Context: an optimization exercise on an open-source flow, tuned for small area, a short achievable clock period and few clock cycles. The choices shown serve that exercise and are no tape-out recipe. RTL that was checked went through simulation tests only; none was proved equivalent to the original. The series may have gaps, and a smaller design here may also do less where the tests do not look. For runs 2 to 9, only the layout was checked, not whether the RTL still works.

### Wire density map, run 1

Scale: 0.5 px per um. The die is cut into 30 by 30 equal tiles; dark blue is low, red is high, scaled to the fullest tile. Values are wire area over tile area, all layers added.
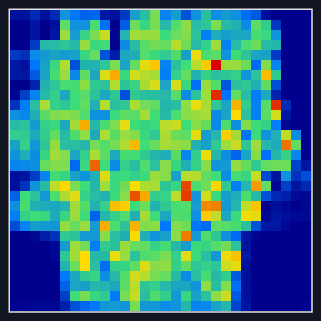
### Congestion heat map, run 1

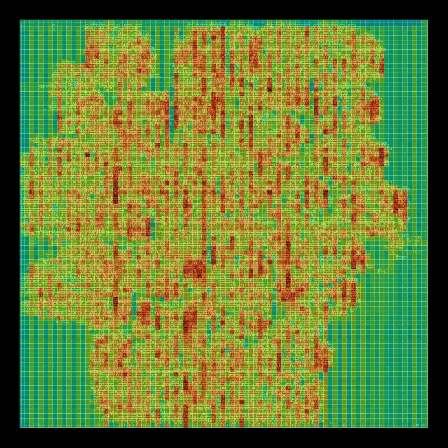
### Top view of the die, run 1

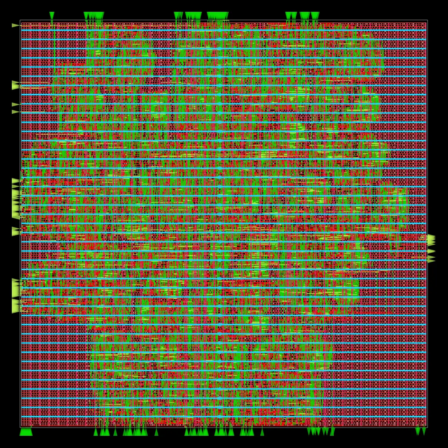
$ cat flow/config.mk
export PLATFORM = sky130hd
export DESIGN_NAME = mv_mul
export DESIGN_NICKNAME = mv_mul
export VERILOG_FILES = /design/flow/design.v
export SDC_FILE = /design/flow/constraint.sdc
export NUM_CORES = 4
export LEC_CHECK = 0
export CAP_MARGIN = 20
export CORE_MARGIN = 2
export CORE_UTILIZATION = 40
export SLEW_MARGIN = 20
$ cat flow/constraint.sdc
create_clock -name core_clock -period 10.0 [get_ports {clk}]
set_input_delay 2.0000 -clock core_clock [delete_from_list [all_inputs] [get_ports {clk}]]
set_output_delay 2.0000 -clock core_clock [all_outputs]
set_load 0.01 [all_outputs]
$ cat flow/design.v
module fmul_pipe #(
    parameter EXP_WIDTH    = 5,
    parameter FRAC_WIDTH   = 3,
    parameter CTRL_C_WIDTH = 16,
    parameter DEPTH_WARP   = 4
) (
    input  wire                              clk,
    input  wire                              rst_n,
    input  wire [EXP_WIDTH+FRAC_WIDTH:0]     a_i,
    input  wire [EXP_WIDTH+FRAC_WIDTH:0]     b_i,
    input  wire [2:0]                        rm_i,       
    input  wire [CTRL_C_WIDTH-1:0]           ctrl_c_i,   
    input  wire [2:0]                        ctrl_rm_i,  
    input  wire [7:0]                        ctrl_reg_idxw_i, 
    input  wire [DEPTH_WARP-1:0]             ctrl_warpid_i,   
    input  wire                              in_valid_i, 
    output reg                               in_ready_o, 
    output reg                               out_valid_o,
    input  wire                              out_ready_i, 
    output reg  [EXP_WIDTH+FRAC_WIDTH:0]     result_o,
    output reg  [4:0]                        fflags_o,
    output wire [CTRL_C_WIDTH-1:0]           ctrl_c_o,   
    output wire [2:0]                        ctrl_rm_o, 
    output wire [7:0]                        ctrl_reg_idxw_o, 
    output wire [DEPTH_WARP-1:0]             ctrl_warpid_o
);
    localparam integer MAN_WIDTH      = FRAC_WIDTH + 1;
    localparam integer PROD_WIDTH     = MAN_WIDTH * 2;
    localparam integer EXP_SUM_WIDTH  = EXP_WIDTH + 3;
    localparam integer BIAS           = (1 << (EXP_WIDTH - 1)) - 1;
    localparam signed [EXP_SUM_WIDTH:0] BIAS_VALUE = BIAS[EXP_SUM_WIDTH:0];
    localparam integer EXP_MAX        = (1 << EXP_WIDTH) - 1;
    localparam integer INDEX_MSB      = PROD_WIDTH - 3;
    localparam integer INDEX_LSB      = PROD_WIDTH - FRAC_WIDTH - 2;
    localparam integer GUARD_INDEX    = INDEX_LSB - 1;
    localparam integer ROUND_INDEX    = GUARD_INDEX - 1;
    assign ctrl_c_o        = ctrl_c_i;
    assign ctrl_rm_o       = ctrl_rm_i;
    assign ctrl_reg_idxw_o = ctrl_reg_idxw_i;
    assign ctrl_warpid_o   = ctrl_warpid_i;
    reg                               stage1_valid;
    reg                               stage1_sign_a;
    reg                               stage1_sign_b;
    reg  [EXP_WIDTH-1:0]              stage1_exp_a;
    reg  [EXP_WIDTH-1:0]              stage1_exp_b;
    reg  [MAN_WIDTH-1:0]              stage1_mant_a;
    reg  [MAN_WIDTH-1:0]              stage1_mant_b;
    reg  signed [EXP_SUM_WIDTH:0]     stage1_exp_a_eff;
    reg  signed [EXP_SUM_WIDTH:0]     stage1_exp_b_eff;
    reg                               stage1_is_zero_a;
    reg                               stage1_is_zero_b;
    reg                               stage1_is_inf_a;
    reg                               stage1_is_inf_b;
    reg                               stage1_is_nan_a;
    reg                               stage1_is_nan_b;
    reg                               stage2_valid;
    reg                               stage2_sign;
    reg  [PROD_WIDTH-1:0]             stage2_mant_product;
    reg  signed [EXP_SUM_WIDTH:0]     stage2_exp_sum;
    reg                               stage2_is_nan;
    reg                               stage2_is_inf;
    reg                               stage2_is_zero;
    reg                               stage2_invalid;
    reg                               stage3_valid;
    wire [PROD_WIDTH-1:0]             mant_product_w;
    wire signed [EXP_SUM_WIDTH:0]     exp_sum_w;
    wire                              invalid_w;
    wire                              nan_w;
    wire                              inf_w;
    wire                              zero_w;
    wire [EXP_WIDTH-1:0]              exp_a_w;
    wire [EXP_WIDTH-1:0]              exp_b_w;
    wire [FRAC_WIDTH-1:0]             frac_a_w;
    wire [FRAC_WIDTH-1:0]             frac_b_w;
    wire                              is_zero_a_w;
    wire                              is_zero_b_w;
    wire                              is_inf_a_w;
    wire                              is_inf_b_w;
    wire                              is_nan_a_w;
    wire                              is_nan_b_w;
    wire [MAN_WIDTH-1:0]              mant_a_w;
    wire [MAN_WIDTH-1:0]              mant_b_w;
    wire signed [EXP_SUM_WIDTH:0]     exp_a_eff_w;
    wire signed [EXP_SUM_WIDTH:0]     exp_b_eff_w;
    assign exp_a_w = a_i[EXP_WIDTH+FRAC_WIDTH-1:FRAC_WIDTH];
    assign exp_b_w = b_i[EXP_WIDTH+FRAC_WIDTH-1:FRAC_WIDTH];
    assign frac_a_w = a_i[FRAC_WIDTH-1:0];
    assign frac_b_w = b_i[FRAC_WIDTH-1:0];
    assign is_zero_a_w = (exp_a_w == {EXP_WIDTH{1'b0}}) && (frac_a_w == {FRAC_WIDTH{1'b0}});
    assign is_zero_b_w = (exp_b_w == {EXP_WIDTH{1'b0}}) && (frac_b_w == {FRAC_WIDTH{1'b0}});
    assign is_inf_a_w = (exp_a_w == {EXP_WIDTH{1'b1}}) && (frac_a_w == {FRAC_WIDTH{1'b0}});
    assign is_inf_b_w = (exp_b_w == {EXP_WIDTH{1'b1}}) && (frac_b_w == {FRAC_WIDTH{1'b0}});
    assign is_nan_a_w = (exp_a_w == {EXP_WIDTH{1'b1}}) && (frac_a_w != {FRAC_WIDTH{1'b0}});
    assign is_nan_b_w = (exp_b_w == {EXP_WIDTH{1'b1}}) && (frac_b_w != {FRAC_WIDTH{1'b0}});
    assign mant_a_w = (exp_a_w == {EXP_WIDTH{1'b0}}) ? {1'b0, frac_a_w} :
                                                       {1'b1, frac_a_w};
    assign mant_b_w = (exp_b_w == {EXP_WIDTH{1'b0}}) ? {1'b0, frac_b_w} :
                                                       {1'b1, frac_b_w};
    assign exp_a_eff_w = is_zero_a_w ? {EXP_SUM_WIDTH+1{1'b0}} :
                         ((exp_a_w == {EXP_WIDTH{1'b0}}) ?
                          {{EXP_SUM_WIDTH{1'b0}}, 1'b1} :
                          {{(EXP_SUM_WIDTH+1-EXP_WIDTH){1'b0}}, exp_a_w});
    assign exp_b_eff_w = is_zero_b_w ? {EXP_SUM_WIDTH+1{1'b0}} :
                         ((exp_b_w == {EXP_WIDTH{1'b0}}) ?
                          {{EXP_SUM_WIDTH{1'b0}}, 1'b1} :
                          {{(EXP_SUM_WIDTH+1-EXP_WIDTH){1'b0}}, exp_b_w});
    always @(posedge clk or negedge rst_n) begin
        if (!rst_n) begin
            stage1_valid     <= 1'b0;
            stage1_sign_a    <= 1'b0;
            stage1_sign_b    <= 1'b0;
            stage1_exp_a     <= {EXP_WIDTH{1'b0}};
            stage1_exp_b     <= {EXP_WIDTH{1'b0}};
            stage1_mant_a    <= {MAN_WIDTH{1'b0}};
            stage1_mant_b    <= {MAN_WIDTH{1'b0}};
            stage1_exp_a_eff <= {EXP_SUM_WIDTH+1{1'b0}};
            stage1_exp_b_eff <= {EXP_SUM_WIDTH+1{1'b0}};
            stage1_is_zero_a <= 1'b0;
            stage1_is_zero_b <= 1'b0;
            stage1_is_inf_a  <= 1'b0;
            stage1_is_inf_b  <= 1'b0;
            stage1_is_nan_a  <= 1'b0;
            stage1_is_nan_b  <= 1'b0;
        end else begin
            stage1_valid  <= in_valid_i && in_ready_o;
            if (in_valid_i && in_ready_o) begin
                stage1_sign_a <= a_i[EXP_WIDTH+FRAC_WIDTH];
                stage1_sign_b <= b_i[EXP_WIDTH+FRAC_WIDTH];
                stage1_exp_a  <= exp_a_w;
                stage1_exp_b  <= exp_b_w;
                stage1_mant_a <= mant_a_w;
                stage1_mant_b <= mant_b_w;
                stage1_is_zero_a <= is_zero_a_w;
                stage1_is_zero_b <= is_zero_b_w;
                stage1_is_inf_a  <= is_inf_a_w;
                stage1_is_inf_b  <= is_inf_b_w;
                stage1_is_nan_a  <= is_nan_a_w;
                stage1_is_nan_b  <= is_nan_b_w;
                stage1_exp_a_eff <= exp_a_eff_w;
                stage1_exp_b_eff <= exp_b_eff_w;
            end
        end
    end
    assign invalid_w = (stage1_is_inf_a && stage1_is_zero_b) ||
                       (stage1_is_inf_b && stage1_is_zero_a);
    assign nan_w = stage1_is_nan_a || stage1_is_nan_b || invalid_w;
    assign inf_w = (stage1_is_inf_a || stage1_is_inf_b) && !nan_w;
    assign zero_w = (stage1_is_zero_a || stage1_is_zero_b) && !inf_w && !nan_w;
    naiveMultiplier #(
        .WIDTH(MAN_WIDTH)
    ) mant_mul (
        .in_a(stage1_mant_a),
        .in_b(stage1_mant_b),
        .product(mant_product_w)
    );
    assign exp_sum_w = stage1_exp_a_eff + stage1_exp_b_eff - BIAS_VALUE;
    always @(posedge clk or negedge rst_n) begin
        if (!rst_n) begin
            stage2_valid        <= 1'b0;
            stage2_sign         <= 1'b0;
            stage2_mant_product <= {PROD_WIDTH{1'b0}};
            stage2_exp_sum      <= {EXP_SUM_WIDTH+1{1'b0}};
            stage2_is_nan       <= 1'b0;
            stage2_is_inf       <= 1'b0;
            stage2_is_zero      <= 1'b0;
            stage2_invalid      <= 1'b0;
        end else begin
            stage2_valid        <= stage1_valid;
            if (stage1_valid) begin
                stage2_sign         <= stage1_sign_a ^ stage1_sign_b;
                stage2_mant_product <= mant_product_w;
                stage2_exp_sum      <= exp_sum_w;
                stage2_is_nan       <= nan_w;
                stage2_is_inf       <= inf_w;
                stage2_is_zero      <= zero_w;
                stage2_invalid      <= invalid_w;
            end
        end
    end
    reg [EXP_WIDTH+FRAC_WIDTH:0] result_comb;
    reg                          overflow_comb;
    reg                          underflow_comb;
    reg                          invalid_comb;
    reg [PROD_WIDTH-1:0]         norm_mant;
    reg signed [EXP_SUM_WIDTH:0] norm_exp;
    reg signed [EXP_SUM_WIDTH:0] exp_after_round;
    reg [FRAC_WIDTH-1:0]         mantissa_field;
    reg                          guard_bit;
    reg                          round_bit;
    reg                          sticky_bit;
    reg                          round_up;
    reg [FRAC_WIDTH:0]           mantissa_rounded;
    reg                          found_one;
    integer                      i;
    always @(*) begin
        result_comb    = {EXP_WIDTH+FRAC_WIDTH+1{1'b0}};
        overflow_comb  = 1'b0;
        underflow_comb = 1'b0;
        invalid_comb   = 1'b0;
        norm_mant      = stage2_mant_product;
        norm_exp       = stage2_exp_sum;
        exp_after_round = stage2_exp_sum;
        mantissa_field = {FRAC_WIDTH{1'b0}};
        guard_bit      = 1'b0;
        round_bit      = 1'b0;
        sticky_bit     = 1'b0;
        round_up       = 1'b0;
        mantissa_rounded = {(FRAC_WIDTH+1){1'b0}};
        found_one      = 1'b0;
        if (stage2_is_nan) begin
            result_comb  = {1'b0, {EXP_WIDTH{1'b1}}, {FRAC_WIDTH{1'b0}}};
            if (FRAC_WIDTH > 0) begin
                result_comb[FRAC_WIDTH-1:0] = {1'b1, {FRAC_WIDTH-1{1'b0}}};
            end
            invalid_comb = 1'b1;
        end else if (stage2_is_inf) begin
            result_comb = {stage2_sign, {EXP_WIDTH{1'b1}}, {FRAC_WIDTH{1'b0}}};
        end else if (stage2_is_zero || (stage2_mant_product == {PROD_WIDTH{1'b0}})) begin
            result_comb = {stage2_sign, {EXP_WIDTH{1'b0}}, {FRAC_WIDTH{1'b0}}};
        end else begin
            norm_mant = stage2_mant_product;
            norm_exp  = stage2_exp_sum;
            if (norm_mant[PROD_WIDTH-1]) begin
                norm_mant = norm_mant >> 1;
                norm_exp  = norm_exp + 1'b1;
            end else begin
                found_one = 1'b0;
                for (i = 0; i < PROD_WIDTH-1; i = i + 1) begin
                    if (!found_one) begin
                        if (norm_mant[PROD_WIDTH-2]) begin
                            found_one = 1'b1;
                        end else begin
                            norm_mant = norm_mant << 1;
                            norm_exp  = norm_exp - 1'b1;
                        end
                    end
                end
            end
            mantissa_field = (INDEX_MSB >= INDEX_LSB) ?
                             norm_mant[INDEX_MSB:INDEX_LSB] :
                             {FRAC_WIDTH{1'b0}};
            guard_bit = (GUARD_INDEX >= 0) ? norm_mant[GUARD_INDEX] : 1'b0;
            round_bit = (ROUND_INDEX >= 0) ? norm_mant[ROUND_INDEX] : 1'b0;
            if (ROUND_INDEX > 0) begin
                sticky_bit = |norm_mant[ROUND_INDEX-1:0];
            end else begin
                sticky_bit = 1'b0;
            end
            if (FRAC_WIDTH > 0) begin
                round_up = guard_bit & (round_bit | sticky_bit | mantissa_field[0]);
            end else begin
                round_up = guard_bit & (round_bit | sticky_bit);
            end
            mantissa_rounded = {1'b0, mantissa_field} + { {FRAC_WIDTH{1'b0}}, round_up };
            exp_after_round = norm_exp;
            if (mantissa_rounded[FRAC_WIDTH]) begin
                mantissa_field   = mantissa_rounded[FRAC_WIDTH:1];
                exp_after_round  = norm_exp + 1'b1;
            end else begin
                mantissa_field = mantissa_rounded[FRAC_WIDTH-1:0];
            end
            if ($signed(exp_after_round) >= $signed(EXP_MAX[EXP_SUM_WIDTH:0])) begin
                result_comb   = {stage2_sign, {EXP_WIDTH{1'b1}}, {FRAC_WIDTH{1'b0}}};
                overflow_comb = 1'b1;
            end else if (exp_after_round <= 0) begin
                result_comb    = {stage2_sign, {EXP_WIDTH{1'b0}}, {FRAC_WIDTH{1'b0}}};
                underflow_comb = 1'b1;
            end else begin
                result_comb = {stage2_sign,
                               exp_after_round[EXP_WIDTH-1:0],
                               mantissa_field};
            end
        end
        if (stage2_invalid) begin
            invalid_comb = 1'b1;
        end
    end
    always @(posedge clk or negedge rst_n) begin
        if (!rst_n) begin
            stage3_valid<= 1'b0;
            result_o    <= {EXP_WIDTH+FRAC_WIDTH+1{1'b0}};
            fflags_o    <= 5'b0;
        end else begin
            stage3_valid <= stage2_valid;
            if (stage2_valid) begin
                result_o    <= result_comb;
                fflags_o    <= {1'b0, 1'b0, invalid_comb, underflow_comb, overflow_comb};
            end
        end
    end
    always @(posedge clk or negedge rst_n)begin
        if(!rst_n)
            in_ready_o <= 1'b0;
        else if(~in_ready_o && in_valid_i)
            in_ready_o <= 1'b1;
        else
            in_ready_o <= 1'b0;
    end
    always @(posedge clk or negedge rst_n)begin
        if(!rst_n)
            out_valid_o <= 1'b0;
        else if(stage3_valid)
            out_valid_o <= 1'b1;
        else if(out_ready_i)
            out_valid_o <= 1'b0;
        else
            out_valid_o <= out_valid_o;
    end
endmodule
module naiveMultiplier #(
    parameter WIDTH = 24
) (
    input  wire [WIDTH-1:0]  in_a,
    input  wire [WIDTH-1:0]  in_b,
    output wire [2*WIDTH-1:0] product
);
    assign product = in_a * in_b;
endmodule
module tc_mul #(
    parameter SHAPE_K       = 8,
    parameter ELEMENT_WIDTH = 9,
    parameter CTRL_C_WIDTH  = 16,
    parameter DEPTH_WARP    = 4
) (
    input  wire                              clk,
    input  wire                              rst_n,
    input  wire [SHAPE_K*ELEMENT_WIDTH-1:0]  a_i,
    input  wire [SHAPE_K*ELEMENT_WIDTH-1:0]  b_i,
    input  wire [2:0]                        rm_i,       
    input  wire [CTRL_C_WIDTH-1:0]           ctrl_c_i,   
    input  wire [2:0]                        ctrl_rm_i,  
    input  wire [7:0]                        ctrl_reg_idxw_i, 
    input  wire [DEPTH_WARP-1:0]             ctrl_warpid_i,   
    input  wire                              in_valid_i, 
    output reg                               in_ready_o, 
    output reg                               out_valid_o,
    input  wire                              out_ready_i, 
    output reg  [SHAPE_K*ELEMENT_WIDTH-1:0]  result_o,
    output reg  [4:0]                        fflags_o,
    output wire [CTRL_C_WIDTH-1:0]           ctrl_c_o,   
    output wire [2:0]                        ctrl_rm_o, 
    output wire [7:0]                        ctrl_reg_idxw_o, 
    output wire [DEPTH_WARP-1:0]             ctrl_warpid_o
);
assign ctrl_c_o        = ctrl_c_i;
assign ctrl_rm_o       = ctrl_rm_i;
assign ctrl_reg_idxw_o = ctrl_reg_idxw_i;
assign ctrl_warpid_o   = ctrl_warpid_i;
wire [ELEMENT_WIDTH-1:0] a_lane         [0:SHAPE_K-1];
wire [ELEMENT_WIDTH-1:0] b_lane         [0:SHAPE_K-1];
wire [ELEMENT_WIDTH-1:0] result_lane    [0:SHAPE_K-1];
wire [4:0]               fflags_lane    [0:SHAPE_K-1];
wire                     in_ready_lane  [0:SHAPE_K-1];
wire                     out_valid_lane [0:SHAPE_K-1];
genvar i;
generate
    for (i = 0; i < SHAPE_K; i = i + 1) begin : SPLIT
        assign a_lane[i] = a_i[(i+1)*ELEMENT_WIDTH-1 -: ELEMENT_WIDTH];
        assign b_lane[i] = b_i[(i+1)*ELEMENT_WIDTH-1 -: ELEMENT_WIDTH];
        assign result_o[(i+1)*ELEMENT_WIDTH-1 -: ELEMENT_WIDTH] = result_lane[i];
    end
endgenerate
integer j;
reg [4:0] fflags_r;
reg       in_ready_r;
reg       out_valid_r;
always @(*) begin
    fflags_r    = 5'b0;
    in_ready_r  = 1'b1;
    out_valid_r = 1'b1;
    for (j = 0; j < SHAPE_K; j = j + 1) begin
        fflags_r    = fflags_r    | fflags_lane[j];
        in_ready_r  = in_ready_r  & in_ready_lane[j];
        out_valid_r = out_valid_r & out_valid_lane[j];
    end
end
assign fflags_o    = fflags_r;
assign in_ready_o  = in_ready_r;
assign out_valid_o = out_valid_r;
generate
    for (i = 0; i < SHAPE_K; i = i + 1) begin : MUL_INST
        fmul_pipe u_fmul_pipe (
        .clk(clk),
        .rst_n(rst_n),
        .a_i(a_lane[i]),
        .b_i(b_lane[i]),
        .rm_i(3'b0),       
        .ctrl_c_i({CTRL_C_WIDTH{1'b0}}),   
        .ctrl_rm_i(3'b0),  
        .ctrl_reg_idxw_i(8'b0), 
        .ctrl_warpid_i({DEPTH_WARP{1'b0}}),   
        .in_valid_i(in_valid_i), 
        .in_ready_o(in_ready_lane[i]), 
        .out_valid_o(out_valid_lane[i]),
        .out_ready_i(out_ready_i), 
        .result_o(result_lane[i]),
        .fflags_o(fflags_lane[i]),
        .ctrl_c_o(),   
        .ctrl_rm_o(), 
        .ctrl_reg_idxw_o(), 
        .ctrl_warpid_o()
    );
    end
endgenerate
endmodule
module fadd_pipe #(
    parameter EXPWIDTH    = 5,
    parameter PRECISION   = 3,
    parameter CTRL_C_WIDTH = 16,
    parameter DEPTH_WARP   = 4
)(
    input  wire                              clk,
    input  wire                              rst_n,
    input  wire [EXPWIDTH+PRECISION:0]       a_i,
    input  wire [EXPWIDTH+PRECISION:0]       b_i,
    input  wire [2:0]                        rm_i,       
    input  wire [CTRL_C_WIDTH-1:0]           ctrl_c_i,   
    input  wire [2:0]                        ctrl_rm_i,  
    input  wire [7:0]                        ctrl_reg_idxw_i, 
    input  wire [DEPTH_WARP-1:0]             ctrl_warpid_i,   
    input  wire                              in_valid_i, 
    output reg                               in_ready_o, 
    output reg                               out_valid_o,
    input  wire                              out_ready_i, 
    output reg  [EXPWIDTH+PRECISION:0]       result_o,
    output reg  [4:0]                        fflags_o,
    output wire [CTRL_C_WIDTH-1:0]           ctrl_c_o,   
    output wire [2:0]                        ctrl_rm_o, 
    output wire [7:0]                        ctrl_reg_idxw_o, 
    output wire [DEPTH_WARP-1:0]             ctrl_warpid_o
);
    localparam TOTAL_WIDTH = EXPWIDTH + PRECISION + 1;
    localparam FRAC_WIDTH  = PRECISION + 3;
    localparam SUM_WIDTH   = FRAC_WIDTH + 2;
    assign ctrl_c_o        = ctrl_c_i;
    assign ctrl_rm_o       = ctrl_rm_i;
    assign ctrl_reg_idxw_o = ctrl_reg_idxw_i;
    assign ctrl_warpid_o   = ctrl_warpid_i;
    reg overflow;
    reg underflow;
    reg invalid;
    wire sign_a;
    wire [EXPWIDTH-1:0] E_a;
    wire [EXPWIDTH-1:0] exponent_a;
    wire hidden_a;
    wire [FRAC_WIDTH-1:0] fraction_a;
    wire sign_b;
    wire [EXPWIDTH-1:0] E_b;
    wire [EXPWIDTH-1:0] exponent_b;
    wire hidden_b;
    wire [FRAC_WIDTH-1:0] fraction_b;
    wire sign_large;
    wire [EXPWIDTH-1:0] exponent_large;
    wire [FRAC_WIDTH-1:0] fraction_large;
    wire [FRAC_WIDTH+2:0] FRACTION_LARGE;  
    wire sign_small;
    wire [EXPWIDTH-1:0] exponent_small;
    wire [FRAC_WIDTH-1:0] fraction_small;
    wire [FRAC_WIDTH+2:0] FRACTION_SMALL;  
    wire [FRAC_WIDTH:0] shifted_fraction_small;   
    wire [SUM_WIDTH:0] sum;
    wire [SUM_WIDTH:0] SUM;
    wire [SUM_WIDTH:0] normalizedSum;
    wire [SUM_WIDTH:0] NorSum;
    wire [SUM_WIDTH:0] NorSumm;
    wire [SUM_WIDTH:0] Sum;
    wire [SUM_WIDTH:0] SUMFINAL;
    wire [EXPWIDTH-1:0] Exponent;
    wire [EXPWIDTH-1:0] EXPONENT;
    wire [EXPWIDTH-1:0] EpreFinal;
    wire [EXPWIDTH-1:0] EFinal;
    wire [EXPWIDTH-1:0] EFINAL;
    wire [EXPWIDTH-1:0] subtraction;
    wire [EXPWIDTH-1:0] shift;
    wire [FRAC_WIDTH-1:0] lostBits;
    wire [SUM_WIDTH:0] sticky;
    wire [EXPWIDTH-1:0] k;
    wire carry;
    reg  [TOTAL_WIDTH-1:0] a_reg;
    reg  [TOTAL_WIDTH-1:0] b_reg;
    reg [FRAC_WIDTH+2:0]FRACTION_SMALL_stage2;
    reg [FRAC_WIDTH+2:0]FRACTION_LARGE_stage2;
    reg [EXPWIDTH-1:0] Exponent_stage2;
    reg [TOTAL_WIDTH-1:0] a_stage2;
    reg [TOTAL_WIDTH-1:0] b_stage2;
    reg [SUM_WIDTH:0] sum_stage2;
    reg stage1_valid;
    reg stage2_valid;
    wire[TOTAL_WIDTH-1:0] result;
    assign sign_a = a_i[EXPWIDTH+PRECISION];
    assign sign_b = b_i[EXPWIDTH+PRECISION];
    assign E_a = a_i[EXPWIDTH+PRECISION-1:PRECISION];
    assign E_b = b_i[EXPWIDTH+PRECISION-1:PRECISION];
    assign hidden_a = |E_a;
    assign hidden_b = |E_b;
    assign exponent_a = E_a > 0 ? E_a : {{EXPWIDTH-1{1'b0}}, 1'b1};
    assign exponent_b = E_b > 0 ? E_b : {{EXPWIDTH-1{1'b0}}, 1'b1};
    assign fraction_a = {hidden_a, a_i[PRECISION-1:0], 2'b00};
    assign fraction_b = {hidden_b, b_i[PRECISION-1:0], 2'b00};
    assign {carry, subtraction} = exponent_a - exponent_b;
    assign sign_small = carry == 0 ? sign_b : sign_a;
    assign sign_large = carry == 0 ? sign_a : sign_b;
    assign exponent_small = carry == 0 ? exponent_b : exponent_a;
    assign exponent_large = carry == 0 ? exponent_a : exponent_b;
    assign Exponent = exponent_large;
    assign fraction_small = carry == 0 ? fraction_b : fraction_a;  
    assign fraction_large = carry == 0 ? fraction_a : fraction_b;
    assign shift = carry == 0 ? subtraction : -subtraction;
    assign lostBits = shift <= FRAC_WIDTH ? fraction_small << (FRAC_WIDTH - shift) : fraction_small;
    assign shifted_fraction_small = {fraction_small >> shift, |lostBits};
    assign FRACTION_SMALL = sign_small ? {sign_small, sign_small, -shifted_fraction_small} : {sign_small, sign_small, shifted_fraction_small};
    assign FRACTION_LARGE = sign_large ? {sign_large, sign_large, -fraction_large, 1'b0} : {sign_large, sign_large, fraction_large, 1'b0};
    assign sum = FRACTION_LARGE + FRACTION_SMALL;    
    always @(posedge clk or negedge rst_n) begin
        if (!rst_n) begin
            stage1_valid <= 1'b0;
            FRACTION_LARGE_stage2 <= {FRAC_WIDTH+3{1'b0}};
            FRACTION_SMALL_stage2 <= {FRAC_WIDTH+3{1'b0}};
            Exponent_stage2 <= {EXPWIDTH{1'b0}};
            a_reg <= {TOTAL_WIDTH{1'b0}};
            b_reg <= {TOTAL_WIDTH{1'b0}};
            sum_stage2 <= {SUM_WIDTH+1{1'b0}};
        end else begin
            stage1_valid <= in_valid_i && in_ready_o;
            FRACTION_LARGE_stage2 <= FRACTION_LARGE;
            FRACTION_SMALL_stage2 <= FRACTION_SMALL;
            Exponent_stage2 <= Exponent;
            a_reg <= a_i;
            b_reg <= b_i;
            sum_stage2 <= sum;
        end
    end
    assign SUM = sum_stage2[SUM_WIDTH] ? -sum_stage2 : sum_stage2;
    reg [EXPWIDTH-1:0] k_reg;
    always @(*) begin
        k_reg = {EXPWIDTH{1'b0}};
        for (integer i = 0; i < SUM_WIDTH; i = i + 1) begin
            if (SUM[i]) begin
                k_reg = i[EXPWIDTH-1:0];   
            end
        end
    end
    assign k = k_reg;
    assign normalizedSum = k > (PRECISION + 2) ? SUM >> (k - FRAC_WIDTH) : SUM << (FRAC_WIDTH - k);
    assign EXPONENT      = k > (PRECISION + 2) ? (Exponent_stage2 + k - FRAC_WIDTH) : (Exponent_stage2 - FRAC_WIDTH + k);
    assign EpreFinal = Exponent_stage2 + k > FRAC_WIDTH ? EXPONENT : {EXPWIDTH{1'b0}}; 
    assign NorSum    = Exponent_stage2 + k > FRAC_WIDTH ? normalizedSum : SUM << (Exponent_stage2 - 1);
    assign sticky = (k > (FRAC_WIDTH-1)) ? SUM << (FRAC_WIDTH*2+2 - k) : SUM << SUM_WIDTH;
    assign NorSumm = {NorSum[SUM_WIDTH:1], |sticky};
    assign Sum = NorSumm[2] == 0 ? NorSumm :
                 NorSumm[1] == 1 ? (NorSumm + {{SUM_WIDTH-3{1'b0}}, 4'b1000}) :
                 NorSumm[0] == 1 ? (NorSumm + {{SUM_WIDTH-3{1'b0}}, 4'b1000}) :
                 NorSumm[3] == 0 ? NorSumm : (NorSumm + {{SUM_WIDTH-3{1'b0}}, 4'b1000});
    assign EFinal = |SUM ? EpreFinal : {EXPWIDTH{1'b0}};
    assign SUMFINAL = Sum[SUM_WIDTH-1] ? Sum >> 1 : Sum; 
    assign EFINAL =  Sum[SUM_WIDTH-1] ? EFinal + 1 : EFinal;
    assign result = (a_reg[EXPWIDTH+PRECISION-1:0] == 0) ? b_reg :
                      (b_reg[EXPWIDTH+PRECISION-1:0] == 0) ? a_reg : 
                      (a_reg[EXPWIDTH+PRECISION-1:PRECISION] == {EXPWIDTH{1'b1}}) && (a_reg[PRECISION-1:0] == 0) ? {1'b0, {EXPWIDTH{1'b1}}, {PRECISION{1'b0}}} :
                      (b_reg[EXPWIDTH+PRECISION-1:PRECISION] == {EXPWIDTH{1'b1}}) && (b_reg[PRECISION-1:0] == 0) ? {1'b0, {EXPWIDTH{1'b1}}, {PRECISION{1'b0}}} : 
                      (a_reg[EXPWIDTH+PRECISION-1:PRECISION] == {EXPWIDTH{1'b1}}) && (a_reg[PRECISION-1:0] != 0) ? {1'b0, {EXPWIDTH{1'b1}}, 1'b1, {PRECISION-1{1'b0}}} :
                      (b_reg[EXPWIDTH+PRECISION-1:PRECISION] == {EXPWIDTH{1'b1}}) && (b_reg[PRECISION-1:0] != 0) ? {1'b0, {EXPWIDTH{1'b1}}, 1'b1, {PRECISION-1{1'b0}}} : 
                      {sum_stage2[SUM_WIDTH], EFINAL, SUMFINAL[FRAC_WIDTH-1:3]};
    assign overflow = result[EXPWIDTH+PRECISION-1:PRECISION] == {EXPWIDTH{1'b1}};  
    assign underflow = 1'b0;  
    assign invalid  = (result[EXPWIDTH+PRECISION-1:PRECISION] == {EXPWIDTH{1'b1}}) && (result[PRECISION-1:0] != 0);
    always @(posedge clk or negedge rst_n) begin
        if (!rst_n) begin
            stage2_valid<= 1'b0;
            result_o    <= {EXPWIDTH+PRECISION+1{1'b0}};
            fflags_o    <= 5'b0;
        end else begin
            stage2_valid <= stage1_valid;
            if (stage1_valid) begin
                result_o    <= result;
                fflags_o    <= {1'b0, 1'b0, invalid, underflow, overflow};
            end
        end
    end
    always @(posedge clk or negedge rst_n)begin
        if(!rst_n)
            in_ready_o <= 1'b0;
        else if(~in_ready_o && in_valid_i)
            in_ready_o <= 1'b1;
        else
            in_ready_o <= 1'b0;
    end
    always @(posedge clk or negedge rst_n)begin
        if(!rst_n)
            out_valid_o <= 1'b0;
        else if(stage1_valid)
            out_valid_o <= 1'b1;
        else if(out_ready_i)
            out_valid_o <= 1'b0;
        else
            out_valid_o <= out_valid_o;
    end
endmodule
module fadd_tree #(
    parameter SHAPE_K       = 8,
    parameter ELEMENT_WIDTH = 9,
    parameter CTRL_C_WIDTH  = 16,
    parameter DEPTH_WARP    = 4
)(
    input  wire                              clk,
    input  wire                              rst_n,
    input  wire [SHAPE_K*ELEMENT_WIDTH-1:0]  data_i,
    input  wire [2:0]                        rm_i,       
    input  wire [CTRL_C_WIDTH-1:0]           ctrl_c_i,   
    input  wire [2:0]                        ctrl_rm_i,  
    input  wire [7:0]                        ctrl_reg_idxw_i, 
    input  wire [DEPTH_WARP-1:0]             ctrl_warpid_i,   
    input  wire                              in_valid_i, 
    output reg                               in_ready_o, 
    output reg                               out_valid_o,
    input  wire                              out_ready_i, 
    output reg  [ELEMENT_WIDTH-1:0]          result_o,
    output reg  [4:0]                        fflags_o,
    output wire [CTRL_C_WIDTH-1:0]           ctrl_c_o,   
    output wire [2:0]                        ctrl_rm_o, 
    output wire [7:0]                        ctrl_reg_idxw_o, 
    output wire [DEPTH_WARP-1:0]             ctrl_warpid_o
);
assign ctrl_c_o        = ctrl_c_i;
assign ctrl_rm_o       = ctrl_rm_i;
assign ctrl_reg_idxw_o = ctrl_reg_idxw_i;
assign ctrl_warpid_o   = ctrl_warpid_i;
wire [ELEMENT_WIDTH-1:0] data_lane         [0:SHAPE_K-1];
wire [ELEMENT_WIDTH-1:0] data_min          [0:SHAPE_K/2-1];
wire [ELEMENT_WIDTH-1:0] data_high         [0:SHAPE_K/4-1];
wire                     in_ready_lane_low [0:SHAPE_K/2-1];
wire                     out_valid_lane_low[0:SHAPE_K/2-1];
wire                     in_ready_lane_min [0:SHAPE_K/4-1];
wire                     out_valid_lane_min[0:SHAPE_K/4-1];
wire                     in_ready_high;
genvar i;
generate
    for (i = 0; i < SHAPE_K; i = i + 1) begin : SPLIT
        assign data_lane[i] = data_i[(i+1)*ELEMENT_WIDTH-1 -: ELEMENT_WIDTH];
    end
endgenerate
integer j;
reg       in_ready_r;
reg       out_valid_r;
always @(*) begin
    in_ready_r  = 1'b1;
    out_valid_r = 1'b1;
    for (j = 0; j < SHAPE_K/2; j = j + 1) begin
        in_ready_r  = in_ready_r  & in_ready_lane_low[j];
        out_valid_r = out_valid_r & out_valid_lane_low[j];
    end
end
assign in_ready_o  = in_ready_r;
wire   out_valid_low = out_valid_r;
integer k;
reg       in_ready_r_min;
reg       out_valid_r_min;
always @(*) begin
    in_ready_r_min  = 1'b1;
    out_valid_r_min = 1'b1;
    for (k = 0; k < SHAPE_K/4; k = k + 1) begin
        in_ready_r_min  = in_ready_r_min  & in_ready_lane_min[k];
        out_valid_r_min = out_valid_r_min & out_valid_lane_min[k];
    end
end
wire in_ready_min = in_ready_r_min;
wire out_valid_min = out_valid_r_min;
generate
    for (i = 0; i < SHAPE_K/2; i = i + 1) begin : ADD_INST_LOW
        fadd_pipe u_add_pipe_low(
            .clk(clk),
            .rst_n(rst_n),
            .a_i(data_lane[i]),
            .b_i(data_lane[i+4]),
            .rm_i(3'b0),       
            .ctrl_c_i({CTRL_C_WIDTH{1'b0}}),   
            .ctrl_rm_i(3'b0),  
            .ctrl_reg_idxw_i(8'b0), 
            .ctrl_warpid_i({DEPTH_WARP{1'b0}}),    
            .in_valid_i(in_valid_i), 
            .in_ready_o(in_ready_lane_low[i]), 
            .out_valid_o(out_valid_lane_low[i]),
            .out_ready_i(in_ready_min), 
            .result_o(data_min[i]),
            .fflags_o(),
            .ctrl_c_o(),   
            .ctrl_rm_o(), 
            .ctrl_reg_idxw_o(), 
            .ctrl_warpid_o()
        );
    end
endgenerate
generate
    for (i = 0; i < SHAPE_K/4; i = i + 1) begin : ADD_INST_MIN
        fadd_pipe u_add_pipe_min(
            .clk(clk),
            .rst_n(rst_n),
            .a_i(data_min[i]),
            .b_i(data_min[i+2]),
            .rm_i(3'b0),       
            .ctrl_c_i({CTRL_C_WIDTH{1'b0}}),   
            .ctrl_rm_i(3'b0),  
            .ctrl_reg_idxw_i(8'b0), 
            .ctrl_warpid_i({DEPTH_WARP{1'b0}}),    
            .in_valid_i(out_valid_low), 
            .in_ready_o(in_ready_lane_min[i]), 
            .out_valid_o(out_valid_lane_min[i]),
            .out_ready_i(in_ready_high), 
            .result_o(data_high[i]),
            .fflags_o(),
            .ctrl_c_o(),   
            .ctrl_rm_o(), 
            .ctrl_reg_idxw_o(), 
            .ctrl_warpid_o()
        );
    end
endgenerate
fadd_pipe u_add_pipe_high(
    .clk(clk),
    .rst_n(rst_n),
    .a_i(data_high[0]),
    .b_i(data_high[1]),
    .rm_i(3'b0),       
    .ctrl_c_i({CTRL_C_WIDTH{1'b0}}),   
    .ctrl_rm_i(3'b0),  
    .ctrl_reg_idxw_i(8'b0), 
    .ctrl_warpid_i({DEPTH_WARP{1'b0}}),    
    .in_valid_i(out_valid_min), 
    .in_ready_o(in_ready_high), 
    .out_valid_o(out_valid_o),
    .out_ready_i(out_ready_i), 
    .result_o(result_o),
    .fflags_o(fflags_o),
    .ctrl_c_o(),   
    .ctrl_rm_o(), 
    .ctrl_reg_idxw_o(), 
    .ctrl_warpid_o()
);
endmodule
module tc_add #(
    parameter SHAPE_N       = 8,
    parameter SHAPE_K       = 8,
    parameter ELEMENT_WIDTH = 9,
    parameter CTRL_C_WIDTH  = 16,
    parameter DEPTH_WARP    = 4
)(
    input  wire                              clk,
    input  wire                              rst_n,
    input  wire [SHAPE_N*SHAPE_K*ELEMENT_WIDTH-1:0]  r_v_i,
    input  wire [2:0]                        rm_i,       
    input  wire [CTRL_C_WIDTH-1:0]           ctrl_c_i,   
    input  wire [2:0]                        ctrl_rm_i,  
    input  wire [7:0]                        ctrl_reg_idxw_i, 
    input  wire [DEPTH_WARP-1:0]             ctrl_warpid_i,   
    input  wire                              in_valid_i, 
    output reg                               in_ready_o, 
    output reg                               out_valid_o,
    input  wire                              out_ready_i, 
    output reg  [SHAPE_K*ELEMENT_WIDTH-1:0]  result_o,
    output reg  [4:0]                        fflags_o,
    output wire [CTRL_C_WIDTH-1:0]           ctrl_c_o,   
    output wire [2:0]                        ctrl_rm_o, 
    output wire [7:0]                        ctrl_reg_idxw_o, 
    output wire [DEPTH_WARP-1:0]             ctrl_warpid_o
);
assign ctrl_c_o        = ctrl_c_i;
assign ctrl_rm_o       = ctrl_rm_i;
assign ctrl_reg_idxw_o = ctrl_reg_idxw_i;
assign ctrl_warpid_o   = ctrl_warpid_i;
wire [SHAPE_K*ELEMENT_WIDTH-1:0] data_lane      [0:SHAPE_N-1];
wire [ELEMENT_WIDTH-1:0]         result_lane    [0:SHAPE_N-1];
wire [4:0]                       fflags_lane    [0:SHAPE_N-1];
wire                             in_ready_lane  [0:SHAPE_N-1];
wire                             out_valid_lane [0:SHAPE_N-1];
genvar i;
generate
    for (i = 0; i < SHAPE_N; i = i + 1) begin : SPLIT
        assign data_lane[i] = r_v_i[(i+1)*SHAPE_K*ELEMENT_WIDTH-1 -: SHAPE_K*ELEMENT_WIDTH];
        assign result_o[(i+1)*ELEMENT_WIDTH-1 -: ELEMENT_WIDTH] = result_lane[i];
    end
endgenerate
integer j;
reg [4:0] fflags_r;
reg       in_ready_r;
reg       out_valid_r;
always @(*) begin
    fflags_r    = 5'b0;
    in_ready_r  = 1'b1;
    out_valid_r = 1'b1;
    for (j = 0; j < SHAPE_N; j = j + 1) begin
        fflags_r    = fflags_r    | fflags_lane[j];
        in_ready_r  = in_ready_r  & in_ready_lane[j];
        out_valid_r = out_valid_r & out_valid_lane[j];
    end
end
assign fflags_o    = fflags_r;
assign in_ready_o  = in_ready_r;
assign out_valid_o = out_valid_r;
generate
    for (i = 0; i < SHAPE_N; i = i + 1) begin : FADD_TREE_INST
        fadd_tree u_fadd_tree(
            .clk(clk),
            .rst_n(rst_n),
            .data_i(data_lane[i]),
            .rm_i(3'b0),       
            .ctrl_c_i({CTRL_C_WIDTH{1'b0}}),   
            .ctrl_rm_i(3'b0),  
            .ctrl_reg_idxw_i(8'b0), 
            .ctrl_warpid_i({DEPTH_WARP{1'b0}}),    
            .in_valid_i(in_valid_i), 
            .in_ready_o(in_ready_lane[i]), 
            .out_valid_o(out_valid_lane[i]),
            .out_ready_i(out_ready_i), 
            .result_o(result_lane[i]),
            .fflags_o(fflags_lane[i]),
            .ctrl_c_o(),   
            .ctrl_rm_o(), 
            .ctrl_reg_idxw_o(), 
            .ctrl_warpid_o()
        );
    end
endgenerate
endmodule
module mv_mul #(
    parameter SHAPE_M       = 2,
    parameter SHAPE_N       = 8,
    parameter ELEMENT_WIDTH = 9,
    parameter CTRL_C_WIDTH  = 16,
    parameter DEPTH_WARP    = 4
) (
    input  wire                              clk,
    input  wire                              rst_n,
    input  wire [SHAPE_M*SHAPE_N*ELEMENT_WIDTH-1:0]  a_i,
    input  wire [SHAPE_N*ELEMENT_WIDTH-1:0]  b_i,
    input  wire [2:0]                        rm_i,       
    input  wire [7:0]                        ctrl_reg_idxw_i, 
    input  wire [DEPTH_WARP-1:0]             ctrl_warpid_i,   
    input  wire                              in_valid_i, 
    output reg                               in_ready_o, 
    output reg                               out_valid_o,
    input  wire                              out_ready_i, 
    output reg  [SHAPE_M*ELEMENT_WIDTH-1:0]  result_o,
    output reg  [4:0]                        fflags_o
);
wire [SHAPE_M*SHAPE_N*ELEMENT_WIDTH-1:0] input_tc_add;
wire [SHAPE_N*ELEMENT_WIDTH-1:0] a_lane         [0:SHAPE_M-1];
wire [SHAPE_N*ELEMENT_WIDTH-1:0] result_lane    [0:SHAPE_M-1];
wire [4:0]                       fflags_lane    [0:SHAPE_M-1];
wire                             in_ready_lane  [0:SHAPE_M-1];
wire                             out_valid_lane [0:SHAPE_M-1];
genvar i;
generate
    for (i = 0; i < SHAPE_M; i = i + 1) begin : SPLIT
        assign a_lane[i] = a_i[(i+1)*SHAPE_N*ELEMENT_WIDTH-1 -: SHAPE_N*ELEMENT_WIDTH];
        assign input_tc_add[(i+1)*SHAPE_N*ELEMENT_WIDTH-1 -: SHAPE_N*ELEMENT_WIDTH] = result_lane[i];
    end
endgenerate
integer j;
reg       in_ready_r;
reg       out_valid_r;
always @(*) begin
    in_ready_r  = 1'b1;
    out_valid_r = 1'b1;
    for (j = 0; j < SHAPE_M; j = j + 1) begin
        in_ready_r  = in_ready_r  & in_ready_lane[j];
        out_valid_r = out_valid_r & out_valid_lane[j];
    end
end
assign in_ready_o  = in_ready_r;
wire   out_valid_mv_mul = out_valid_r;
wire   in_ready_tc_add;
generate
    for (i = 0; i < SHAPE_M; i = i + 1) begin : TC_MUL_INST
        tc_mul u_tc_mul (
        .clk(clk),
        .rst_n(rst_n),
        .a_i(a_lane[i]),
        .b_i(b_i),
        .rm_i(3'b0),       
        .ctrl_c_i({CTRL_C_WIDTH{1'b0}}),   
        .ctrl_rm_i(3'b0),  
        .ctrl_reg_idxw_i(8'b0), 
        .ctrl_warpid_i({DEPTH_WARP{1'b0}}),   
        .in_valid_i(in_valid_i), 
        .in_ready_o(in_ready_lane[i]), 
        .out_valid_o(out_valid_lane[i]),
        .out_ready_i(in_ready_tc_add), 
        .result_o(result_lane[i]),
        .fflags_o(fflags_lane[i]),
        .ctrl_c_o(),   
        .ctrl_rm_o(), 
        .ctrl_reg_idxw_o(), 
        .ctrl_warpid_o()
    );
    end
endgenerate
tc_add #(.SHAPE_N(SHAPE_M), .SHAPE_K(SHAPE_N)) u_tc_add(
    .clk(clk),
    .rst_n(rst_n),
    .r_v_i(input_tc_add),
    .rm_i(3'b0),       
    .ctrl_c_i({CTRL_C_WIDTH{1'b0}}),   
    .ctrl_rm_i(3'b0),  
    .ctrl_reg_idxw_i(8'b0), 
    .ctrl_warpid_i({DEPTH_WARP{1'b0}}), 
    .in_valid_i(out_valid_mv_mul), 
    .in_ready_o(in_ready_tc_add), 
    .out_valid_o(out_valid_o),
    .out_ready_i(out_ready_i), 
    .result_o(result_o),
    .fflags_o(fflags_o),
    .ctrl_c_o(),   
    .ctrl_rm_o(), 
    .ctrl_reg_idxw_o(), 
    .ctrl_warpid_o()
);
endmodule
$ cat flow/run.sh
#!/bin/bash
# synth_recipe.tcl (not shown) runs the flow's synth.tcl, then flattens the netlist and writes it again
# the make line also repeats each setting of config.mk as NAME=value (left out here)
make -C /OpenROAD-flow-scripts/flow DESIGN_CONFIG=/design/flow/config.mk WORK_HOME=/design/flow/orfs CLKGATE_MAP_FILE= SYNTH_SCRIPT=/design/flow/synth_recipe.tcl finish
==> out/qor.csv, run 1 <==
stage;metric;value;unit
synthesis;sequential cell area fraction in the yosys report;0.279;
cts;post-CTS setup-driven buffer insertion count;0;
synthesis;number of warnings printed during yosys synthesis;46;
timing;setup_tns;0;ps
cells_and_area;Seq. cell area;0.0399;sq mm
grt;first-pass GRT wire length;622000;um
synthesis;Main synth FF type;sky130_fd_sc_hd__dfrtp_1;
placement;minimum setup slack after placement;1800;ps
synthesis;Post-Syn Area per Cell;8.24;sq um
cells_and_area;Post-Layout Inst Area;0.156;sq mm
cells_and_area;FILL cells;35391;
timing;post-layout min period;8400;ps
synthesis;xor-xnor portion of the synthesized cell area;0.102;
synthesis;Adder-Cell Fraction of Synth Area;0.100;
synthesis;Compound-Gate Fraction of Synth Area;0.196;
cts;number of buffers between clock root and the deepest sink;4;
synthesis;library cells used by synthesis;126;
cts;number of buffers inserted for hold repair after clock tree synthesis;0;
route;total number of vias;124206;
placement;number of port buffers;241;
grt;Tot GR Track Use;0.203;
floorplan;Die W;603;um
critical_path;largest stage delay on the critical path;650;ps
floorplan;die area;0.363;sq mm
timing;worst clock skew;59.6;ps
synthesis;top cell type by total area after synthesis;sky130_fd_sc_hd__dfrtp_1;
critical_path;kind of start point of the critical path;register;
min_path;hold path cells;0;
critical_path;Setup crit end kind;register;
cts;clock tree root buffer cell;sky130_fd_sc_hd__clkbuf_16;
route;number of detailed-route iterations in the first pass;8;
timing;ratio of final minimum period to clock period;0.840;
timing;setup repair after global routing missed its margin;no;
cts;clock tree from TritonCTS;yes;
outcome;outcome;no timing/DRC/antenna violations;
critical_path;critical path's most frequent cell;sky130_fd_sc_hd__inv_1;
floorplan;Core Box Area;0.356;sq mm
synthesis;EDFF count, synth;0;
timing;number of setup violations in the final report;0;
placement;Post-DP Area;0.150;sq mm
timing;worst path setup slack after routing;1600;ps
cells_and_area;proportion of layout cells with a drive suffix above 1;0.0667;
critical_path;path depth of the worst reg2reg path;28;
synthesis;mapped cell area;0.143;sq mm
synthesis;simple-gate share of the synthesized area;0.210;
cells_and_area;post-synthesis to final-layout area growth;9.05;%
timing;Slew headroom;0.250;
critical_path;slack of the worst reg-to-reg path;1600;ps
timing;Fin. Hold Viols;0;
timing;Worst Tran Pin Value;1110;ps
Testbench counts for the RTL of run 1, summed over its fixed seeds: cycles 28,680.
Notes on 'Wire density map' above:
emptiest ninth of the die	south-east
densest ninth of the die	centre
mean over tiles	0.17
tiles over half the peak	32%
nearly empty tiles	17%

Notes on 'Congestion heat map' above:
final cell utilization of the core: 0.439
global-route met1 utilization: 0.287
met2 routing resource usage after global routing: 0.329

Notes on 'Top view of the die' above:
die height: 603 um
top-level port count: 260
placement row count: 219
routed wire length: 380,000 um
non-filler instance count after layout: 22,093

[run 1: layout by cell type, fill, tap and decap left out, types with 488 or more instances in the layout]
| cell type | instances |
|---|---|
| sky130_fd_sc_hd__a21oi_1 | 989 |
| sky130_fd_sc_hd__dfrtp_1 | 1590 |
| sky130_fd_sc_hd__ha_1 | 928 |
| sky130_fd_sc_hd__inv_1 | 1085 |
| sky130_fd_sc_hd__nand2_1 | 1706 |
| sky130_fd_sc_hd__nand3_1 | 497 |
| sky130_fd_sc_hd__nor2_1 | 1475 |
| sky130_fd_sc_hd__nor3_1 | 488 |
| sky130_fd_sc_hd__o21ai_0 | 1149 |
| sky130_fd_sc_hd__xnor2_1 | 1084 |
[run 1: routing by layer]
metal	track usage	routed length (um)
met5	0	0
met4	0.0620	11500
met3	0.0163	14800
met2	0.329	173000
met1	0.287	181000
[run 1: kinds of logic (layout without fill, tap and decap cells)]
kind of cell,count (synthesis),after routing
buffers and inverters,1869,1799
other,1,19
adder cells (fa/ha/maj),1065,1065
flip-flops,1596,1596
AND/OR/NAND/NOR,6096,6096
AO/OA/AOI/OAI,4362,4362
XOR/XNOR,1579,1579
multiplexers,826,826
[run 1: how the worst max path moves through the flow]
stage          startpoint       end  slack (ps)  depth (start not counted)
2_1_floorplan    register  register        2840                         33
3_3_place_gp     register  register        1860                         28
3_5_place_dp     register  register        1800                         28
4_1_cts          register  register        1750                         28
5_1_grt          register  register         920                         28
6_report         register  register        1600                         28
[run 1: synthesized netlist by cell type, drive strengths merged (46+ instances only)]
| library cell | number |
|---|---|
| nand2 | 1706 |
| dfrtp | 1596 |
| nor2 | 1479 |
| o21ai | 1175 |
| xnor2 | 1094 |
| inv | 1088 |
| a21oi | 992 |
| ha | 928 |
| clkbuf | 639 |
| nand3 | 497 |
| nor3 | 494 |
| mux2 | 456 |
| xor2 | 438 |
| and2 | 352 |
| mux2i | 340 |
| a21o | 267 |
| a31oi | 216 |
| and3 | 191 |
| o211ai | 185 |
| o22ai | 183 |
| a211oi | 173 |
| nor2b | 172 |
| nand2b | 168 |
| nor4 | 156 |
| o31ai | 151 |
| fa | 136 |
| nand4 | 128 |
| or3 | 126 |
| or4 | 120 |
| buf | 118 |
| nand3b | 104 |
| o21a | 100 |
| or2 | 97 |
| nor3b | 96 |
| a22oi | 95 |
| o2111ai | 64 |
| a21boi | 62 |
| nor4b | 53 |
| a2111oi | 52 |
| a221oi | 52 |
| a211o | 50 |
| and4 | 47 |
| o221ai | 46 |
[run 1: critical path: cells and delay by family (launching register included)]
| kind | cells | cell delay [ps] |
|---|---|---|
| AOI/OAI and AO/OA | 8 | 2100 |
| xor gates and xnor gates | 4 | 1360 |
| adders and majority gates | 4 | 1140 |
| buffers and inverters | 4 | 800 |
| DFF | 1 | 540 |
| and+or+nand+nor | 8 | 2360 |
[run 1: through the flow]
stage | hold slack, ps | cells
after global routing | 376 | 22087
after global placement | 379 | 21721
after floorplan | 352 | 17396
after CTS | 362 | 22077
final | 366 | 22093
after detailed placement | 382 | 21721
[run 1: layout make-up]
type	instances	share of cell area
Timing Repair Buffer	331	0.0205
Clock buffer	245	0.0343
Tap cell	4751	0.0380
Sequential cell	1596	0.256
Inverter	1112	0.0267
Clock inverter	111	0.00841
Multi-Input combinational cell	13931	0.616
Antenna cell	16	0.000256
### Layout detail, run 1

Window x 437 to 467, y 437 to 467 um. Cells in grey, sequential cells in the stronger grey; small squares are vias.
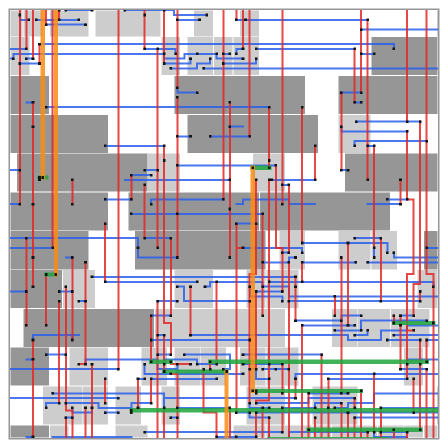

--- run 2 (changed files replaced; the others as in run 1) ---
==> flow/design.v <==
module fp9_mul(input [8:0] a, input [8:0] b, output [8:0] y);
    wire [4:0] ea = a[7:3], eb = b[7:3];
    wire [2:0] fa = a[2:0], fb = b[2:0];
    wire s = a[8] ^ b[8];
    wire ea0 = (ea == 5'd0), eb0 = (eb == 5'd0);
    wire ea1 = &ea, eb1 = &eb;
    wire fa0 = (fa == 3'd0), fb0 = (fb == 3'd0);
    wire za = ea0 & fa0, zb = eb0 & fb0;
    wire ia = ea1 & fa0, ib = eb1 & fb0;
    wire na = ea1 & ~fa0, nb = eb1 & ~fb0;
    wire nan = na | nb | (ia & zb) | (ib & za);
    wire inf = ia | ib;
    wire zero = za | zb;
    wire [3:0] ma = {~ea0, fa}, mb = {~eb0, fb};
    wire [7:0] P = ma * mb;
    reg [2:0] L;
    always @(*) begin
        casez (P)
            8'b1???????: L = 3'd7;
            8'b01??????: L = 3'd6;
            8'b001?????: L = 3'd5;
            8'b0001????: L = 3'd4;
            8'b00001???: L = 3'd3;
            8'b000001??: L = 3'd2;
            8'b0000001?: L = 3'd1;
            default:     L = 3'd0;
        endcase
    end
    wire [7:0] N = P << (3'd7 - L);
    wire [2:0] fld = N[6:4];
    wire g = N[3], r = N[2], st = N[1] | (~P[7] & N[0]);
    wire rup = g & (r | st | fld[0]);
    wire cy = rup & (&fld);
    wire [2:0] fr = cy ? 3'b100 : fld + {2'b0, rup};
    wire [4:0] xa = ea0 ? 5'd1 : ea, xb = eb0 ? 5'd1 : eb;
    wire [6:0] T = xa + xb + L + cy;    
    wire ovf = (T >= 7'd52);
    wire unf = (T <= 7'd21);
    wire [4:0] ex = T[4:0] + 5'd11;
    assign y = nan  ? 9'b0_11111_100 :
               inf  ? {s, 5'b11111, 3'b000} :
               zero ? {s, 8'd0} :
               ovf  ? {s, 5'b11111, 3'b000} :
               unf  ? {s, 8'd0} :
                      {s, ex, fr};
endmodule
module fp9_add(input [8:0] a, input [8:0] b, output [8:0] y);
    wire [4:0] Ea = a[7:3], Eb = b[7:3];
    wire ha = |Ea, hb = |Eb;
    wire [4:0] xa = ha ? Ea : 5'd1, xb = hb ? Eb : 5'd1;
    wire [5:0] d = {1'b0, xa} - {1'b0, xb};
    wire swp = d[5];                        
    wire [4:0] sh = swp ? -d[4:0] : d[4:0];
    wire [3:0] fl = swp ? {hb, b[2:0]} : {ha, a[2:0]};
    wire [3:0] fs = swp ? {ha, a[2:0]} : {hb, b[2:0]};
    wire sl = swp ? b[8] : a[8];
    wire ss = swp ? a[8] : b[8];
    wire [4:0] E2 = swp ? xb : xa;
    wire [6:0] fs7 = {fs, 3'b000};
    wire [6:0] sa = fs7 >> sh;
    wire stk = (sh >= 5'd7) ? 1'b1 : |(fs7 & ~(7'h7f << sh));
    wire [6:0] S7 = {sa[6:1], sa[0] | stk};
    wire [6:0] L8 = {fl, 3'b000};
    wire [8:0] sum = (sl ? -{2'b0, L8} : {2'b0, L8}) + (ss ? -{2'b0, S7} : {2'b0, S7});
    wire [7:0] SUM = sum[8] ? -sum[7:0] : sum[7:0];
    reg [2:0] k;
    always @(*) begin
        casez (SUM)
            8'b1???????: k = 3'd7;
            8'b01??????: k = 3'd6;
            8'b001?????: k = 3'd5;
            8'b0001????: k = 3'd4;
            8'b00001???: k = 3'd3;
            8'b000001??: k = 3'd2;
            8'b0000001?: k = 3'd1;
            default:     k = 3'd0;
        endcase
    end
    wire [5:0] E2k = E2 + k;
    wire nrm = E2k > 6'd6;
    wire [7:0] NorSum = nrm ? ((k == 3'd7) ? {1'b0, SUM[7:1]} : SUM << (3'd6 - k)) : SUM << (E2 - 5'd1);
    wire stick = SUM[0] | ((k == 3'd7) & SUM[1]);
    wire [7:0] NS = {NorSum[7:1], stick};
    wire rup = NS[2] & (NS[1] | NS[0] | NS[3]);
    wire [7:0] Sm = NS + {4'b0, rup, 3'b000};
    wire [4:0] EF = (nrm && (SUM != 0)) ? (E2k[4:0] - 5'd6) : 5'd0;
    wire [4:0] EFIN = Sm[7] ? EF + 5'd1 : EF;
    wire [2:0] FF = Sm[7] ? Sm[6:4] : Sm[5:3];
    wire az = (a[7:0] == 0), bz = (b[7:0] == 0);
    wire ai = (&Ea) & (a[2:0] == 0), bi = (&Eb) & (b[2:0] == 0);
    wire an = (&Ea) & (a[2:0] != 0), bn = (&Eb) & (b[2:0] != 0);
    assign y = az ? b : bz ? a : (ai | bi) ? 9'b0_11111_000 : (an | bn) ? 9'b0_11111_100 :
               {sum[8], EFIN, FF};
endmodule
module mv_mul #(
    parameter SHAPE_M       = 2,
    parameter SHAPE_N       = 8,
    parameter ELEMENT_WIDTH = 9,
    parameter CTRL_C_WIDTH  = 16,
    parameter DEPTH_WARP    = 4
) (
    input  wire                              clk,
    input  wire                              rst_n,
    input  wire [SHAPE_M*SHAPE_N*ELEMENT_WIDTH-1:0]  a_i,
    input  wire [SHAPE_N*ELEMENT_WIDTH-1:0]  b_i,
    input  wire [2:0]                        rm_i,
    input  wire [7:0]                        ctrl_reg_idxw_i,
    input  wire [DEPTH_WARP-1:0]             ctrl_warpid_i,
    input  wire                              in_valid_i,
    output reg                               in_ready_o,
    output reg                               out_valid_o,
    input  wire                              out_ready_i,
    output reg  [SHAPE_M*ELEMENT_WIDTH-1:0]  result_o,
    output reg  [4:0]                        fflags_o
);
    reg  [3:0] cnt;
    wire       acc = in_valid_i & in_ready_o;
    always @(posedge clk or negedge rst_n) begin
        if (!rst_n) begin
            cnt        <= 4'd0;
            in_ready_o <= 1'b0;
        end else begin
            cnt        <= (in_valid_i && !in_ready_o) ? cnt + 4'd1 : 4'd0;
            in_ready_o <= in_valid_i && !in_ready_o && (cnt == 4'd9);
        end
    end
    always @(posedge clk or negedge rst_n) begin
        if (!rst_n)
            out_valid_o <= 1'b0;
        else if (acc)
            out_valid_o <= 1'b1;
        else if (out_ready_i)
            out_valid_o <= 1'b0;
    end
    wire [1:0] col = {cnt[0], cnt[1]};
    wire       row = cnt[2];
    wire [71:0] a_row = row ? a_i[143:72] : a_i[71:0];
    wire [8:0] ma0 = a_row[col*9 +: 9];
    wire [8:0] ma1 = a_row[(col+4)*9 +: 9];
    wire [8:0] mb0 = b_i[col*9 +: 9];
    wire [8:0] mb1 = b_i[(col+4)*9 +: 9];
    wire [8:0] p0, p1;
    fp9_mul u_mul0 (.a(ma0), .b(mb0), .y(p0));
    fp9_mul u_mul1 (.a(ma1), .b(mb1), .y(p1));
    reg [8:0] pa, pb;        
    reg [8:0] s0, s1;        
    reg [8:0] t0, t1;        
    always @(posedge clk) begin
        pa <= p0;
        pb <= p1;
    end
    wire [8:0] l1;
    fp9_add u_add1 (.a(pa), .b(pb), .y(l1));
    always @(posedge clk) begin
        s0 <= l1;
        s1 <= s0;
    end
    wire       top = (cnt == 4'd6) | (cnt == 4'd10);
    wire [8:0] l2;
    fp9_add u_add2 (.a(top ? t0 : s1), .b(top ? t1 : s0), .y(l2));
    always @(posedge clk) begin
        if (cnt == 4'd3 || cnt == 4'd7) t0 <= l2;
        if (cnt == 4'd5 || cnt == 4'd9) t1 <= l2;
        if (cnt == 4'd6)  result_o[8:0]  <= l2;
        if (cnt == 4'd10) result_o[17:9] <= l2;
    end
    wire ov0 = &result_o[7:3];
    wire ov1 = &result_o[16:12];
    always @(*) begin
        fflags_o = {2'b00, (ov0 & |result_o[2:0]) | (ov1 & |result_o[11:9]), 1'b0, ov0 | ov1};
    end
endmodule
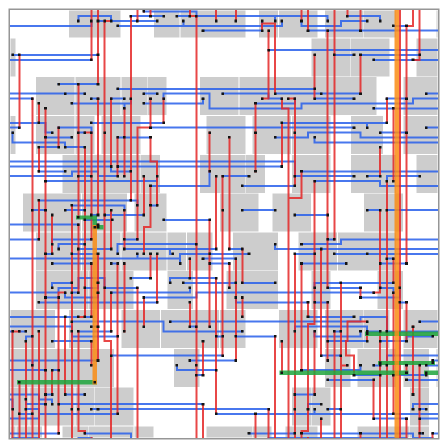
*Layout detail, run 2*
Window x 127 to 157, y 127 to 157 um. Cells in grey, sequential cells in the stronger grey; small squares are vias.
colour	layer
green	met3
blue	met1
red	met2
orange	met4
sequential cells in the window	0
most frequent	buf_4 (19), nand2_1 (6), nand3_1 (5)
cells with their middle in the window	73

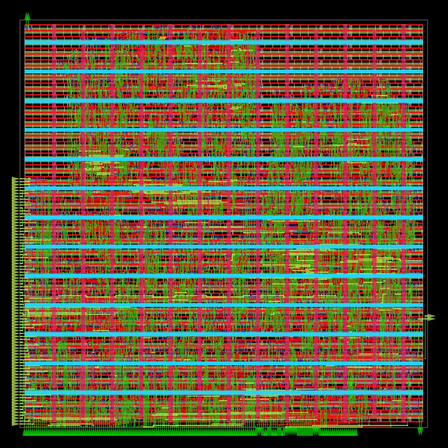
*Top view of the die, run 2*
routed wire length: 46,400 um
die area: 0.0361 sq mm
die height: 190 um
final cell utilization of the core: 0.556
placement row count: 68

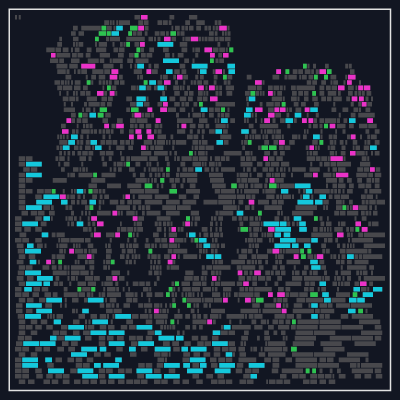
*Selected gate families, run 2*
Scale: 2 px per um.
colour	family	cells	most used
magenta	AND-OR and OR-AND gates	109	a21o_1
green	AND and OR gates	78	and2_1
cyan	multiplexers	152	mux2i_1

==> run 2 against run 1 <==
Net effect:
- via count decreased by 88%
- die area fell by 90%
- critical path depth rose by 19
- worst setup slack worse by 1500 ps
- still clean
- count of clock-buffer cells in the layout is 236 lower
- highest routed layer unchanged
==> out/qor.csv, run 2 <==
stage;metric;value;unit
outcome;outcome;no timing/DRC/antenna violations;
cts;clock tree root buffer cell;sky130_fd_sc_hd__clkbuf_16;
synthesis;mapped cell area;0.0138;sq mm
floorplan;Die W;190;um
cells_and_area;most common library cell in the layout ignoring fill and taps;sky130_fd_sc_hd__clkdlybuf4s50_1;
critical_path;critical path's most frequent cell;sky130_fd_sc_hd__buf_4;
cts;number of buffers between clock root and the deepest sink;2;
cts;clock tree from TritonCTS;yes;
cts;number of buffers inserted for hold repair after clock tree synthesis;0;
critical_path;startpoint of the worst setup timing path;t1[6];
critical_path;slack of the worst reg-to-reg path;140;ps
grt;first-pass GRT wire length;73600;um
cts;clock insertion delay at the later pin of the skew report;350;ps
critical_path;kind of start point of the critical path;register;
synthesis;sequential cell area fraction in the yosys report;0.141;
route;DRC violations left;0;
cells_and_area;highest-count cells in the layout ignoring fill and taps;sky130_fd_sc_hd__clkdlybuf4s50_1, sky130_fd_sc_hd__buf_4, sky130_fd_sc_hd__nand2_1;
timing;Fin. Hold Viols;0;
synthesis;Post-Syn Area per Cell;8.01;sq um
critical_path;Setup crit end kind;register;
grt;Tot GR Track Use;0.252;
timing;Worst Tran Pin Value;1060;ps
min_path;hold path cells;0;
grt;remaining global-route overflow;0;
placement;number of port buffers;241;
route;total number of vias;14700;
critical_path;largest stage delay on the critical path;560;ps
route;via-per-instance ratio;5.72;
cells_and_area;post-synthesis to final-layout area growth;37.9;%
synthesis;top cells by count, synth;sky130_fd_sc_hd__nand2_1, sky130_fd_sc_hd__nor2_1, sky130_fd_sc_hd__a21oi_1;
synthesis;library cells used by synthesis;112;
timing;number of setup violations in the final report;0;
floorplan;top-level port count;260;
timing;setup repair after global routing missed its margin;yes;
synthesis;number of warnings printed during yosys synthesis;3;
timing;worst clock skew;11.5;ps
cells_and_area;Antenna diodes;0;
placement;Post-DP Area;0.0180;sq mm
cells_and_area;register name with the most flops;result_o;
route;number of detailed-route iterations in the first pass;5;
synthesis;top cell type by total area after synthesis;sky130_fd_sc_hd__mux4_2;
cells_and_area;proportion of layout cells with a drive suffix above 1;0.225;
cts;number of H-tree levels;3;
synthesis;most numerous cell in the Yosys netlist;sky130_fd_sc_hd__nand2_1;
grt;pin count of the biggest net entering global routing;64;
timing;Slew headroom;0.292;
critical_path;path depth of the worst reg2reg path;47;
timing;ratio of final minimum period to clock period;0.986;
placement;minimum setup slack after placement;-161;ps
synthesis;EDFF count, synth;36;
cells_and_area;Post-Layout Inst Area;0.0191;sq mm
timing;worst path setup slack after routing;142;ps
floorplan;Core Box Area;0.0343;sq mm
cells_and_area;FILL cells;3189;
route;WL per Instance;18.1;um
critical_path;endpoint of the worst setup timing path;t1[0];
synthesis;Main synth FF type;sky130_fd_sc_hd__edfxtp_1;
timing;post-layout min period;9860;ps
run 2: cell count changes after synthesis, moves of 394 or more:
cell	previous run	this run
sky130_fd_sc_hd__a21oi_1	989	120
sky130_fd_sc_hd__clkbuf_1	637	41
sky130_fd_sc_hd__dfrtp_1	1596	6
sky130_fd_sc_hd__ha_1	928	93
sky130_fd_sc_hd__inv_1	1085	110
sky130_fd_sc_hd__mux2_2	456	19
sky130_fd_sc_hd__nand2_1	1706	163
sky130_fd_sc_hd__nand3_1	497	58
sky130_fd_sc_hd__nor2_1	1475	161
sky130_fd_sc_hd__nor3_1	489	45
sky130_fd_sc_hd__o21ai_0	1149	85
sky130_fd_sc_hd__xnor2_1	1084	59
sky130_fd_sc_hd__xor2_1	434	40
run 2: logic make-up after synthesis:
logic type               after synthesis  synth area share
adder cells (fa/ha/maj)              113             0.113
multiplexers                         152             0.164
XOR/XNOR                             102            0.0662
AND/OR/NAND/NOR                      595             0.209
other                                  1          0.000271
buffers and inverters                188            0.0544
AO/OA/AOI/OAI                        497             0.252
flip-flops                            78             0.141
run 2: metal layers:
| metal | vias up | global-route usage | wire (um) |
|---|---|---|---|
| li1 | 7219 | - | - |
| met1 | 6990 | 0.321 | 20200 |
| met2 | 414 | 0.438 | 22700 |
| met3 | 77 | 0.0410 | 2340 |
| met4 | 0 | 0.0730 | 1190 |
| met5 | - | 0 | 0 |
run 2: critical path: cells and delay by family (launching register included):
| kind | cells | cell delay, ps |
|---|---|---|
| flip-flops | 1 | 410 |
| multiplexers | 1 | 90 |
| AND/OR/NAND/NOR | 15 | 3240 |
| XOR/XNOR | 3 | 540 |
| buffers and inverters | 6 | 730 |
| AO/OA/AOI/OAI | 16 | 2680 |
| adder cells (fa/ha/maj) | 6 | 1860 |
run 2: worst min-delay path by stage:
stage | startpoint | end | slack [ps]
2_1_floorplan | s0[6] | s1[6] | 340
3_3_place_gp | s0[8] | s1[8] | 390
3_5_place_dp | s0[8] | s1[8] | 380
4_1_cts | s0[8] | s1[8] | 390
5_1_grt | s0[8] | s1[8] | 400
6_report | s0[8] | s1[8] | 400
run 2: repair_timing:
action | CTS | global route
hold endpoints to repair | 0 | 0
resized for setup | 8 | 114
buffers inserted | 2 | 30
pin swaps | 1 | 57
setup endpoints to repair | 33 | 43
run 2: per-stage QoR:
stage	util	setup TNS (ps)	hold WS (ps)	instances
after floorplan	-	-9890	343	1728
after global placement	0.524	-27.2	386	2521
after detailed placement	0.524	-3230	385	2521
after CTS	0.534	0	389	2539
after global routing	0.556	-4520	403	2569
final	0.556	0	398	2569
run 2: cell type report:
cell class                      count  area (sq um)  area share
Multi-Input combinational cell   1462         11900       0.623
Timing Repair Buffer              445          3960       0.207
Sequential cell                    78          1950       0.102
Tap cell                          455           569      0.0298
Inverter                          113           424      0.0222
Clock buffer                        9           225      0.0118
Clock inverter                      7          67.6     0.00354
### Wire density map, run 2

Scale: 2 px per um. The die is cut into 38 by 38 equal tiles; dark blue is low, red is high, scaled to the fullest tile. Values are wire area over tile area, all layers added.
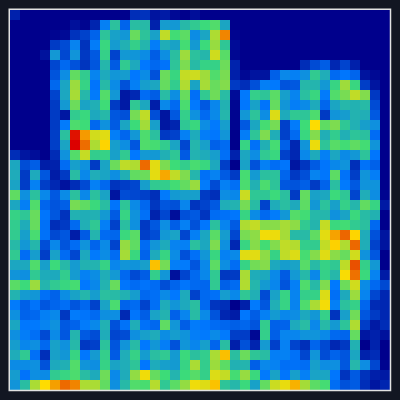

--- run 3 (changed files replaced; the others as in run 2) ---
==> flow/design.v <==
module fp9_mul(input [8:0] a, input [8:0] b, output [8:0] y);
    wire [4:0] ea = a[7:3], eb = b[7:3];
    wire s = a[8] ^ b[8];
    wire ea0 = ~|ea, eb0 = ~|eb;
    wire ea1 = &ea, eb1 = &eb;
    wire fa0 = ~|a[2:0], fb0 = ~|b[2:0];
    wire za = ea0 & fa0, zb = eb0 & fb0;
    wire ia = ea1 & fa0, ib = eb1 & fb0;
    wire nan = (ea1 & ~fa0) | (eb1 & ~fb0) | (ia & zb) | (ib & za);
    wire inf = ia | ib;
    wire zero = za | zb;
    reg [2:0] na, nb; reg [1:0] la, lb;
    always @(*) begin
        casez (a[2:0])
            3'b1??: begin na = {a[1:0], 1'b0}; la = 2'd1; end
            3'b01?: begin na = {a[0], 2'b0};   la = 2'd2; end
            default: begin na = 3'b0;          la = 2'd3; end
        endcase
        casez (b[2:0])
            3'b1??: begin nb = {b[1:0], 1'b0}; lb = 2'd1; end
            3'b01?: begin nb = {b[0], 2'b0};   lb = 2'd2; end
            default: begin nb = 3'b0;          lb = 2'd3; end
        endcase
    end
    wire [2:0] ma = ea0 ? na : a[2:0];
    wire [2:0] mb = eb0 ? nb : b[2:0];
    reg [1:0] adj; reg [2:0] fr;
    always @(*) begin
        case ({ma, mb})
            6'd0: begin adj = 2'd0; fr = 3'd0; end
            6'd1: begin adj = 2'd0; fr = 3'd1; end
            6'd2: begin adj = 2'd0; fr = 3'd2; end
            6'd3: begin adj = 2'd0; fr = 3'd3; end
            6'd4: begin adj = 2'd0; fr = 3'd4; end
            6'd5: begin adj = 2'd0; fr = 3'd5; end
            6'd6: begin adj = 2'd0; fr = 3'd6; end
            6'd7: begin adj = 2'd0; fr = 3'd7; end
            6'd8: begin adj = 2'd0; fr = 3'd1; end
            6'd9: begin adj = 2'd0; fr = 3'd2; end
            6'd10: begin adj = 2'd0; fr = 3'd3; end
            6'd11: begin adj = 2'd0; fr = 3'd4; end
            6'd12: begin adj = 2'd0; fr = 3'd6; end
            6'd13: begin adj = 2'd0; fr = 3'd7; end
            6'd14: begin adj = 2'd1; fr = 3'd4; end
            6'd15: begin adj = 2'd1; fr = 3'd0; end
            6'd16: begin adj = 2'd0; fr = 3'd2; end
            6'd17: begin adj = 2'd0; fr = 3'd3; end
            6'd18: begin adj = 2'd0; fr = 3'd4; end
            6'd19: begin adj = 2'd0; fr = 3'd6; end
            6'd20: begin adj = 2'd0; fr = 3'd7; end
            6'd21: begin adj = 2'd1; fr = 3'd0; end
            6'd22: begin adj = 2'd1; fr = 3'd1; end
            6'd23: begin adj = 2'd1; fr = 3'd1; end
            6'd24: begin adj = 2'd0; fr = 3'd3; end
            6'd25: begin adj = 2'd0; fr = 3'd4; end
            6'd26: begin adj = 2'd0; fr = 3'd6; end
            6'd27: begin adj = 2'd0; fr = 3'd7; end
            6'd28: begin adj = 2'd1; fr = 3'd0; end
            6'd29: begin adj = 2'd1; fr = 3'd1; end
            6'd30: begin adj = 2'd1; fr = 3'd2; end
            6'd31: begin adj = 2'd1; fr = 3'd2; end
            6'd32: begin adj = 2'd0; fr = 3'd4; end
            6'd33: begin adj = 2'd0; fr = 3'd6; end
            6'd34: begin adj = 2'd0; fr = 3'd7; end
            6'd35: begin adj = 2'd1; fr = 3'd0; end
            6'd36: begin adj = 2'd1; fr = 3'd1; end
            6'd37: begin adj = 2'd1; fr = 3'd2; end
            6'd38: begin adj = 2'd1; fr = 3'd2; end
            6'd39: begin adj = 2'd1; fr = 3'd3; end
            6'd40: begin adj = 2'd0; fr = 3'd5; end
            6'd41: begin adj = 2'd0; fr = 3'd7; end
            6'd42: begin adj = 2'd1; fr = 3'd0; end
            6'd43: begin adj = 2'd1; fr = 3'd1; end
            6'd44: begin adj = 2'd1; fr = 3'd2; end
            6'd45: begin adj = 2'd1; fr = 3'd2; end
            6'd46: begin adj = 2'd1; fr = 3'd3; end
            6'd47: begin adj = 2'd1; fr = 3'd4; end
            6'd48: begin adj = 2'd0; fr = 3'd6; end
            6'd49: begin adj = 2'd1; fr = 3'd4; end
            6'd50: begin adj = 2'd1; fr = 3'd1; end
            6'd51: begin adj = 2'd1; fr = 3'd2; end
            6'd52: begin adj = 2'd1; fr = 3'd2; end
            6'd53: begin adj = 2'd1; fr = 3'd3; end
            6'd54: begin adj = 2'd1; fr = 3'd4; end
            6'd55: begin adj = 2'd1; fr = 3'd5; end
            6'd56: begin adj = 2'd0; fr = 3'd7; end
            6'd57: begin adj = 2'd1; fr = 3'd0; end
            6'd58: begin adj = 2'd1; fr = 3'd1; end
            6'd59: begin adj = 2'd1; fr = 3'd2; end
            6'd60: begin adj = 2'd1; fr = 3'd3; end
            6'd61: begin adj = 2'd1; fr = 3'd4; end
            6'd62: begin adj = 2'd1; fr = 3'd5; end
            6'd63: begin adj = 2'd1; fr = 3'd6; end
            default: begin adj = 2'd0; fr = 3'd0; end
        endcase
    end
    wire [6:0] xa = ea0 ? (7'd1 - {5'd0, la}) : {2'b0, ea};
    wire [6:0] xb = eb0 ? (7'd1 - {5'd0, lb}) : {2'b0, eb};
    wire [6:0] T = xa + xb + {5'd0, adj} - 7'd15;
    wire ovf = ~T[6] & (T[5:0] >= 6'd31);
    wire unf = T[6] | (T[5:0] == 6'd0);
    assign y = nan  ? 9'b0_11111_100 :
               (inf | ovf) ? {s, 5'b11111, 3'b000} :
               (zero | unf) ? {s, 8'd0} :
                      {s, T[4:0], fr};
endmodule
module fp9_add(input [8:0] a, input [8:0] b, output [8:0] y);
    wire [4:0] Ea = a[7:3], Eb = b[7:3];
    wire ha = |Ea, hb = |Eb;
    wire [4:0] xa = ha ? Ea : 5'd1, xb = hb ? Eb : 5'd1;
    wire [5:0] dab = {1'b0, xa} - {1'b0, xb};
    wire [5:0] dba = {1'b0, xb} - {1'b0, xa};
    wire [3:0] ma = {ha, a[2:0]}, mb = {hb, b[2:0]};
    wire swp = {xa, ma} < {xb, mb};           
    wire [4:0] sh = dab[5] ? dba[4:0] : dab[4:0];
    wire [3:0] fl = swp ? mb : ma;
    wire [3:0] fs = swp ? ma : mb;
    wire sl = swp ? b[8] : a[8];
    wire [4:0] E2 = swp ? xb : xa;
    wire sub = a[8] ^ b[8];
    wire [6:0] fs7 = {fs, 3'b000};
    wire [6:0] sa = fs7 >> sh;
    wire stk = (sh >= 5'd7) ? 1'b1 : |(fs7 & ~(7'h7f << sh));
    wire [6:0] S7 = {sa[6:1], sa[0] | stk};
    wire [6:0] L8 = {fl, 3'b000};
    wire [7:0] SUM = {1'b0, L8} + ({8{sub}} ^ {1'b0, S7}) + {7'd0, sub};
    wire sgn = sl;
    reg [3:0] adj; reg [2:0] FFn; reg [2:0] k;
    always @(*) begin
        case (SUM)
            8'd0: begin adj = 4'd10; FFn = 3'd0; k = 3'd0; end
            8'd1: begin adj = 4'd10; FFn = 3'd0; k = 3'd0; end
            8'd2: begin adj = 4'd11; FFn = 3'd0; k = 3'd1; end
            8'd3: begin adj = 4'd11; FFn = 3'd4; k = 3'd1; end
            8'd4: begin adj = 4'd12; FFn = 3'd0; k = 3'd2; end
            8'd5: begin adj = 4'd12; FFn = 3'd2; k = 3'd2; end
            8'd6: begin adj = 4'd12; FFn = 3'd4; k = 3'd2; end
            8'd7: begin adj = 4'd12; FFn = 3'd6; k = 3'd2; end
            8'd8: begin adj = 4'd13; FFn = 3'd0; k = 3'd3; end
            8'd9: begin adj = 4'd13; FFn = 3'd1; k = 3'd3; end
            8'd10: begin adj = 4'd13; FFn = 3'd2; k = 3'd3; end
            8'd11: begin adj = 4'd13; FFn = 3'd3; k = 3'd3; end
            8'd12: begin adj = 4'd13; FFn = 3'd4; k = 3'd3; end
            8'd13: begin adj = 4'd13; FFn = 3'd5; k = 3'd3; end
            8'd14: begin adj = 4'd13; FFn = 3'd6; k = 3'd3; end
            8'd15: begin adj = 4'd13; FFn = 3'd7; k = 3'd3; end
            8'd16: begin adj = 4'd14; FFn = 3'd0; k = 3'd4; end
            8'd17: begin adj = 4'd14; FFn = 3'd1; k = 3'd4; end
            8'd18: begin adj = 4'd14; FFn = 3'd1; k = 3'd4; end
            8'd19: begin adj = 4'd14; FFn = 3'd2; k = 3'd4; end
            8'd20: begin adj = 4'd14; FFn = 3'd2; k = 3'd4; end
            8'd21: begin adj = 4'd14; FFn = 3'd3; k = 3'd4; end
            8'd22: begin adj = 4'd14; FFn = 3'd3; k = 3'd4; end
            8'd23: begin adj = 4'd14; FFn = 3'd4; k = 3'd4; end
            8'd24: begin adj = 4'd14; FFn = 3'd4; k = 3'd4; end
            8'd25: begin adj = 4'd14; FFn = 3'd5; k = 3'd4; end
            8'd26: begin adj = 4'd14; FFn = 3'd5; k = 3'd4; end
            8'd27: begin adj = 4'd14; FFn = 3'd6; k = 3'd4; end
            8'd28: begin adj = 4'd14; FFn = 3'd6; k = 3'd4; end
            8'd29: begin adj = 4'd14; FFn = 3'd7; k = 3'd4; end
            8'd30: begin adj = 4'd14; FFn = 3'd7; k = 3'd4; end
            8'd31: begin adj = 4'd15; FFn = 3'd0; k = 3'd4; end
            8'd32: begin adj = 4'd15; FFn = 3'd0; k = 3'd5; end
            8'd33: begin adj = 4'd15; FFn = 3'd0; k = 3'd5; end
            8'd34: begin adj = 4'd15; FFn = 3'd0; k = 3'd5; end
            8'd35: begin adj = 4'd15; FFn = 3'd1; k = 3'd5; end
            8'd36: begin adj = 4'd15; FFn = 3'd1; k = 3'd5; end
            8'd37: begin adj = 4'd15; FFn = 3'd1; k = 3'd5; end
            8'd38: begin adj = 4'd15; FFn = 3'd2; k = 3'd5; end
            8'd39: begin adj = 4'd15; FFn = 3'd2; k = 3'd5; end
            8'd40: begin adj = 4'd15; FFn = 3'd2; k = 3'd5; end
            8'd41: begin adj = 4'd15; FFn = 3'd2; k = 3'd5; end
            8'd42: begin adj = 4'd15; FFn = 3'd2; k = 3'd5; end
            8'd43: begin adj = 4'd15; FFn = 3'd3; k = 3'd5; end
            8'd44: begin adj = 4'd15; FFn = 3'd3; k = 3'd5; end
            8'd45: begin adj = 4'd15; FFn = 3'd3; k = 3'd5; end
            8'd46: begin adj = 4'd15; FFn = 3'd4; k = 3'd5; end
            8'd47: begin adj = 4'd15; FFn = 3'd4; k = 3'd5; end
            8'd48: begin adj = 4'd15; FFn = 3'd4; k = 3'd5; end
            8'd49: begin adj = 4'd15; FFn = 3'd4; k = 3'd5; end
            8'd50: begin adj = 4'd15; FFn = 3'd4; k = 3'd5; end
            8'd51: begin adj = 4'd15; FFn = 3'd5; k = 3'd5; end
            8'd52: begin adj = 4'd15; FFn = 3'd5; k = 3'd5; end
            8'd53: begin adj = 4'd15; FFn = 3'd5; k = 3'd5; end
            8'd54: begin adj = 4'd15; FFn = 3'd6; k = 3'd5; end
            8'd55: begin adj = 4'd15; FFn = 3'd6; k = 3'd5; end
            8'd56: begin adj = 4'd15; FFn = 3'd6; k = 3'd5; end
            8'd57: begin adj = 4'd15; FFn = 3'd6; k = 3'd5; end
            8'd58: begin adj = 4'd15; FFn = 3'd6; k = 3'd5; end
            8'd59: begin adj = 4'd15; FFn = 3'd7; k = 3'd5; end
            8'd60: begin adj = 4'd15; FFn = 3'd7; k = 3'd5; end
            8'd61: begin adj = 4'd15; FFn = 3'd7; k = 3'd5; end
            8'd62: begin adj = 4'd0; FFn = 3'd0; k = 3'd5; end
            8'd63: begin adj = 4'd0; FFn = 3'd0; k = 3'd5; end
            8'd64: begin adj = 4'd0; FFn = 3'd0; k = 3'd6; end
            8'd65: begin adj = 4'd0; FFn = 3'd0; k = 3'd6; end
            8'd66: begin adj = 4'd0; FFn = 3'd0; k = 3'd6; end
            8'd67: begin adj = 4'd0; FFn = 3'd0; k = 3'd6; end
            8'd68: begin adj = 4'd0; FFn = 3'd0; k = 3'd6; end
            8'd69: begin adj = 4'd0; FFn = 3'd1; k = 3'd6; end
            8'd70: begin adj = 4'd0; FFn = 3'd1; k = 3'd6; end
            8'd71: begin adj = 4'd0; FFn = 3'd1; k = 3'd6; end
            8'd72: begin adj = 4'd0; FFn = 3'd1; k = 3'd6; end
            8'd73: begin adj = 4'd0; FFn = 3'd1; k = 3'd6; end
            8'd74: begin adj = 4'd0; FFn = 3'd1; k = 3'd6; end
            8'd75: begin adj = 4'd0; FFn = 3'd1; k = 3'd6; end
            8'd76: begin adj = 4'd0; FFn = 3'd2; k = 3'd6; end
            8'd77: begin adj = 4'd0; FFn = 3'd2; k = 3'd6; end
            8'd78: begin adj = 4'd0; FFn = 3'd2; k = 3'd6; end
            8'd79: begin adj = 4'd0; FFn = 3'd2; k = 3'd6; end
            8'd80: begin adj = 4'd0; FFn = 3'd2; k = 3'd6; end
            8'd81: begin adj = 4'd0; FFn = 3'd2; k = 3'd6; end
            8'd82: begin adj = 4'd0; FFn = 3'd2; k = 3'd6; end
            8'd83: begin adj = 4'd0; FFn = 3'd2; k = 3'd6; end
            8'd84: begin adj = 4'd0; FFn = 3'd2; k = 3'd6; end
            8'd85: begin adj = 4'd0; FFn = 3'd3; k = 3'd6; end
            8'd86: begin adj = 4'd0; FFn = 3'd3; k = 3'd6; end
            8'd87: begin adj = 4'd0; FFn = 3'd3; k = 3'd6; end
            8'd88: begin adj = 4'd0; FFn = 3'd3; k = 3'd6; end
            8'd89: begin adj = 4'd0; FFn = 3'd3; k = 3'd6; end
            8'd90: begin adj = 4'd0; FFn = 3'd3; k = 3'd6; end
            8'd91: begin adj = 4'd0; FFn = 3'd3; k = 3'd6; end
            8'd92: begin adj = 4'd0; FFn = 3'd4; k = 3'd6; end
            8'd93: begin adj = 4'd0; FFn = 3'd4; k = 3'd6; end
            8'd94: begin adj = 4'd0; FFn = 3'd4; k = 3'd6; end
            8'd95: begin adj = 4'd0; FFn = 3'd4; k = 3'd6; end
            8'd96: begin adj = 4'd0; FFn = 3'd4; k = 3'd6; end
            8'd97: begin adj = 4'd0; FFn = 3'd4; k = 3'd6; end
            8'd98: begin adj = 4'd0; FFn = 3'd4; k = 3'd6; end
            8'd99: begin adj = 4'd0; FFn = 3'd4; k = 3'd6; end
            8'd100: begin adj = 4'd0; FFn = 3'd4; k = 3'd6; end
            8'd101: begin adj = 4'd0; FFn = 3'd5; k = 3'd6; end
            8'd102: begin adj = 4'd0; FFn = 3'd5; k = 3'd6; end
            8'd103: begin adj = 4'd0; FFn = 3'd5; k = 3'd6; end
            8'd104: begin adj = 4'd0; FFn = 3'd5; k = 3'd6; end
            8'd105: begin adj = 4'd0; FFn = 3'd5; k = 3'd6; end
            8'd106: begin adj = 4'd0; FFn = 3'd5; k = 3'd6; end
            8'd107: begin adj = 4'd0; FFn = 3'd5; k = 3'd6; end
            8'd108: begin adj = 4'd0; FFn = 3'd6; k = 3'd6; end
            8'd109: begin adj = 4'd0; FFn = 3'd6; k = 3'd6; end
            8'd110: begin adj = 4'd0; FFn = 3'd6; k = 3'd6; end
            8'd111: begin adj = 4'd0; FFn = 3'd6; k = 3'd6; end
            8'd112: begin adj = 4'd0; FFn = 3'd6; k = 3'd6; end
            8'd113: begin adj = 4'd0; FFn = 3'd6; k = 3'd6; end
            8'd114: begin adj = 4'd0; FFn = 3'd6; k = 3'd6; end
            8'd115: begin adj = 4'd0; FFn = 3'd6; k = 3'd6; end
            8'd116: begin adj = 4'd0; FFn = 3'd6; k = 3'd6; end
            8'd117: begin adj = 4'd0; FFn = 3'd7; k = 3'd6; end
            8'd118: begin adj = 4'd0; FFn = 3'd7; k = 3'd6; end
            8'd119: begin adj = 4'd0; FFn = 3'd7; k = 3'd6; end
            8'd120: begin adj = 4'd0; FFn = 3'd7; k = 3'd6; end
            8'd121: begin adj = 4'd0; FFn = 3'd7; k = 3'd6; end
            8'd122: begin adj = 4'd0; FFn = 3'd7; k = 3'd6; end
            8'd123: begin adj = 4'd0; FFn = 3'd7; k = 3'd6; end
            8'd124: begin adj = 4'd1; FFn = 3'd0; k = 3'd6; end
            8'd125: begin adj = 4'd1; FFn = 3'd0; k = 3'd6; end
            8'd126: begin adj = 4'd1; FFn = 3'd0; k = 3'd6; end
            8'd127: begin adj = 4'd1; FFn = 3'd0; k = 3'd6; end
            8'd128: begin adj = 4'd1; FFn = 3'd0; k = 3'd7; end
            8'd129: begin adj = 4'd1; FFn = 3'd0; k = 3'd7; end
            8'd130: begin adj = 4'd1; FFn = 3'd0; k = 3'd7; end
            8'd131: begin adj = 4'd1; FFn = 3'd0; k = 3'd7; end
            8'd132: begin adj = 4'd1; FFn = 3'd0; k = 3'd7; end
            8'd133: begin adj = 4'd1; FFn = 3'd0; k = 3'd7; end
            8'd134: begin adj = 4'd1; FFn = 3'd0; k = 3'd7; end
            8'd135: begin adj = 4'd1; FFn = 3'd0; k = 3'd7; end
            8'd136: begin adj = 4'd1; FFn = 3'd0; k = 3'd7; end
            8'd137: begin adj = 4'd1; FFn = 3'd1; k = 3'd7; end
            8'd138: begin adj = 4'd1; FFn = 3'd1; k = 3'd7; end
            8'd139: begin adj = 4'd1; FFn = 3'd1; k = 3'd7; end
            8'd140: begin adj = 4'd1; FFn = 3'd1; k = 3'd7; end
            8'd141: begin adj = 4'd1; FFn = 3'd1; k = 3'd7; end
            8'd142: begin adj = 4'd1; FFn = 3'd1; k = 3'd7; end
            8'd143: begin adj = 4'd1; FFn = 3'd1; k = 3'd7; end
            8'd144: begin adj = 4'd1; FFn = 3'd1; k = 3'd7; end
            8'd145: begin adj = 4'd1; FFn = 3'd1; k = 3'd7; end
            8'd146: begin adj = 4'd1; FFn = 3'd1; k = 3'd7; end
            8'd147: begin adj = 4'd1; FFn = 3'd1; k = 3'd7; end
            8'd148: begin adj = 4'd1; FFn = 3'd1; k = 3'd7; end
            8'd149: begin adj = 4'd1; FFn = 3'd1; k = 3'd7; end
            8'd150: begin adj = 4'd1; FFn = 3'd1; k = 3'd7; end
            8'd151: begin adj = 4'd1; FFn = 3'd1; k = 3'd7; end
            8'd152: begin adj = 4'd1; FFn = 3'd2; k = 3'd7; end
            8'd153: begin adj = 4'd1; FFn = 3'd2; k = 3'd7; end
            8'd154: begin adj = 4'd1; FFn = 3'd2; k = 3'd7; end
            8'd155: begin adj = 4'd1; FFn = 3'd2; k = 3'd7; end
            8'd156: begin adj = 4'd1; FFn = 3'd2; k = 3'd7; end
            8'd157: begin adj = 4'd1; FFn = 3'd2; k = 3'd7; end
            8'd158: begin adj = 4'd1; FFn = 3'd2; k = 3'd7; end
            8'd159: begin adj = 4'd1; FFn = 3'd2; k = 3'd7; end
            8'd160: begin adj = 4'd1; FFn = 3'd2; k = 3'd7; end
            8'd161: begin adj = 4'd1; FFn = 3'd2; k = 3'd7; end
            8'd162: begin adj = 4'd1; FFn = 3'd2; k = 3'd7; end
            8'd163: begin adj = 4'd1; FFn = 3'd2; k = 3'd7; end
            8'd164: begin adj = 4'd1; FFn = 3'd2; k = 3'd7; end
            8'd165: begin adj = 4'd1; FFn = 3'd2; k = 3'd7; end
            8'd166: begin adj = 4'd1; FFn = 3'd2; k = 3'd7; end
            8'd167: begin adj = 4'd1; FFn = 3'd2; k = 3'd7; end
            8'd168: begin adj = 4'd1; FFn = 3'd2; k = 3'd7; end
            8'd169: begin adj = 4'd1; FFn = 3'd3; k = 3'd7; end
            8'd170: begin adj = 4'd1; FFn = 3'd3; k = 3'd7; end
            8'd171: begin adj = 4'd1; FFn = 3'd3; k = 3'd7; end
            8'd172: begin adj = 4'd1; FFn = 3'd3; k = 3'd7; end
            8'd173: begin adj = 4'd1; FFn = 3'd3; k = 3'd7; end
            8'd174: begin adj = 4'd1; FFn = 3'd3; k = 3'd7; end
            8'd175: begin adj = 4'd1; FFn = 3'd3; k = 3'd7; end
            8'd176: begin adj = 4'd1; FFn = 3'd3; k = 3'd7; end
            8'd177: begin adj = 4'd1; FFn = 3'd3; k = 3'd7; end
            8'd178: begin adj = 4'd1; FFn = 3'd3; k = 3'd7; end
            8'd179: begin adj = 4'd1; FFn = 3'd3; k = 3'd7; end
            8'd180: begin adj = 4'd1; FFn = 3'd3; k = 3'd7; end
            8'd181: begin adj = 4'd1; FFn = 3'd3; k = 3'd7; end
            8'd182: begin adj = 4'd1; FFn = 3'd3; k = 3'd7; end
            8'd183: begin adj = 4'd1; FFn = 3'd3; k = 3'd7; end
            8'd184: begin adj = 4'd1; FFn = 3'd4; k = 3'd7; end
            8'd185: begin adj = 4'd1; FFn = 3'd4; k = 3'd7; end
            8'd186: begin adj = 4'd1; FFn = 3'd4; k = 3'd7; end
            8'd187: begin adj = 4'd1; FFn = 3'd4; k = 3'd7; end
            8'd188: begin adj = 4'd1; FFn = 3'd4; k = 3'd7; end
            8'd189: begin adj = 4'd1; FFn = 3'd4; k = 3'd7; end
            8'd190: begin adj = 4'd1; FFn = 3'd4; k = 3'd7; end
            8'd191: begin adj = 4'd1; FFn = 3'd4; k = 3'd7; end
            8'd192: begin adj = 4'd1; FFn = 3'd4; k = 3'd7; end
            8'd193: begin adj = 4'd1; FFn = 3'd4; k = 3'd7; end
            8'd194: begin adj = 4'd1; FFn = 3'd4; k = 3'd7; end
            8'd195: begin adj = 4'd1; FFn = 3'd4; k = 3'd7; end
            8'd196: begin adj = 4'd1; FFn = 3'd4; k = 3'd7; end
            8'd197: begin adj = 4'd1; FFn = 3'd4; k = 3'd7; end
            8'd198: begin adj = 4'd1; FFn = 3'd4; k = 3'd7; end
            8'd199: begin adj = 4'd1; FFn = 3'd4; k = 3'd7; end
            8'd200: begin adj = 4'd1; FFn = 3'd4; k = 3'd7; end
            8'd201: begin adj = 4'd1; FFn = 3'd5; k = 3'd7; end
            8'd202: begin adj = 4'd1; FFn = 3'd5; k = 3'd7; end
            8'd203: begin adj = 4'd1; FFn = 3'd5; k = 3'd7; end
            8'd204: begin adj = 4'd1; FFn = 3'd5; k = 3'd7; end
            8'd205: begin adj = 4'd1; FFn = 3'd5; k = 3'd7; end
            8'd206: begin adj = 4'd1; FFn = 3'd5; k = 3'd7; end
            8'd207: begin adj = 4'd1; FFn = 3'd5; k = 3'd7; end
            8'd208: begin adj = 4'd1; FFn = 3'd5; k = 3'd7; end
            8'd209: begin adj = 4'd1; FFn = 3'd5; k = 3'd7; end
            8'd210: begin adj = 4'd1; FFn = 3'd5; k = 3'd7; end
            8'd211: begin adj = 4'd1; FFn = 3'd5; k = 3'd7; end
            8'd212: begin adj = 4'd1; FFn = 3'd5; k = 3'd7; end
            8'd213: begin adj = 4'd1; FFn = 3'd5; k = 3'd7; end
            8'd214: begin adj = 4'd1; FFn = 3'd5; k = 3'd7; end
            8'd215: begin adj = 4'd1; FFn = 3'd5; k = 3'd7; end
            8'd216: begin adj = 4'd1; FFn = 3'd6; k = 3'd7; end
            8'd217: begin adj = 4'd1; FFn = 3'd6; k = 3'd7; end
            8'd218: begin adj = 4'd1; FFn = 3'd6; k = 3'd7; end
            8'd219: begin adj = 4'd1; FFn = 3'd6; k = 3'd7; end
            8'd220: begin adj = 4'd1; FFn = 3'd6; k = 3'd7; end
            8'd221: begin adj = 4'd1; FFn = 3'd6; k = 3'd7; end
            8'd222: begin adj = 4'd1; FFn = 3'd6; k = 3'd7; end
            8'd223: begin adj = 4'd1; FFn = 3'd6; k = 3'd7; end
            8'd224: begin adj = 4'd1; FFn = 3'd6; k = 3'd7; end
            8'd225: begin adj = 4'd1; FFn = 3'd6; k = 3'd7; end
            8'd226: begin adj = 4'd1; FFn = 3'd6; k = 3'd7; end
            8'd227: begin adj = 4'd1; FFn = 3'd6; k = 3'd7; end
            8'd228: begin adj = 4'd1; FFn = 3'd6; k = 3'd7; end
            8'd229: begin adj = 4'd1; FFn = 3'd6; k = 3'd7; end
            8'd230: begin adj = 4'd1; FFn = 3'd6; k = 3'd7; end
            8'd231: begin adj = 4'd1; FFn = 3'd6; k = 3'd7; end
            8'd232: begin adj = 4'd1; FFn = 3'd6; k = 3'd7; end
            8'd233: begin adj = 4'd1; FFn = 3'd7; k = 3'd7; end
            8'd234: begin adj = 4'd1; FFn = 3'd7; k = 3'd7; end
            8'd235: begin adj = 4'd1; FFn = 3'd7; k = 3'd7; end
            8'd236: begin adj = 4'd1; FFn = 3'd7; k = 3'd7; end
            8'd237: begin adj = 4'd1; FFn = 3'd7; k = 3'd7; end
            8'd238: begin adj = 4'd1; FFn = 3'd7; k = 3'd7; end
            8'd239: begin adj = 4'd1; FFn = 3'd7; k = 3'd7; end
            8'd240: begin adj = 4'd1; FFn = 3'd7; k = 3'd7; end
            8'd241: begin adj = 4'd1; FFn = 3'd7; k = 3'd7; end
            8'd242: begin adj = 4'd1; FFn = 3'd7; k = 3'd7; end
            8'd243: begin adj = 4'd1; FFn = 3'd7; k = 3'd7; end
            8'd244: begin adj = 4'd1; FFn = 3'd7; k = 3'd7; end
            8'd245: begin adj = 4'd1; FFn = 3'd7; k = 3'd7; end
            8'd246: begin adj = 4'd1; FFn = 3'd7; k = 3'd7; end
            8'd247: begin adj = 4'd1; FFn = 3'd7; k = 3'd7; end
            8'd248: begin adj = 4'd2; FFn = 3'd0; k = 3'd7; end
            8'd249: begin adj = 4'd2; FFn = 3'd0; k = 3'd7; end
            8'd250: begin adj = 4'd2; FFn = 3'd0; k = 3'd7; end
            8'd251: begin adj = 4'd2; FFn = 3'd0; k = 3'd7; end
            8'd252: begin adj = 4'd2; FFn = 3'd0; k = 3'd7; end
            8'd253: begin adj = 4'd2; FFn = 3'd0; k = 3'd7; end
            8'd254: begin adj = 4'd2; FFn = 3'd0; k = 3'd7; end
            8'd255: begin adj = 4'd2; FFn = 3'd0; k = 3'd7; end
            default: begin adj = 4'd0; FFn = 3'd0; k = 3'd0; end
        endcase
    end
    wire nrm = ({1'b0, E2} + {3'b0, k}) > 6'd6;
    wire [7:0] NSd = (SUM << (E2 - 5'd1)) | {7'd0, SUM[0]};
    wire rupd = NSd[2] & (NSd[1] | NSd[0] | NSd[3]);
    wire [7:0] Smd = NSd + {4'b0, rupd, 3'b000};
    wire [4:0] EFIN = E2 + {adj[3], adj};
    wire az = (a[7:0] == 0), bz = (b[7:0] == 0);
    wire ai = (&Ea) & (a[2:0] == 0), bi = (&Eb) & (b[2:0] == 0);
    wire an = (&Ea) & (a[2:0] != 0), bn = (&Eb) & (b[2:0] != 0);
    assign y = az ? b : bz ? a : (ai | bi) ? 9'b0_11111_000 : (an | bn) ? 9'b0_11111_100 :
               (SUM == 8'd0) ? 9'd0 :
               nrm ? {sgn, EFIN, FFn} : {sgn, 5'd0, Smd[5:3]};
endmodule
module mv_mul #(
    parameter SHAPE_M       = 2,
    parameter SHAPE_N       = 8,
    parameter ELEMENT_WIDTH = 9,
    parameter CTRL_C_WIDTH  = 16,
    parameter DEPTH_WARP    = 4
) (
    input  wire                              clk,
    input  wire                              rst_n,
    input  wire [SHAPE_M*SHAPE_N*ELEMENT_WIDTH-1:0]  a_i,
    input  wire [SHAPE_N*ELEMENT_WIDTH-1:0]  b_i,
    input  wire [2:0]                        rm_i,
    input  wire [7:0]                        ctrl_reg_idxw_i,
    input  wire [DEPTH_WARP-1:0]             ctrl_warpid_i,
    input  wire                              in_valid_i,
    output reg                               in_ready_o,
    output reg                               out_valid_o,
    input  wire                              out_ready_i,
    output reg  [SHAPE_M*ELEMENT_WIDTH-1:0]  result_o,
    output reg  [4:0]                        fflags_o
);
    reg  [3:0] cnt;
    wire       acc = in_valid_i & in_ready_o;
    always @(posedge clk or negedge rst_n) begin
        if (!rst_n) begin
            cnt        <= 4'd0;
            in_ready_o <= 1'b0;
        end else begin
            cnt        <= (in_valid_i && !in_ready_o) ? cnt + 4'd1 : 4'd0;
            in_ready_o <= in_valid_i && !in_ready_o && (cnt == 4'd9);
        end
    end
    always @(posedge clk or negedge rst_n) begin
        if (!rst_n)
            out_valid_o <= 1'b0;
        else if (acc)
            out_valid_o <= 1'b1;
        else if (out_ready_i)
            out_valid_o <= 1'b0;
    end
    wire [1:0] col = {cnt[0], cnt[1]};
    wire       row = cnt[2];
    wire [71:0] a_row = row ? a_i[143:72] : a_i[71:0];
    wire [8:0] ma0 = a_row[col*9 +: 9];
    wire [8:0] ma1 = a_row[(col+4)*9 +: 9];
    wire [8:0] mb0 = b_i[col*9 +: 9];
    wire [8:0] mb1 = b_i[(col+4)*9 +: 9];
    wire [8:0] p0, p1;
    fp9_mul u_mul0 (.a(ma0), .b(mb0), .y(p0));
    fp9_mul u_mul1 (.a(ma1), .b(mb1), .y(p1));
    reg [8:0] pa, pb;        
    reg [8:0] s0, s1;        
    reg [8:0] t0, t1;        
    always @(posedge clk) begin
        pa <= p0;
        pb <= p1;
    end
    wire [8:0] l1;
    fp9_add u_add1 (.a(pa), .b(pb), .y(l1));
    always @(posedge clk) begin
        s0 <= l1;
        s1 <= s0;
    end
    wire       top = (cnt == 4'd6) | (cnt == 4'd10);
    wire [8:0] l2;
    fp9_add u_add2 (.a(top ? t0 : s1), .b(top ? t1 : s0), .y(l2));
    always @(posedge clk) begin
        if (cnt == 4'd3 || cnt == 4'd7) t0 <= l2;
        if (cnt == 4'd5 || cnt == 4'd9) t1 <= l2;
        if (cnt == 4'd6)  result_o[8:0]  <= l2;
        if (cnt == 4'd10) result_o[17:9] <= l2;
    end
    wire ov0 = &result_o[7:3];
    wire ov1 = &result_o[16:12];
    always @(*) begin
        fflags_o = {2'b00, (ov0 & |result_o[2:0]) | (ov1 & |result_o[11:9]), 1'b0, ov0 | ov1};
    end
endmodule
==> flow/config.mk <==
export PLATFORM = sky130hd
export DESIGN_NAME = mv_mul
export DESIGN_NICKNAME = mv_mul
export VERILOG_FILES = /design/flow/design.v
export SDC_FILE = /design/flow/constraint.sdc
export NUM_CORES = 4
export LEC_CHECK = 0
export ABC_AREA = 1
export CAP_MARGIN = 20
export CORE_MARGIN = 2
export CORE_UTILIZATION = 40
export SLEW_MARGIN = 20
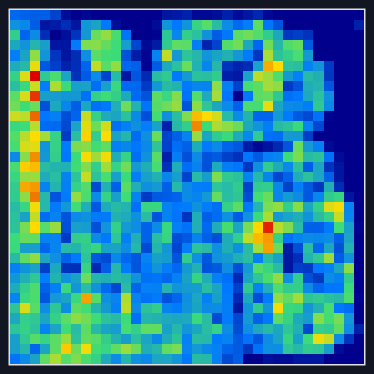
*Wire density map, run 3*
Scale: 2 px per um. The die is cut into 35 by 35 equal tiles; dark blue is low, red is high, scaled to the fullest tile. Values are wire area over tile area, all layers added.
nearly empty tiles	9.4%
tiles over half the peak	18%
densest ninth of the die	west
emptiest ninth of the die	north-east

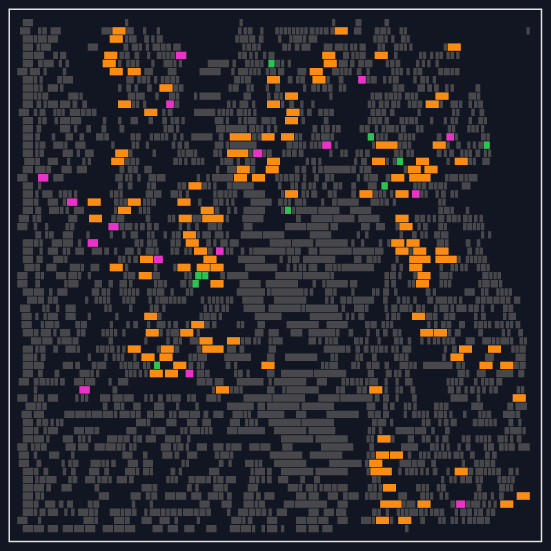
*Selected gate families, run 3*
Scale: 3 px per um.
colour	family	cells	most used
orange	adder and majority cells	117	ha_1
green	AND and OR gates	10	or2_2
magenta	AND-OR and OR-AND gates	16	a32o_1

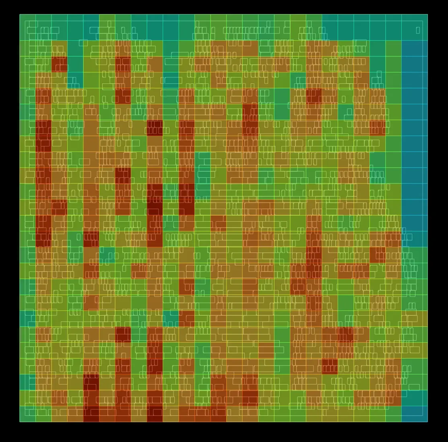
*Congestion heat map, run 3*
global route hottest layer: met2
routing usage on met3: 0.0249
global-route met1 utilization: 0.285
final cell utilization of the core: 0.504

==> run 3 against run 2 <==
Net effect:
- core utilization is 5.2 points lower
- final cell count fell by 0.35%
- sequential share of layout area up 2.9 points
- routed wire length fell by 16%
- via count is 8.5% lower
- worst setup slack better by 1500 ps
- flip-flop and latch count unchanged
==> out/qor.csv, run 3 <==
stage;metric;value;unit
timing;number of setup violations in the final report;0;
floorplan;top-level port count;260;
synthesis;xor-xnor portion of the synthesized cell area;0.0329;
route;via-per-instance ratio;5.26;
timing;Worst Tran Pin Value;1020;ps
cts;CTS-repair resized insts;0;
cts;post-CTS setup-driven buffer insertion count;0;
cts;number of buffers between clock root and the deepest sink;2;
synthesis;top cell type by total area after synthesis;sky130_fd_sc_hd__nand2_1;
synthesis;top cells by count, synth;sky130_fd_sc_hd__nand2_1, sky130_fd_sc_hd__inv_1, sky130_fd_sc_hd__nor2_1;
route;total number of vias;13453;
cells_and_area;most common library cell in the layout ignoring fill and taps;sky130_fd_sc_hd__nand2_1;
grt;first-pass GRT wire length;62700;um
grt;pin count of the biggest net entering global routing;76;
cts;clock tree from TritonCTS;yes;
cells_and_area;proportion of layout cells with a drive suffix above 1;0.0548;
critical_path;slack of the worst reg-to-reg path;1620;ps
cts;clock insertion delay at the later pin of the skew report;340;ps
floorplan;placement row count;63;
timing;post-layout min period;8380;ps
outcome;outcome;no timing/DRC/antenna violations;
synthesis;most numerous cell in the Yosys netlist;sky130_fd_sc_hd__nand2_1;
route;WL per Instance;15.3;um
critical_path;largest stage delay on the critical path;490;ps
floorplan;die area;0.0313;sq mm
floorplan;die height;177;um
synthesis;simple-gate share of the synthesized area;0.343;
synthesis;Adder-Cell Fraction of Synth Area;0.129;
route;routed wire length;39100;um
synthesis;number of warnings printed during yosys synthesis;3;
cts;clock tree root buffer cell;sky130_fd_sc_hd__clkbuf_16;
timing;Slew headroom;0.320;
synthesis;Main synth FF type;sky130_fd_sc_hd__edfxtp_1;
timing;worst hold-check slack;354;ps
timing;worst clock skew;12.3;ps
synthesis;EDFF count, synth;36;
critical_path;Setup crit end kind;register;
synthesis;Post-Syn Area per Cell;6.07;sq um
timing;ratio of final minimum period to clock period;0.838;
grt;Tot GR Track Use;0.246;
cells_and_area;Antenna diodes;0;
cells_and_area;FILL cells;3061;
cells_and_area;highest-count cells in the layout ignoring fill and taps;sky130_fd_sc_hd__nand2_1, sky130_fd_sc_hd__inv_1, sky130_fd_sc_hd__clkdlybuf4s50_1;
route;DRC violations left;0;
synthesis;share of cell area taken by muxes after synthesis;0.000837;
timing;setup_tns;0;ps
floorplan;Core Box Area;0.0296;sq mm
timing;Fin. Hold Viols;0;
cts;number of H-tree levels;3;
cts;number of buffers inserted for hold repair after clock tree synthesis;0;
critical_path;critical path's most frequent cell;sky130_fd_sc_hd__nand2_1;
synthesis;sequential cell area fraction in the yosys report;0.163;
cells_and_area;post-synthesis to final-layout area growth;24.6;%
synthesis;dominant combinational cell family by area after synthesis;simple AND/OR/NAND/NOR gates;
-- run 3: changes by cell type after synthesis, moves of 27 or more --
cell	change
sky130_fd_sc_hd__nor2_1	+56
sky130_fd_sc_hd__xnor2_1	-47
sky130_fd_sc_hd__mux4_2	-57
sky130_fd_sc_hd__a21o_1	-33
sky130_fd_sc_hd__nand3_1	+75
sky130_fd_sc_hd__nand2b_1	-27
sky130_fd_sc_hd__nand2_1	+312
sky130_fd_sc_hd__o22ai_1	+38
sky130_fd_sc_hd__inv_1	+140
sky130_fd_sc_hd__mux2i_1	-73
sky130_fd_sc_hd__o21ai_0	+93
-- run 3: cell families (layout without fill, tap and decap cells) --
kind of cell | count (synthesis) | count (layout)
adder cells (fa/ha/maj) | 117 | 117
XOR/XNOR | 42 | 42
flip-flops | 78 | 78
other | 1 | 3
AND/OR/NAND/NOR | 947 | 947
buffers and inverters | 336 | 534
AO/OA/AOI/OAI | 448 | 448
multiplexers | 1 | 1
-- run 3: area by class of cell --
cell class / instances / area, sq um / area share
timing repair buffer: 253 / 2500 / 0.168
clock buffer: 9 / 225 / 0.0151
inverter: 265 / 995 / 0.0667
tap: 390 / 488 / 0.0327
multi-input combinational: 1558 / 8680 / 0.583
clock inverter: 7 / 57.6 / 0.00386
sequential: 78 / 1950 / 0.131
-- run 3: metal layers --
metal / routed length, um / share of wire / GRT usage
met5: 0 / 0 / 0
met3: 1710 / 0.044 / 0.0249
met2: 20100 / 0.51 / 0.471
met1: 16300 / 0.42 / 0.285
met4: 1010 / 0.026 / 0.0733
-- run 3: stage by stage --
step / instances / setup slack (ps) / area, sq um
floorplan: 1972 / 2500 / 12000
finish: 2560 / 1620 / 14900
global route: 2560 / 741 / 14900
CTS: 2560 / 1620 / 14900
global placement: 2544 / 1820 / 14600
detailed placement: 2544 / 1690 / 14600
-- run 3: final timing paths --
check	end	cells after the start	from
max	t0[2]	45	cnt[0]
min	s1[5]	0	s0[5]
max reg2reg	t0[2]	45	cnt[0]
min reg2reg	s1[5]	0	s0[5]
max in group asynchronous	cnt[2]	1	rst_n
min in group asynchronous	out_valid_o	1	rst_n
-- run 3: worst max-delay path: cells and delay by family, from the launching register on --
| family | cells | cell delay, ps |
|---|---|---|
| xor+xnor | 2 | 340 |
| fa+ha+maj | 4 | 1250 |
| flops | 1 | 380 |
| simple gates | 26 | 3760 |
| buf+inv | 5 | 520 |
| compound gates | 8 | 1850 |
### Top view of the die, run 3

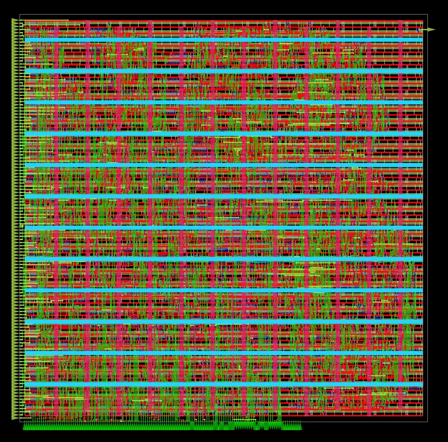

==> inputs of run 4 (changes only) <==
--- a/flow/design.v
+++ b/flow/design.v
@@ -423,11 +423,21 @@
     reg  [3:0] cnt;
     wire       acc = in_valid_i & in_ready_o;
+    reg        top, we_t0, we_t1, we_r0;
+    wire [3:0] cnt_n = (in_valid_i && !in_ready_o) ? cnt + 4'd1 : 4'd0;
     always @(posedge clk or negedge rst_n) begin
         if (!rst_n) begin
             cnt        <= 4'd0;
             in_ready_o <= 1'b0;
+            top        <= 1'b0;
+            we_t0      <= 1'b0;
+            we_t1      <= 1'b0;
+            we_r0      <= 1'b0;
         end else begin
-            cnt        <= (in_valid_i && !in_ready_o) ? cnt + 4'd1 : 4'd0;
+            cnt        <= cnt_n;
             in_ready_o <= in_valid_i && !in_ready_o && (cnt == 4'd9);
+            top        <= (cnt_n == 4'd6) | (cnt_n == 4'd10);
+            we_t0      <= (cnt_n == 4'd3) | (cnt_n == 4'd7);
+            we_t1      <= (cnt_n == 4'd5) | (cnt_n == 4'd9);
+            we_r0      <= (cnt_n == 4'd6);
         end
     end
@@ -463,12 +473,11 @@
         s1 <= s0;
     end
-    wire       top = (cnt == 4'd6) | (cnt == 4'd10);
     wire [8:0] l2;
     fp9_add u_add2 (.a(top ? t0 : s1), .b(top ? t1 : s0), .y(l2));
     always @(posedge clk) begin
-        if (cnt == 4'd3 || cnt == 4'd7) t0 <= l2;
-        if (cnt == 4'd5 || cnt == 4'd9) t1 <= l2;
-        if (cnt == 4'd6)  result_o[8:0]  <= l2;
-        if (cnt == 4'd10) result_o[17:9] <= l2;
+        if (we_t0) t0 <= l2;
+        if (we_t1) t1 <= l2;
+        if (we_r0) result_o[8:0]  <= l2;
+        if (acc)   result_o[17:9] <= l2;
     end
     wire ov0 = &result_o[7:3];
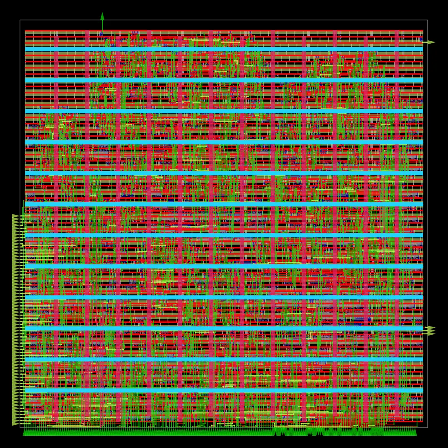
*Top view of the die, run 4*
die area: 0.0319 sq mm
routed wire length: 39,700 um

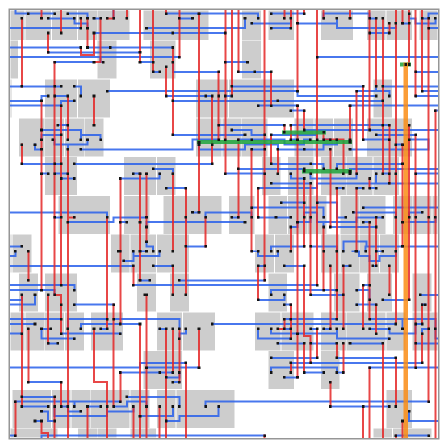
*Layout detail, run 4*
Window x 119 to 149, y 119 to 149 um. Cells in grey, sequential cells in the stronger grey; small squares are vias.
colour	layer
green	met3
blue	met1
orange	met4
red	met2
cells with their middle in the window	91
sequential cells in the window	0
most frequent	nand2_1 (27), nand3_1 (13), inv_1 (10)

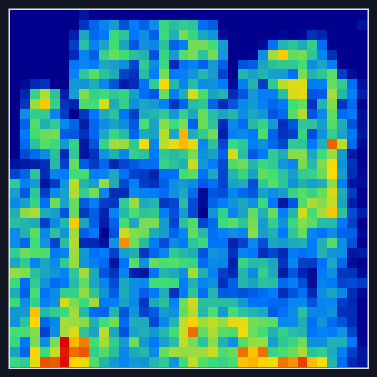
*Wire density map, run 4*
Scale: 2 px per um. The die is cut into 36 by 36 equal tiles; dark blue is low, red is high, scaled to the fullest tile. Values are wire area over tile area, all layers added.
Tot GR Track Use: 0.250
total number of vias: 13,515
WL per Instance: 15.4 um

==> run 4 against run 3 <==
Net effect:
- final cell count increased by 1.1%
- still clean
- worst setup slack gained 410 ps
- core utilization grew 0.37 points
- synthesized cell count increased by 1.2%
- critical endpoint is now t1[2]
==> out/qor.csv, run 4 <==
stage;metric;value;unit
cells_and_area;proportion of layout cells with a drive suffix above 1;0.0679;
synthesis;library cells used by synthesis;65;
cts;number of buffers between clock root and the deepest sink;2;
cts;clock tree root buffer cell;sky130_fd_sc_hd__clkbuf_16;
cts;number of buffers inserted for hold repair after clock tree synthesis;0;
route;Met3 Wirelength;1720;um
critical_path;Setup crit end kind;register;
critical_path;slack of the worst reg-to-reg path;2030;ps
cts;number of H-tree levels;3;
timing;Fin. Hold Viols;0;
critical_path;kind of start point of the critical path;register;
timing;Slew headroom;0.355;
cells_and_area;most common library cell in the layout ignoring fill and taps;sky130_fd_sc_hd__nand2_1;
cts;clock tree from TritonCTS;yes;
synthesis;top cell type by total area after synthesis;sky130_fd_sc_hd__nand2_1;
grt;pin count of the biggest net entering global routing;77;
outcome;outcome;no timing/DRC/antenna violations;
critical_path;startpoint of the worst setup timing path;top;
timing;worst clock skew;7.52;ps
synthesis;top cells by count, synth;sky130_fd_sc_hd__nand2_1, sky130_fd_sc_hd__inv_1, sky130_fd_sc_hd__nor2_1;
cts;post-CTS setup-driven buffer insertion count;0;
timing;ratio of final minimum period to clock period;0.797;
route;number of detailed-route iterations in the first pass;5;
route;DRC violations left;0;
timing;Worst Tran Pin Value;968;ps
cells_and_area;final cell utilization of the core;0.508;
cts;CTS-repair resized insts;0;
floorplan;Die W;179;um
placement;number of port buffers;241;
timing;setup_tns;0;ps
synthesis;sequential cell area fraction in the yosys report;0.168;
cells_and_area;highest-count cells in the layout ignoring fill and taps;sky130_fd_sc_hd__nand2_1, sky130_fd_sc_hd__inv_1, sky130_fd_sc_hd__clkdlybuf4s50_1;
synthesis;number of warnings printed during yosys synthesis;3;
cells_and_area;post-synthesis to final-layout area growth;24.3;%
grt;remaining global-route overflow;0;
synthesis;mapped cell area;0.0122;sq mm
critical_path;critical path's most frequent cell;sky130_fd_sc_hd__nand2_1;
synthesis;Post-Syn Area per Cell;6.13;sq um
timing;post-layout min period;7970;ps
timing;worst hold-check slack;369;ps
route;via-per-instance ratio;5.22;
route;sum of routed wire segments on met1;18100;um
synthesis;most numerous cell in the Yosys netlist;sky130_fd_sc_hd__nand2_1;
min_path;Min-Delay Startpoint;s0[0];
synthesis;EDFF count, synth;36;
route;Top Metal Used;met4;
floorplan;die height;179;um
cts;clock insertion delay at the later pin of the skew report;340;ps
floorplan;top-level port count;260;
## run 4: changes by cell type after synthesis, sizes merged, moves of 10 or more
cell	delta
nand2	+13
inv	+19
clkbuf	-10
nor2	-10
## run 4: path summary, 6_finish.rpt
| check | end | depth (start not counted) |
|---|---|---|
| setup / recovery | t1[2] | 39 |
| hold / removal | s1[0] | 0 |
| setup reg to reg | t1[2] | 39 |
| hold reg to reg | s1[0] | 0 |
| max in group asynchronous | cnt[1] | 1 |
| min in group asynchronous | out_valid_o | 1 |
## run 4: stage by stage
step / std cells / instance area, sq um / setup slack (ps)
2_1_floorplan: 1995 / 12200 / 3840
3_3_place_gp: 2568 / 14900 / 2170
3_5_place_dp: 2568 / 14900 / 2080
4_1_cts: 2584 / 15200 / 2040
5_1_grt: 2587 / 15200 / 1250
6_report: 2587 / 15200 / 2030
## run 4: kinds of logic (layout without fill, tap and decap cells)
family	count (synthesis)	after routing	synth area share
flip-flops	82	82	0.168
buffers and inverters	355	554	0.116
XOR/XNOR	39	39	0.0301
AO/OA/AOI/OAI	447	447	0.218
other	1	6	0.000307
adder cells (fa/ha/maj)	116	116	0.125
multiplexers	1	1	0.00184
AND/OR/NAND/NOR	952	952	0.341
## run 4: area by class of cell
class | instances | area, sq um
timing repair buffer | 251 | 2490
sequential | 82 | 2050
clock buffer | 9 | 225
fill | 3004 | 14700
antenna | 3 | 7.51
multi-input combinational | 1558 | 8750
inverter | 287 | 1080
tap | 390 | 488
clock inverter | 7 | 82.6
## run 4: critical path, delay by kind of cell, from the launching register on
family                     cells  cell delay (ps)
adders and majority gates      3             1080
and+or+nand+nor               23             3330
DFF                            1              590
AOI/OAI and AO/OA              8             1770
xor gates and xnor gates       1              150
buffers and inverters          4              770
## run 4: layer usage
metal  vias to the layer above  track usage
met3                        54       0.0384
met1                      6094        0.321
li1                       7037            -
met5                         -            0
met4                         0       0.0674
met2                       330        0.434
### Sizing map, run 4

Scale: 3 px per um.
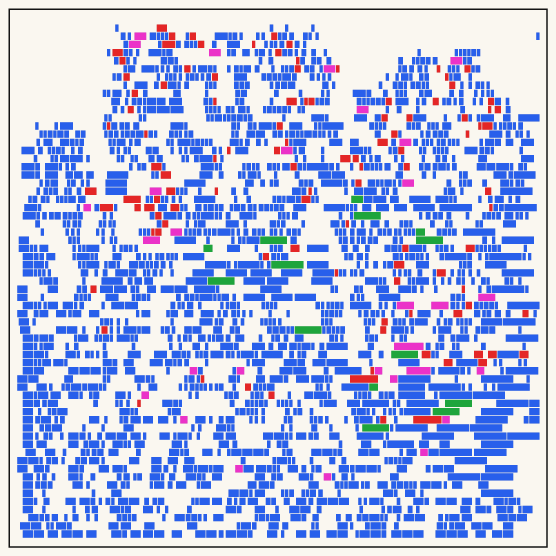

==> inputs of run 5 (changes only) <==
--- a/flow/config.mk
+++ b/flow/config.mk
@@ -10,3 +10,4 @@
 export CORE_MARGIN = 2
 export CORE_UTILIZATION = 40
+export SETUP_SLACK_MARGIN = 2.5
 export SLEW_MARGIN = 20
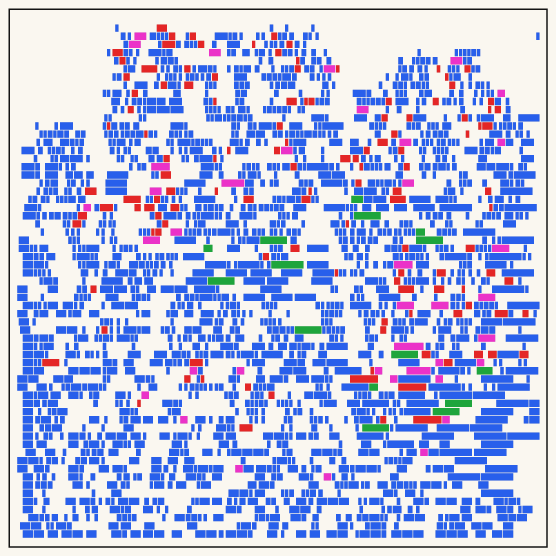
*Sizing map, run 5*
Scale: 3 px per um.
colour	size	cells	share
blue	drive 1 or less	2,025	92%
green	drive 6 and up	15	0.68%
magenta	drive 3 to 4	38	1.7%
red	drive 2	123	5.6%

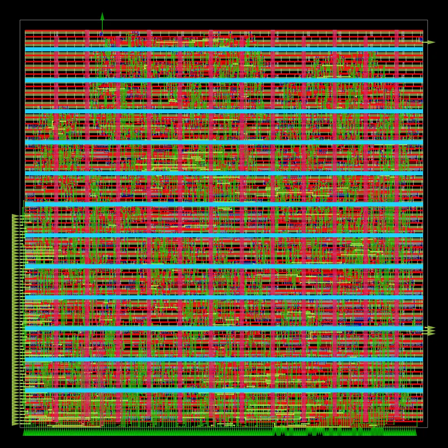
*Top view of the die, run 5*
routed wire length: 40,200 um
non-filler instance count after layout: 2,594
Die W: 179 um
placement row count: 63
Post-Layout Inst Area: 0.0154 sq mm

==> run 5 against run 4 <==
Net effect:
- global-route usage hardly changed
- register-to-register slack gained 1000 ps
- non-clock buffer count rose by 5
- sequential share of layout area is 0.15 points lower
- clock skew is essentially flat
- critical endpoint is now pb[1]
==> out/qor.csv, run 5 <==
stage;metric;value;unit
outcome;outcome;no timing/DRC/antenna violations;
synthesis;most numerous cell in the Yosys netlist;sky130_fd_sc_hd__nand2_1;
timing;setup_tns;0;ps
min_path;hold path cells;0;
timing;Worst Tran Pin Value;807;ps
synthesis;mapped cell area;0.0122;sq mm
cells_and_area;register name with the most flops;result_o;
synthesis;Post-Syn Area per Cell;6.13;sq um
synthesis;Main synth FF type;sky130_fd_sc_hd__edfxtp_1;
cells_and_area;most common library cell in the layout ignoring fill and taps;sky130_fd_sc_hd__nand2_1;
cells_and_area;post-synthesis to final-layout area growth;25.8;%
route;via-per-instance ratio;5.25;
grt;pin count of the biggest net entering global routing;77;
route;WL per Instance;15.5;um
critical_path;FF-to-FF End;t0[1];
timing;worst hold-check slack;369;ps
cts;clock insertion delay at the later pin of the skew report;340;ps
timing;worst clock skew;7.32;ps
cts;number of buffers between clock root and the deepest sink;2;
critical_path;category of cells accounting for the largest share of critical-path delay;compound AO/OA/AOI/OAI gates;
placement;placed cells;2568;
critical_path;startpoint of the worst register-to-register path;top;
critical_path;kind of start point of the critical path;input port;
grt;Tot GR Track Use;0.250;
placement;number of port buffers;241;
cts;number of H-tree levels;3;
cts;clock tree root buffer cell;sky130_fd_sc_hd__clkbuf_16;
critical_path;count of buffer and inverter cells on the critical path;5;
min_path;Hold Path End;s1[0];
cts;clock tree from TritonCTS;yes;
timing;ratio of final minimum period to clock period;0.701;
critical_path;slack of the worst reg-to-reg path;3050;ps
synthesis;library cells used by synthesis;65;
timing;worst path setup slack after routing;2990;ps
timing;post-layout min period;7010;ps
floorplan;top-level port count;260;
critical_path;stages on the worst setup path;29;
critical_path;startpoint of the worst setup timing path;b_i[49];
synthesis;top cells by count, synth;sky130_fd_sc_hd__nand2_1, sky130_fd_sc_hd__inv_1, sky130_fd_sc_hd__nor2_1;
placement;minimum setup slack after placement;2080;ps
critical_path;path depth of the worst reg2reg path;38;
timing;number of setup violations in the final report;0;
grt;remaining global-route overflow;0;
timing;Fin. Hold Viols;0;
critical_path;Setup crit end kind;register;
timing;Slew headroom;0.456;
min_path;Min-Delay Startpoint;s0[0];
synthesis;sequential cell area fraction in the yosys report;0.168;
cts;number of buffers inserted for hold repair after clock tree synthesis;0;
critical_path;critical path's most frequent cell;sky130_fd_sc_hd__nand2_1;
cells_and_area;FILL cells;2987;
floorplan;Core Box Area;0.0299;sq mm
floorplan;die area;0.0319;sq mm
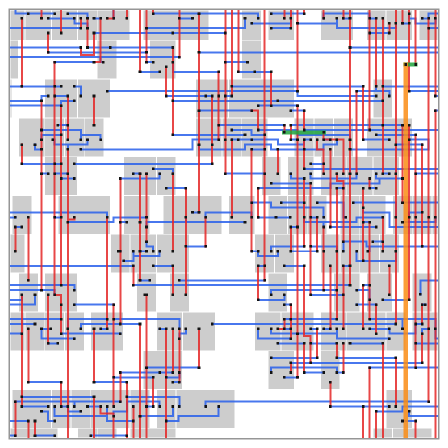
*Layout detail, run 5*
Window x 119 to 149, y 119 to 149 um. Cells in grey, sequential cells in the stronger grey; small squares are vias.

## run 5: changes by cell type in the layout (fill, tap and decap cells not counted), moves of 3 or more
cell / before / now
sky130_fd_sc_hd__buf_4: 10 / 14
sky130_fd_sc_hd__o22ai_2: 0 / 3
sky130_fd_sc_hd__a21oi_1: 98 / 93
sky130_fd_sc_hd__o22ai_1: 45 / 42
sky130_fd_sc_hd__nand2_2: 32 / 35
sky130_fd_sc_hd__nand2_1: 480 / 477
sky130_fd_sc_hd__a21oi_2: 0 / 4
## run 5: layer usage
metal  wire [um]  global-route usage
met3        1740              0.0384
met4         882              0.0674
met2       19200               0.434
met1       18400               0.321
met5           0                   0
## run 5: stage by stage
step / cell area (sq um) / utilization
global route: 15400 / 0.514
CTS: 15200 / 0.508
floorplan: 12200 / -
detailed placement: 14900 / 0.497
global placement: 14900 / 0.497
finish: 15400 / 0.514
## run 5: cell type report
| type | count | area, sq um | area share |
|---|---|---|---|
| repair buffers | 256 | 2530 | 0.165 |
| clock buffers | 9 | 225 | 0.0147 |
| inverters | 287 | 1080 | 0.0701 |
| flip-flops and latches | 82 | 2060 | 0.134 |
| diodes | 3 | 7.51 | 0.000489 |
| multi-input cells | 1560 | 8890 | 0.579 |
| well taps | 390 | 488 | 0.0318 |
| clock inverters | 7 | 82.6 | 0.00538 |
## run 5: what timing repair did
action | CTS | global route
gates cloned | 0 | 2
setup buffers | 0 | 5
gates resized for setup | 4 | 24
endpoints found under the setup margin | 32 | 51
pin swaps | 0 | 3
## run 5: logic make-up (layout without fill, tap and decap cells)
kind of cell               Yosys count  count (layout)  share of synthesized area
muxes                                1               1                    0.00184
DFF                                 82              82                      0.168
buffers and inverters              355             559                      0.116
AOI/OAI and AO/OA                  447             447                      0.218
and+or+nand+nor                    952             954                      0.341
xor gates and xnor gates            39              39                     0.0301
other                                1               6                   0.000307
adders and majority gates          116             116                      0.125
## run 5: worst max path at each step
stage | slack [ps] | end
detailed placement | 2080 | result_o[11]
floorplan | 3840 | result_o[16]
CTS | 2500 | result_o[16]
global route | 2450 | t1[0]
finish | 2990 | pb[1]
global placement | 2170 | result_o[11]
### Selected gate families, run 5

Scale: 3 px per um.
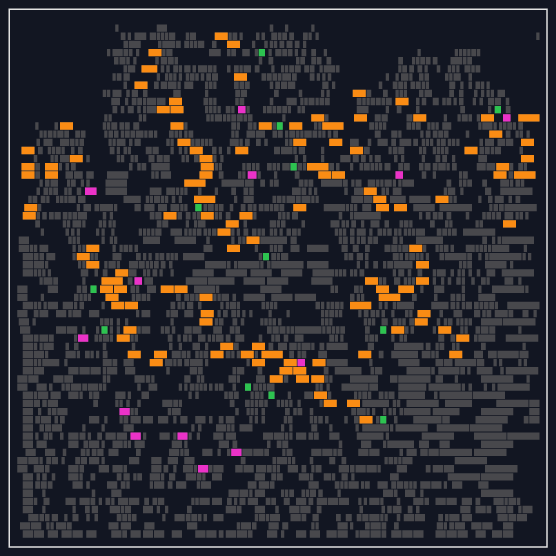

==> inputs of run 6 (changes only) <==
--- a/flow/design.v
+++ b/flow/design.v
@@ -421,23 +421,19 @@
     output reg  [4:0]                        fflags_o
 );
-    reg  [3:0] cnt;
+    reg [9:0]  ph;           
+    reg        ph0;
+    reg        top;          
     wire       acc = in_valid_i & in_ready_o;
-    reg        top, we_t0, we_t1, we_r0;
-    wire [3:0] cnt_n = (in_valid_i && !in_ready_o) ? cnt + 4'd1 : 4'd0;
     always @(posedge clk or negedge rst_n) begin
         if (!rst_n) begin
-            cnt        <= 4'd0;
+            ph0        <= 1'b1;
+            ph         <= 10'd0;
             in_ready_o <= 1'b0;
             top        <= 1'b0;
-            we_t0      <= 1'b0;
-            we_t1      <= 1'b0;
-            we_r0      <= 1'b0;
         end else begin
-            cnt        <= cnt_n;
-            in_ready_o <= in_valid_i && !in_ready_o && (cnt == 4'd9);
-            top        <= (cnt_n == 4'd6) | (cnt_n == 4'd10);
-            we_t0      <= (cnt_n == 4'd3) | (cnt_n == 4'd7);
-            we_t1      <= (cnt_n == 4'd5) | (cnt_n == 4'd9);
-            we_r0      <= (cnt_n == 4'd6);
+            ph0        <= !in_valid_i | ph[9];
+            ph         <= in_valid_i ? {ph[8:0], ph0} : 10'd0;
+            in_ready_o <= in_valid_i & ph[8];
+            top        <= in_valid_i & (ph[4] | ph[8]);
         end
     end
@@ -450,11 +446,19 @@
             out_valid_o <= 1'b0;
     end
-    wire [1:0] col = {cnt[0], cnt[1]};
-    wire       row = cnt[2];
-    wire [71:0] a_row = row ? a_i[143:72] : a_i[71:0];
-    wire [8:0] ma0 = a_row[col*9 +: 9];
-    wire [8:0] ma1 = a_row[(col+4)*9 +: 9];
-    wire [8:0] mb0 = b_i[col*9 +: 9];
-    wire [8:0] mb1 = b_i[(col+4)*9 +: 9];
+    wire [7:0] slot = {ph[6:0], ph0};
+    wire [3:0] csel = slot[3:0] | slot[7:4];
+    reg  [8:0] ma0, ma1, mb0, mb1;
+    integer t;
+    always @(*) begin
+        ma0 = 9'd0; ma1 = 9'd0; mb0 = 9'd0; mb1 = 9'd0;
+        for (t = 0; t < 8; t = t + 1) begin
+            ma0 = ma0 | ({9{slot[t]}} & a_i[(t[2]*8 + {t[0], t[1]})*9 +: 9]);
+            ma1 = ma1 | ({9{slot[t]}} & a_i[(t[2]*8 + {t[0], t[1]} + 4)*9 +: 9]);
+        end
+        for (t = 0; t < 4; t = t + 1) begin
+            mb0 = mb0 | ({9{csel[t]}} & b_i[{t[0], t[1]}*9 +: 9]);
+            mb1 = mb1 | ({9{csel[t]}} & b_i[({t[0], t[1]} + 4)*9 +: 9]);
+        end
+    end
     wire [8:0] p0, p1;
     fp9_mul u_mul0 (.a(ma0), .b(mb0), .y(p0));
@@ -476,8 +480,8 @@
     fp9_add u_add2 (.a(top ? t0 : s1), .b(top ? t1 : s0), .y(l2));
     always @(posedge clk) begin
-        if (we_t0) t0 <= l2;
-        if (we_t1) t1 <= l2;
-        if (we_r0) result_o[8:0]  <= l2;
-        if (acc)   result_o[17:9] <= l2;
+        if (ph[2] | ph[6]) t0 <= l2;
+        if (ph[4] | ph[8]) t1 <= l2;
+        if (ph[5])         result_o[8:0]  <= l2;
+        if (ph[9])         result_o[17:9] <= l2;
     end
     wire ov0 = &result_o[7:3];
--- a/flow/config.mk
+++ b/flow/config.mk
@@ -10,4 +10,4 @@
 export CORE_MARGIN = 2
 export CORE_UTILIZATION = 40
-export SETUP_SLACK_MARGIN = 2.5
+export SETUP_SLACK_MARGIN = 3.5
 export SLEW_MARGIN = 20
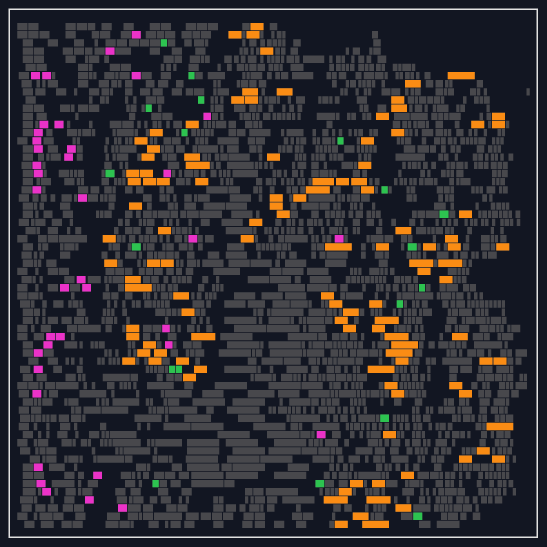
*Selected gate families, run 6*
Scale: 3 px per um.
non-filler instance count after layout: 2,598
share of the final layout cell area in multi-input gates: 0.551
most common library cell in the layout ignoring fill and taps: sky130_fd_sc_hd__nand2_1

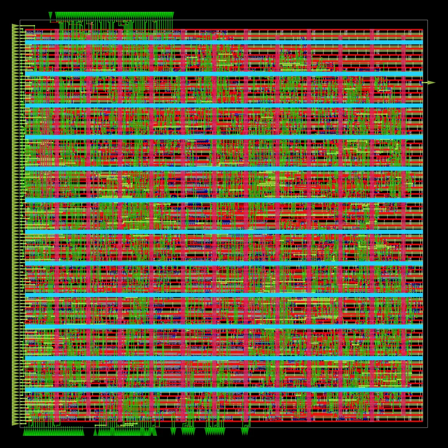
*Top view of the die, run 6*
Post-Layout Inst Area: 0.0170 sq mm
die area: 0.0308 sq mm
routed wire length: 40,900 um

==> run 6 against run 5 <==
Net effect:
- die area decreased by 3.6%
- maximum frequency rose by 9.0%
- synthesized cell count decreased by 5.9%
- final cell count grew 0.15%
- flip-flop and latch count increased by 3
- via count is 0.23% higher
- non-clock buffer count grew 116
- cell area rose by 11%
==> out/qor.csv, run 6 <==
stage;metric;value;unit
placement;number of port buffers;241;
cells_and_area;proportion of layout cells with a drive suffix above 1;0.207;
floorplan;top-level port count;260;
critical_path;kind of start point of the critical path;register;
grt;first-pass GRT wire length;61800;um
cts;clock tree from TritonCTS;yes;
synthesis;number of warnings printed during yosys synthesis;3;
cts;number of buffers inserted for hold repair after clock tree synthesis;0;
min_path;hold path cells;0;
cells_and_area;Seq. cell area;0.00213;sq mm
synthesis;library cells used by synthesis;63;
synthesis;Main synth FF type;sky130_fd_sc_hd__edfxtp_1;
cells_and_area;highest-count cells in the layout ignoring fill and taps;sky130_fd_sc_hd__nand2_1, sky130_fd_sc_hd__inv_1, sky130_fd_sc_hd__clkdlybuf4s50_1;
outcome;outcome;no timing/DRC/antenna violations;
timing;post-layout min period;6440;ps
cells_and_area;Antenna diodes;0;
route;DRC violations left;0;
cts;clock tree root buffer cell;sky130_fd_sc_hd__clkbuf_16;
cells_and_area;register name with the most flops;result_o;
synthesis;EDFF count, synth;36;
route;number of detailed-route iterations in the first pass;7;
timing;Worst Tran Pin Value;876;ps
timing;setup repair after global routing missed its margin;yes;
critical_path;path depth of the worst reg2reg path;41;
floorplan;placement row count;62;
synthesis;sequential cell area fraction in the yosys report;0.181;
synthesis;mapped cell area;0.0118;sq mm
placement;minimum setup slack after placement;1660;ps
synthesis;most numerous cell in the Yosys netlist;sky130_fd_sc_hd__nand2_1;
timing;worst clock skew;10.7;ps
timing;number of setup violations in the final report;0;
cts;number of H-tree levels;3;
timing;Slew headroom;0.411;
grt;Tot GR Track Use;0.245;
route;via-per-instance ratio;5.25;
cells_and_area;post-synthesis to final-layout area growth;44.3;%
route;total number of vias;13637;
floorplan;die height;176;um
floorplan;Core Box Area;0.0289;sq mm
timing;Fin. Hold Viols;0;
timing;setup_tns;0;ps
synthesis;top cell type by total area after synthesis;sky130_fd_sc_hd__nand2_1;
timing;worst path setup slack after routing;3560;ps
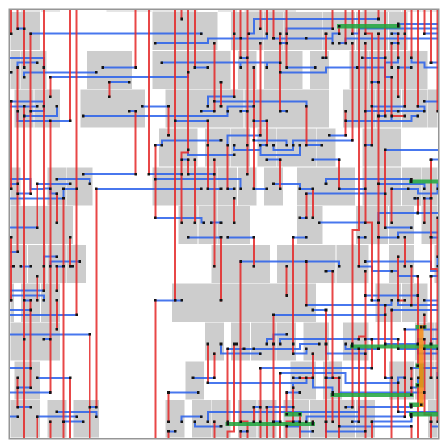
*Layout detail, run 6*
Window x 117 to 147, y 117 to 147 um. Cells in grey, sequential cells in the stronger grey; small squares are vias.
colour	layer
green	met3
red	met2
orange	met4
blue	met1
most frequent	nand2_1 (24), nand3_1 (12), inv_1 (9)
cells with their middle in the window	87
sequential cells in the window	0

-- run 6: final cells by class --
| type | count | area share |
|---|---|---|
| timing repair buffer | 372 | 0.208 |
| clock inverter | 7 | 0.00494 |
| sequential | 85 | 0.126 |
| tap | 384 | 0.0283 |
| clock buffer | 9 | 0.0133 |
| multi-input combinational | 1436 | 0.551 |
| inverter | 305 | 0.0694 |
-- run 6: kinds of logic after synthesis --
kind of cell / Yosys count / share of synthesized area
DFF: 85 / 0.181
adders and majority gates: 112 / 0.125
muxes: 2 / 0.00213
buffers and inverters: 359 / 0.122
other: 1 / 0.000319
xor gates and xnor gates: 37 / 0.0294
AOI/OAI and AO/OA: 351 / 0.189
and+or+nand+nor: 929 / 0.351
-- run 6: worst max-delay path, delay by kind of cell, from the launching register on --
kind	cells	cell delay, ps
xor gates and xnor gates	2	340
AOI/OAI and AO/OA	10	1470
DFF	1	450
buffers and inverters	6	620
and+or+nand+nor	18	1820
adders and majority gates	5	1410
-- run 6: what timing repair did --
action,CTS,global route
hold endpoints to repair,0,0
resized for setup,119,211
cloned,3,2
setup buffers,44,78
setup endpoints to repair,56,56
pin swaps,39,124
-- run 6: path summary, 6_finish.rpt --
path / startpoint / slack, ps / to
worst min register to register: s0[5] / 390 / s1[5]
worst max-delay path: top / 3560 / t0[7]
min in group asynchronous: rst_n / 2030 / ph[1]
worst min-delay path: s0[5] / 390 / s1[5]
max in group asynchronous: rst_n / 7550 / top
worst max register to register: top / 3560 / t0[7]
-- run 6: per-layer routing --
metal	wire (um)	global-route usage
met4	1100	0.0658
met1	17000	0.297
met3	1780	0.0223
met5	0	0
met2	21000	0.460
-- run 6: per-stage QoR --
| stage | utilization | cells | area [sq um] | hold WS [ps] |
|---|---|---|---|---|
| after detailed placement | 0.500 | 2455 | 14400 | 356 |
| after CTS | 0.541 | 2518 | 15600 | 393 |
| after global routing | 0.589 | 2598 | 17000 | 396 |
| after floorplan | - | 1878 | 11800 | 330 |
| after global placement | 0.500 | 2455 | 14400 | 359 |
| final | 0.589 | 2598 | 17000 | 390 |
### Congestion heat map, run 6

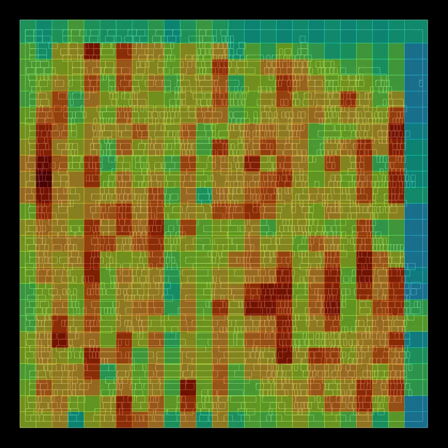

==> inputs of run 7 (changes only) <==
--- a/flow/config.mk
+++ b/flow/config.mk
@@ -10,4 +10,4 @@
 export CORE_MARGIN = 2
 export CORE_UTILIZATION = 40
-export SETUP_SLACK_MARGIN = 3.5
+export SETUP_SLACK_MARGIN = 5
 export SLEW_MARGIN = 20
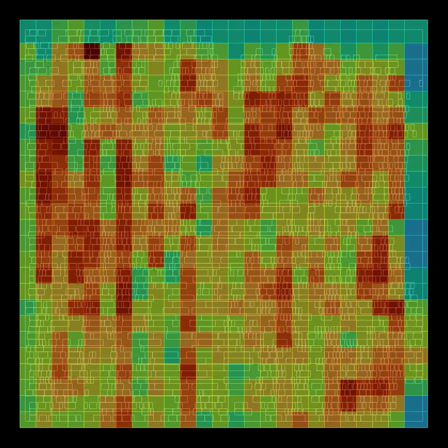
*Congestion heat map, run 7*
WL per Instance: 16.1 um
Tot GR Track Use: 0.270

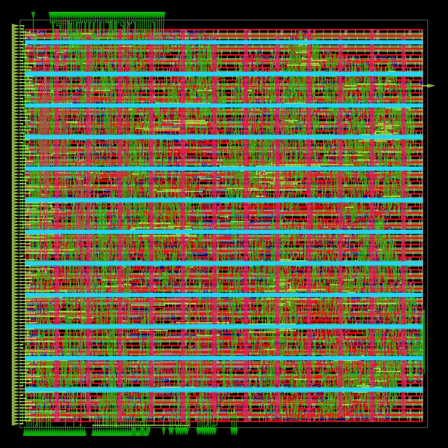
*Top view of the die, run 7*
final cell utilization of the core: 0.643
die height: 176 um

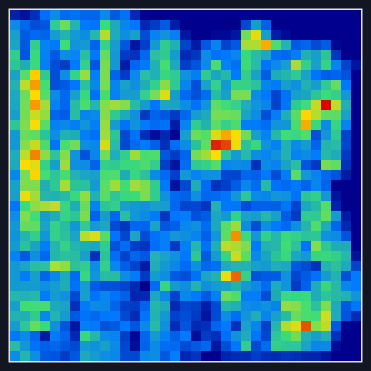
*Wire density map, run 7*
Scale: 2 px per um. The die is cut into 35 by 35 equal tiles; dark blue is low, red is high, scaled to the fullest tile. Values are wire area over tile area, all layers added.
mean over tiles	0.23
nearly empty tiles	7.3%
fullest tile	0.73

==> run 7 against run 6 <==
Net effect:
- clock skew is 4.2 ps lower
- first-iteration DRC count is 23% lower
- flip-flop and latch count stayed put
- critical path depth is 3 higher
- core utilization is 5.4 points higher
- register-to-register slack better by 30 ps
- maximum frequency is 0.53% higher
- global-route usage is 2.5 points higher
- critical endpoint is now result_o[7]
- critical path type unchanged
- count of clock-buffer cells in the layout stayed put
==> out/qor.csv, run 7 <==
stage;metric;value;unit
outcome;outcome;no timing/DRC/antenna violations;
timing;worst clock skew;6.46;ps
route;number of detailed-route iterations in the first pass;5;
floorplan;placement row count;62;
timing;Slew headroom;0.383;
cts;clock tree root buffer cell;sky130_fd_sc_hd__clkbuf_16;
synthesis;number of warnings printed during yosys synthesis;3;
cells_and_area;post-synthesis to final-layout area growth;57.6;%
timing;setup repair after global routing missed its margin;yes;
cells_and_area;Seq. cell area;0.00215;sq mm
critical_path;largest stage delay on the critical path;560;ps
critical_path;startpoint of the worst setup timing path;top;
placement;minimum setup slack after placement;2100;ps
route;via-per-instance ratio;5.29;
floorplan;die area;0.0308;sq mm
timing;number of setup violations in the final report;0;
synthesis;sequential cell area fraction in the yosys report;0.181;
critical_path;kind of start point of the critical path;register;
cts;clock insertion delay at the later pin of the skew report;330;ps
timing;ratio of final minimum period to clock period;0.640;
min_path;Min-Delay Startpoint;s0[3];
cts;clock tree from TritonCTS;yes;
synthesis;Main synth FF type;sky130_fd_sc_hd__edfxtp_1;
cells_and_area;register name with the most flops;result_o;
synthesis;library cells used by synthesis;63;
route;total number of vias;14353;
cts;number of buffers inserted for hold repair after clock tree synthesis;0;
floorplan;Core Box Area;0.0289;sq mm
synthesis;top cells by count, synth;sky130_fd_sc_hd__nand2_1, sky130_fd_sc_hd__inv_1, sky130_fd_sc_hd__nand3_1;
synthesis;most numerous cell in the Yosys netlist;sky130_fd_sc_hd__nand2_1;
floorplan;Die W;176;um
grt;pin count of the biggest net entering global routing;28;
cells_and_area;FILL cells;2583;
route;DRC violations left;0;
critical_path;Setup crit end kind;register;
cells_and_area;most common library cell in the layout ignoring fill and taps;sky130_fd_sc_hd__nand2_1;
==> run 7: repair_timing <==
action | 4_1_cts | 5_1_grt
resized for setup | 438 | 163
cloned | 5 | 0
pin swaps | 198 | 138
setup endpoints to repair | 61 | 61
buffers inserted | 180 | 53
==> run 7: cell families (layout without fill, tap and decap cells) <==
group / Yosys count / after routing / share of synthesized area
AOI/OAI and AO/OA: 351 / 351 / 0.189
xor gates and xnor gates: 37 / 37 / 0.0294
other: 1 / 4 / 0.000319
and+or+nand+nor: 929 / 933 / 0.351
DFF: 85 / 85 / 0.181
muxes: 2 / 2 / 0.00213
buffers and inverters: 359 / 803 / 0.122
adders and majority gates: 112 / 112 / 0.125
==> run 7: metrics by stage <==
| step | cells | hold WS (ps) | cell area, sq um | util |
|---|---|---|---|---|
| after floorplan | 1878 | 330 | 12100 | - |
| after CTS | 2657 | 370 | 17600 | 0.610 |
| final | 2711 | 364 | 18600 | 0.643 |
| after detailed placement | 2456 | 366 | 14800 | 0.512 |
| after global routing | 2711 | 371 | 18600 | 0.643 |
| after global placement | 2456 | 371 | 14800 | 0.512 |
==> run 7: metal layers <==
layer,part of all wire,routed length (um),vias to the layer above,track usage
met5,0,0,-,0
met2,0.52,22700,453,0.507
met1,0.39,17200,6642,0.309
met3,0.046,2020,85,0.0301
met4,0.041,1800,0,0.110
li1,-,-,7173,-
==> run 7: layout make-up <==
cell class | instances | area share
Multi-Input combinational cell | 1438 | 0.545
Timing Repair Buffer | 482 | 0.232
Sequential cell | 85 | 0.116
Inverter | 305 | 0.0649
Tap cell | 384 | 0.0259
Clock buffer | 9 | 0.0121
Clock inverter | 7 | 0.00445
Antenna cell | 1 | 0.000135
==> run 7: path summary, 6_finish.rpt <==
path                               end  slack [ps]  cells after the start
max                        result_o[7]        3600                     44
min                              s1[3]         360                      0
max reg2reg                result_o[7]        3600                     44
min reg2reg                      s1[3]         360                      0
max in group asynchronous          top        7540                      1
min in group asynchronous   in_ready_o        2040                      1
==> run 7: worst max-delay path: cells and delay by family (launching register included) <==
kind                       cells  cell delay (ps)
AOI/OAI and AO/OA              8             1000
xor gates and xnor gates       2              370
adders and majority gates      5             1390
buffers and inverters          7              620
DFF                            1              560
and+or+nand+nor               22             2170
### Selected gate families, run 7

Scale: 3 px per um.
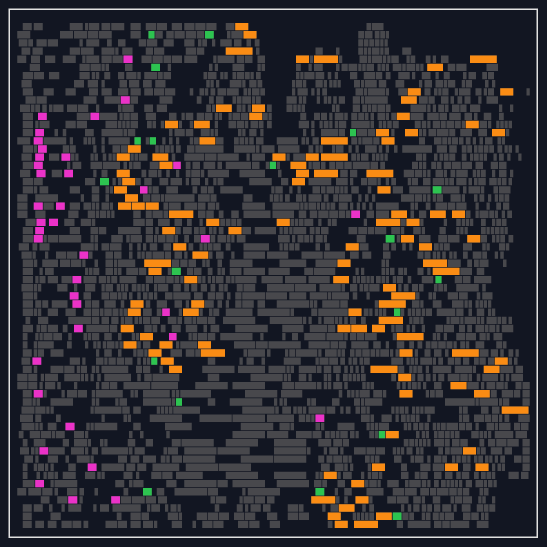

==> inputs of run 8 (changes only) <==
--- a/flow/config.mk
+++ b/flow/config.mk
@@ -10,4 +10,4 @@
 export CORE_MARGIN = 2
 export CORE_UTILIZATION = 40
-export SETUP_SLACK_MARGIN = 5
+export SETUP_SLACK_MARGIN = 3
 export SLEW_MARGIN = 20
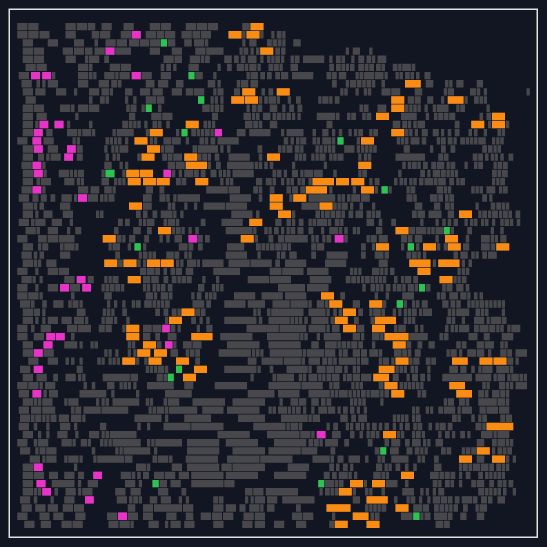
*Selected gate families, run 8*
Scale: 3 px per um.
colour	family	cells	most used
green	AND and OR gates	19	or2_2
orange	adder and majority cells	112	ha_1
magenta	AND-OR and OR-AND gates	38	a22o_1

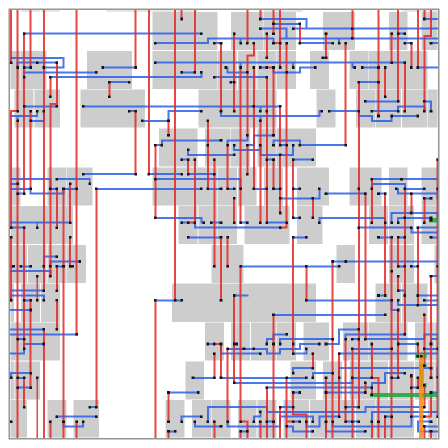
*Layout detail, run 8*
Window x 117 to 147, y 117 to 147 um. Cells in grey, sequential cells in the stronger grey; small squares are vias.

==> run 8 against run 7 <==
Net effect:
- count of clock-buffer cells in the layout stayed put
- die area unchanged
- worst hold slack improved by 26 ps
- via count decreased by 7.7%
- cell area down 15%
- routed wire length down 11%
- synthesized area is the same
- global-route usage down 3.2 points
- critical endpoint is now pa[2]
- highest routed layer unchanged
==> out/qor.csv, run 8 <==
stage;metric;value;unit
outcome;outcome;no timing/DRC/antenna violations;
cts;clock tree root buffer cell;sky130_fd_sc_hd__clkbuf_16;
synthesis;most numerous cell in the Yosys netlist;sky130_fd_sc_hd__nand2_1;
timing;setup repair after global routing missed its margin;no;
cells_and_area;non-filler instance count after layout;2543;
timing;number of setup violations in the final report;0;
cells_and_area;final cell utilization of the core;0.549;
critical_path;kind of start point of the critical path;input port;
critical_path;slack of the worst reg-to-reg path;3360;ps
route;via-per-instance ratio;5.21;
grt;remaining global-route overflow;0;
synthesis;top cells by count, synth;sky130_fd_sc_hd__nand2_1, sky130_fd_sc_hd__inv_1, sky130_fd_sc_hd__nand3_1;
route;DRC violations left;0;
floorplan;die area;0.0308;sq mm
synthesis;Main synth FF type;sky130_fd_sc_hd__edfxtp_1;
cells_and_area;Antenna diodes;0;
route;routed wire length;39000;um
grt;first-pass GRT wire length;59900;um
synthesis;number of warnings printed during yosys synthesis;3;
placement;placed cells;2455;
grt;Tot GR Track Use;0.238;
grt;pin count of the biggest net entering global routing;29;
synthesis;Post-Syn Area per Cell;6.27;sq um
cts;clock tree from TritonCTS;yes;
cts;number of H-tree levels;3;
floorplan;die height;176;um
cts;number of buffers between clock root and the deepest sink;2;
timing;Worst Tran Pin Value;916;ps
cells_and_area;FILL cells;2880;
synthesis;mapped cell area;0.0118;sq mm
cells_and_area;register name with the most flops;result_o;
timing;Slew headroom;0.383;
timing;post-layout min period;6650;ps
floorplan;Core Box Area;0.0289;sq mm
route;number of detailed-route iterations in the first pass;6;
floorplan;top-level port count;260;
timing;worst clock skew;11.6;ps
cells_and_area;highest-count cells in the layout ignoring fill and taps;sky130_fd_sc_hd__nand2_1, sky130_fd_sc_hd__inv_1, sky130_fd_sc_hd__clkdlybuf4s50_1;
floorplan;placement row count;62;
synthesis;sequential cell area fraction in the yosys report;0.181;
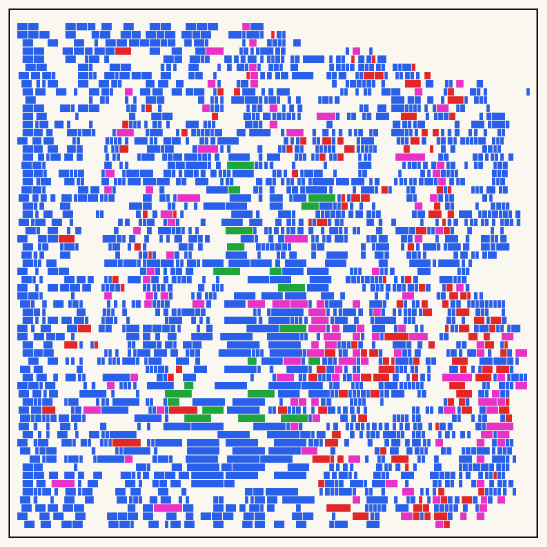
*Sizing map, run 8*
Scale: 3 px per um.
colour	size	cells	share
red	drive 2	144	6.7%
magenta	drive 3 to 4	119	5.5%
blue	drive 1 or less	1,876	87%
green	drive 6 and up	20	0.93%

-- run 8: layer usage --
layer / vias to the layer above / wire length (um) / GRT usage
met4: 0 / 793 / 0.0558
met3: 48 / 1780 / 0.0212
met2: 394 / 19900 / 0.447
met1: 6016 / 16600 / 0.291
met5: - / 0 / 0
li1: 6796 / - / -
-- run 8: repair_timing --
item | CTS | global route
endpoints found under the hold margin | 0 | 0
gates resized for setup | 38 | 96
hold buffers | 0 | 0
gates cloned | 1 | 5
buffers inserted | 4 | 62
endpoints found under the setup margin | 51 | 56
pin swaps | 3 | 42
-- run 8: final cells by class --
cell class              instances  area, sq um  area share
flip-flops and latches         85         2130       0.134
repair inverters                1         5.00    0.000316
clock inverters                 7         83.8     0.00529
repair buffers                316         3030       0.191
multi-input cells            1436         8750       0.552
clock buffers                   9          225      0.0142
well taps                     384          480      0.0303
inverters                     305         1160      0.0730
-- run 8: path summary, 6_finish.rpt --
check | cells past startpoint | endpoint | startpoint
max | 28 | pa[2] | a_i[4]
min | 0 | s1[5] | s0[5]
max reg2reg | 40 | t1[4] | top
min reg2reg | 0 | s1[5] | s0[5]
max in group asynchronous | 1 | top | rst_n
min in group asynchronous | 1 | ph[1] | rst_n
-- run 8: kinds of logic after synthesis --
family	Yosys count	share of synthesized area
adder cells (fa/ha/maj)	112	0.125
XOR/XNOR	37	0.0294
buffers and inverters	359	0.122
multiplexers	2	0.00213
AO/OA/AOI/OAI	351	0.189
AND/OR/NAND/NOR	929	0.351
flip-flops	85	0.181
other	1	0.000319
-- run 8: worst max-delay path, stage by stage --
cell	delay, ps
sky130_fd_sc_hd__clkdlybuf4s50_1	410
sky130_fd_sc_hd__a22o_1	230
sky130_fd_sc_hd__a221oi_1	230
sky130_fd_sc_hd__nand4_1	210
sky130_fd_sc_hd__a21oi_4	230
sky130_fd_sc_hd__nand3b_1	120
sky130_fd_sc_hd__or2_4	290
sky130_fd_sc_hd__nor2_1	120
sky130_fd_sc_hd__o21ai_2	120
sky130_fd_sc_hd__inv_2	100
sky130_fd_sc_hd__buf_4	120
sky130_fd_sc_hd__nor2_1	30
sky130_fd_sc_hd__o21ai_0	190
sky130_fd_sc_hd__nand2_1	110
sky130_fd_sc_hd__ha_1	280
sky130_fd_sc_hd__inv_1	40
sky130_fd_sc_hd__ha_1	210
sky130_fd_sc_hd__fa_1	400
sky130_fd_sc_hd__a21oi_1	150
sky130_fd_sc_hd__o21bai_1	100
sky130_fd_sc_hd__a21oi_1	140
sky130_fd_sc_hd__o21bai_1	90
sky130_fd_sc_hd__xor2_1	200
sky130_fd_sc_hd__o21a_1	150
sky130_fd_sc_hd__nand3_1	100
sky130_fd_sc_hd__inv_1	120
sky130_fd_sc_hd__nand2_1	120
sky130_fd_sc_hd__o311ai_1	280
-- run 8: metrics by stage --
stage / hold WS (ps) / setup WS, ps / instance area, sq um
detailed placement: 356 / 1660 / 14400
global placement: 359 / 1750 / 14400
floorplan: 330 / 3600 / 11800
finish: 390 / 3350 / 15900
global route: 393 / 2920 / 15900
CTS: 389 / 2960 / 15000
### Wire density map, run 8

Scale: 2 px per um. The die is cut into 35 by 35 equal tiles; dark blue is low, red is high, scaled to the fullest tile. Values are wire area over tile area, all layers added.
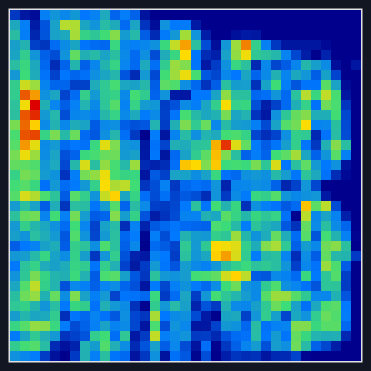

==> inputs of run 9 (changes only) <==
--- a/flow/config.mk
+++ b/flow/config.mk
@@ -10,4 +10,4 @@
 export CORE_MARGIN = 2
 export CORE_UTILIZATION = 40
-export SETUP_SLACK_MARGIN = 3
+export SETUP_SLACK_MARGIN = 2.5
 export SLEW_MARGIN = 20
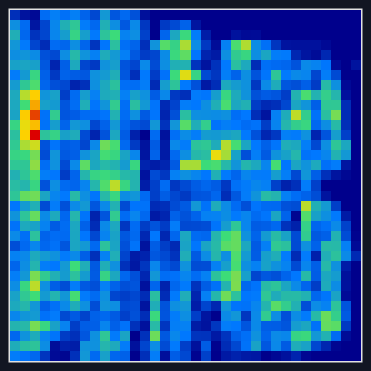
*Wire density map, run 9*
Scale: 2 px per um. The die is cut into 35 by 35 equal tiles; dark blue is low, red is high, scaled to the fullest tile. Values are wire area over tile area, all layers added.
densest ninth of the die	west
tiles over half the peak	5.2%
emptiest ninth of the die	north-east
nearly empty tiles	9.3%
mean over tiles	0.19

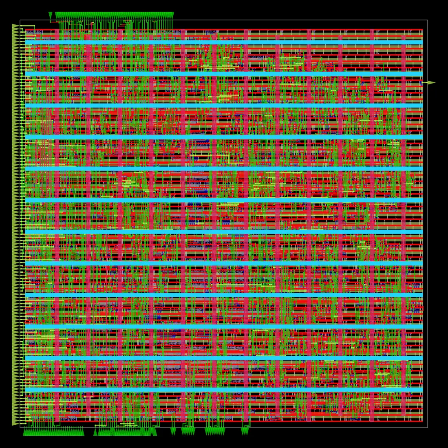
*Top view of the die, run 9*
Die W: 176 um
Post-Layout Inst Area: 0.0151 sq mm

==> run 9 against run 8 <==
Net effect:
- count of clock-buffer cells in the layout unchanged
- sequential share of layout area rose by 0.65 points
- non-clock buffer count fell by 57
- flip-flop and latch count unchanged
- routed wire length down 3.1%
- critical path depth is 1 lower
- clock skew barely moved
- final cell count is 2.3% lower
- first-iteration DRC count rose by 19%
==> out/qor.csv, run 9 <==
stage;metric;value;unit
route;DRC violations left;0;
placement;Post-DP Area;0.0144;sq mm
floorplan;top-level port count;260;
cts;clock tree root buffer cell;sky130_fd_sc_hd__clkbuf_16;
route;via-per-instance ratio;5.22;
grt;remaining global-route overflow;0;
critical_path;path depth of the worst reg2reg path;45;
cts;clock insertion delay at the later pin of the skew report;340;ps
timing;worst hold-check slack;386;ps
synthesis;library cells used by synthesis;63;
synthesis;Main synth FF type;sky130_fd_sc_hd__edfxtp_1;
cells_and_area;register name with the most flops;result_o;
cells_and_area;non-filler instance count after layout;2484;
critical_path;kind of start point of the critical path;input port;
synthesis;EDFF count, synth;36;
cells_and_area;most common library cell in the layout ignoring fill and taps;sky130_fd_sc_hd__nand2_1;
placement;number of port buffers;241;
timing;worst clock skew;11.9;ps
cts;clock tree from TritonCTS;yes;
timing;Fin. Hold Viols;0;
cells_and_area;Seq. cell area;0.00213;sq mm
cells_and_area;highest-count cells in the layout ignoring fill and taps;sky130_fd_sc_hd__nand2_1, sky130_fd_sc_hd__inv_1, sky130_fd_sc_hd__clkdlybuf4s50_1;
cells_and_area;multi-input gate area in the final layout;0.00847;sq mm
floorplan;Core Box Area;0.0289;sq mm
synthesis;sequential cell area fraction in the yosys report;0.181;
timing;Slew headroom;0.451;
critical_path;largest stage delay on the critical path;400;ps
grt;first-pass GRT wire length;59500;um
outcome;outcome;no timing/DRC/antenna violations;
synthesis;top cell type by total area after synthesis;sky130_fd_sc_hd__nand2_1;
critical_path;cell with the biggest individual delay on the critical path;sky130_fd_sc_hd__clkdlybuf4s50_1;
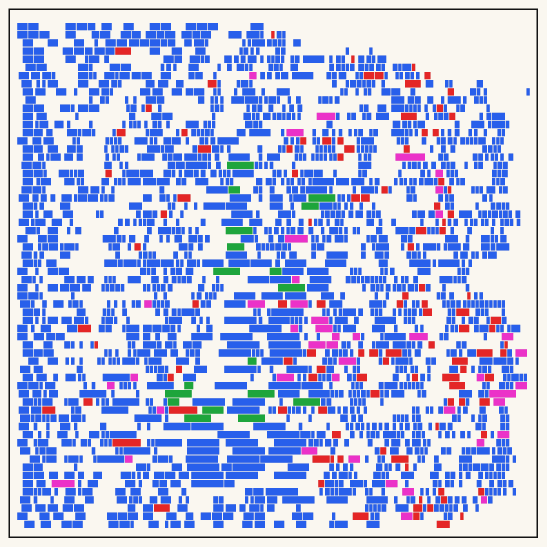
*Sizing map, run 9*
Scale: 3 px per um.
colour	size	cells	share
blue	drive 1 or less	1,929	92%
red	drive 2	110	5.2%
magenta	drive 3 to 4	43	2.0%
green	drive 6 and up	18	0.86%

==> run 9: cell types whose count changed in the layout (fill, tap and decap cells not counted), moves of 5 or more <==
cell,change
sky130_fd_sc_hd__nor2_1,+6
sky130_fd_sc_hd__o21ai_0,+5
sky130_fd_sc_hd__nand2_1,+11
sky130_fd_sc_hd__nand3_2,-5
sky130_fd_sc_hd__nor2_2,-5
sky130_fd_sc_hd__inv_2,-11
sky130_fd_sc_hd__inv_1,+14
sky130_fd_sc_hd__buf_4,-55
sky130_fd_sc_hd__nand3_1,+5
sky130_fd_sc_hd__nand2_2,-7
==> run 9: per-stage QoR <==
stage | utilization
2_1_floorplan | -
3_3_place_gp | 0.500
3_5_place_dp | 0.500
4_1_cts | 0.512
5_1_grt | 0.524
6_report | 0.524
==> run 9: cell families after synthesis <==
kind of cell,count (synthesis),synth area share
DFF,85,0.181
xor gates and xnor gates,37,0.0294
buffers and inverters,359,0.122
AOI/OAI and AO/OA,351,0.189
muxes,2,0.00213
adders and majority gates,112,0.125
other,1,0.000319
and+or+nand+nor,929,0.351
==> run 9: repair_timing <==
action | in CTS | in global routing
cloned | 0 | 2
resized for setup | 6 | 49
pin swaps | 0 | 8
endpoints found under the setup margin | 33 | 56
setup buffers | 0 | 11
==> run 9: path summary, 6_finish.rpt <==
kind / start / end
worst max register to register: top / t0[7]
worst max-delay path: b_i[42] / pb[1]
worst min-delay path: s0[5] / s1[5]
worst min register to register: s0[5] / s1[5]
min in group asynchronous: rst_n / ph[1]
max in group asynchronous: rst_n / top
==> run 9: layout make-up <==
class,count,area share
clock buffers,9,0.0149
repair buffers,259,0.170
multi-input cells,1435,0.561
inverters,305,0.0759
well taps,384,0.0318
clock inverters,7,0.00554
flip-flops and latches,85,0.141
==> run 9: metal layers <==
metal	global-route usage	wire, um
met1	0.289	16400
met2	0.444	19300
met3	0.0212	1480
met4	0.0537	637
met5	0	0
==> run 9: critical path, delay by kind of cell <==
family          cells  cell delay (ps)
xor+xnor            1              150
fa+ha+maj           4             1010
simple gates        7             1190
compound gates     10             2000
buf+inv             5             1000
### Congestion heat map, run 9

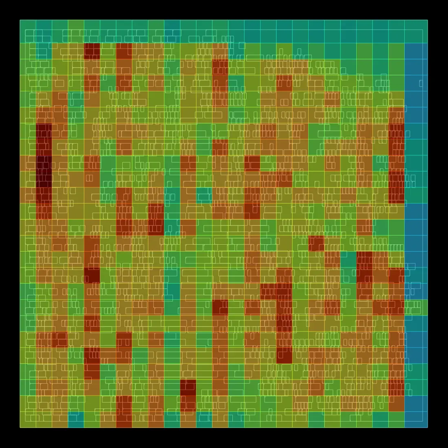

## Run 10: large edit since run 9, in outline
flow/design.v: 492 -> 2028 lines; modules unchanged: 0
  fp9_mul: edited, 106 -> 435 lines
  fp9_add: edited, 295 -> 777 lines
  fp9_add_ns: new, 725 lines
  mv_mul: edited, 91 -> 91 lines
==> module fp9_mul as of run 10 <==
module fp9_mul(a, b, y);
  input [8:0] a;
  wire [8:0] a;
  input [8:0] b;
  wire [8:0] b;
  output [8:0] y;
  wire [8:0] y;
  wire _000_;
  wire _001_;
  wire _002_;
  wire _003_;
  wire _004_;
  wire _005_;
  wire _006_;
  wire _007_;
  wire _008_;
  wire _009_;
  wire _010_;
  wire _011_;
  wire _012_;
  wire _013_;
  wire _014_;
  wire _015_;
  wire _016_;
  wire _017_;
  wire _018_;
  wire _019_;
  wire _020_;
  wire _021_;
  wire _022_;
  wire _023_;
  wire _024_;
  wire _025_;
  wire _026_;
  wire _027_;
  wire _028_;
  wire _029_;
  wire _030_;
  wire _031_;
  wire _032_;
  wire _033_;
  wire _034_;
  wire _035_;
  wire _036_;
  wire _037_;
  wire _038_;
  wire _039_;
  wire _040_;
  wire _041_;
  wire _042_;
  wire _043_;
  wire _044_;
  wire _045_;
  wire _046_;
  wire _047_;
  wire _048_;
  wire _049_;
  wire _050_;
  wire _051_;
  wire _052_;
  wire _053_;
  wire _054_;
  wire _055_;
  wire _056_;
  wire _057_;
  wire _058_;
  wire _059_;
  wire _060_;
  wire _061_;
  wire _062_;
  wire _063_;
  wire _064_;
  wire _065_;
  wire _066_;
  wire _067_;
  wire _068_;
  wire _069_;
  wire _070_;
  wire _071_;
  wire _072_;
  wire _073_;
  wire _074_;
  wire _075_;
  wire _076_;
  wire _077_;
  wire _078_;
  wire _079_;
  wire _080_;
  wire _081_;
  wire _082_;
  wire _083_;
  wire _084_;
  wire _085_;
  wire _086_;
  wire _087_;
  wire _088_;
  wire _089_;
  wire _090_;
  wire _091_;
  wire _092_;
  wire _093_;
  wire _094_;
  wire _095_;
  wire _096_;
  wire _097_;
  wire _098_;
  wire _099_;
  wire _100_;
  wire _101_;
  wire _102_;
  wire _103_;
  wire _104_;
  wire _105_;
  wire _106_;
  wire _107_;
  wire _108_;
  wire _109_;
  wire _110_;
  wire _111_;
  wire _112_;
  wire _113_;
  wire _114_;
  wire _115_;
  wire _116_;
  wire _117_;
  wire _118_;
  wire _119_;
  wire _120_;
  wire _121_;
  wire _122_;
  wire _123_;
  wire _124_;
  wire _125_;
  wire _126_;
  wire _127_;
  wire _128_;
  wire _129_;
  wire _130_;
  wire _131_;
  wire _132_;
  wire _133_;
  wire _134_;
  wire _135_;
  wire _136_;
  wire _137_;
  wire _138_;
  wire _139_;
  wire _140_;
  wire _141_;
  wire _142_;
  wire _143_;
  wire _144_;
  wire _145_;
  wire _146_;
  wire _147_;
  wire _148_;
  wire _149_;
  wire _150_;
  wire _151_;
  wire _152_;
  wire _153_;
  wire _154_;
  wire _155_;
  wire _156_;
  wire _157_;
  wire _158_;
  wire _159_;
  wire _160_;
  wire _161_;
  wire _162_;
  wire _163_;
  wire _164_;
  wire _165_;
  wire _166_;
  wire _167_;
  wire _168_;
  wire _169_;
  wire _170_;
  wire _171_;
  wire _172_;
  wire _173_;
  wire _174_;
  wire _175_;
  wire _176_;
  wire _177_;
  wire _178_;
  wire _179_;
  wire _180_;
  wire _181_;
  wire _182_;
  wire _183_;
  wire _184_;
  wire _185_;
  wire _186_;
  wire _187_;
  wire _188_;
  wire _189_;
  wire _190_;
  wire _191_;
  wire _192_;
  wire _193_;
  wire _194_;
  wire _195_;
  wire _196_;
  wire _197_;
  wire _198_;
  wire _199_;
  wire _200_;
  wire _201_;
  wire _202_;
  wire _203_;
  wire _204_;
  wire _205_;
  wire _206_;
  wire _207_;
  wire _208_;
  assign _137_ = 4'h1 >> { b[3], b[7] };
  assign _138_ = 4'h1 >> b[5:4];
  assign _139_ = 4'h4 >> { _138_, b[6] };
  assign _140_ = 4'h8 >> { _139_, _137_ };
  assign _141_ = 4'h4 >> { _140_, b[2] };
  assign _142_ = 4'h1 >> { a[3], a[7] };
  assign _143_ = 4'h1 >> a[5:4];
  assign _144_ = 4'h4 >> { _143_, a[6] };
  assign _145_ = 4'h8 >> { _144_, _142_ };
  assign _146_ = 4'h4 >> { _145_, a[2] };
  assign _147_ = 4'h1 >> { _146_, _141_ };
  assign _148_ = 4'h1 >> { _146_, a[7] };
  assign _149_ = 4'h1 >> { _141_, b[6] };
  assign _150_ = 4'h1 >> { _141_, b[5] };
  assign _151_ = 4'h1 >> { _141_, b[4] };
  assign _152_ = 4'h1 >> { _146_, a[4] };
  assign _153_ = 4'h1 >> { _152_, _151_ };
  assign _154_ = 4'h8 >> { _141_, b[1] };
  assign _155_ = 4'h1 >> { _154_, b[3] };
  assign _156_ = 4'h8 >> { _146_, a[1] };
  assign _157_ = 4'h1 >> { _156_, a[3] };
  assign _158_ = 4'h1 >> { _157_, _155_ };
  assign _159_ = 4'h8 >> { _152_, _151_ };
  assign _160_ = 4'h1 >> { _159_, _153_ };
  assign _161_ = 4'h8 >> { _160_, _158_ };
  assign _162_ = 4'h1 >> { _161_, _153_ };
  assign _163_ = 4'h8 >> { _162_, _150_ };
  assign _164_ = 4'h1 >> { _146_, a[5] };
  assign _165_ = 4'h1 >> { _162_, _150_ };
  assign _166_ = 4'h1 >> { _165_, _163_ };
  assign _167_ = 4'h8 >> { _166_, _164_ };
  assign _168_ = 4'h1 >> { _167_, _163_ };
  assign _169_ = 4'h2 >> { _168_, _149_ };
  assign _170_ = 4'h1 >> { _146_, a[6] };
  assign _171_ = 4'h4 >> { _168_, _149_ };
  assign _172_ = 4'h1 >> { _171_, _169_ };
  assign _173_ = 4'h8 >> { _172_, _170_ };
  assign _174_ = 4'h1 >> { _173_, _169_ };
  assign _175_ = 4'h2 >> { _174_, _148_ };
  assign _176_ = 4'h1 >> { _141_, b[7] };
  assign _177_ = 4'h4 >> { _174_, _148_ };
  assign _178_ = 4'h1 >> { _177_, _175_ };
  assign _179_ = 4'h8 >> { _178_, _176_ };
  assign _180_ = 4'h1 >> { _179_, _175_ };
  assign _181_ = 4'h8 >> { _180_, _147_ };
  assign _182_ = 4'h1 >> { _166_, _164_ };
  assign _183_ = 4'h1 >> { _182_, _167_ };
  assign _184_ = 4'h1 >> { _172_, _170_ };
  assign _185_ = 4'h1 >> { _184_, _173_ };
  assign _186_ = 4'h1 >> { _185_, _183_ };
  assign _187_ = 4'h8 >> { _145_, a[0] };
  assign _188_ = 4'h1 >> { _187_, a[2] };
  assign _189_ = 4'h4 >> { _145_, a[1] };
  assign _190_ = 4'h1 >> { _189_, _188_ };
  assign _191_ = 4'h8 >> { _140_, b[0] };
  assign _192_ = 4'h1 >> { _191_, b[2] };
  assign _193_ = 4'h4 >> { _140_, b[1] };
  assign _194_ = 4'h1 >> { _193_, _192_ };
  assign _195_ = 4'h2 >> { _145_, a[1] };
  assign _196_ = 4'h8 >> { _187_, a[2] };
  assign _197_ = 4'h1 >> { _196_, _195_ };
  assign _198_ = 4'h2 >> { _145_, a[0] };
  assign _199_ = 4'h2 >> { _140_, b[0] };
  assign _200_ = 4'h8 >> { _199_, b[2] };
  assign _201_ = 4'h8 >> { _191_, b[2] };
  assign _202_ = 4'h2 >> { _140_, b[1] };
  assign _203_ = 4'h1 >> { _202_, _201_ };
  assign _204_ = 4'h1 >> { _203_, _199_ };
  assign _205_ = 4'h1 >> { _204_, _200_ };
  assign _206_ = 4'h1 >> { _205_, _198_ };
  assign _207_ = 4'h4 >> { _203_, _198_ };
  assign _208_ = 4'h4 >> { _199_, b[1] };
  assign _000_ = 4'h1 >> { _208_, _204_ };
  assign _001_ = 4'h1 >> { _000_, _194_ };
  assign _002_ = 4'h8 >> { _203_, _194_ };
  assign _003_ = 4'h2 >> { _002_, _198_ };
  assign _004_ = 4'h4 >> { _003_, _001_ };
  assign _005_ = 4'h1 >> { _004_, _207_ };
  assign _006_ = 4'h8 >> { _005_, _203_ };
  assign _007_ = 4'h1 >> { _006_, _206_ };
  assign _008_ = 4'h1 >> { _007_, _197_ };
  assign _009_ = 4'h8 >> { _008_, _194_ };
  assign _010_ = 4'h1 >> { _009_, _190_ };
  assign _011_ = 4'h8 >> { _198_, _194_ };
  assign _012_ = 4'h4 >> { _011_, _203_ };
  assign _013_ = 4'h2 >> { _012_, _010_ };
  assign _014_ = 4'h8 >> { _199_, _198_ };
  assign _015_ = 4'h2 >> { _014_, _197_ };
  assign _016_ = 4'h4 >> { _199_, _197_ };
  assign _017_ = 4'h2 >> { _016_, _203_ };
  assign _018_ = 4'h1 >> { _017_, _015_ };
  assign _019_ = 4'h4 >> { _018_, _207_ };
  assign _020_ = 4'h2 >> { _019_, _194_ };
  assign _021_ = 4'h4 >> { _019_, _194_ };
  assign _022_ = 4'h1 >> { _021_, _020_ };
  assign _023_ = 4'h1 >> { _199_, _198_ };
  assign _024_ = 4'h1 >> { _023_, _194_ };
  assign _025_ = 4'h4 >> { _024_, _203_ };
  assign _026_ = 4'h2 >> { _025_, _022_ };
  assign _027_ = 4'h4 >> { _026_, _018_ };
  assign _028_ = 4'h1 >> { _027_, _013_ };
  assign _029_ = 4'h8 >> { _157_, _155_ };
  assign _030_ = 4'h1 >> { _029_, _158_ };
  assign _031_ = 4'h8 >> { _030_, _028_ };
  assign _032_ = 4'h1 >> { _160_, _158_ };
  assign _033_ = 4'h1 >> { _032_, _161_ };
  assign _034_ = 4'h1 >> { _033_, _031_ };
  assign _035_ = 4'h2 >> { _034_, _186_ };
  assign _036_ = 4'h1 >> { _178_, _176_ };
  assign _037_ = 4'h1 >> { _036_, _179_ };
  assign _038_ = 4'h4 >> { _037_, _035_ };
  assign _039_ = 4'h2 >> { _038_, _181_ };
  assign _040_ = 4'h8 >> { a[3], a[7] };
  assign _041_ = 4'h8 >> a[5:4];
  assign _042_ = 4'h8 >> { _041_, a[6] };
  assign _043_ = 4'h8 >> { _042_, _040_ };
  assign _044_ = 4'h8 >> { b[3], b[7] };
  assign _045_ = 4'h8 >> b[5:4];
  assign _046_ = 4'h8 >> { _045_, b[6] };
  assign _047_ = 4'h8 >> { _046_, _044_ };
  assign _048_ = 4'h1 >> { _047_, _043_ };
  assign _049_ = 4'h4 >> { _048_, _039_ };
  assign _050_ = 4'h8 >> { _186_, _160_ };
  assign _051_ = 4'h8 >> { _050_, _031_ };
  assign _052_ = 4'h2 >> { _051_, _037_ };
  assign _053_ = 4'h4 >> { _052_, _181_ };
  assign _054_ = 4'h1 >> { _180_, _147_ };
  assign _055_ = 4'h8 >> { _146_, _141_ };
  assign _056_ = 4'h1 >> a[2:1];
  assign _057_ = 4'h4 >> { _056_, a[0] };
  assign _058_ = 4'h8 >> { _057_, _145_ };
  assign _059_ = 4'h1 >> b[1:0];
  assign _060_ = 4'h4 >> { _059_, b[2] };
  assign _061_ = 4'h8 >> { _060_, _140_ };
  assign _062_ = 4'h1 >> { _061_, _058_ };
  assign _063_ = 4'h4 >> { _062_, _055_ };
  assign _064_ = 4'h4 >> { _063_, _054_ };
  assign _065_ = 4'h4 >> { _064_, _053_ };
  assign _066_ = 4'h1 >> { _030_, _028_ };
  assign _067_ = 4'h2 >> { _066_, _033_ };
  assign _068_ = 4'h4 >> { _066_, _033_ };
  assign _069_ = 4'h1 >> { _068_, _067_ };
  assign _070_ = 4'h8 >> { _069_, _065_ };
  assign y[4] = 4'hd >> { _070_, _049_ };
  assign _071_ = 4'h2 >> { _061_, _057_ };
  assign _072_ = 4'h2 >> { _071_, _043_ };
  assign _073_ = 4'h4 >> { _060_, _058_ };
  assign _074_ = 4'h2 >> { _073_, _047_ };
  assign _075_ = 4'h1 >> { _074_, _072_ };
  assign _076_ = 4'h8 >> { _065_, _049_ };
  assign _077_ = 4'h4 >> { _022_, _190_ };
  assign _078_ = 4'h1 >> { _026_, _010_ };
  assign _079_ = 4'h1 >> { _078_, _077_ };
  assign _080_ = 4'h8 >> { _079_, _076_ };
  assign y[2] = 4'hd >> { _080_, _075_ };
  assign _081_ = 4'h1 >> { _066_, _031_ };
  assign _082_ = 4'h2 >> { _081_, _065_ };
  assign y[3] = 4'hd >> { _082_, _049_ };
  assign _083_ = 4'h8 >> { _067_, _186_ };
  assign _084_ = 4'h1 >> { _083_, _037_ };
  assign _085_ = 4'h8 >> { _083_, _037_ };
  assign _086_ = 4'h1 >> { _085_, _084_ };
  assign _087_ = 4'h8 >> { _086_, _065_ };
  assign y[7] = 4'hd >> { _087_, _049_ };
  assign _088_ = 4'h2 >> { _208_, _194_ };
  assign _089_ = 4'h4 >> { _001_, _197_ };
  assign _090_ = 4'h1 >> { _089_, _088_ };
  assign _091_ = 4'h2 >> { _090_, _198_ };
  assign _092_ = 4'h4 >> { _014_, b[2] };
  assign _093_ = 4'h1 >> { _092_, _023_ };
  assign _094_ = 4'h2 >> { _093_, _197_ };
  assign _095_ = 4'h1 >> { _000_, _206_ };
  assign _096_ = 4'h1 >> { _088_, _198_ };
  assign _097_ = 4'h4 >> { _096_, _197_ };
  assign _098_ = 4'h4 >> { _097_, _095_ };
  assign _099_ = 4'h1 >> { _098_, _094_ };
  assign _100_ = 4'h4 >> { _099_, _091_ };
  assign _101_ = 4'h1 >> { _100_, _190_ };
  assign _102_ = 4'h1 >> { _096_, _011_ };
  assign _103_ = 4'h2 >> { _102_, _204_ };
  assign _104_ = 4'h1 >> { _200_, _198_ };
  assign _105_ = 4'h4 >> { _104_, _103_ };
  assign _106_ = 4'h1 >> { _014_, _197_ };
  assign _107_ = 4'h4 >> { _106_, _105_ };
  assign _108_ = 4'h4 >> { _102_, _204_ };
  assign _109_ = 4'h1 >> { _108_, _103_ };
  assign _110_ = 4'h2 >> { _109_, _197_ };
  assign _111_ = 4'h2 >> { _110_, _190_ };
  assign _112_ = 4'h4 >> { _111_, _107_ };
  assign _113_ = 4'h1 >> { _112_, _101_ };
  assign y[0] = 4'h8 >> { _113_, _076_ };
  assign _114_ = 4'h2 >> { _067_, _183_ };
  assign _115_ = 4'h4 >> { _067_, _183_ };
  assign _116_ = 4'h1 >> { _115_, _114_ };
  assign _117_ = 4'h8 >> { _116_, _065_ };
  assign y[5] = 4'hd >> { _117_, _049_ };
  assign _118_ = 4'h2 >> { a[8], b[8] };
  assign _119_ = 4'h4 >> { a[8], b[8] };
  assign _120_ = 4'h1 >> { _119_, _118_ };
  assign y[8] = 4'h2 >> { _120_, _075_ };
  assign _121_ = 4'h2 >> { _115_, _185_ };
  assign _122_ = 4'h1 >> { _121_, _083_ };
  assign _123_ = 4'h8 >> { _122_, _065_ };
  assign y[6] = 4'hd >> { _123_, _049_ };
  assign _124_ = 4'h4 >> { _206_, _203_ };
  assign _125_ = 4'h1 >> { _124_, _095_ };
  assign _126_ = 4'h1 >> { _125_, _197_ };
  assign _127_ = 4'h4 >> { _011_, _199_ };
  assign _128_ = 4'h2 >> { _208_, _197_ };
  assign _129_ = 4'h4 >> { _128_, _127_ };
  assign _130_ = 4'h4 >> { _129_, _206_ };
  assign _131_ = 4'h2 >> { _130_, _190_ };
  assign _132_ = 4'h4 >> { _131_, _126_ };
  assign _133_ = 4'h2 >> { _005_, _197_ };
  assign _134_ = 4'h1 >> { _133_, _190_ };
  assign _135_ = 4'h4 >> { _134_, _008_ };
  assign _136_ = 4'h1 >> { _135_, _132_ };
  assign y[1] = 4'h2 >> { _136_, _076_ };
endmodule
--- a/flow/config.mk
+++ b/flow/config.mk
@@ -10,4 +10,4 @@
 export CORE_MARGIN = 2
 export CORE_UTILIZATION = 40
-export SETUP_SLACK_MARGIN = 2.5
+export SETUP_SLACK_MARGIN = 2
 export SLEW_MARGIN = 20
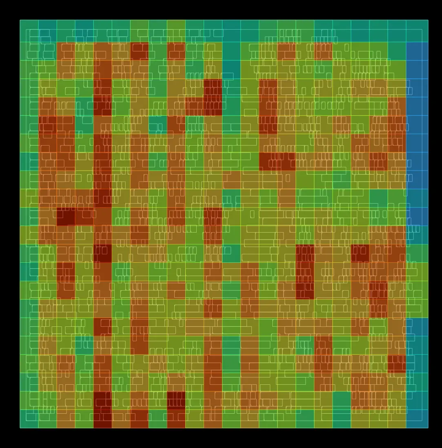
*Congestion heat map, run 10*
final cell utilization of the core: 0.545
global-route met1 utilization: 0.292

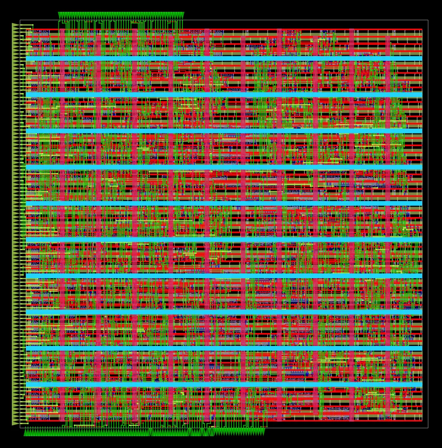
*Top view of the die, run 10*
die height: 153 um
Die W: 153 um
Post-Layout Inst Area: 0.0119 sq mm
non-filler instance count after layout: 1,863

==> run 10 against run 9 <==
Net effect:
- critical endpoint is now t0[5]
- worst setup slack worse by 260 ps
- core utilization increased by 2.1 points
- synthesized cell count is 28% lower
- still clean
- critical path type is now reg2reg
==> out/qor.csv, run 10 <==
stage;metric;value;unit
outcome;outcome;no timing/DRC/antenna violations;
critical_path;critical path's most frequent cell;sky130_fd_sc_hd__inv_1;
critical_path;cell with the biggest individual delay on the critical path;sky130_fd_sc_hd__fa_1;
cells_and_area;multi-input gate area in the final layout;0.00577;sq mm
placement;number of port buffers;241;
cts;clock insertion delay at the later pin of the skew report;330;ps
timing;worst hold-check slack;351;ps
synthesis;mapped cell area;0.00890;sq mm
floorplan;Core Box Area;0.0218;sq mm
cells_and_area;proportion of layout cells with a drive suffix above 1;0.0714;
floorplan;top-level port count;260;
synthesis;EDFF count, synth;36;
critical_path;largest stage delay on the critical path;390;ps
synthesis;number of warnings printed during yosys synthesis;1;
route;via-per-instance ratio;5.20;
timing;number of setup violations in the final report;0;
timing;setup_tns;0;ps
timing;Worst Tran Pin Value;857;ps
timing;setup repair after global routing missed its margin;no;
critical_path;slack of the worst reg-to-reg path;2670;ps
synthesis;library cells used by synthesis;65;
critical_path;count of buffer and inverter cells on the critical path;10;
cts;number of buffers between clock root and the deepest sink;2;
timing;worst clock skew;7.85;ps
route;WL per Instance;16.0;um
grt;remaining global-route overflow;0;
route;number of detailed-route iterations in the first pass;5;
timing;ratio of final minimum period to clock period;0.733;
synthesis;most numerous cell in the Yosys netlist;sky130_fd_sc_hd__nand2_1;
timing;Slew headroom;0.424;
cts;clock tree root buffer cell;sky130_fd_sc_hd__clkbuf_16;
critical_path;category of cells accounting for the largest share of critical-path delay;simple AND/OR/NAND/NOR gates;
route;routed wire length;29800;um
timing;post-layout min period;7330;ps
synthesis;top cells by count, synth;sky130_fd_sc_hd__nand2_1, sky130_fd_sc_hd__inv_1, sky130_fd_sc_hd__nor2_1;
placement;Post-DP Area;0.0116;sq mm
grt;first-pass GRT wire length;47400;um
cts;clock tree from TritonCTS;yes;
Testbench counts for the RTL of run 10, summed over its fixed seeds: cycles 22,536.
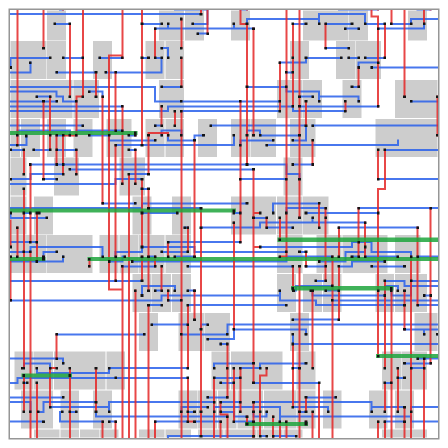
*Layout detail, run 10*
Window x 100 to 130, y 100 to 130 um. Cells in grey, sequential cells in the stronger grey; small squares are vias.
colour	layer
blue	met1
red	met2
green	met3
cells with their middle in the window	89
sequential cells in the window	0
most frequent	nand2_1 (26), inv_1 (13), o21ai_0 (11)

## run 10: changes by cell type after synthesis, sizes merged, moves of 23 or more
cell / before / now
nand2: 535 / 376
nand3: 145 / 87
nand4: 46 / 23
ha: 102 / 50
o21ai: 132 / 109
inv: 301 / 223
a21oi: 81 / 43
nor2: 135 / 110
## run 10: through the flow
step,worst slack [ps],cells
floorplan,3330,1350
global placement,2070,1847
detailed placement,1980,1847
CTS,2210,1863
global route,2040,1863
finish,2670,1863
## run 10: path summary, 6_finish.rpt
| kind | depth (start not counted) | start | end |
|---|---|---|---|
| hold / removal | 0 | s0[2] | s1[2] |
| setup reg to reg | 38 | top | t0[5] |
| max in group asynchronous | 1 | rst_n | ph[3] |
| min in group asynchronous | 1 | rst_n | ph[7] |
| setup / recovery | 38 | top | t0[5] |
| hold reg to reg | 0 | s0[2] | s1[2] |
## run 10: logic make-up (layout without fill, tap and decap cells)
kind of cell             Yosys count  after routing  share of synthesized area
flip-flops                        85             85                      0.239
other                              1              3                   0.000421
buffers and inverters            262            495                      0.116
multiplexers                       3              3                    0.00337
AND/OR/NAND/NOR                  653            653                      0.329
XOR/XNOR                          22             22                     0.0217
AO/OA/AOI/OAI                    258            258                      0.188
adder cells (fa/ha/maj)           64             64                      0.102
## run 10: layout make-up
cell class | instances | area share
multi-input cells | 1003 | 0.485
repair buffers | 251 | 0.209
flip-flops and latches | 85 | 0.179
inverters | 228 | 0.0720
well taps | 280 | 0.0295
clock buffers | 10 | 0.0201
clock inverters | 6 | 0.00526
## run 10: worst reg2reg max path, delay by kind of cell (launching register included)
family	cells	cell delay, ps
AOI/OAI and AO/OA	5	920
xor gates and xnor gates	1	110
adders and majority gates	7	2120
buffers and inverters	10	1040
DFF	1	320
and+or+nand+nor	15	2530
## run 10: metal layers
layer  part of all wire  global-route usage  vias up  wire [um]
li1                   -                   -     4923          -
met1               0.41               0.292     4427      12200
met2               0.51               0.460      298      15300
met3              0.047              0.0318       48       1390
met4              0.031              0.0939        0        916
met5                  0                   0        -          0
## run 10: timing repair
action | CTS | global route
setup buffers | 0 | 0
pin swaps | 0 | 1
setup endpoints to repair | 28 | 32
gates resized for setup | 1 | 3
### Wire density map, run 10

Scale: 2 px per um. The die is cut into 31 by 31 equal tiles; dark blue is low, red is high, scaled to the fullest tile. Values are wire area over tile area, all layers added.
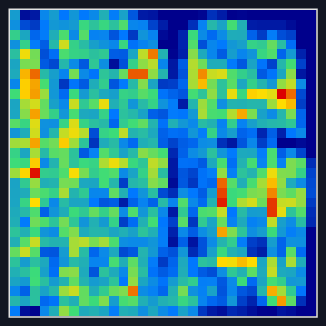

==> inputs of run 11 (changes only) <==
--- a/flow/config.mk
+++ b/flow/config.mk
@@ -10,4 +10,4 @@
 export CORE_MARGIN = 2
 export CORE_UTILIZATION = 40
-export SETUP_SLACK_MARGIN = 2
+export SETUP_SLACK_MARGIN = 4
 export SLEW_MARGIN = 20
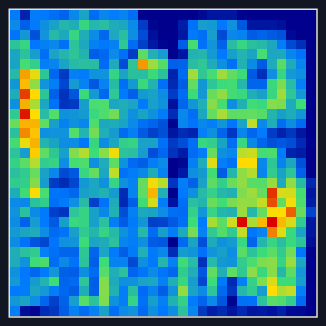
*Wire density map, run 11*
Scale: 2 px per um. The die is cut into 31 by 31 equal tiles; dark blue is low, red is high, scaled to the fullest tile. Values are wire area over tile area, all layers added.
densest ninth of the die	west
nearly empty tiles	6.0%
fullest tile	0.64
mean over tiles	0.22
tiles over half the peak	17%

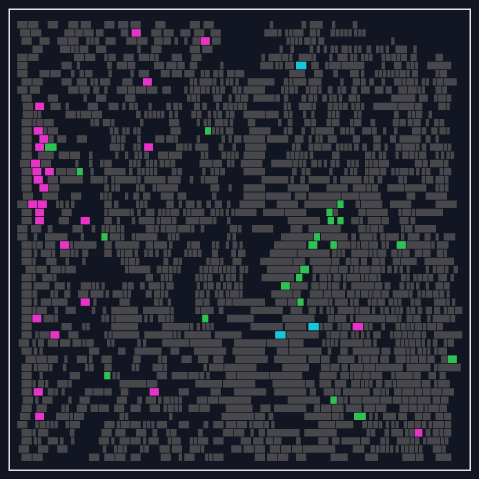
*Selected gate families, run 11*
Scale: 3 px per um.
colour	family	cells	most used
magenta	AND-OR and OR-AND gates	27	a22o_1
green	AND and OR gates	21	or2_1
cyan	multiplexers	3	mux2i_1

==> run 11 against run 10 <==
Net effect:
- die area is the same
- first-iteration DRC count shrank 13%
- clock skew is 2.1 ps higher
==> out/qor.csv, run 11 <==
stage;metric;value;unit
outcome;outcome;no timing/DRC/antenna violations;
route;WL per Instance;16.3;um
synthesis;mapped cell area;0.00890;sq mm
critical_path;cell with the biggest individual delay on the critical path;sky130_fd_sc_hd__dfrtp_1;
floorplan;die height;153;um
min_path;hold path cells;0;
timing;Fin. Hold Viols;0;
synthesis;Post-Syn Area per Cell;6.60;sq um
timing;number of setup violations in the final report;0;
route;number of detailed-route iterations in the first pass;5;
floorplan;placement row count;54;
route;via-per-instance ratio;5.14;
floorplan;Core Box Area;0.0218;sq mm
synthesis;top cell type by total area after synthesis;sky130_fd_sc_hd__nand2_1;
critical_path;path depth of the worst reg2reg path;39;
timing;Slew headroom;0.305;
timing;worst clock skew;9.93;ps
critical_path;startpoint of the worst register-to-register path;top;
synthesis;Synth top area share;0.151;
synthesis;top cells by count, synth;sky130_fd_sc_hd__nand2_1, sky130_fd_sc_hd__inv_1, sky130_fd_sc_hd__nor2_1;
synthesis;Main synth FF type;sky130_fd_sc_hd__edfxtp_1;
cells_and_area;FILL cells;2028;
placement;Post-DP Area;0.0116;sq mm
critical_path;critical path's most frequent cell;sky130_fd_sc_hd__inv_2;
placement;number of port buffers;241;
floorplan;top-level port count;260;
cells_and_area;post-synthesis to final-layout area growth;50.0;%
cts;clock tree from TritonCTS;yes;
synthesis;number of warnings printed during yosys synthesis;1;
route;DRC violations left;0;
cts;number of buffers between clock root and the deepest sink;2;
cells_and_area;Post-Layout Inst Area;0.0133;sq mm
cts;number of H-tree levels;3;
cells_and_area;proportion of layout cells with a drive suffix above 1;0.201;
cts;clock insertion delay at the later pin of the skew report;340;ps
timing;ratio of final minimum period to clock period;0.634;
timing;Worst Tran Pin Value;1040;ps
route;total number of vias;10070;
grt;first-pass GRT wire length;49200;um
cells_and_area;register name with the most flops;result_o;
critical_path;Setup crit end kind;register;
grt;remaining global-route overflow;0;
cts;clock tree root buffer cell;sky130_fd_sc_hd__clkbuf_16;
cells_and_area;highest-count cells in the layout ignoring fill and taps;sky130_fd_sc_hd__nand2_1, sky130_fd_sc_hd__clkdlybuf4s50_1, sky130_fd_sc_hd__inv_1;
timing;setup repair after global routing missed its margin;yes;
floorplan;die area;0.0235;sq mm
timing;setup_tns;0;ps
critical_path;largest stage delay on the critical path;420;ps
grt;pin count of the biggest net entering global routing;28;
cells_and_area;Antenna diodes;0;
floorplan;Die W;153;um
critical_path;slack of the worst reg-to-reg path;3660;ps
min_path;Hold Path End;s1[0];
placement;total half-perimeter wirelength after legalization and detailed placement;25000;um
route;routed wire length;31900;um
critical_path;FF-to-FF End;t0[7];
timing;post-layout min period;6340;ps
synthesis;most numerous cell in the Yosys netlist;sky130_fd_sc_hd__nand2_1;
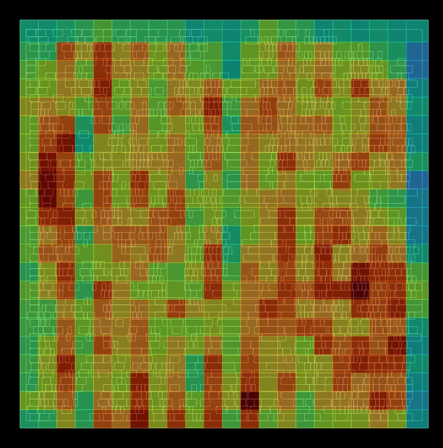
*Congestion heat map, run 11*
global-route met1 utilization: 0.296
Tot GR Track Use: 0.259
final cell utilization of the core: 0.612
routing usage on met3: 0.0363
met2 routing resource usage after global routing: 0.486

[run 11: cell counts after synthesis]
No cell type changed its count.
[run 11: final cells by class]
| class | count | area [sq um] | area share |
|---|---|---|---|
| Multi-Input combinational cell | 1004 | 6450 | 0.483 |
| Clock inverter | 4 | 30.0 | 0.00225 |
| Clock buffer | 12 | 256 | 0.0192 |
| Inverter | 228 | 872 | 0.0653 |
| Timing Repair Buffer | 346 | 3260 | 0.244 |
| Tap cell | 280 | 350 | 0.0262 |
| Sequential cell | 85 | 2140 | 0.160 |
[run 11: how the worst max path moves through the flow]
stage	start	to	slack [ps]	depth (start not counted)
2_1_floorplan	top	result_o[16]	3890	39
3_3_place_gp	top	t1[0]	2800	36
4_1_cts	top	result_o[2]	3830	39
6_report	top	t0[7]	3660	39
3_5_place_dp	top	t1[0]	2720	36
5_1_grt	top	t0[7]	3360	39
[run 11: timing repair]
item,CTS,global route
pin swaps,40,63
endpoints found under the setup margin,52,60
hold buffers,0,0
gates cloned,1,1
endpoints found under the hold margin,0,0
buffers inserted,54,46
resized for setup,71,107
[run 11: cells by family after synthesis]
family	synth area share
buffers and inverters	0.116
muxes	0.00337
adders and majority gates	0.102
DFF	0.239
other	0.000421
and+or+nand+nor	0.329
AOI/OAI and AO/OA	0.188
xor gates and xnor gates	0.0217
[run 11: critical path: cells and delay by family, from the launching register on]
family	cells	cell delay, ps
fa+ha+maj	7	1820
simple gates	12	1640
compound gates	7	960
buf+inv	10	650
xor+xnor	3	530
flops	1	420
[run 11: routing by layer]
layer	wire [um]	global-route usage	up-vias
met4	1090	0.0948	0
li1	-	-	5121
met3	1340	0.0363	78
met2	16700	0.486	296
met1	12800	0.296	4575
met5	0	0	-
[run 11: through the flow]
stage	cells	util	hold slack (ps)	setup WS, ps
2_1_floorplan	1350	-	326	3890
3_3_place_gp	1841	0.532	340	2800
3_5_place_dp	1841	0.532	354	2720
4_1_cts	1912	0.577	362	3830
5_1_grt	1959	0.612	372	3360
6_report	1959	0.612	358	3660
==> inputs of run 12 (changes only) <==
--- a/flow/config.mk
+++ b/flow/config.mk
@@ -9,5 +9,5 @@
 export CAP_MARGIN = 20
 export CORE_MARGIN = 2
-export CORE_UTILIZATION = 40
-export SETUP_SLACK_MARGIN = 4
+export CORE_UTILIZATION = 65
+export SETUP_SLACK_MARGIN = 3
 export SLEW_MARGIN = 20
==> run 12 against run 11 <==
Net effect:
- synthesized area is the same
- the run now fails in 5_1_grt
- synthesized cell count is the same
==> out/qor.csv, run 12 <==
stage;metric;value;unit
outcome;outcome;did not finish;
outcome;terminating stage of the flow;5_1_grt;
outcome;first reported error;[ERROR GRT-0232] Routing congestion too high. Check the congestion heatmap in the GUI.;
synthesis;Seq cells post-synth;85;
synthesis;number of warnings printed during yosys synthesis;1;
synthesis;EDFF count, synth;36;
synthesis;top cells by count, synth;sky130_fd_sc_hd__nand2_1, sky130_fd_sc_hd__inv_1, sky130_fd_sc_hd__nor2_1;
cts;number of H-tree levels;3;
synthesis;top cell type by total area after synthesis;sky130_fd_sc_hd__nand2_1;
grt;pin count of the biggest net entering global routing;30;
timing;kind of endpoint with the least setup slack;sequential cell input;
cts;clock tree root buffer cell;sky130_fd_sc_hd__clkbuf_16;
synthesis;Cells after Synth;1348;
floorplan;die height;121;um
grt;remaining global-route overflow;16;
synthesis;mapped cell area;0.00890;sq mm
placement;total half-perimeter wirelength after legalization and detailed placement;25200;um
synthesis;dominant cells by area after synthesis;sky130_fd_sc_hd__nand2_1, sky130_fd_sc_hd__edfxtp_1, sky130_fd_sc_hd__inv_1, sky130_fd_sc_hd__dfxtp_1, sky130_fd_sc_hd__ha_1;
placement;routability congestion estimate;1.02;
synthesis;async set-or-reset flop fraction in the synthesized netlist;0.153;
synthesis;library cells used by synthesis;65;
synthesis;Main synth FF type;sky130_fd_sc_hd__edfxtp_1;
synthesis;most numerous cell in the Yosys netlist;sky130_fd_sc_hd__nand2_1;
cts;number of buffers inserted for hold repair after clock tree synthesis;0;
synthesis;sequential cell area fraction in the yosys report;0.239;
floorplan;placement row count;42;
floorplan;initial cell density of the core;0.669;
placement;number of port buffers;241;
placement;placed cells;1735;
placement;Post-DP Area;0.0114;sq mm
synthesis;Post-Syn Area per Cell;6.60;sq um
floorplan;Die W;121;um
floorplan;top-level port count;260;
cts;clock sinks;85;
timing;GRT repair_timing worst endpoint;result_o[2]$_DFFE_PP_/D;
cts;number of buffers between clock root and the deepest sink;2;
synthesis;Synth top area share;0.151;
grt;Tot GR Track Use;0.701;
cts;number of buffers created by CTS;9;
-- run 12: cell counts after synthesis --
No cell type changed its count.
-- run 12: worst max path at each step --
stage / slack (ps) / start / end
after global placement: 1830 / top / result_o[2]
after floorplan: 3330 / top / result_o[11]
after detailed placement: 1350 / top / result_o[14]
after CTS: 3020 / top / t0[7]
-- run 12: kinds of logic after synthesis --
| logic type | synth area share |
|---|---|
| other cells | 0.000421 |
| buf+inv | 0.116 |
| mux | 0.00337 |
| compound gates | 0.188 |
| xor+xnor | 0.0217 |
| flops | 0.239 |
| fa+ha+maj | 0.102 |
| simple gates | 0.329 |
-- run 12: what timing repair did --
action                                  CTS
gates resized for setup                  22
endpoints found under the setup margin   36
buffers inserted                          8
pin swaps                                 9
-- run 12: metal layers --
layer,overflow,global-route usage
met1,1,0.666
met3,0,0.570
met4,7,0.626
met2,8,0.922
met5,0,0.221
-- run 12: metrics by stage --
step | setup WS [ps] | utilization | hold WS [ps]
3_3_place_gp | 1830 | 0.856 | 365
2_1_floorplan | 3330 | - | 326
3_5_place_dp | 1350 | 0.856 | 361
4_1_cts | 3020 | 0.892 | 369
==> inputs of run 13 (changes only) <==
--- a/flow/config.mk
+++ b/flow/config.mk
@@ -9,5 +9,5 @@
 export CAP_MARGIN = 20
 export CORE_MARGIN = 2
-export CORE_UTILIZATION = 65
+export CORE_UTILIZATION = 50
 export SETUP_SLACK_MARGIN = 3
 export SLEW_MARGIN = 20
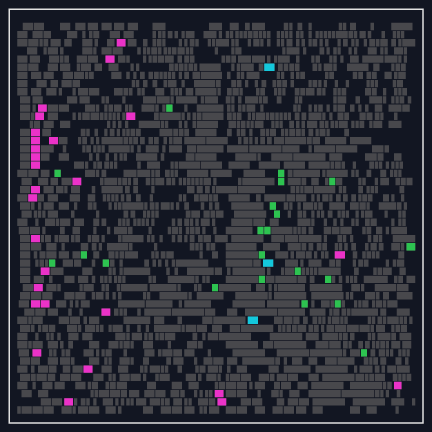
*Selected gate families, run 13*
Scale: 3 px per um.
colour	family	cells	most used
magenta	AND-OR and OR-AND gates	27	a22o_1
cyan	multiplexers	3	mux2i_1
green	AND and OR gates	21	or2_0

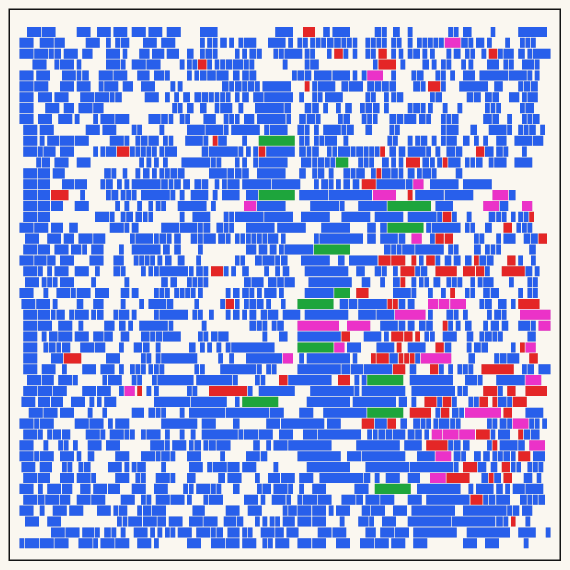
*Sizing map, run 13*
Scale: 4 px per um.
Post-Layout Inst Area: 0.0120 sq mm
worst path setup slack after routing: 3290 ps
number of buffers outside the clock class in the layout: 252
post-synthesis to final-layout area growth: 34.3%

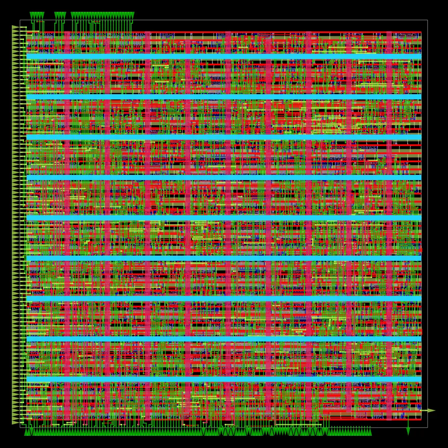
*Top view of the die, run 13*
non-filler instance count after layout: 1,809
die area: 0.0189 sq mm
placement row count: 48

==> run 13 against run 12 <==
Net effect:
- the run now finishes clean
- synthesized cell count did not move
- synthesized area did not move
==> out/qor.csv, run 13 <==
stage;metric;value;unit
floorplan;top-level port count;260;
cts;clock insertion delay at the later pin of the skew report;330;ps
critical_path;largest stage delay on the critical path;640;ps
placement;number of port buffers;241;
min_path;Min-Delay Startpoint;s0[2];
critical_path;critical path's most frequent cell;sky130_fd_sc_hd__inv_2;
grt;first-pass GRT wire length;46300;um
floorplan;die height;137;um
cells_and_area;most common library cell in the layout ignoring fill and taps;sky130_fd_sc_hd__nand2_1;
timing;Fin. Hold Viols;0;
synthesis;Main synth FF type;sky130_fd_sc_hd__edfxtp_1;
placement;routability congestion estimate;0.945;
cts;number of buffers created by CTS;9;
synthesis;Post-Syn Area per Cell;6.60;sq um
cts;clock tree root buffer cell;sky130_fd_sc_hd__clkbuf_16;
timing;worst clock skew;7.14;ps
synthesis;mapped cell area;0.00890;sq mm
timing;setup repair after global routing missed its margin;no;
route;via-per-instance ratio;5.42;
cts;number of buffers inserted for hold repair after clock tree synthesis;0;
outcome;outcome;no timing/DRC/antenna violations;
timing;Slew headroom;0.315;
synthesis;top cell type by total area after synthesis;sky130_fd_sc_hd__nand2_1;
cts;number of H-tree levels;3;
synthesis;Synth top area share;0.151;
placement;Post-DP Area;0.0114;sq mm
placement;total half-perimeter wirelength after legalization and detailed placement;24600;um
timing;post-layout min period;6710;ps
grt;remaining global-route overflow;0;
grt;Tot GR Track Use;0.315;
route;routed wire length;29800;um
cells_and_area;Antenna diodes;0;
cells_and_area;register name with the most flops;result_o;
route;WL per Instance;16.5;um
synthesis;EDFF count, synth;36;
synthesis;Seq cells post-synth;85;
cts;number of buffers between clock root and the deepest sink;2;
synthesis;top cells by count, synth;sky130_fd_sc_hd__nand2_1, sky130_fd_sc_hd__inv_1, sky130_fd_sc_hd__nor2_1;
synthesis;sequential cell area fraction in the yosys report;0.239;
cells_and_area;final cell utilization of the core;0.689;
cts;clock tree from TritonCTS;yes;
timing;setup_tns;0;ps
synthesis;most numerous cell in the Yosys netlist;sky130_fd_sc_hd__nand2_1;
cts;clock sinks;85;
synthesis;dominant cells by area after synthesis;sky130_fd_sc_hd__nand2_1, sky130_fd_sc_hd__edfxtp_1, sky130_fd_sc_hd__inv_1, sky130_fd_sc_hd__dfxtp_1, sky130_fd_sc_hd__ha_1;
critical_path;Setup crit end kind;register;
cells_and_area;proportion of layout cells with a drive suffix above 1;0.0852;
route;total number of vias;9800;
synthesis;library cells used by synthesis;65;
floorplan;Core Box Area;0.0174;sq mm
[run 13: cell counts after synthesis]
No cell type changed its count.
[run 13: worst max-delay path: cells and delay by family, from the launching register on]
family | cells | cell delay, ps
and+or+nand+nor | 19 | 2210
DFF | 1 | 510
adders and majority gates | 6 | 2050
buffers and inverters | 11 | 1040
AOI/OAI and AO/OA | 3 | 560
xor gates and xnor gates | 1 | 100
[run 13: timing repair]
action,4_1_cts,5_1_grt
gates cloned,0,0
setup buffers,3,6
setup endpoints to repair,36,41
pin swaps,2,9
resized for setup,9,29
[run 13: cells by family after synthesis]
kind of cell	after synthesis	share of synthesized area
buffers and inverters	262	0.116
DFF	85	0.239
other	1	0.000421
AOI/OAI and AO/OA	258	0.188
muxes	3	0.00337
adders and majority gates	64	0.102
and+or+nand+nor	653	0.329
xor gates and xnor gates	22	0.0217
[run 13: final cells by class]
cell class | count | area, sq um
tap | 225 | 282
clock buffer | 13 | 262
fill | 1584 | 5410
inverter | 228 | 861
sequential | 85 | 2130
clock inverter | 3 | 43.8
timing repair buffer | 252 | 2500
multi-input combinational | 1003 | 5870
[run 13: metrics by stage]
step / hold slack, ps
floorplan: 326
CTS: 361
global route: 369
global placement: 345
detailed placement: 343
finish: 357
[run 13: metal layers]
metal / vias to the layer above / part of all wire / global-route usage
li1: 4910 / - / -
met1: 4436 / 0.39 / 0.364
met2: 373 / 0.51 / 0.579
met3: 81 / 0.051 / 0.0397
met4: 0 / 0.043 / 0.138
met5: - / 0 / 0
[run 13: how the worst max path moves through the flow]
stage	end	cells past startpoint	from	slack [ps]
2_1_floorplan	result_o[11]	37	top	3330
3_5_place_dp	t1[0]	36	top	1540
3_3_place_gp	result_o[11]	38	top	1720
6_report	t1[2]	40	top	3290
5_1_grt	t0[2]	39	top	2930
4_1_cts	result_o[16]	37	top	3010
### Congestion heat map, run 13

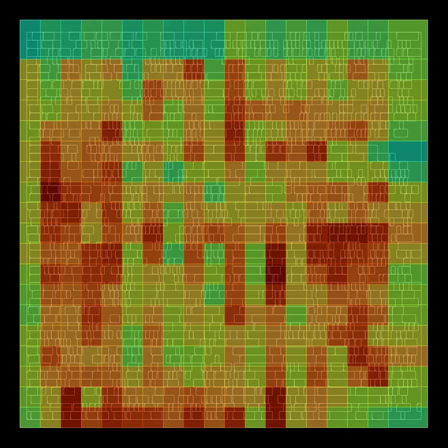

==> inputs of run 14 (changes only) <==
--- a/flow/config.mk
+++ b/flow/config.mk
@@ -9,5 +9,5 @@
 export CAP_MARGIN = 20
 export CORE_MARGIN = 2
-export CORE_UTILIZATION = 50
+export CORE_UTILIZATION = 40
 export SETUP_SLACK_MARGIN = 3
 export SLEW_MARGIN = 20
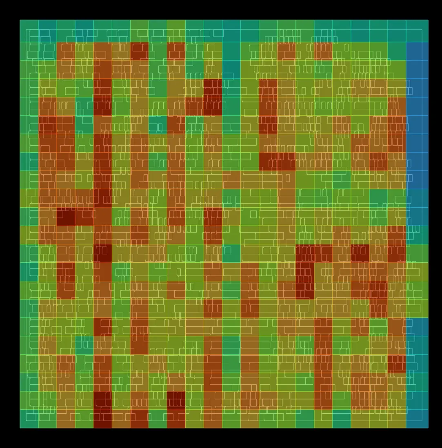
*Congestion heat map, run 14*
met2 routing resource usage after global routing: 0.463
routing usage on met3: 0.0318
Tot GR Track Use: 0.250
final cell utilization of the core: 0.556

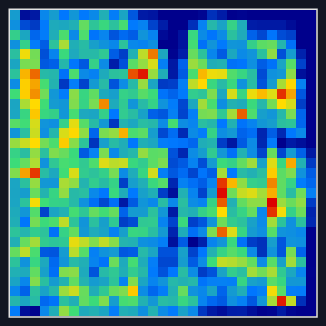
*Wire density map, run 14*
Scale: 2 px per um. The die is cut into 31 by 31 equal tiles; dark blue is low, red is high, scaled to the fullest tile. Values are wire area over tile area, all layers added.
tiles over half the peak	24%
fullest tile	0.55
densest ninth of the die	west
mean over tiles	0.21
nearly empty tiles	5.4%

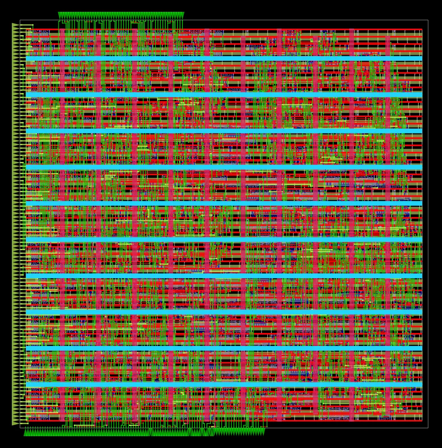
*Top view of the die, run 14*
placement row count: 54
non-filler instance count after layout: 1,878
die area: 0.0235 sq mm

==> run 14 against run 13 <==
Net effect:
- still clean on timing, DRC and antenna
- die area is 24% higher
- synthesized area did not move
- via count decreased by 0.21%
- count of clock-buffer cells in the layout decreased by 3
- critical path type is now in2reg
==> out/qor.csv, run 14 <==
stage;metric;value;unit
synthesis;xor-xnor portion of the synthesized cell area;0.0217;
grt;first-pass GRT wire length;47500;um
synthesis;Main synth FF type;sky130_fd_sc_hd__edfxtp_1;
cts;number of buffers created by CTS;9;
placement;number of port buffers;241;
synthesis;Synth top area share;0.151;
synthesis;EDFF count, synth;36;
synthesis;dominant combinational cell family by area after synthesis;simple AND/OR/NAND/NOR gates;
min_path;hold path cells;0;
cells_and_area;proportion of layout cells with a drive suffix above 1;0.0957;
timing;ratio of final minimum period to clock period;0.663;
critical_path;slack of the worst reg-to-reg path;3400;ps
cells_and_area;FILL cells;2170;
outcome;outcome;no timing/DRC/antenna violations;
cts;clock sinks;85;
synthesis;async set-or-reset flop fraction in the synthesized netlist;0.153;
timing;Worst Tran Pin Value;866;ps
synthesis;number of warnings printed during yosys synthesis;1;
timing;setup_tns;0;ps
cts;number of buffers between clock root and the deepest sink;2;
synthesis;Cells after Synth;1348;
cts;clock tree root buffer cell;sky130_fd_sc_hd__clkbuf_16;
timing;worst clock skew;7.41;ps
critical_path;startpoint of the worst setup timing path;a_i[103];
synthesis;top cell type by total area after synthesis;sky130_fd_sc_hd__nand2_1;
placement;routability congestion estimate;0.897;
synthesis;sequential cell area fraction in the yosys report;0.239;
timing;Slew headroom;0.418;
critical_path;Setup crit end kind;register;
synthesis;Compound-Gate Fraction of Synth Area;0.188;
route;routed wire length;30200;um
floorplan;top-level port count;260;
cts;clock insertion delay at the later pin of the skew report;330;ps
synthesis;Adder-Cell Fraction of Synth Area;0.102;
timing;Fin. Hold Viols;0;
cells_and_area;Antenna diodes;0;
critical_path;kind of start point of the critical path;input port;
cells_and_area;highest-count cells in the layout ignoring fill and taps;sky130_fd_sc_hd__nand2_1, sky130_fd_sc_hd__clkdlybuf4s50_1, sky130_fd_sc_hd__inv_1;
route;number of detailed-route iterations in the first pass;5;
cts;clock tree from TritonCTS;yes;
synthesis;top cells by count, synth;sky130_fd_sc_hd__nand2_1, sky130_fd_sc_hd__inv_1, sky130_fd_sc_hd__nor2_1;
synthesis;library cells used by synthesis;65;
min_path;Min-Delay Startpoint;s0[2];
floorplan;Die W;153;um
floorplan;die height;153;um
## run 14: timing repair
item / in CTS / in global routing
pin swaps: 3 / 8
gates resized for setup: 12 / 28
hold endpoints to repair: 0 / 0
endpoints found under the setup margin: 36 / 36
hold buffers: 0 / 0
setup buffers: 2 / 12
gates cloned: 0 / 1
## run 14: per-stage QoR
stage	area (sq um)	worst slack (ps)	hold slack (ps)	cells
floorplan	8910	3330	326	1350
global placement	11600	2070	344	1847
detailed placement	11600	1980	342	1847
CTS	11900	2970	354	1865
global route	12100	2980	359	1878
finish	12100	3370	351	1878
## run 14: cell type report
| type | count | area, sq um | share of cell area |
|---|---|---|---|
| inverters | 228 | 858 | 0.0708 |
| clock buffers | 10 | 239 | 0.0197 |
| repair buffers | 266 | 2630 | 0.217 |
| clock inverters | 6 | 62.6 | 0.00516 |
| well taps | 280 | 350 | 0.0289 |
| multi-input cells | 1003 | 5860 | 0.483 |
| flip-flops and latches | 85 | 2130 | 0.176 |
## run 14: worst max-delay path, cell delays in order
cell and delay [ps]:
sky130_fd_sc_hd__clkdlybuf4s50_1 450, sky130_fd_sc_hd__a22o_1 210, sky130_fd_sc_hd__nor4_1 540, sky130_fd_sc_hd__inv_1 130, sky130_fd_sc_hd__nor2_1 110, sky130_fd_sc_hd__nand3_1 130
sky130_fd_sc_hd__inv_1 170, sky130_fd_sc_hd__nand2_1 180, sky130_fd_sc_hd__o21ai_0 260, sky130_fd_sc_hd__ha_1 190, sky130_fd_sc_hd__fa_1 170, sky130_fd_sc_hd__inv_1 50
sky130_fd_sc_hd__fa_1 420, sky130_fd_sc_hd__inv_1 90, sky130_fd_sc_hd__fa_1 200, sky130_fd_sc_hd__fa_1 430, sky130_fd_sc_hd__inv_1 120, sky130_fd_sc_hd__a21oi_1 80
sky130_fd_sc_hd__nor3_1 450, sky130_fd_sc_hd__nand2_1 200, sky130_fd_sc_hd__inv_1 80, sky130_fd_sc_hd__o21ai_0 80, sky130_fd_sc_hd__o21bai_1 150
## run 14: how the worst max path moves through the flow
stage | to | slack [ps] | depth (start not counted)
4_1_cts | t0[5] | 2970 | 39
3_5_place_dp | result_o[11] | 1980 | 39
3_3_place_gp | t0[0] | 2070 | 37
5_1_grt | result_o[7] | 2980 | 40
6_report | pa[2] | 3370 | 23
2_1_floorplan | result_o[11] | 3330 | 37
## run 14: cells by family after synthesis
kind of cell | count (synthesis)
buffers and inverters | 262
adders and majority gates | 64
and+or+nand+nor | 653
AOI/OAI and AO/OA | 258
xor gates and xnor gates | 22
muxes | 3
other | 1
DFF | 85
## run 14: per-layer routing
metal,part of all wire,wire [um],vias to the layer above
li1,-,-,4957
met1,0.41,12300,4463
met2,0.51,15500,309
met3,0.045,1370,50
met4,0.031,948,0
met5,0,0,-
### Selected gate families, run 14

Scale: 3 px per um.
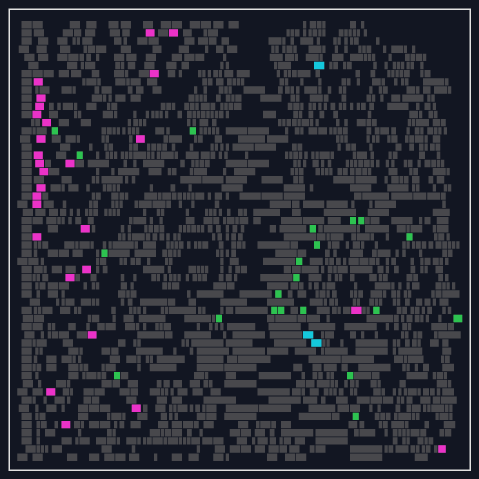

==> inputs of run 15 (changes only) <==
==> flow/flow/run.sh (new file) <==
#!/bin/bash
# The standard layout (standard.sh: standard synthesis, floorplan, power
# grid, placement, CTS, routing), with one change: the buffers that placement
# puts on every input and output port are the plain sky130 buf_1 instead of the
# tool's default pick (a clkdlybuf4s50 delay cell).
set -euo pipefail
bash standard.sh 'BUFFER_PORTS_ARGS=-buffer_cell sky130_fd_sc_hd__buf_1' finish > standard_flow.log 2>&1
==> flow/standard.sh (new file) <==
#!/bin/bash
# synth_recipe.tcl (not shown) runs the flow's synth.tcl, then flattens the netlist and writes it again
# the make line also repeats each setting of config.mk as NAME=value (left out here)
make -C /OpenROAD-flow-scripts/flow DESIGN_CONFIG=/design/flow/config.mk WORK_HOME=/design/flow/orfs CLKGATE_MAP_FILE= SYNTH_SCRIPT=/design/flow/synth_recipe.tcl "${@:-finish}"
removed: flow/run.sh
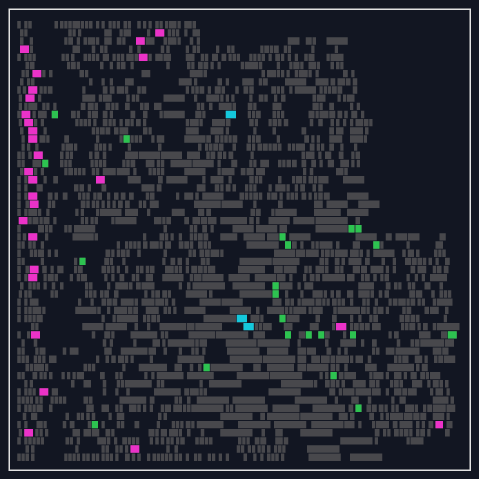
*Selected gate families, run 15*
Scale: 3 px per um.
colour	family	cells	most used
green	AND and OR gates	21	or2_0
cyan	multiplexers	3	mux2i_1
magenta	AND-OR and OR-AND gates	27	a22o_1

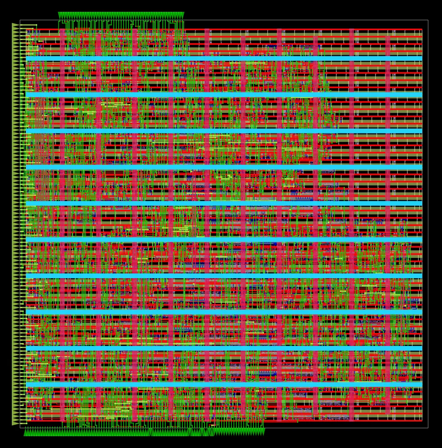
*Top view of the die, run 15*
Post-Layout Inst Area: 0.0106 sq mm
routed wire length: 28,300 um
final cell utilization of the core: 0.484
non-filler instance count after layout: 1,873

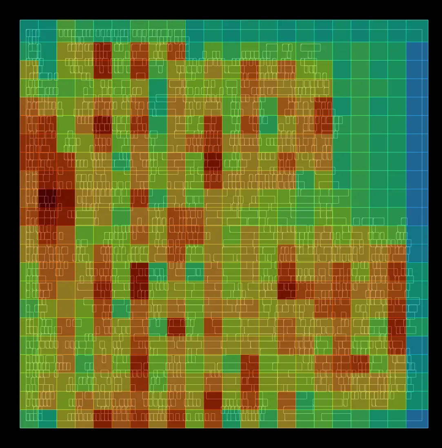
*Congestion heat map, run 15*
Tot GR Track Use: 0.230
routing usage on met3: 0.0139
met2 routing resource usage after global routing: 0.436

==> run 15 against run 14 <==
Net effect:
- worst hold slack better by 3.4 ps
- via count is 0.80% lower
- critical path type is now reg2reg
- critical endpoint is now t0[1]
==> out/qor.csv, run 15 <==
stage;metric;value;unit
outcome;outcome;no timing/DRC/antenna violations;
cells_and_area;highest-count cells in the layout ignoring fill and taps;sky130_fd_sc_hd__nand2_1, sky130_fd_sc_hd__buf_1, sky130_fd_sc_hd__inv_1;
cts;number of buffers between clock root and the deepest sink;2;
cells_and_area;post-synthesis to final-layout area growth;18.7;%
cts;number of buffers created by CTS;9;
floorplan;die height;153;um
placement;Post-DP Area;0.0100;sq mm
cells_and_area;Antenna diodes;0;
synthesis;number of warnings printed during yosys synthesis;1;
synthesis;Post-Syn Area per Cell;6.60;sq um
floorplan;die area;0.0235;sq mm
critical_path;kind of start point of the critical path;register;
synthesis;mapped cell area;0.00890;sq mm
route;total number of vias;9701;
timing;setup repair after global routing missed its margin;no;
synthesis;Seq cells post-synth;85;
synthesis;top cells by count, synth;sky130_fd_sc_hd__nand2_1, sky130_fd_sc_hd__inv_1, sky130_fd_sc_hd__nor2_1;
critical_path;startpoint of the worst setup timing path;top;
floorplan;Core Box Area;0.0218;sq mm
synthesis;dominant cells by area after synthesis;sky130_fd_sc_hd__nand2_1, sky130_fd_sc_hd__edfxtp_1, sky130_fd_sc_hd__inv_1, sky130_fd_sc_hd__dfxtp_1, sky130_fd_sc_hd__ha_1;
critical_path;startpoint of the worst register-to-register path;top;
timing;post-layout min period;6610;ps
critical_path;critical path's most frequent cell;sky130_fd_sc_hd__inv_1;
synthesis;sequential cell area fraction in the yosys report;0.239;
route;WL per Instance;15.1;um
timing;worst clock skew;5.56;ps
[run 15: changes by cell type in the layout (fill, tap and decap cells not counted), moves of 2 or more]
| cell | before | now |
|---|---|---|
| sky130_fd_sc_hd__buf_1 | 0 | 241 |
| sky130_fd_sc_hd__buf_4 | 23 | 19 |
| sky130_fd_sc_hd__clkdlybuf4s50_1 | 241 | 0 |
| sky130_fd_sc_hd__inv_6 | 0 | 4 |
| sky130_fd_sc_hd__nand2_1 | 355 | 358 |
| sky130_fd_sc_hd__nand2_2 | 15 | 13 |
[run 15: layer usage]
| layer | track usage | wire length (um) | vias to the layer above | part of all wire |
|---|---|---|---|---|
| met2 | 0.436 | 14700 | 275 | 0.52 |
| li1 | - | - | 4958 | - |
| met3 | 0.0139 | 925 | 47 | 0.033 |
| met1 | 0.267 | 11600 | 4421 | 0.41 |
| met5 | 0 | 0 | - | 0 |
| met4 | 0.0935 | 1030 | 0 | 0.036 |
[run 15: what timing repair did]
action                     4_1_cts  5_1_grt
setup endpoints to repair       36       36
setup buffers                    5        7
hold buffers                     0        0
cloned                           0        0
gates resized for setup          7       27
pin swaps                        2        7
[run 15: stage by stage]
step                hold slack, ps  instances  worst slack, ps  utilization
floorplan                      326       1350             3330            -
global placement               337       1845             1690        0.460
detailed placement             345       1845             1590        0.460
CTS                            354       1866             3030        0.478
global route                   366       1873             2990        0.484
finish                         354       1873             3390        0.484
[run 15: worst max-delay path, delay by kind of cell (launching register included)]
kind | cells | cell delay (ps)
AND/OR/NAND/NOR | 16 | 2410
adder cells (fa/ha/maj) | 6 | 1950
buffers and inverters | 10 | 880
AO/OA/AOI/OAI | 3 | 520
flip-flops | 1 | 450
XOR/XNOR | 1 | 100
[run 15: worst paths after layout]
kind | cells after the start | end | slack (ps)
worst max register to register | 36 | t0[1] | 3390
max in group asynchronous | 1 | top | 7740
worst min register to register | 0 | s1[8] | 350
worst min-delay path | 0 | s1[8] | 350
worst max-delay path | 36 | t0[1] | 3390
min in group asynchronous | 1 | out_valid_o | 1710
[run 15: cells by family (layout without fill, tap and decap cells)]
| logic type | count (synthesis) | after routing | share of synthesized area |
|---|---|---|---|
| adders and majority gates | 64 | 64 | 0.102 |
| and+or+nand+nor | 653 | 653 | 0.329 |
| xor gates and xnor gates | 22 | 22 | 0.0217 |
| other | 1 | 3 | 0.000421 |
| AOI/OAI and AO/OA | 258 | 258 | 0.188 |
| buffers and inverters | 262 | 505 | 0.116 |
| DFF | 85 | 85 | 0.239 |
| muxes | 3 | 3 | 0.00337 |
[run 15: cell type report]
class / instances / area, sq um
fill: 2322 / 11300
multi-input combinational: 1003 / 5840
sequential: 85 / 2130
timing repair buffer: 261 / 1060
inverter: 228 / 861
tap: 280 / 350
clock buffer: 9 / 225
clock inverter: 7 / 91.3
### Layout detail, run 15

Window x 100 to 130, y 100 to 130 um. Cells in grey, sequential cells in the stronger grey; small squares are vias.
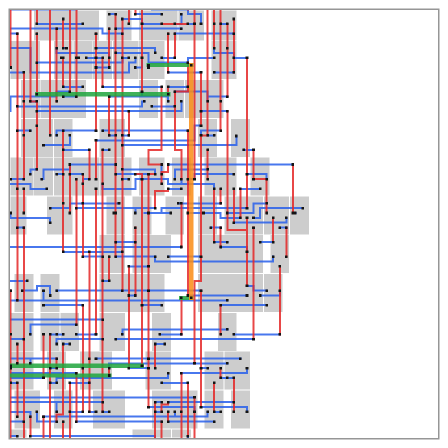

==> inputs of run 16 (changes only) <==
==> flow/flow/run.sh (replaced) <==
#!/bin/bash
# The standard layout (standard.sh: floorplan, power grid, placement,
# CTS, routing) with two changes:
# - synthesis is the standard one (synth_recipe.tcl, same registers and names)
#   except for the combinational mapping: no full-adder extraction, no
#   Kogge-Stone adder map, and ABC's default liberty-mapping script
#   (flow/my_synth.tcl);
# - the buffers that placement puts on every input and output port are the
#   plain sky130 buf_1 instead of the default clkdlybuf4s50 delay cell.
set -euo pipefail
W=$PWD
FLOW_SYNTH_TCL=$W/synth_recipe.tcl bash standard.sh \
  SYNTH_SCRIPT=$W/flow/my_synth.tcl ADDER_MAP_FILE= SYNTH_OPERATIONS_ARGS=-nofsm \
  'BUFFER_PORTS_ARGS=-buffer_cell sky130_fd_sc_hd__buf_1' finish > standard_flow.log 2>&1
==> flow/flow/my_synth.tcl (new file) <==
# Synthesis script for flow/run.sh: synth_recipe.tcl (the standard synthesis,
# named by FLOW_SYNTH_TCL) with the technology mapping done by ABC's own
# default script for a liberty library.
proc abc {args} {
  set i [lsearch -exact $args -script]
  if {$i >= 0} { set args [lreplace $args $i [expr {$i + 1}]] }
  yosys abc {*}$args
}
source $::env(FLOW_SYNTH_TCL)
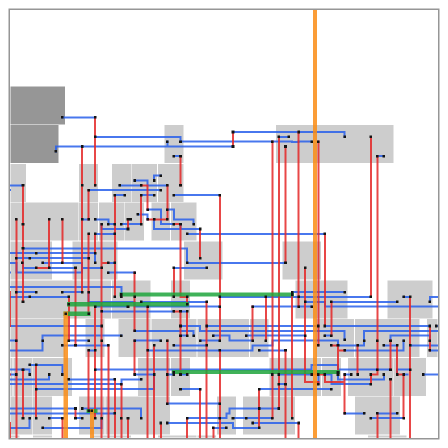
*Layout detail, run 16*
Window x 95 to 125, y 95 to 125 um. Cells in grey, sequential cells in the stronger grey; small squares are vias.

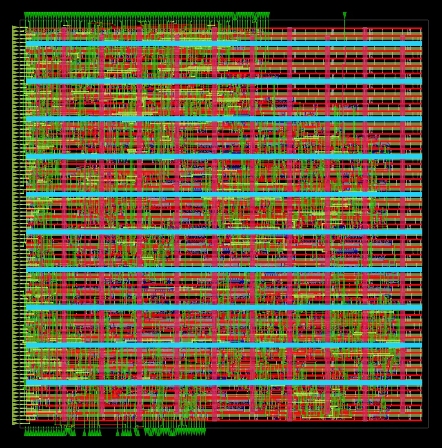
*Top view of the die, run 16*
routed wire length: 28,600 um
non-filler instance count after layout: 1,567

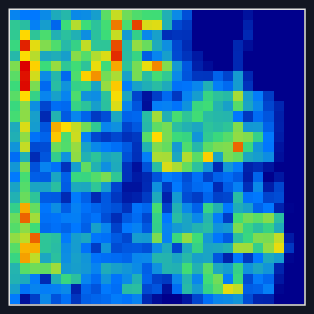
*Wire density map, run 16*
Scale: 2 px per um. The die is cut into 29 by 29 equal tiles; dark blue is low, red is high, scaled to the fullest tile. Values are wire area over tile area, all layers added.
nearly empty tiles	13%
fullest tile	0.70
mean over tiles	0.22
tiles over half the peak	19%

==> run 16 against run 15 <==
Net effect:
- critical endpoint is now pa[2]
- global-route usage up 2.3 points
- die area decreased by 7.7%
- cell area fell by 6.4%
- maximum frequency is 0.52% lower
- worst setup slack got worse by 34 ps
- still clean on timing, DRC and antenna
- clock skew increased by 4.7 ps
==> out/qor.csv, run 16 <==
stage;metric;value;unit
timing;setup_tns;0;ps
cells_and_area;register name with the most flops;result_o;
critical_path;count of buffer and inverter cells on the critical path;1;
placement;number of port buffers;241;
timing;worst path setup slack after routing;3350;ps
synthesis;most numerous cell in the Yosys netlist;sky130_fd_sc_hd__nand2_1;
placement;minimum setup slack after placement;2690;ps
cts;number of buffers created by CTS;9;
timing;Fin. Hold Viols;0;
synthesis;top cell type by total area after synthesis;sky130_fd_sc_hd__edfxtp_1;
synthesis;Synth top area share;0.132;
critical_path;CP Cell Sequence;buf_1 > a222oi_1 > nand3_1 > or4_1 > nor2_1 > and2_1 > nor2_1 > xor2_1 > a21oi_1 > maj3_1 > maj3_1 > xnor2_1 > xnor2_1 > o21ai_0 > o21a_1 > nor3_2 > nand2_1 > o21ai_0;
cells_and_area;highest-count cells in the layout ignoring fill and taps;sky130_fd_sc_hd__buf_1, sky130_fd_sc_hd__nand2_1, sky130_fd_sc_hd__nor2_1;
outcome;outcome;no timing/DRC/antenna violations;
timing;ratio of final minimum period to clock period;0.665;
timing;Slew headroom;0.414;
route;DRC violations left;0;
synthesis;mapped cell area;0.00820;sq mm
critical_path;category of cells accounting for the largest share of critical-path delay;simple AND/OR/NAND/NOR gates;
critical_path;slack of the worst reg-to-reg path;3490;ps
cells_and_area;final cell utilization of the core;0.490;
route;number of detailed-route iterations in the first pass;9;
timing;number of setup violations in the final report;0;
floorplan;initial cell density of the core;0.407;
synthesis;Post-Syn Area per Cell;7.74;sq um
route;WL per Instance;18.3;um
cells_and_area;most common library cell in the layout ignoring fill and taps;sky130_fd_sc_hd__buf_1;
floorplan;top-level port count;260;
cts;clock sinks;85;
-- run 16: cell types whose count changed in the layout (fill, tap and decap cells not counted), moves of 20 or more --
cell                       previous run  this run
sky130_fd_sc_hd__xnor2_1              7        37
sky130_fd_sc_hd__ha_1                46         0
sky130_fd_sc_hd__inv_2               26         2
sky130_fd_sc_hd__nand2_1            358       141
sky130_fd_sc_hd__a222oi_1             0        47
sky130_fd_sc_hd__and2_1               3        25
sky130_fd_sc_hd__inv_1              196        31
sky130_fd_sc_hd__nand3_1             80        40
sky130_fd_sc_hd__a22o_1              25         5
sky130_fd_sc_hd__nand2b_1             0        22
sky130_fd_sc_hd__mux2i_1              3        23
-- run 16: logic make-up (layout without fill, tap and decap cells) --
logic type	count (synthesis)	in the layout	share of synthesized area
multiplexers	39	39	0.0523
other	1	3	0.000457
AO/OA/AOI/OAI	335	335	0.298
AND/OR/NAND/NOR	446	446	0.262
buffers and inverters	73	309	0.0362
flip-flops	85	85	0.260
adder cells (fa/ha/maj)	9	9	0.0111
XOR/XNOR	71	71	0.0803
-- run 16: layout make-up --
type / count / share of cell area
clock buffers: 9 / 0.0228
clock inverters: 7 / 0.00848
inverters: 33 / 0.0125
multi-input cells: 903 / 0.600
flip-flops and latches: 85 / 0.215
well taps: 270 / 0.0342
repair buffers: 260 / 0.106
-- run 16: repair_timing --
item,4_1_cts,5_1_grt
endpoints found under the setup margin,8,50
pin swaps,0,4
buffers inserted,0,9
cloned,0,0
resized for setup,1,28
-- run 16: final timing paths --
check / from / endpoint / depth (start not counted)
worst max register to register: top / t0[5] / 24
worst min-delay path: s0[3] / s1[3] / 0
worst min register to register: s0[3] / s1[3] / 0
max in group asynchronous: rst_n / ph[1] / 1
min in group asynchronous: rst_n / out_valid_o / 1
worst max-delay path: a_i[23] / pa[2] / 18
-- run 16: through the flow --
step                std cells  instance area [sq um]  hold WS [ps]
floorplan                1061                   8210           327
detailed placement       1542                   9360           340
global route             1567                   9890           358
global placement         1542                   9350           338
CTS                      1558                   9670           353
finish                   1567                   9890           351
-- run 16: metal layers --
metal  GRT usage  up-vias  routed length, um  share of wire
met4      0.0909        0                905          0.032
met1       0.349     4304              12600           0.44
met3      0.0366       45               1920          0.067
met5           0        -                  0              0
met2       0.405      412              13200           0.46
li1            -     4491                  -              -
### Sizing map, run 16

Scale: 4 px per um.
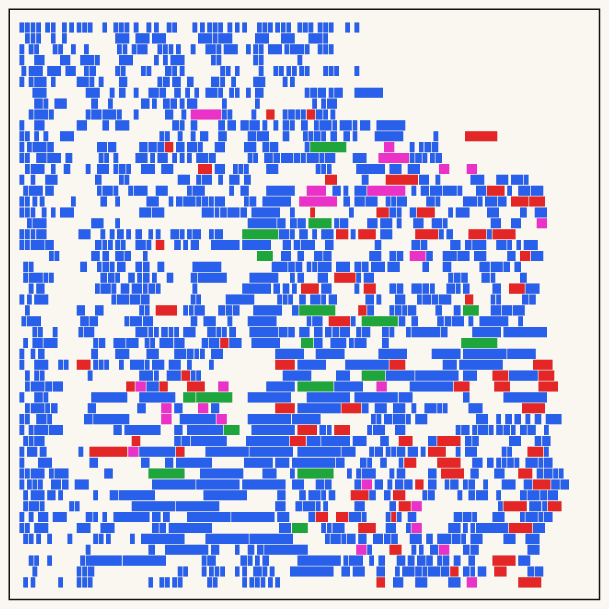

==> inputs of run 17 (changes only) <==
--- a/flow/flow/run.sh
+++ b/flow/flow/run.sh
@@ -4,5 +4,5 @@
 # - synthesis is the standard one (synth_recipe.tcl, same registers and names)
 #   except for the combinational mapping: no full-adder extraction, no
-#   Kogge-Stone adder map, and ABC's default liberty-mapping script
+#   Kogge-Stone adder map, and ABC script flow/map.abc (logic rewriting, then area-oriented mapping with upsizing)
 #   (flow/my_synth.tcl);
 # - the buffers that placement puts on every input and output port are the
==> flow/flow/map.abc (new file) <==
strash
dc2
balance
rewrite
refactor
balance
rewrite
rewrite -z
balance
refactor -z
rewrite -z
balance
dc2
balance
rewrite
refactor
balance
rewrite
rewrite -z
balance
refactor -z
rewrite -z
balance
dch -f
map -a {D}
topo
buffer
upsize {D}
dnsize {D}
==> flow/flow/my_synth.tcl (replaced) <==
# Synthesis script for flow/run.sh: synth_recipe.tcl (the standard synthesis,
# named by FLOW_SYNTH_TCL) with the technology mapping done by flow/map.abc
# instead of ORFS's abc_area/abc_speed script. Registers are untouched: ABC
# only maps the combinational logic.
set map_script [file join [file dirname [file normalize [info script]]] map.abc]
proc abc {args} {
  set i [lsearch -exact $args -script]
  if {$i >= 0} { set args [lreplace $args $i [expr {$i + 1}]] }
  yosys abc -script $::map_script {*}$args
}
source $::env(FLOW_SYNTH_TCL)
--- a/flow/config.mk
+++ b/flow/config.mk
@@ -10,4 +10,4 @@
 export CORE_MARGIN = 2
 export CORE_UTILIZATION = 40
-export SETUP_SLACK_MARGIN = 3
+export SETUP_SLACK_MARGIN = 4.5
 export SLEW_MARGIN = 20
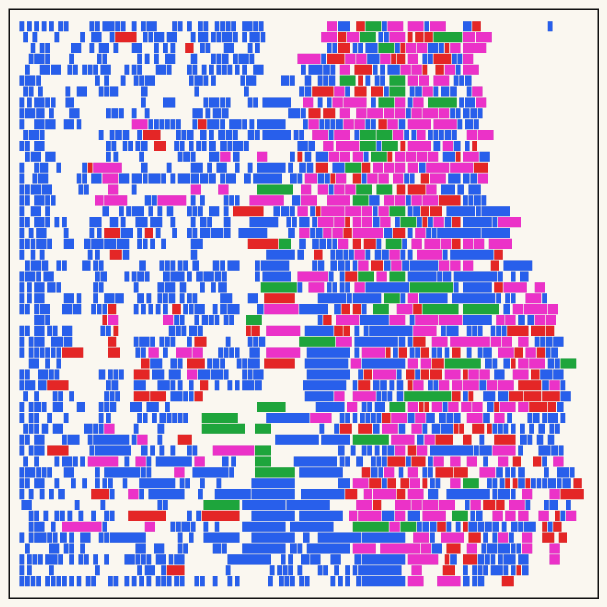
*Sizing map, run 17*
Scale: 4 px per um.
colour	size	cells	share
blue	drive 1 or less	1,254	72%
green	drive 6 and up	50	2.9%
magenta	drive 3 to 4	272	16%
red	drive 2	174	9.9%

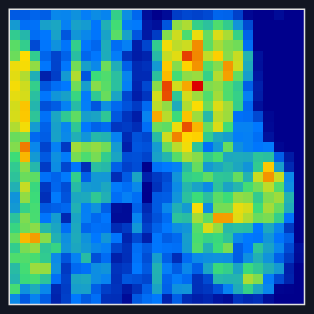
*Wire density map, run 17*
Scale: 2 px per um. The die is cut into 29 by 29 equal tiles; dark blue is low, red is high, scaled to the fullest tile. Values are wire area over tile area, all layers added.
mean over tiles	0.28
tiles over half the peak	23%
nearly empty tiles	9.4%
densest ninth of the die	north
fullest tile	0.85

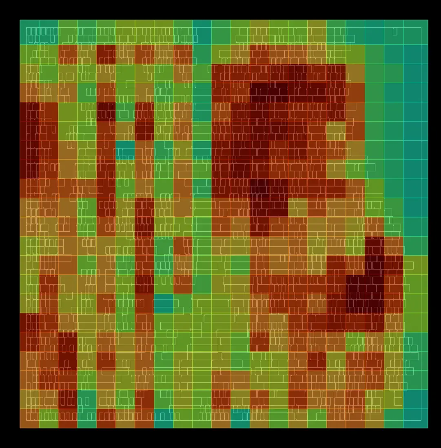
*Congestion heat map, run 17*
global-route met1 utilization: 0.306
WL per Instance: 17.6 um
Tot GR Track Use: 0.283
final cell utilization of the core: 0.628
met2 routing resource usage after global routing: 0.510

==> run 17 against run 16 <==
Net effect:
- core utilization increased by 14 points
- maximum frequency increased by 6.2%
- sequential share of layout area decreased by 4.5 points
- clock skew decreased by 2.2 ps
- non-clock buffer count increased by 182
- synthesized area decreased by 0.43%
- synthesized cell count increased by 25%
- critical endpoint is now s0[7]
==> out/qor.csv, run 17 <==
stage;metric;value;unit
synthesis;library cells used by synthesis;60;
placement;total half-perimeter wirelength after legalization and detailed placement;22500;um
cts;clock tree from TritonCTS;yes;
timing;setup repair after global routing missed its margin;yes;
synthesis;dominant combinational cell family by area after synthesis;simple AND/OR/NAND/NOR gates;
synthesis;dominant cells by area after synthesis;sky130_fd_sc_hd__edfxtp_1, sky130_fd_sc_hd__nand2_1, sky130_fd_sc_hd__nor2_1, sky130_fd_sc_hd__inv_1, sky130_fd_sc_hd__dfxtp_1;
cells_and_area;register name with the most flops;result_o;
synthesis;sequential cell area fraction in the yosys report;0.261;
critical_path;largest stage delay on the critical path;460;ps
synthesis;EDFF count, synth;36;
grt;pin count of the biggest net entering global routing;28;
synthesis;top cells by count, synth;sky130_fd_sc_hd__nand2_1, sky130_fd_sc_hd__nor2_1, sky130_fd_sc_hd__inv_1;
cts;clock sinks;85;
synthesis;xor-xnor portion of the synthesized cell area;0.0472;
critical_path;Setup crit end kind;register;
outcome;outcome;no timing/DRC/antenna violations;
cts;clock tree root buffer cell;sky130_fd_sc_hd__clkbuf_16;
route;number of detailed-route iterations in the first pass;7;
floorplan;placement row count;52;
synthesis;Compound-Gate Fraction of Synth Area;0.267;
timing;worst path setup slack after routing;3740;ps
timing;Fin. Hold Viols;0;
critical_path;kind of start point of the critical path;register;
cells_and_area;highest-count cells in the layout ignoring fill and taps;sky130_fd_sc_hd__buf_1, sky130_fd_sc_hd__nand2_1, sky130_fd_sc_hd__inv_1;
timing;number of setup violations in the final report;0;
cts;number of buffers created by CTS;9;
placement;routability congestion estimate;0.970;
synthesis;Post-Syn Area per Cell;6.18;sq um
route;routed wire length;35500;um
floorplan;Die W;147;um
synthesis;top cell type by total area after synthesis;sky130_fd_sc_hd__edfxtp_1;
timing;post-layout min period;6260;ps
floorplan;die area;0.0216;sq mm
timing;setup_tns;0;ps
cts;clock insertion delay at the later pin of the skew report;340;ps
## run 17: cell type report
type	count	area [sq um]	share of cell area
inverters	218	833	0.0660
multi-input cells	989	6360	0.504
well taps	270	338	0.0267
clock inverters	7	97.6	0.00773
flip-flops and latches	85	2150	0.170
clock buffers	9	225	0.0178
diodes	1	2.50	0.000198
repair buffers	442	2620	0.207
## run 17: worst max-delay path, delay by kind of cell, from the launching register on
kind / cells / cell delay (ps)
AND/OR/NAND/NOR: 25 / 2900
flip-flops: 1 / 460
AO/OA/AOI/OAI: 9 / 1050
buffers and inverters: 17 / 1790
## run 17: logic make-up (layout without fill, tap and decap cells)
logic type               count (synthesis)  count (layout)
other                                    1               4
flip-flops                              85              85
AND/OR/NAND/NOR                        600             600
adder cells (fa/ha/maj)                  4               4
buffers and inverters                  248             676
AO/OA/AOI/OAI                          337             337
multiplexers                             1               1
XOR/XNOR                                44              44
## run 17: stage by stage
| step | cells | area, sq um | hold WS [ps] |
|---|---|---|---|
| 2_1_floorplan | 1322 | 8190 | 327 |
| 4_1_cts | 1968 | 11400 | 351 |
| 5_1_grt | 2021 | 12600 | 351 |
| 3_5_place_dp | 1809 | 9350 | 338 |
| 3_3_place_gp | 1809 | 9350 | 336 |
| 6_report | 2021 | 12600 | 348 |
## run 17: what timing repair did
item                                    4_1_cts  5_1_grt
pin swaps                                    64      104
endpoints found under the setup margin       61       61
buffers inserted                            141       51
resized for setup                           202      208
cloned                                        2        1
## run 17: routing by layer
layer | global-route usage | vias to the layer above | part of all wire
met5 | 0 | - | 0
li1 | - | 5311 | -
met4 | 0.215 | 0 | 0.077
met2 | 0.510 | 650 | 0.50
met3 | 0.0283 | 183 | 0.062
met1 | 0.306 | 5159 | 0.36
## run 17: path summary, 6_finish.rpt
kind | end | slack (ps) | start
worst max-delay path | s0[7] | 3740 | pa[5]
worst min-delay path | s1[6] | 350 | s0[6]
worst max register to register | s0[7] | 3740 | pa[5]
worst min register to register | s1[6] | 350 | s0[6]
max in group asynchronous | top | 7800 | rst_n
min in group asynchronous | ph[1] | 1680 | rst_n
### Layout detail, run 17

Window x 95 to 125, y 95 to 125 um. Cells in grey, sequential cells in the stronger grey; small squares are vias.
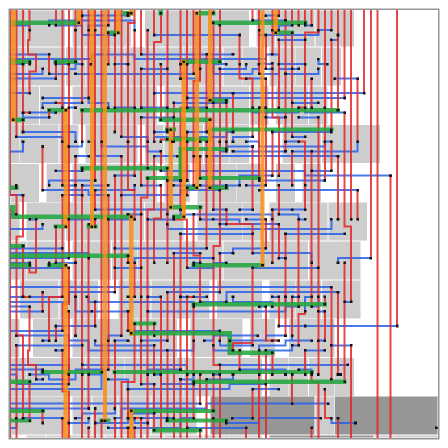

==> inputs of run 18 (changes only) <==
--- a/flow/config.mk
+++ b/flow/config.mk
@@ -10,4 +10,4 @@
 export CORE_MARGIN = 2
 export CORE_UTILIZATION = 40
-export SETUP_SLACK_MARGIN = 4.5
+export SETUP_SLACK_MARGIN = 4
 export SLEW_MARGIN = 20
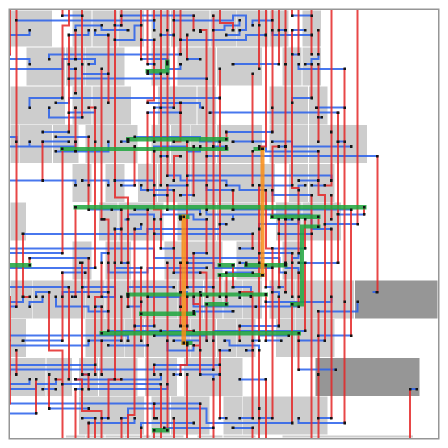
*Layout detail, run 18*
Window x 95 to 125, y 95 to 125 um. Cells in grey, sequential cells in the stronger grey; small squares are vias.
colour	layer
orange	met4
blue	met1
red	met2
green	met3
netlist names of flops here include	s0 (2)
most frequent	nand2_1 (13), buf_4 (13), nor2_1 (11)
sequential cells in the window	2
cells with their middle in the window	86

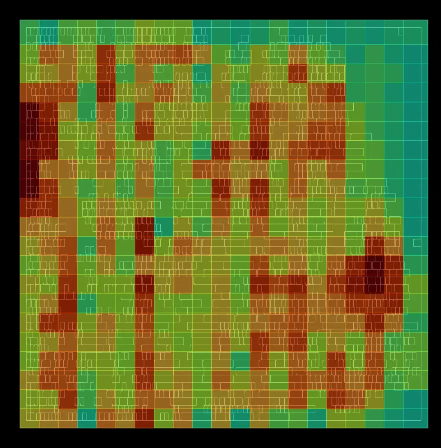
*Congestion heat map, run 18*
Tot GR Track Use: 0.244
routing usage on met3: 0.0286
global-route met1 utilization: 0.288
final cell utilization of the core: 0.556

==> run 18 against run 17 <==
Net effect:
- first-iteration DRC count decreased by 42%
- maximum frequency increased by 6.3%
- count of clock-buffer cells in the layout increased by 1
- global-route usage decreased by 3.9 points
- critical path type unchanged
- critical endpoint unchanged
- largest cell class unchanged
- highest routed layer unchanged
==> out/qor.csv, run 18 <==
stage;metric;value;unit
critical_path;cell with the biggest individual delay on the critical path;sky130_fd_sc_hd__dfxtp_4;
critical_path;Setup crit end kind;register;
cts;number of H-tree levels;3;
synthesis;EDFF count, synth;36;
route;total number of vias;10033;
timing;Fin. Hold Viols;0;
timing;setup_tns;0;ps
placement;routability congestion estimate;0.931;
route;WL per Instance;15.0;um
route;via-per-instance ratio;5.25;
timing;worst hold-check slack;351;ps
synthesis;dominant cells by area after synthesis;sky130_fd_sc_hd__edfxtp_1, sky130_fd_sc_hd__nand2_1, sky130_fd_sc_hd__nor2_1, sky130_fd_sc_hd__inv_1, sky130_fd_sc_hd__dfxtp_1;
floorplan;Core Box Area;0.0201;sq mm
synthesis;share of cell area taken by muxes after synthesis;0.00138;
cts;clock insertion delay at the later pin of the skew report;340;ps
cells_and_area;highest-count cells in the layout ignoring fill and taps;sky130_fd_sc_hd__nand2_1, sky130_fd_sc_hd__buf_1, sky130_fd_sc_hd__nor2_1, sky130_fd_sc_hd__inv_1, sky130_fd_sc_hd__a22oi_1;
synthesis;top cell type by total area after synthesis;sky130_fd_sc_hd__edfxtp_1;
placement;placed cells;1808;
cts;clock sinks;85;
timing;ratio of final minimum period to clock period;0.589;
grt;remaining global-route overflow;0;
cells_and_area;most common library cell in the layout ignoring fill and taps;sky130_fd_sc_hd__nand2_1;
cells_and_area;register name with the most flops;result_o;
timing;number of setup violations in the final report;0;
synthesis;Synth top area share;0.132;
synthesis;Post-Syn Area per Cell;6.18;sq um
cts;clock tree root buffer cell;sky130_fd_sc_hd__clkbuf_16;
timing;setup repair after global routing missed its margin;yes;
route;number of detailed-route iterations in the first pass;5;
synthesis;xor-xnor portion of the synthesized cell area;0.0472;
timing;Slew headroom;0.472;
synthesis;Adder-Cell Fraction of Synth Area;0.00490;
synthesis;Cells after Synth;1320;
min_path;Min-Delay Startpoint;s0[2];
outcome;outcome;no timing/DRC/antenna violations;
grt;first-pass GRT wire length;42800;um
synthesis;sequential cell area fraction in the yosys report;0.261;
synthesis;async set-or-reset flop fraction in the synthesized netlist;0.153;
cells_and_area;FILL cells;1931;
critical_path;startpoint of the worst setup timing path;pa[4];
timing;post-layout min period;5890;ps
placement;number of port buffers;241;
synthesis;most numerous cell in the Yosys netlist;sky130_fd_sc_hd__nand2_1;
critical_path;kind of start point of the critical path;register;
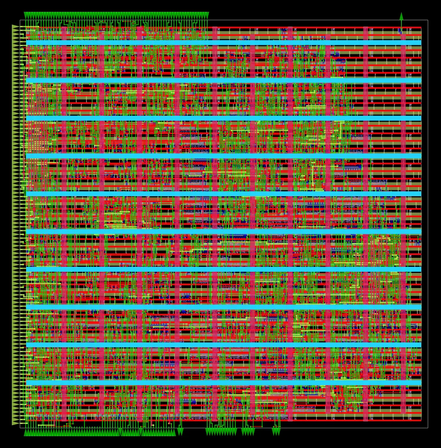
*Top view of the die, run 18*
die area: 0.0216 sq mm
Die W: 147 um
routed wire length: 28,700 um
placement row count: 52
Post-Layout Inst Area: 0.0112 sq mm

-- run 18: cell counts after synthesis --
No cell type changed its count.
-- run 18: final timing paths --
| check | end | slack (ps) | cells past startpoint |
|---|---|---|---|
| max reg2reg | s0[7] | 4110 | 51 |
| min | s1[2] | 350 | 0 |
| max | s0[7] | 4110 | 51 |
| min reg2reg | s1[2] | 350 | 0 |
| min in group asynchronous | in_ready_o | 1670 | 1 |
| max in group asynchronous | top | 7840 | 1 |
-- run 18: through the flow --
stage | area [sq um] | setup slack [ps]
2_1_floorplan | 8170 | 4390
3_3_place_gp | 9330 | 2620
3_5_place_dp | 9330 | 2540
4_1_cts | 10200 | 4000
5_1_grt | 11200 | 3750
6_report | 11200 | 4110
-- run 18: critical path, delay by kind of cell (launching register included) --
family / cells / cell delay, ps
AOI/OAI and AO/OA: 13 / 1540
buffers and inverters: 9 / 680
and+or+nand+nor: 29 / 3210
DFF: 1 / 360
-- run 18: final cells by class --
| type | count | area (sq um) | share of cell area |
|---|---|---|---|
| multi-input combinational | 989 | 5850 | 0.524 |
| sequential | 85 | 2150 | 0.192 |
| timing repair buffer | 332 | 1650 | 0.148 |
| inverter | 218 | 830 | 0.0743 |
| tap | 270 | 338 | 0.0302 |
| clock buffer | 10 | 250 | 0.0224 |
| clock inverter | 6 | 93.8 | 0.00840 |
| antenna | 2 | 5.00 | 0.000448 |
-- run 18: timing repair --
action / in CTS / in global routing
endpoints found under the setup margin: 51 / 60
gates cloned: 0 / 2
setup buffers: 30 / 54
pin swaps: 28 / 78
gates resized for setup: 94 / 162
endpoints found under the hold margin: 0 / 0
-- run 18: cells by family after synthesis --
kind of cell	Yosys count
AOI/OAI and AO/OA	337
adders and majority gates	4
xor gates and xnor gates	44
buffers and inverters	248
DFF	85
other	1
and+or+nand+nor	600
muxes	1
-- run 18: routing by layer --
layer,part of all wire,global-route usage,routed length (um),up-vias
li1,-,-,-,5084
met1,0.40,0.288,11600,4479
met2,0.51,0.443,14600,389
met3,0.044,0.0286,1250,81
met4,0.044,0.112,1270,0
met5,0,0,0,-
### Selected gate families, run 18

Scale: 3 px per um.
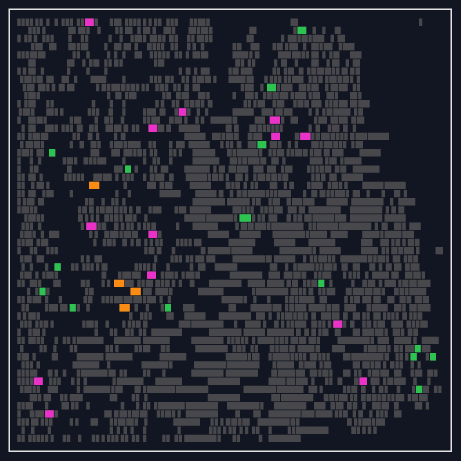

==> inputs of run 19 (changes only) <==
--- a/flow/config.mk
+++ b/flow/config.mk
@@ -10,4 +10,4 @@
 export CORE_MARGIN = 2
 export CORE_UTILIZATION = 40
-export SETUP_SLACK_MARGIN = 4
+export SETUP_SLACK_MARGIN = 2.5
 export SLEW_MARGIN = 20
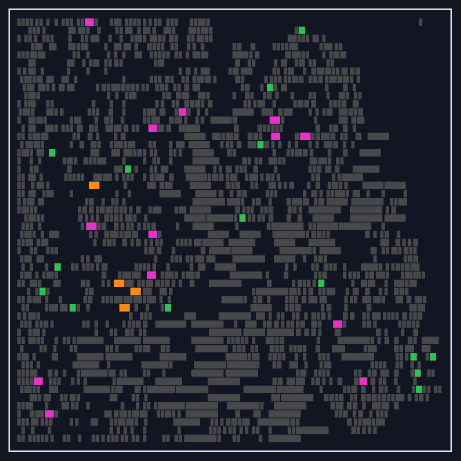
*Selected gate families, run 19*
Scale: 3 px per um.
colour	family	cells	most used
green	AND and OR gates	15	and3_1
orange	adder and majority cells	4	maj3_1
magenta	AND-OR and OR-AND gates	13	a22o_1

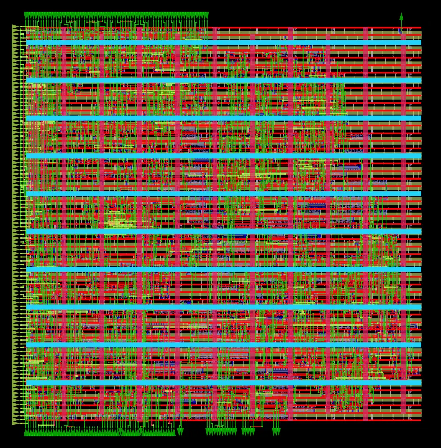
*Top view of the die, run 19*
final cell utilization of the core: 0.485
die height: 147 um

==> run 19 against run 18 <==
Net effect:
- worst hold slack is essentially flat
- worst setup slack lost 790 ps
- cell area shrank 13%
==> out/qor.csv, run 19 <==
stage;metric;value;unit
outcome;outcome;no timing/DRC/antenna violations;
cells_and_area;post-synthesis to final-layout area growth;19.4;%
cts;clock tree root buffer cell;sky130_fd_sc_hd__clkbuf_16;
critical_path;largest stage delay on the critical path;580;ps
cts;number of buffers created by CTS;9;
grt;Tot GR Track Use;0.237;
floorplan;Core Box Area;0.0201;sq mm
grt;pin count of the biggest net entering global routing;36;
critical_path;Setup crit end kind;register;
grt;remaining global-route overflow;0;
cells_and_area;highest-count cells in the layout ignoring fill and taps;sky130_fd_sc_hd__nand2_1, sky130_fd_sc_hd__buf_1, sky130_fd_sc_hd__nor2_1;
cells_and_area;register name with the most flops;result_o;
synthesis;async set-or-reset flop fraction in the synthesized netlist;0.153;
floorplan;Die W;147;um
placement;placed cells;1808;
synthesis;most numerous cell in the Yosys netlist;sky130_fd_sc_hd__nand2_1;
cts;clock tree from TritonCTS;yes;
route;number of detailed-route iterations in the first pass;6;
synthesis;EDFF count, synth;36;
floorplan;top-level port count;260;
timing;worst clock skew;8.22;ps
critical_path;critical path's most frequent cell;sky130_fd_sc_hd__nor2_1;
critical_path;kind of start point of the critical path;register;
cells_and_area;Post-Layout Inst Area;0.00975;sq mm
cells_and_area;most common library cell in the layout ignoring fill and taps;sky130_fd_sc_hd__nand2_1;
critical_path;category of cells accounting for the largest share of critical-path delay;simple AND/OR/NAND/NOR gates;
placement;Post-DP Area;0.00933;sq mm
synthesis;Synth top area share;0.132;
timing;Worst Tran Pin Value;773;ps
timing;Slew headroom;0.485;
timing;number of setup violations in the final report;0;
timing;setup repair after global routing missed its margin;no;
critical_path;cell with the biggest individual delay on the critical path;sky130_fd_sc_hd__dfrtp_4;
cells_and_area;FILL cells;2116;
timing;worst hold-check slack;351;ps
cts;number of buffers between clock root and the deepest sink;2;
route;routed wire length;26400;um
cts;clock insertion delay at the later pin of the skew report;350;ps
synthesis;Post-Syn Area per Cell;6.18;sq um
cts;number of H-tree levels;3;
critical_path;slack of the worst reg-to-reg path;3330;ps
route;via-per-instance ratio;5.18;
timing;ratio of final minimum period to clock period;0.667;
synthesis;mapped cell area;0.00816;sq mm
floorplan;die area;0.0216;sq mm
synthesis;number of warnings printed during yosys synthesis;1;
floorplan;initial cell density of the core;0.406;
critical_path;count of buffer and inverter cells on the critical path;11;
cells_and_area;non-filler instance count after layout;1827;
synthesis;sequential cell area fraction in the yosys report;0.261;
min_path;Min-Delay Startpoint;s0[2];
timing;setup_tns;0;ps
critical_path;FF-to-FF End;t0[4];
synthesis;Seq cells post-synth;85;
timing;worst path setup slack after routing;3330;ps
cells_and_area;proportion of layout cells with a drive suffix above 1;0.0450;
critical_path;startpoint of the worst register-to-register path;top;
grt;first-pass GRT wire length;41400;um
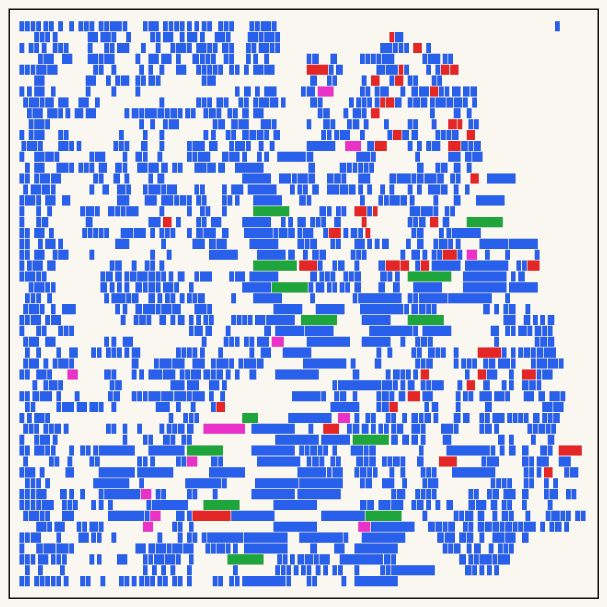
*Sizing map, run 19*
Scale: 4 px per um.
colour	size	cells	share
green	drive 6 and up	13	0.84%
red	drive 2	45	2.9%
blue	drive 1 or less	1,485	95%
magenta	drive 3 to 4	12	0.77%

run 19: how the worst max path moves through the flow:
stage | start | to | slack (ps) | cells after the start
global placement | top | t0[2] | 2620 | 40
detailed placement | top | t0[2] | 2540 | 40
global route | pb[3] | s0[7] | 2510 | 49
finish | top | t0[4] | 3330 | 43
CTS | top | result_o[11] | 2530 | 40
floorplan | top | result_o[16] | 4390 | 43
run 19: worst register-to-register path: cells and delay by family, from the launching register on:
family	cells	cell delay, ps
compound gates	7	1510
xor+xnor	2	510
flops	1	580
buf+inv	11	1070
simple gates	23	2690
run 19: cell type report:
type / instances / area share
multi-input cells: 989 / 0.529
flip-flops and latches: 85 / 0.219
repair buffers: 247 / 0.0978
inverters: 218 / 0.0839
well taps: 270 / 0.0347
clock buffers: 10 / 0.0257
clock inverters: 6 / 0.00963
diodes: 2 / 0.000513
run 19: cells by family after synthesis:
logic type                 after synthesis  share of synthesized area
DFF                                     85                      0.261
muxes                                    1                    0.00138
xor gates and xnor gates                44                     0.0472
buffers and inverters                  248                      0.116
adders and majority gates                4                    0.00490
other                                    1                   0.000459
AOI/OAI and AO/OA                      337                      0.267
and+or+nand+nor                        600                      0.303
run 19: metal layers:
layer / wire length, um / vias up / track usage / share of wire
met5: 0 / - / 0 / 0
met3: 1160 / 60 / 0.0276 / 0.044
met4: 1140 / 0 / 0.114 / 0.043
li1: - / 4903 / - / -
met1: 11100 / 4175 / 0.280 / 0.42
met2: 13000 / 317 / 0.426 / 0.49
run 19: what timing repair did:
item / 4_1_cts / 5_1_grt
setup endpoints to repair: 0 / 39
resized for setup: 0 / 25
hold buffers: 0 / 0
buffers inserted: 0 / 1
### Congestion heat map, run 19

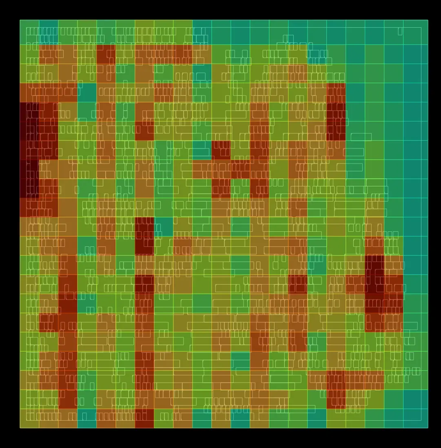

==> inputs of run 20 (changes only) <==
--- a/flow/config.mk
+++ b/flow/config.mk
@@ -10,4 +10,5 @@
 export CORE_MARGIN = 2
 export CORE_UTILIZATION = 40
-export SETUP_SLACK_MARGIN = 2.5
+export PLACE_DENSITY = 0.8
+export SETUP_SLACK_MARGIN = 3
 export SLEW_MARGIN = 20
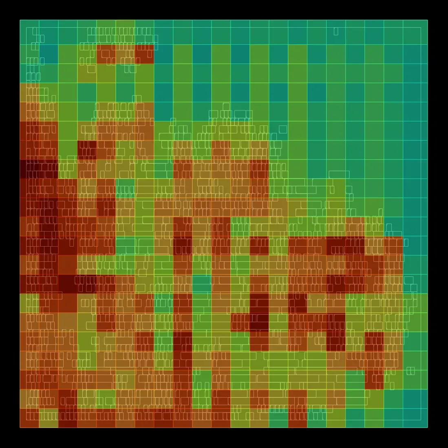
*Congestion heat map, run 20*
met2 routing resource usage after global routing: 0.443
WL per Instance: 15.2 um
final cell utilization of the core: 0.490
global-route met1 utilization: 0.274

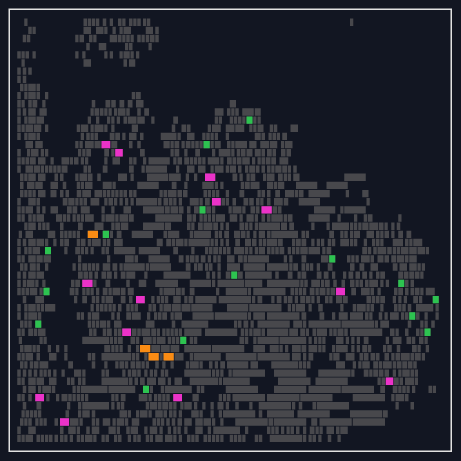
*Selected gate families, run 20*
Scale: 3 px per um.
share of the final layout cell area in multi-input gates: 0.531
non-filler instance count after layout: 1,835

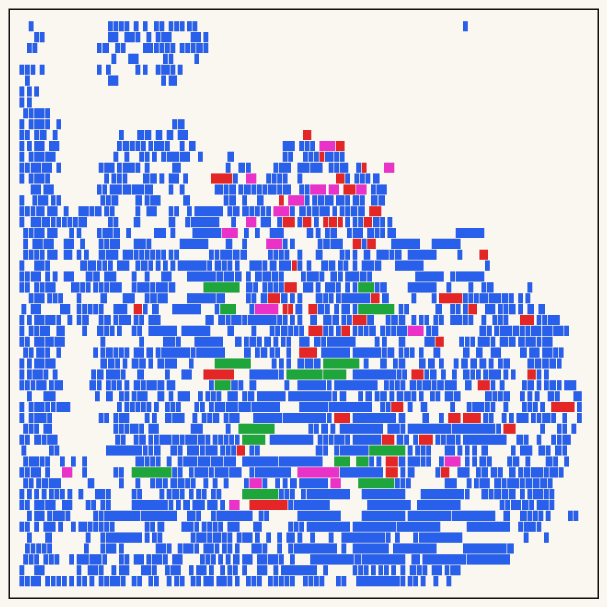
*Sizing map, run 20*
Scale: 4 px per um.
colour	size	cells	share
blue	drive 1 or less	1,472	94%
magenta	drive 3 to 4	19	1.2%
green	drive 6 and up	17	1.1%
red	drive 2	51	3.3%

==> run 20 against run 19 <==
Net effect:
- maximum frequency grew 2.5%
- still clean on timing, DRC and antenna
- final cell count rose by 0.44%
- synthesized cell count unchanged
- routed wire length increased by 6.0%
- via count grew 6.7%
- worst hold slack improved by 0.81 ps
- cell area up 1.1%
- critical endpoint is now s0[7]
- die area stayed put
==> out/qor.csv, run 20 <==
stage;metric;value;unit
timing;Fin. Hold Viols;0;
synthesis;Compound-Gate Fraction of Synth Area;0.267;
timing;setup repair after global routing missed its margin;no;
cts;clock sinks;85;
floorplan;die area;0.0216;sq mm
timing;ratio of final minimum period to clock period;0.651;
synthesis;library cells used by synthesis;60;
synthesis;number of warnings printed during yosys synthesis;1;
grt;Tot GR Track Use;0.245;
floorplan;Die W;147;um
grt;first-pass GRT wire length;43200;um
route;number of detailed-route iterations in the first pass;6;
grt;remaining global-route overflow;0;
critical_path;Setup crit end kind;register;
timing;Slew headroom;0.418;
synthesis;xor-xnor portion of the synthesized cell area;0.0472;
timing;setup_tns;0;ps
critical_path;critical path's most frequent cell;sky130_fd_sc_hd__nand2_1;
critical_path;kind of start point of the critical path;register;
placement;total half-perimeter wirelength after legalization and detailed placement;22700;um
cells_and_area;post-synthesis to final-layout area growth;20.7;%
synthesis;Post-Syn Area per Cell;6.18;sq um
outcome;outcome;no timing/DRC/antenna violations;
critical_path;cell with the biggest individual delay on the critical path;sky130_fd_sc_hd__dfxtp_1;
placement;number of port buffers;241;
synthesis;Seq cells post-synth;85;
critical_path;category of cells accounting for the largest share of critical-path delay;simple AND/OR/NAND/NOR gates;
cells_and_area;FILL cells;2037;
critical_path;count of buffer and inverter cells on the critical path;8;
timing;post-layout min period;6510;ps
synthesis;top cell type by total area after synthesis;sky130_fd_sc_hd__edfxtp_1;
synthesis;Cells after Synth;1320;
synthesis;dominant cells by area after synthesis;sky130_fd_sc_hd__edfxtp_1, sky130_fd_sc_hd__nand2_1, sky130_fd_sc_hd__nor2_1, sky130_fd_sc_hd__inv_1, sky130_fd_sc_hd__dfxtp_1;
critical_path;largest stage delay on the critical path;440;ps
cells_and_area;proportion of layout cells with a drive suffix above 1;0.0558;
synthesis;simple-gate share of the synthesized area;0.303;
placement;Post-DP Area;0.00931;sq mm
cells_and_area;Post-Layout Inst Area;0.00985;sq mm
route;via-per-instance ratio;5.50;
-- run 20: cell counts after synthesis --
No cell type changed its count.
-- run 20: cells by family after synthesis --
kind of cell | count (synthesis)
AOI/OAI and AO/OA | 337
xor gates and xnor gates | 44
adders and majority gates | 4
buffers and inverters | 248
DFF | 85
muxes | 1
other | 1
and+or+nand+nor | 600
-- run 20: worst paths after layout --
check / from / to / slack [ps] / depth (start not counted)
max: pb[5] / s0[7] / 3490 / 49
min reg2reg: s0[7] / s1[7] / 350 / 0
max reg2reg: pb[5] / s0[7] / 3490 / 49
min: s0[7] / s1[7] / 350 / 0
min in group asynchronous: rst_n / out_valid_o / 1700 / 1
max in group asynchronous: rst_n / top / 7760 / 1
-- run 20: metrics by stage --
stage                util  setup WS [ps]
finish              0.490           3490
global route        0.490           2940
CTS                 0.479           3060
detailed placement  0.463           2740
global placement    0.463           2850
floorplan               -           4390
-- run 20: repair_timing --
item | CTS | global route
hold endpoints to repair | 0 | 0
resized for setup | 2 | 50
pin swaps | 0 | 4
endpoints found under the setup margin | 32 | 44
setup buffers | 0 | 6
-- run 20: area by class of cell --
type	count	area, sq um	area share
well taps	270	338	0.0343
clock inverters	7	83.8	0.00851
repair buffers	251	1000	0.102
multi-input cells	989	5240	0.531
diodes	6	15.0	0.00152
clock buffers	9	225	0.0229
flip-flops and latches	85	2130	0.217
inverters	218	818	0.0830
-- run 20: layer usage --
layer	global-route usage	up-vias	share of wire
li1	-	4922	-
met1	0.274	4514	0.37
met2	0.443	535	0.50
met3	0.0177	113	0.062
met4	0.168	0	0.072
met5	0	-	0

-- afterwards: timing with drivers on the ports --
The flow's constraints put no driver on any port. The routed layouts listed below were extracted and timed again, unchanged, in two steps. Step 1: set_driving_cell puts a clkbuf_16 on clk and a buf_2 on each other input, an assumption about the parent block. Step 2, shift: input delay + t, output delay - t, t = (earliest + latest rising clock arrival at the registers) / 2. This alone moves slack from input paths to output paths. a / b / c = ideal ports / drivers / drivers and shift; a / b = the first two.
| run | t, ns | slack for setup (ns) | latest minus earliest clock arrival (ns) | slew at the worst register clock pin (ns) |
|---|---|---|---|---|
| run 1 | 1.006 | 1.605 / 1.605 / 1.605 | 0.090 / 0.091 | 0.07 / 0.07 |
| run 2 | 0.393 | 0.142 / 0.142 / 0.142 | 0.013 / 0.013 | 0.07 / 0.07 |
| run 3 | 0.373 | 1.621 / 1.621 / 1.621 | 0.012 / 0.013 | 0.07 / 0.07 |
| run 4 | 0.381 | 2.034 / 2.034 / 2.034 | 0.008 / 0.008 | 0.07 / 0.07 |
| run 5 | 0.382 | 2.987 / 2.999 / 2.617 | 0.009 / 0.008 | 0.07 / 0.07 |
| run 6 | 0.374 | 3.563 / 3.563 / 3.370 | 0.013 / 0.013 | 0.07 / 0.07 |
| run 7 | 0.372 | 3.597 / 3.597 / 3.597 | 0.007 / 0.007 | 0.07 / 0.07 |
| run 8 | 0.376 | 3.346 / 3.358 / 2.991 | 0.012 / 0.013 | 0.07 / 0.07 |
| run 9 | 0.376 | 2.926 / 2.947 / 2.572 | 0.013 / 0.013 | 0.07 / 0.07 |
| run 10 | 0.363 | 2.668 / 2.668 / 2.668 | 0.007 / 0.008 | 0.06 / 0.06 |
| run 11 | 0.376 | 3.663 / 3.663 / 3.663 | 0.010 / 0.010 | 0.06 / 0.06 |
| run 13 | 0.366 | 3.293 / 3.293 / 3.098 | 0.007 / 0.008 | 0.06 / 0.06 |
| run 14 | 0.361 | 3.373 / 3.385 / 3.024 | 0.007 / 0.007 | 0.06 / 0.06 |
| run 15 | 0.362 | 3.389 / 3.389 / 3.321 | 0.005 / 0.005 | 0.07 / 0.07 |
| run 16 | 0.393 | 3.355 / 3.379 / 2.986 | 0.010 / 0.010 | 0.08 / 0.08 |
| run 17 | 0.367 | 3.742 / 3.742 / 3.742 | 0.009 / 0.008 | 0.07 / 0.07 |
| run 18 | 0.376 | 4.114 / 4.114 / 4.019 | 0.007 / 0.007 | 0.06 / 0.06 |
| run 19 | 0.379 | 3.327 / 3.327 / 3.327 | 0.008 / 0.008 | 0.06 / 0.06 |
| run 20 | 0.365 | 3.490 / 3.490 / 3.246 | 0.011 / 0.011 | 0.07 / 0.07 |
After both steps every run listed still meets setup and hold. For run 5, which loses most, drivers alone change the setup slack by +0.012 ns; drivers and shift together by -0.370 ns.
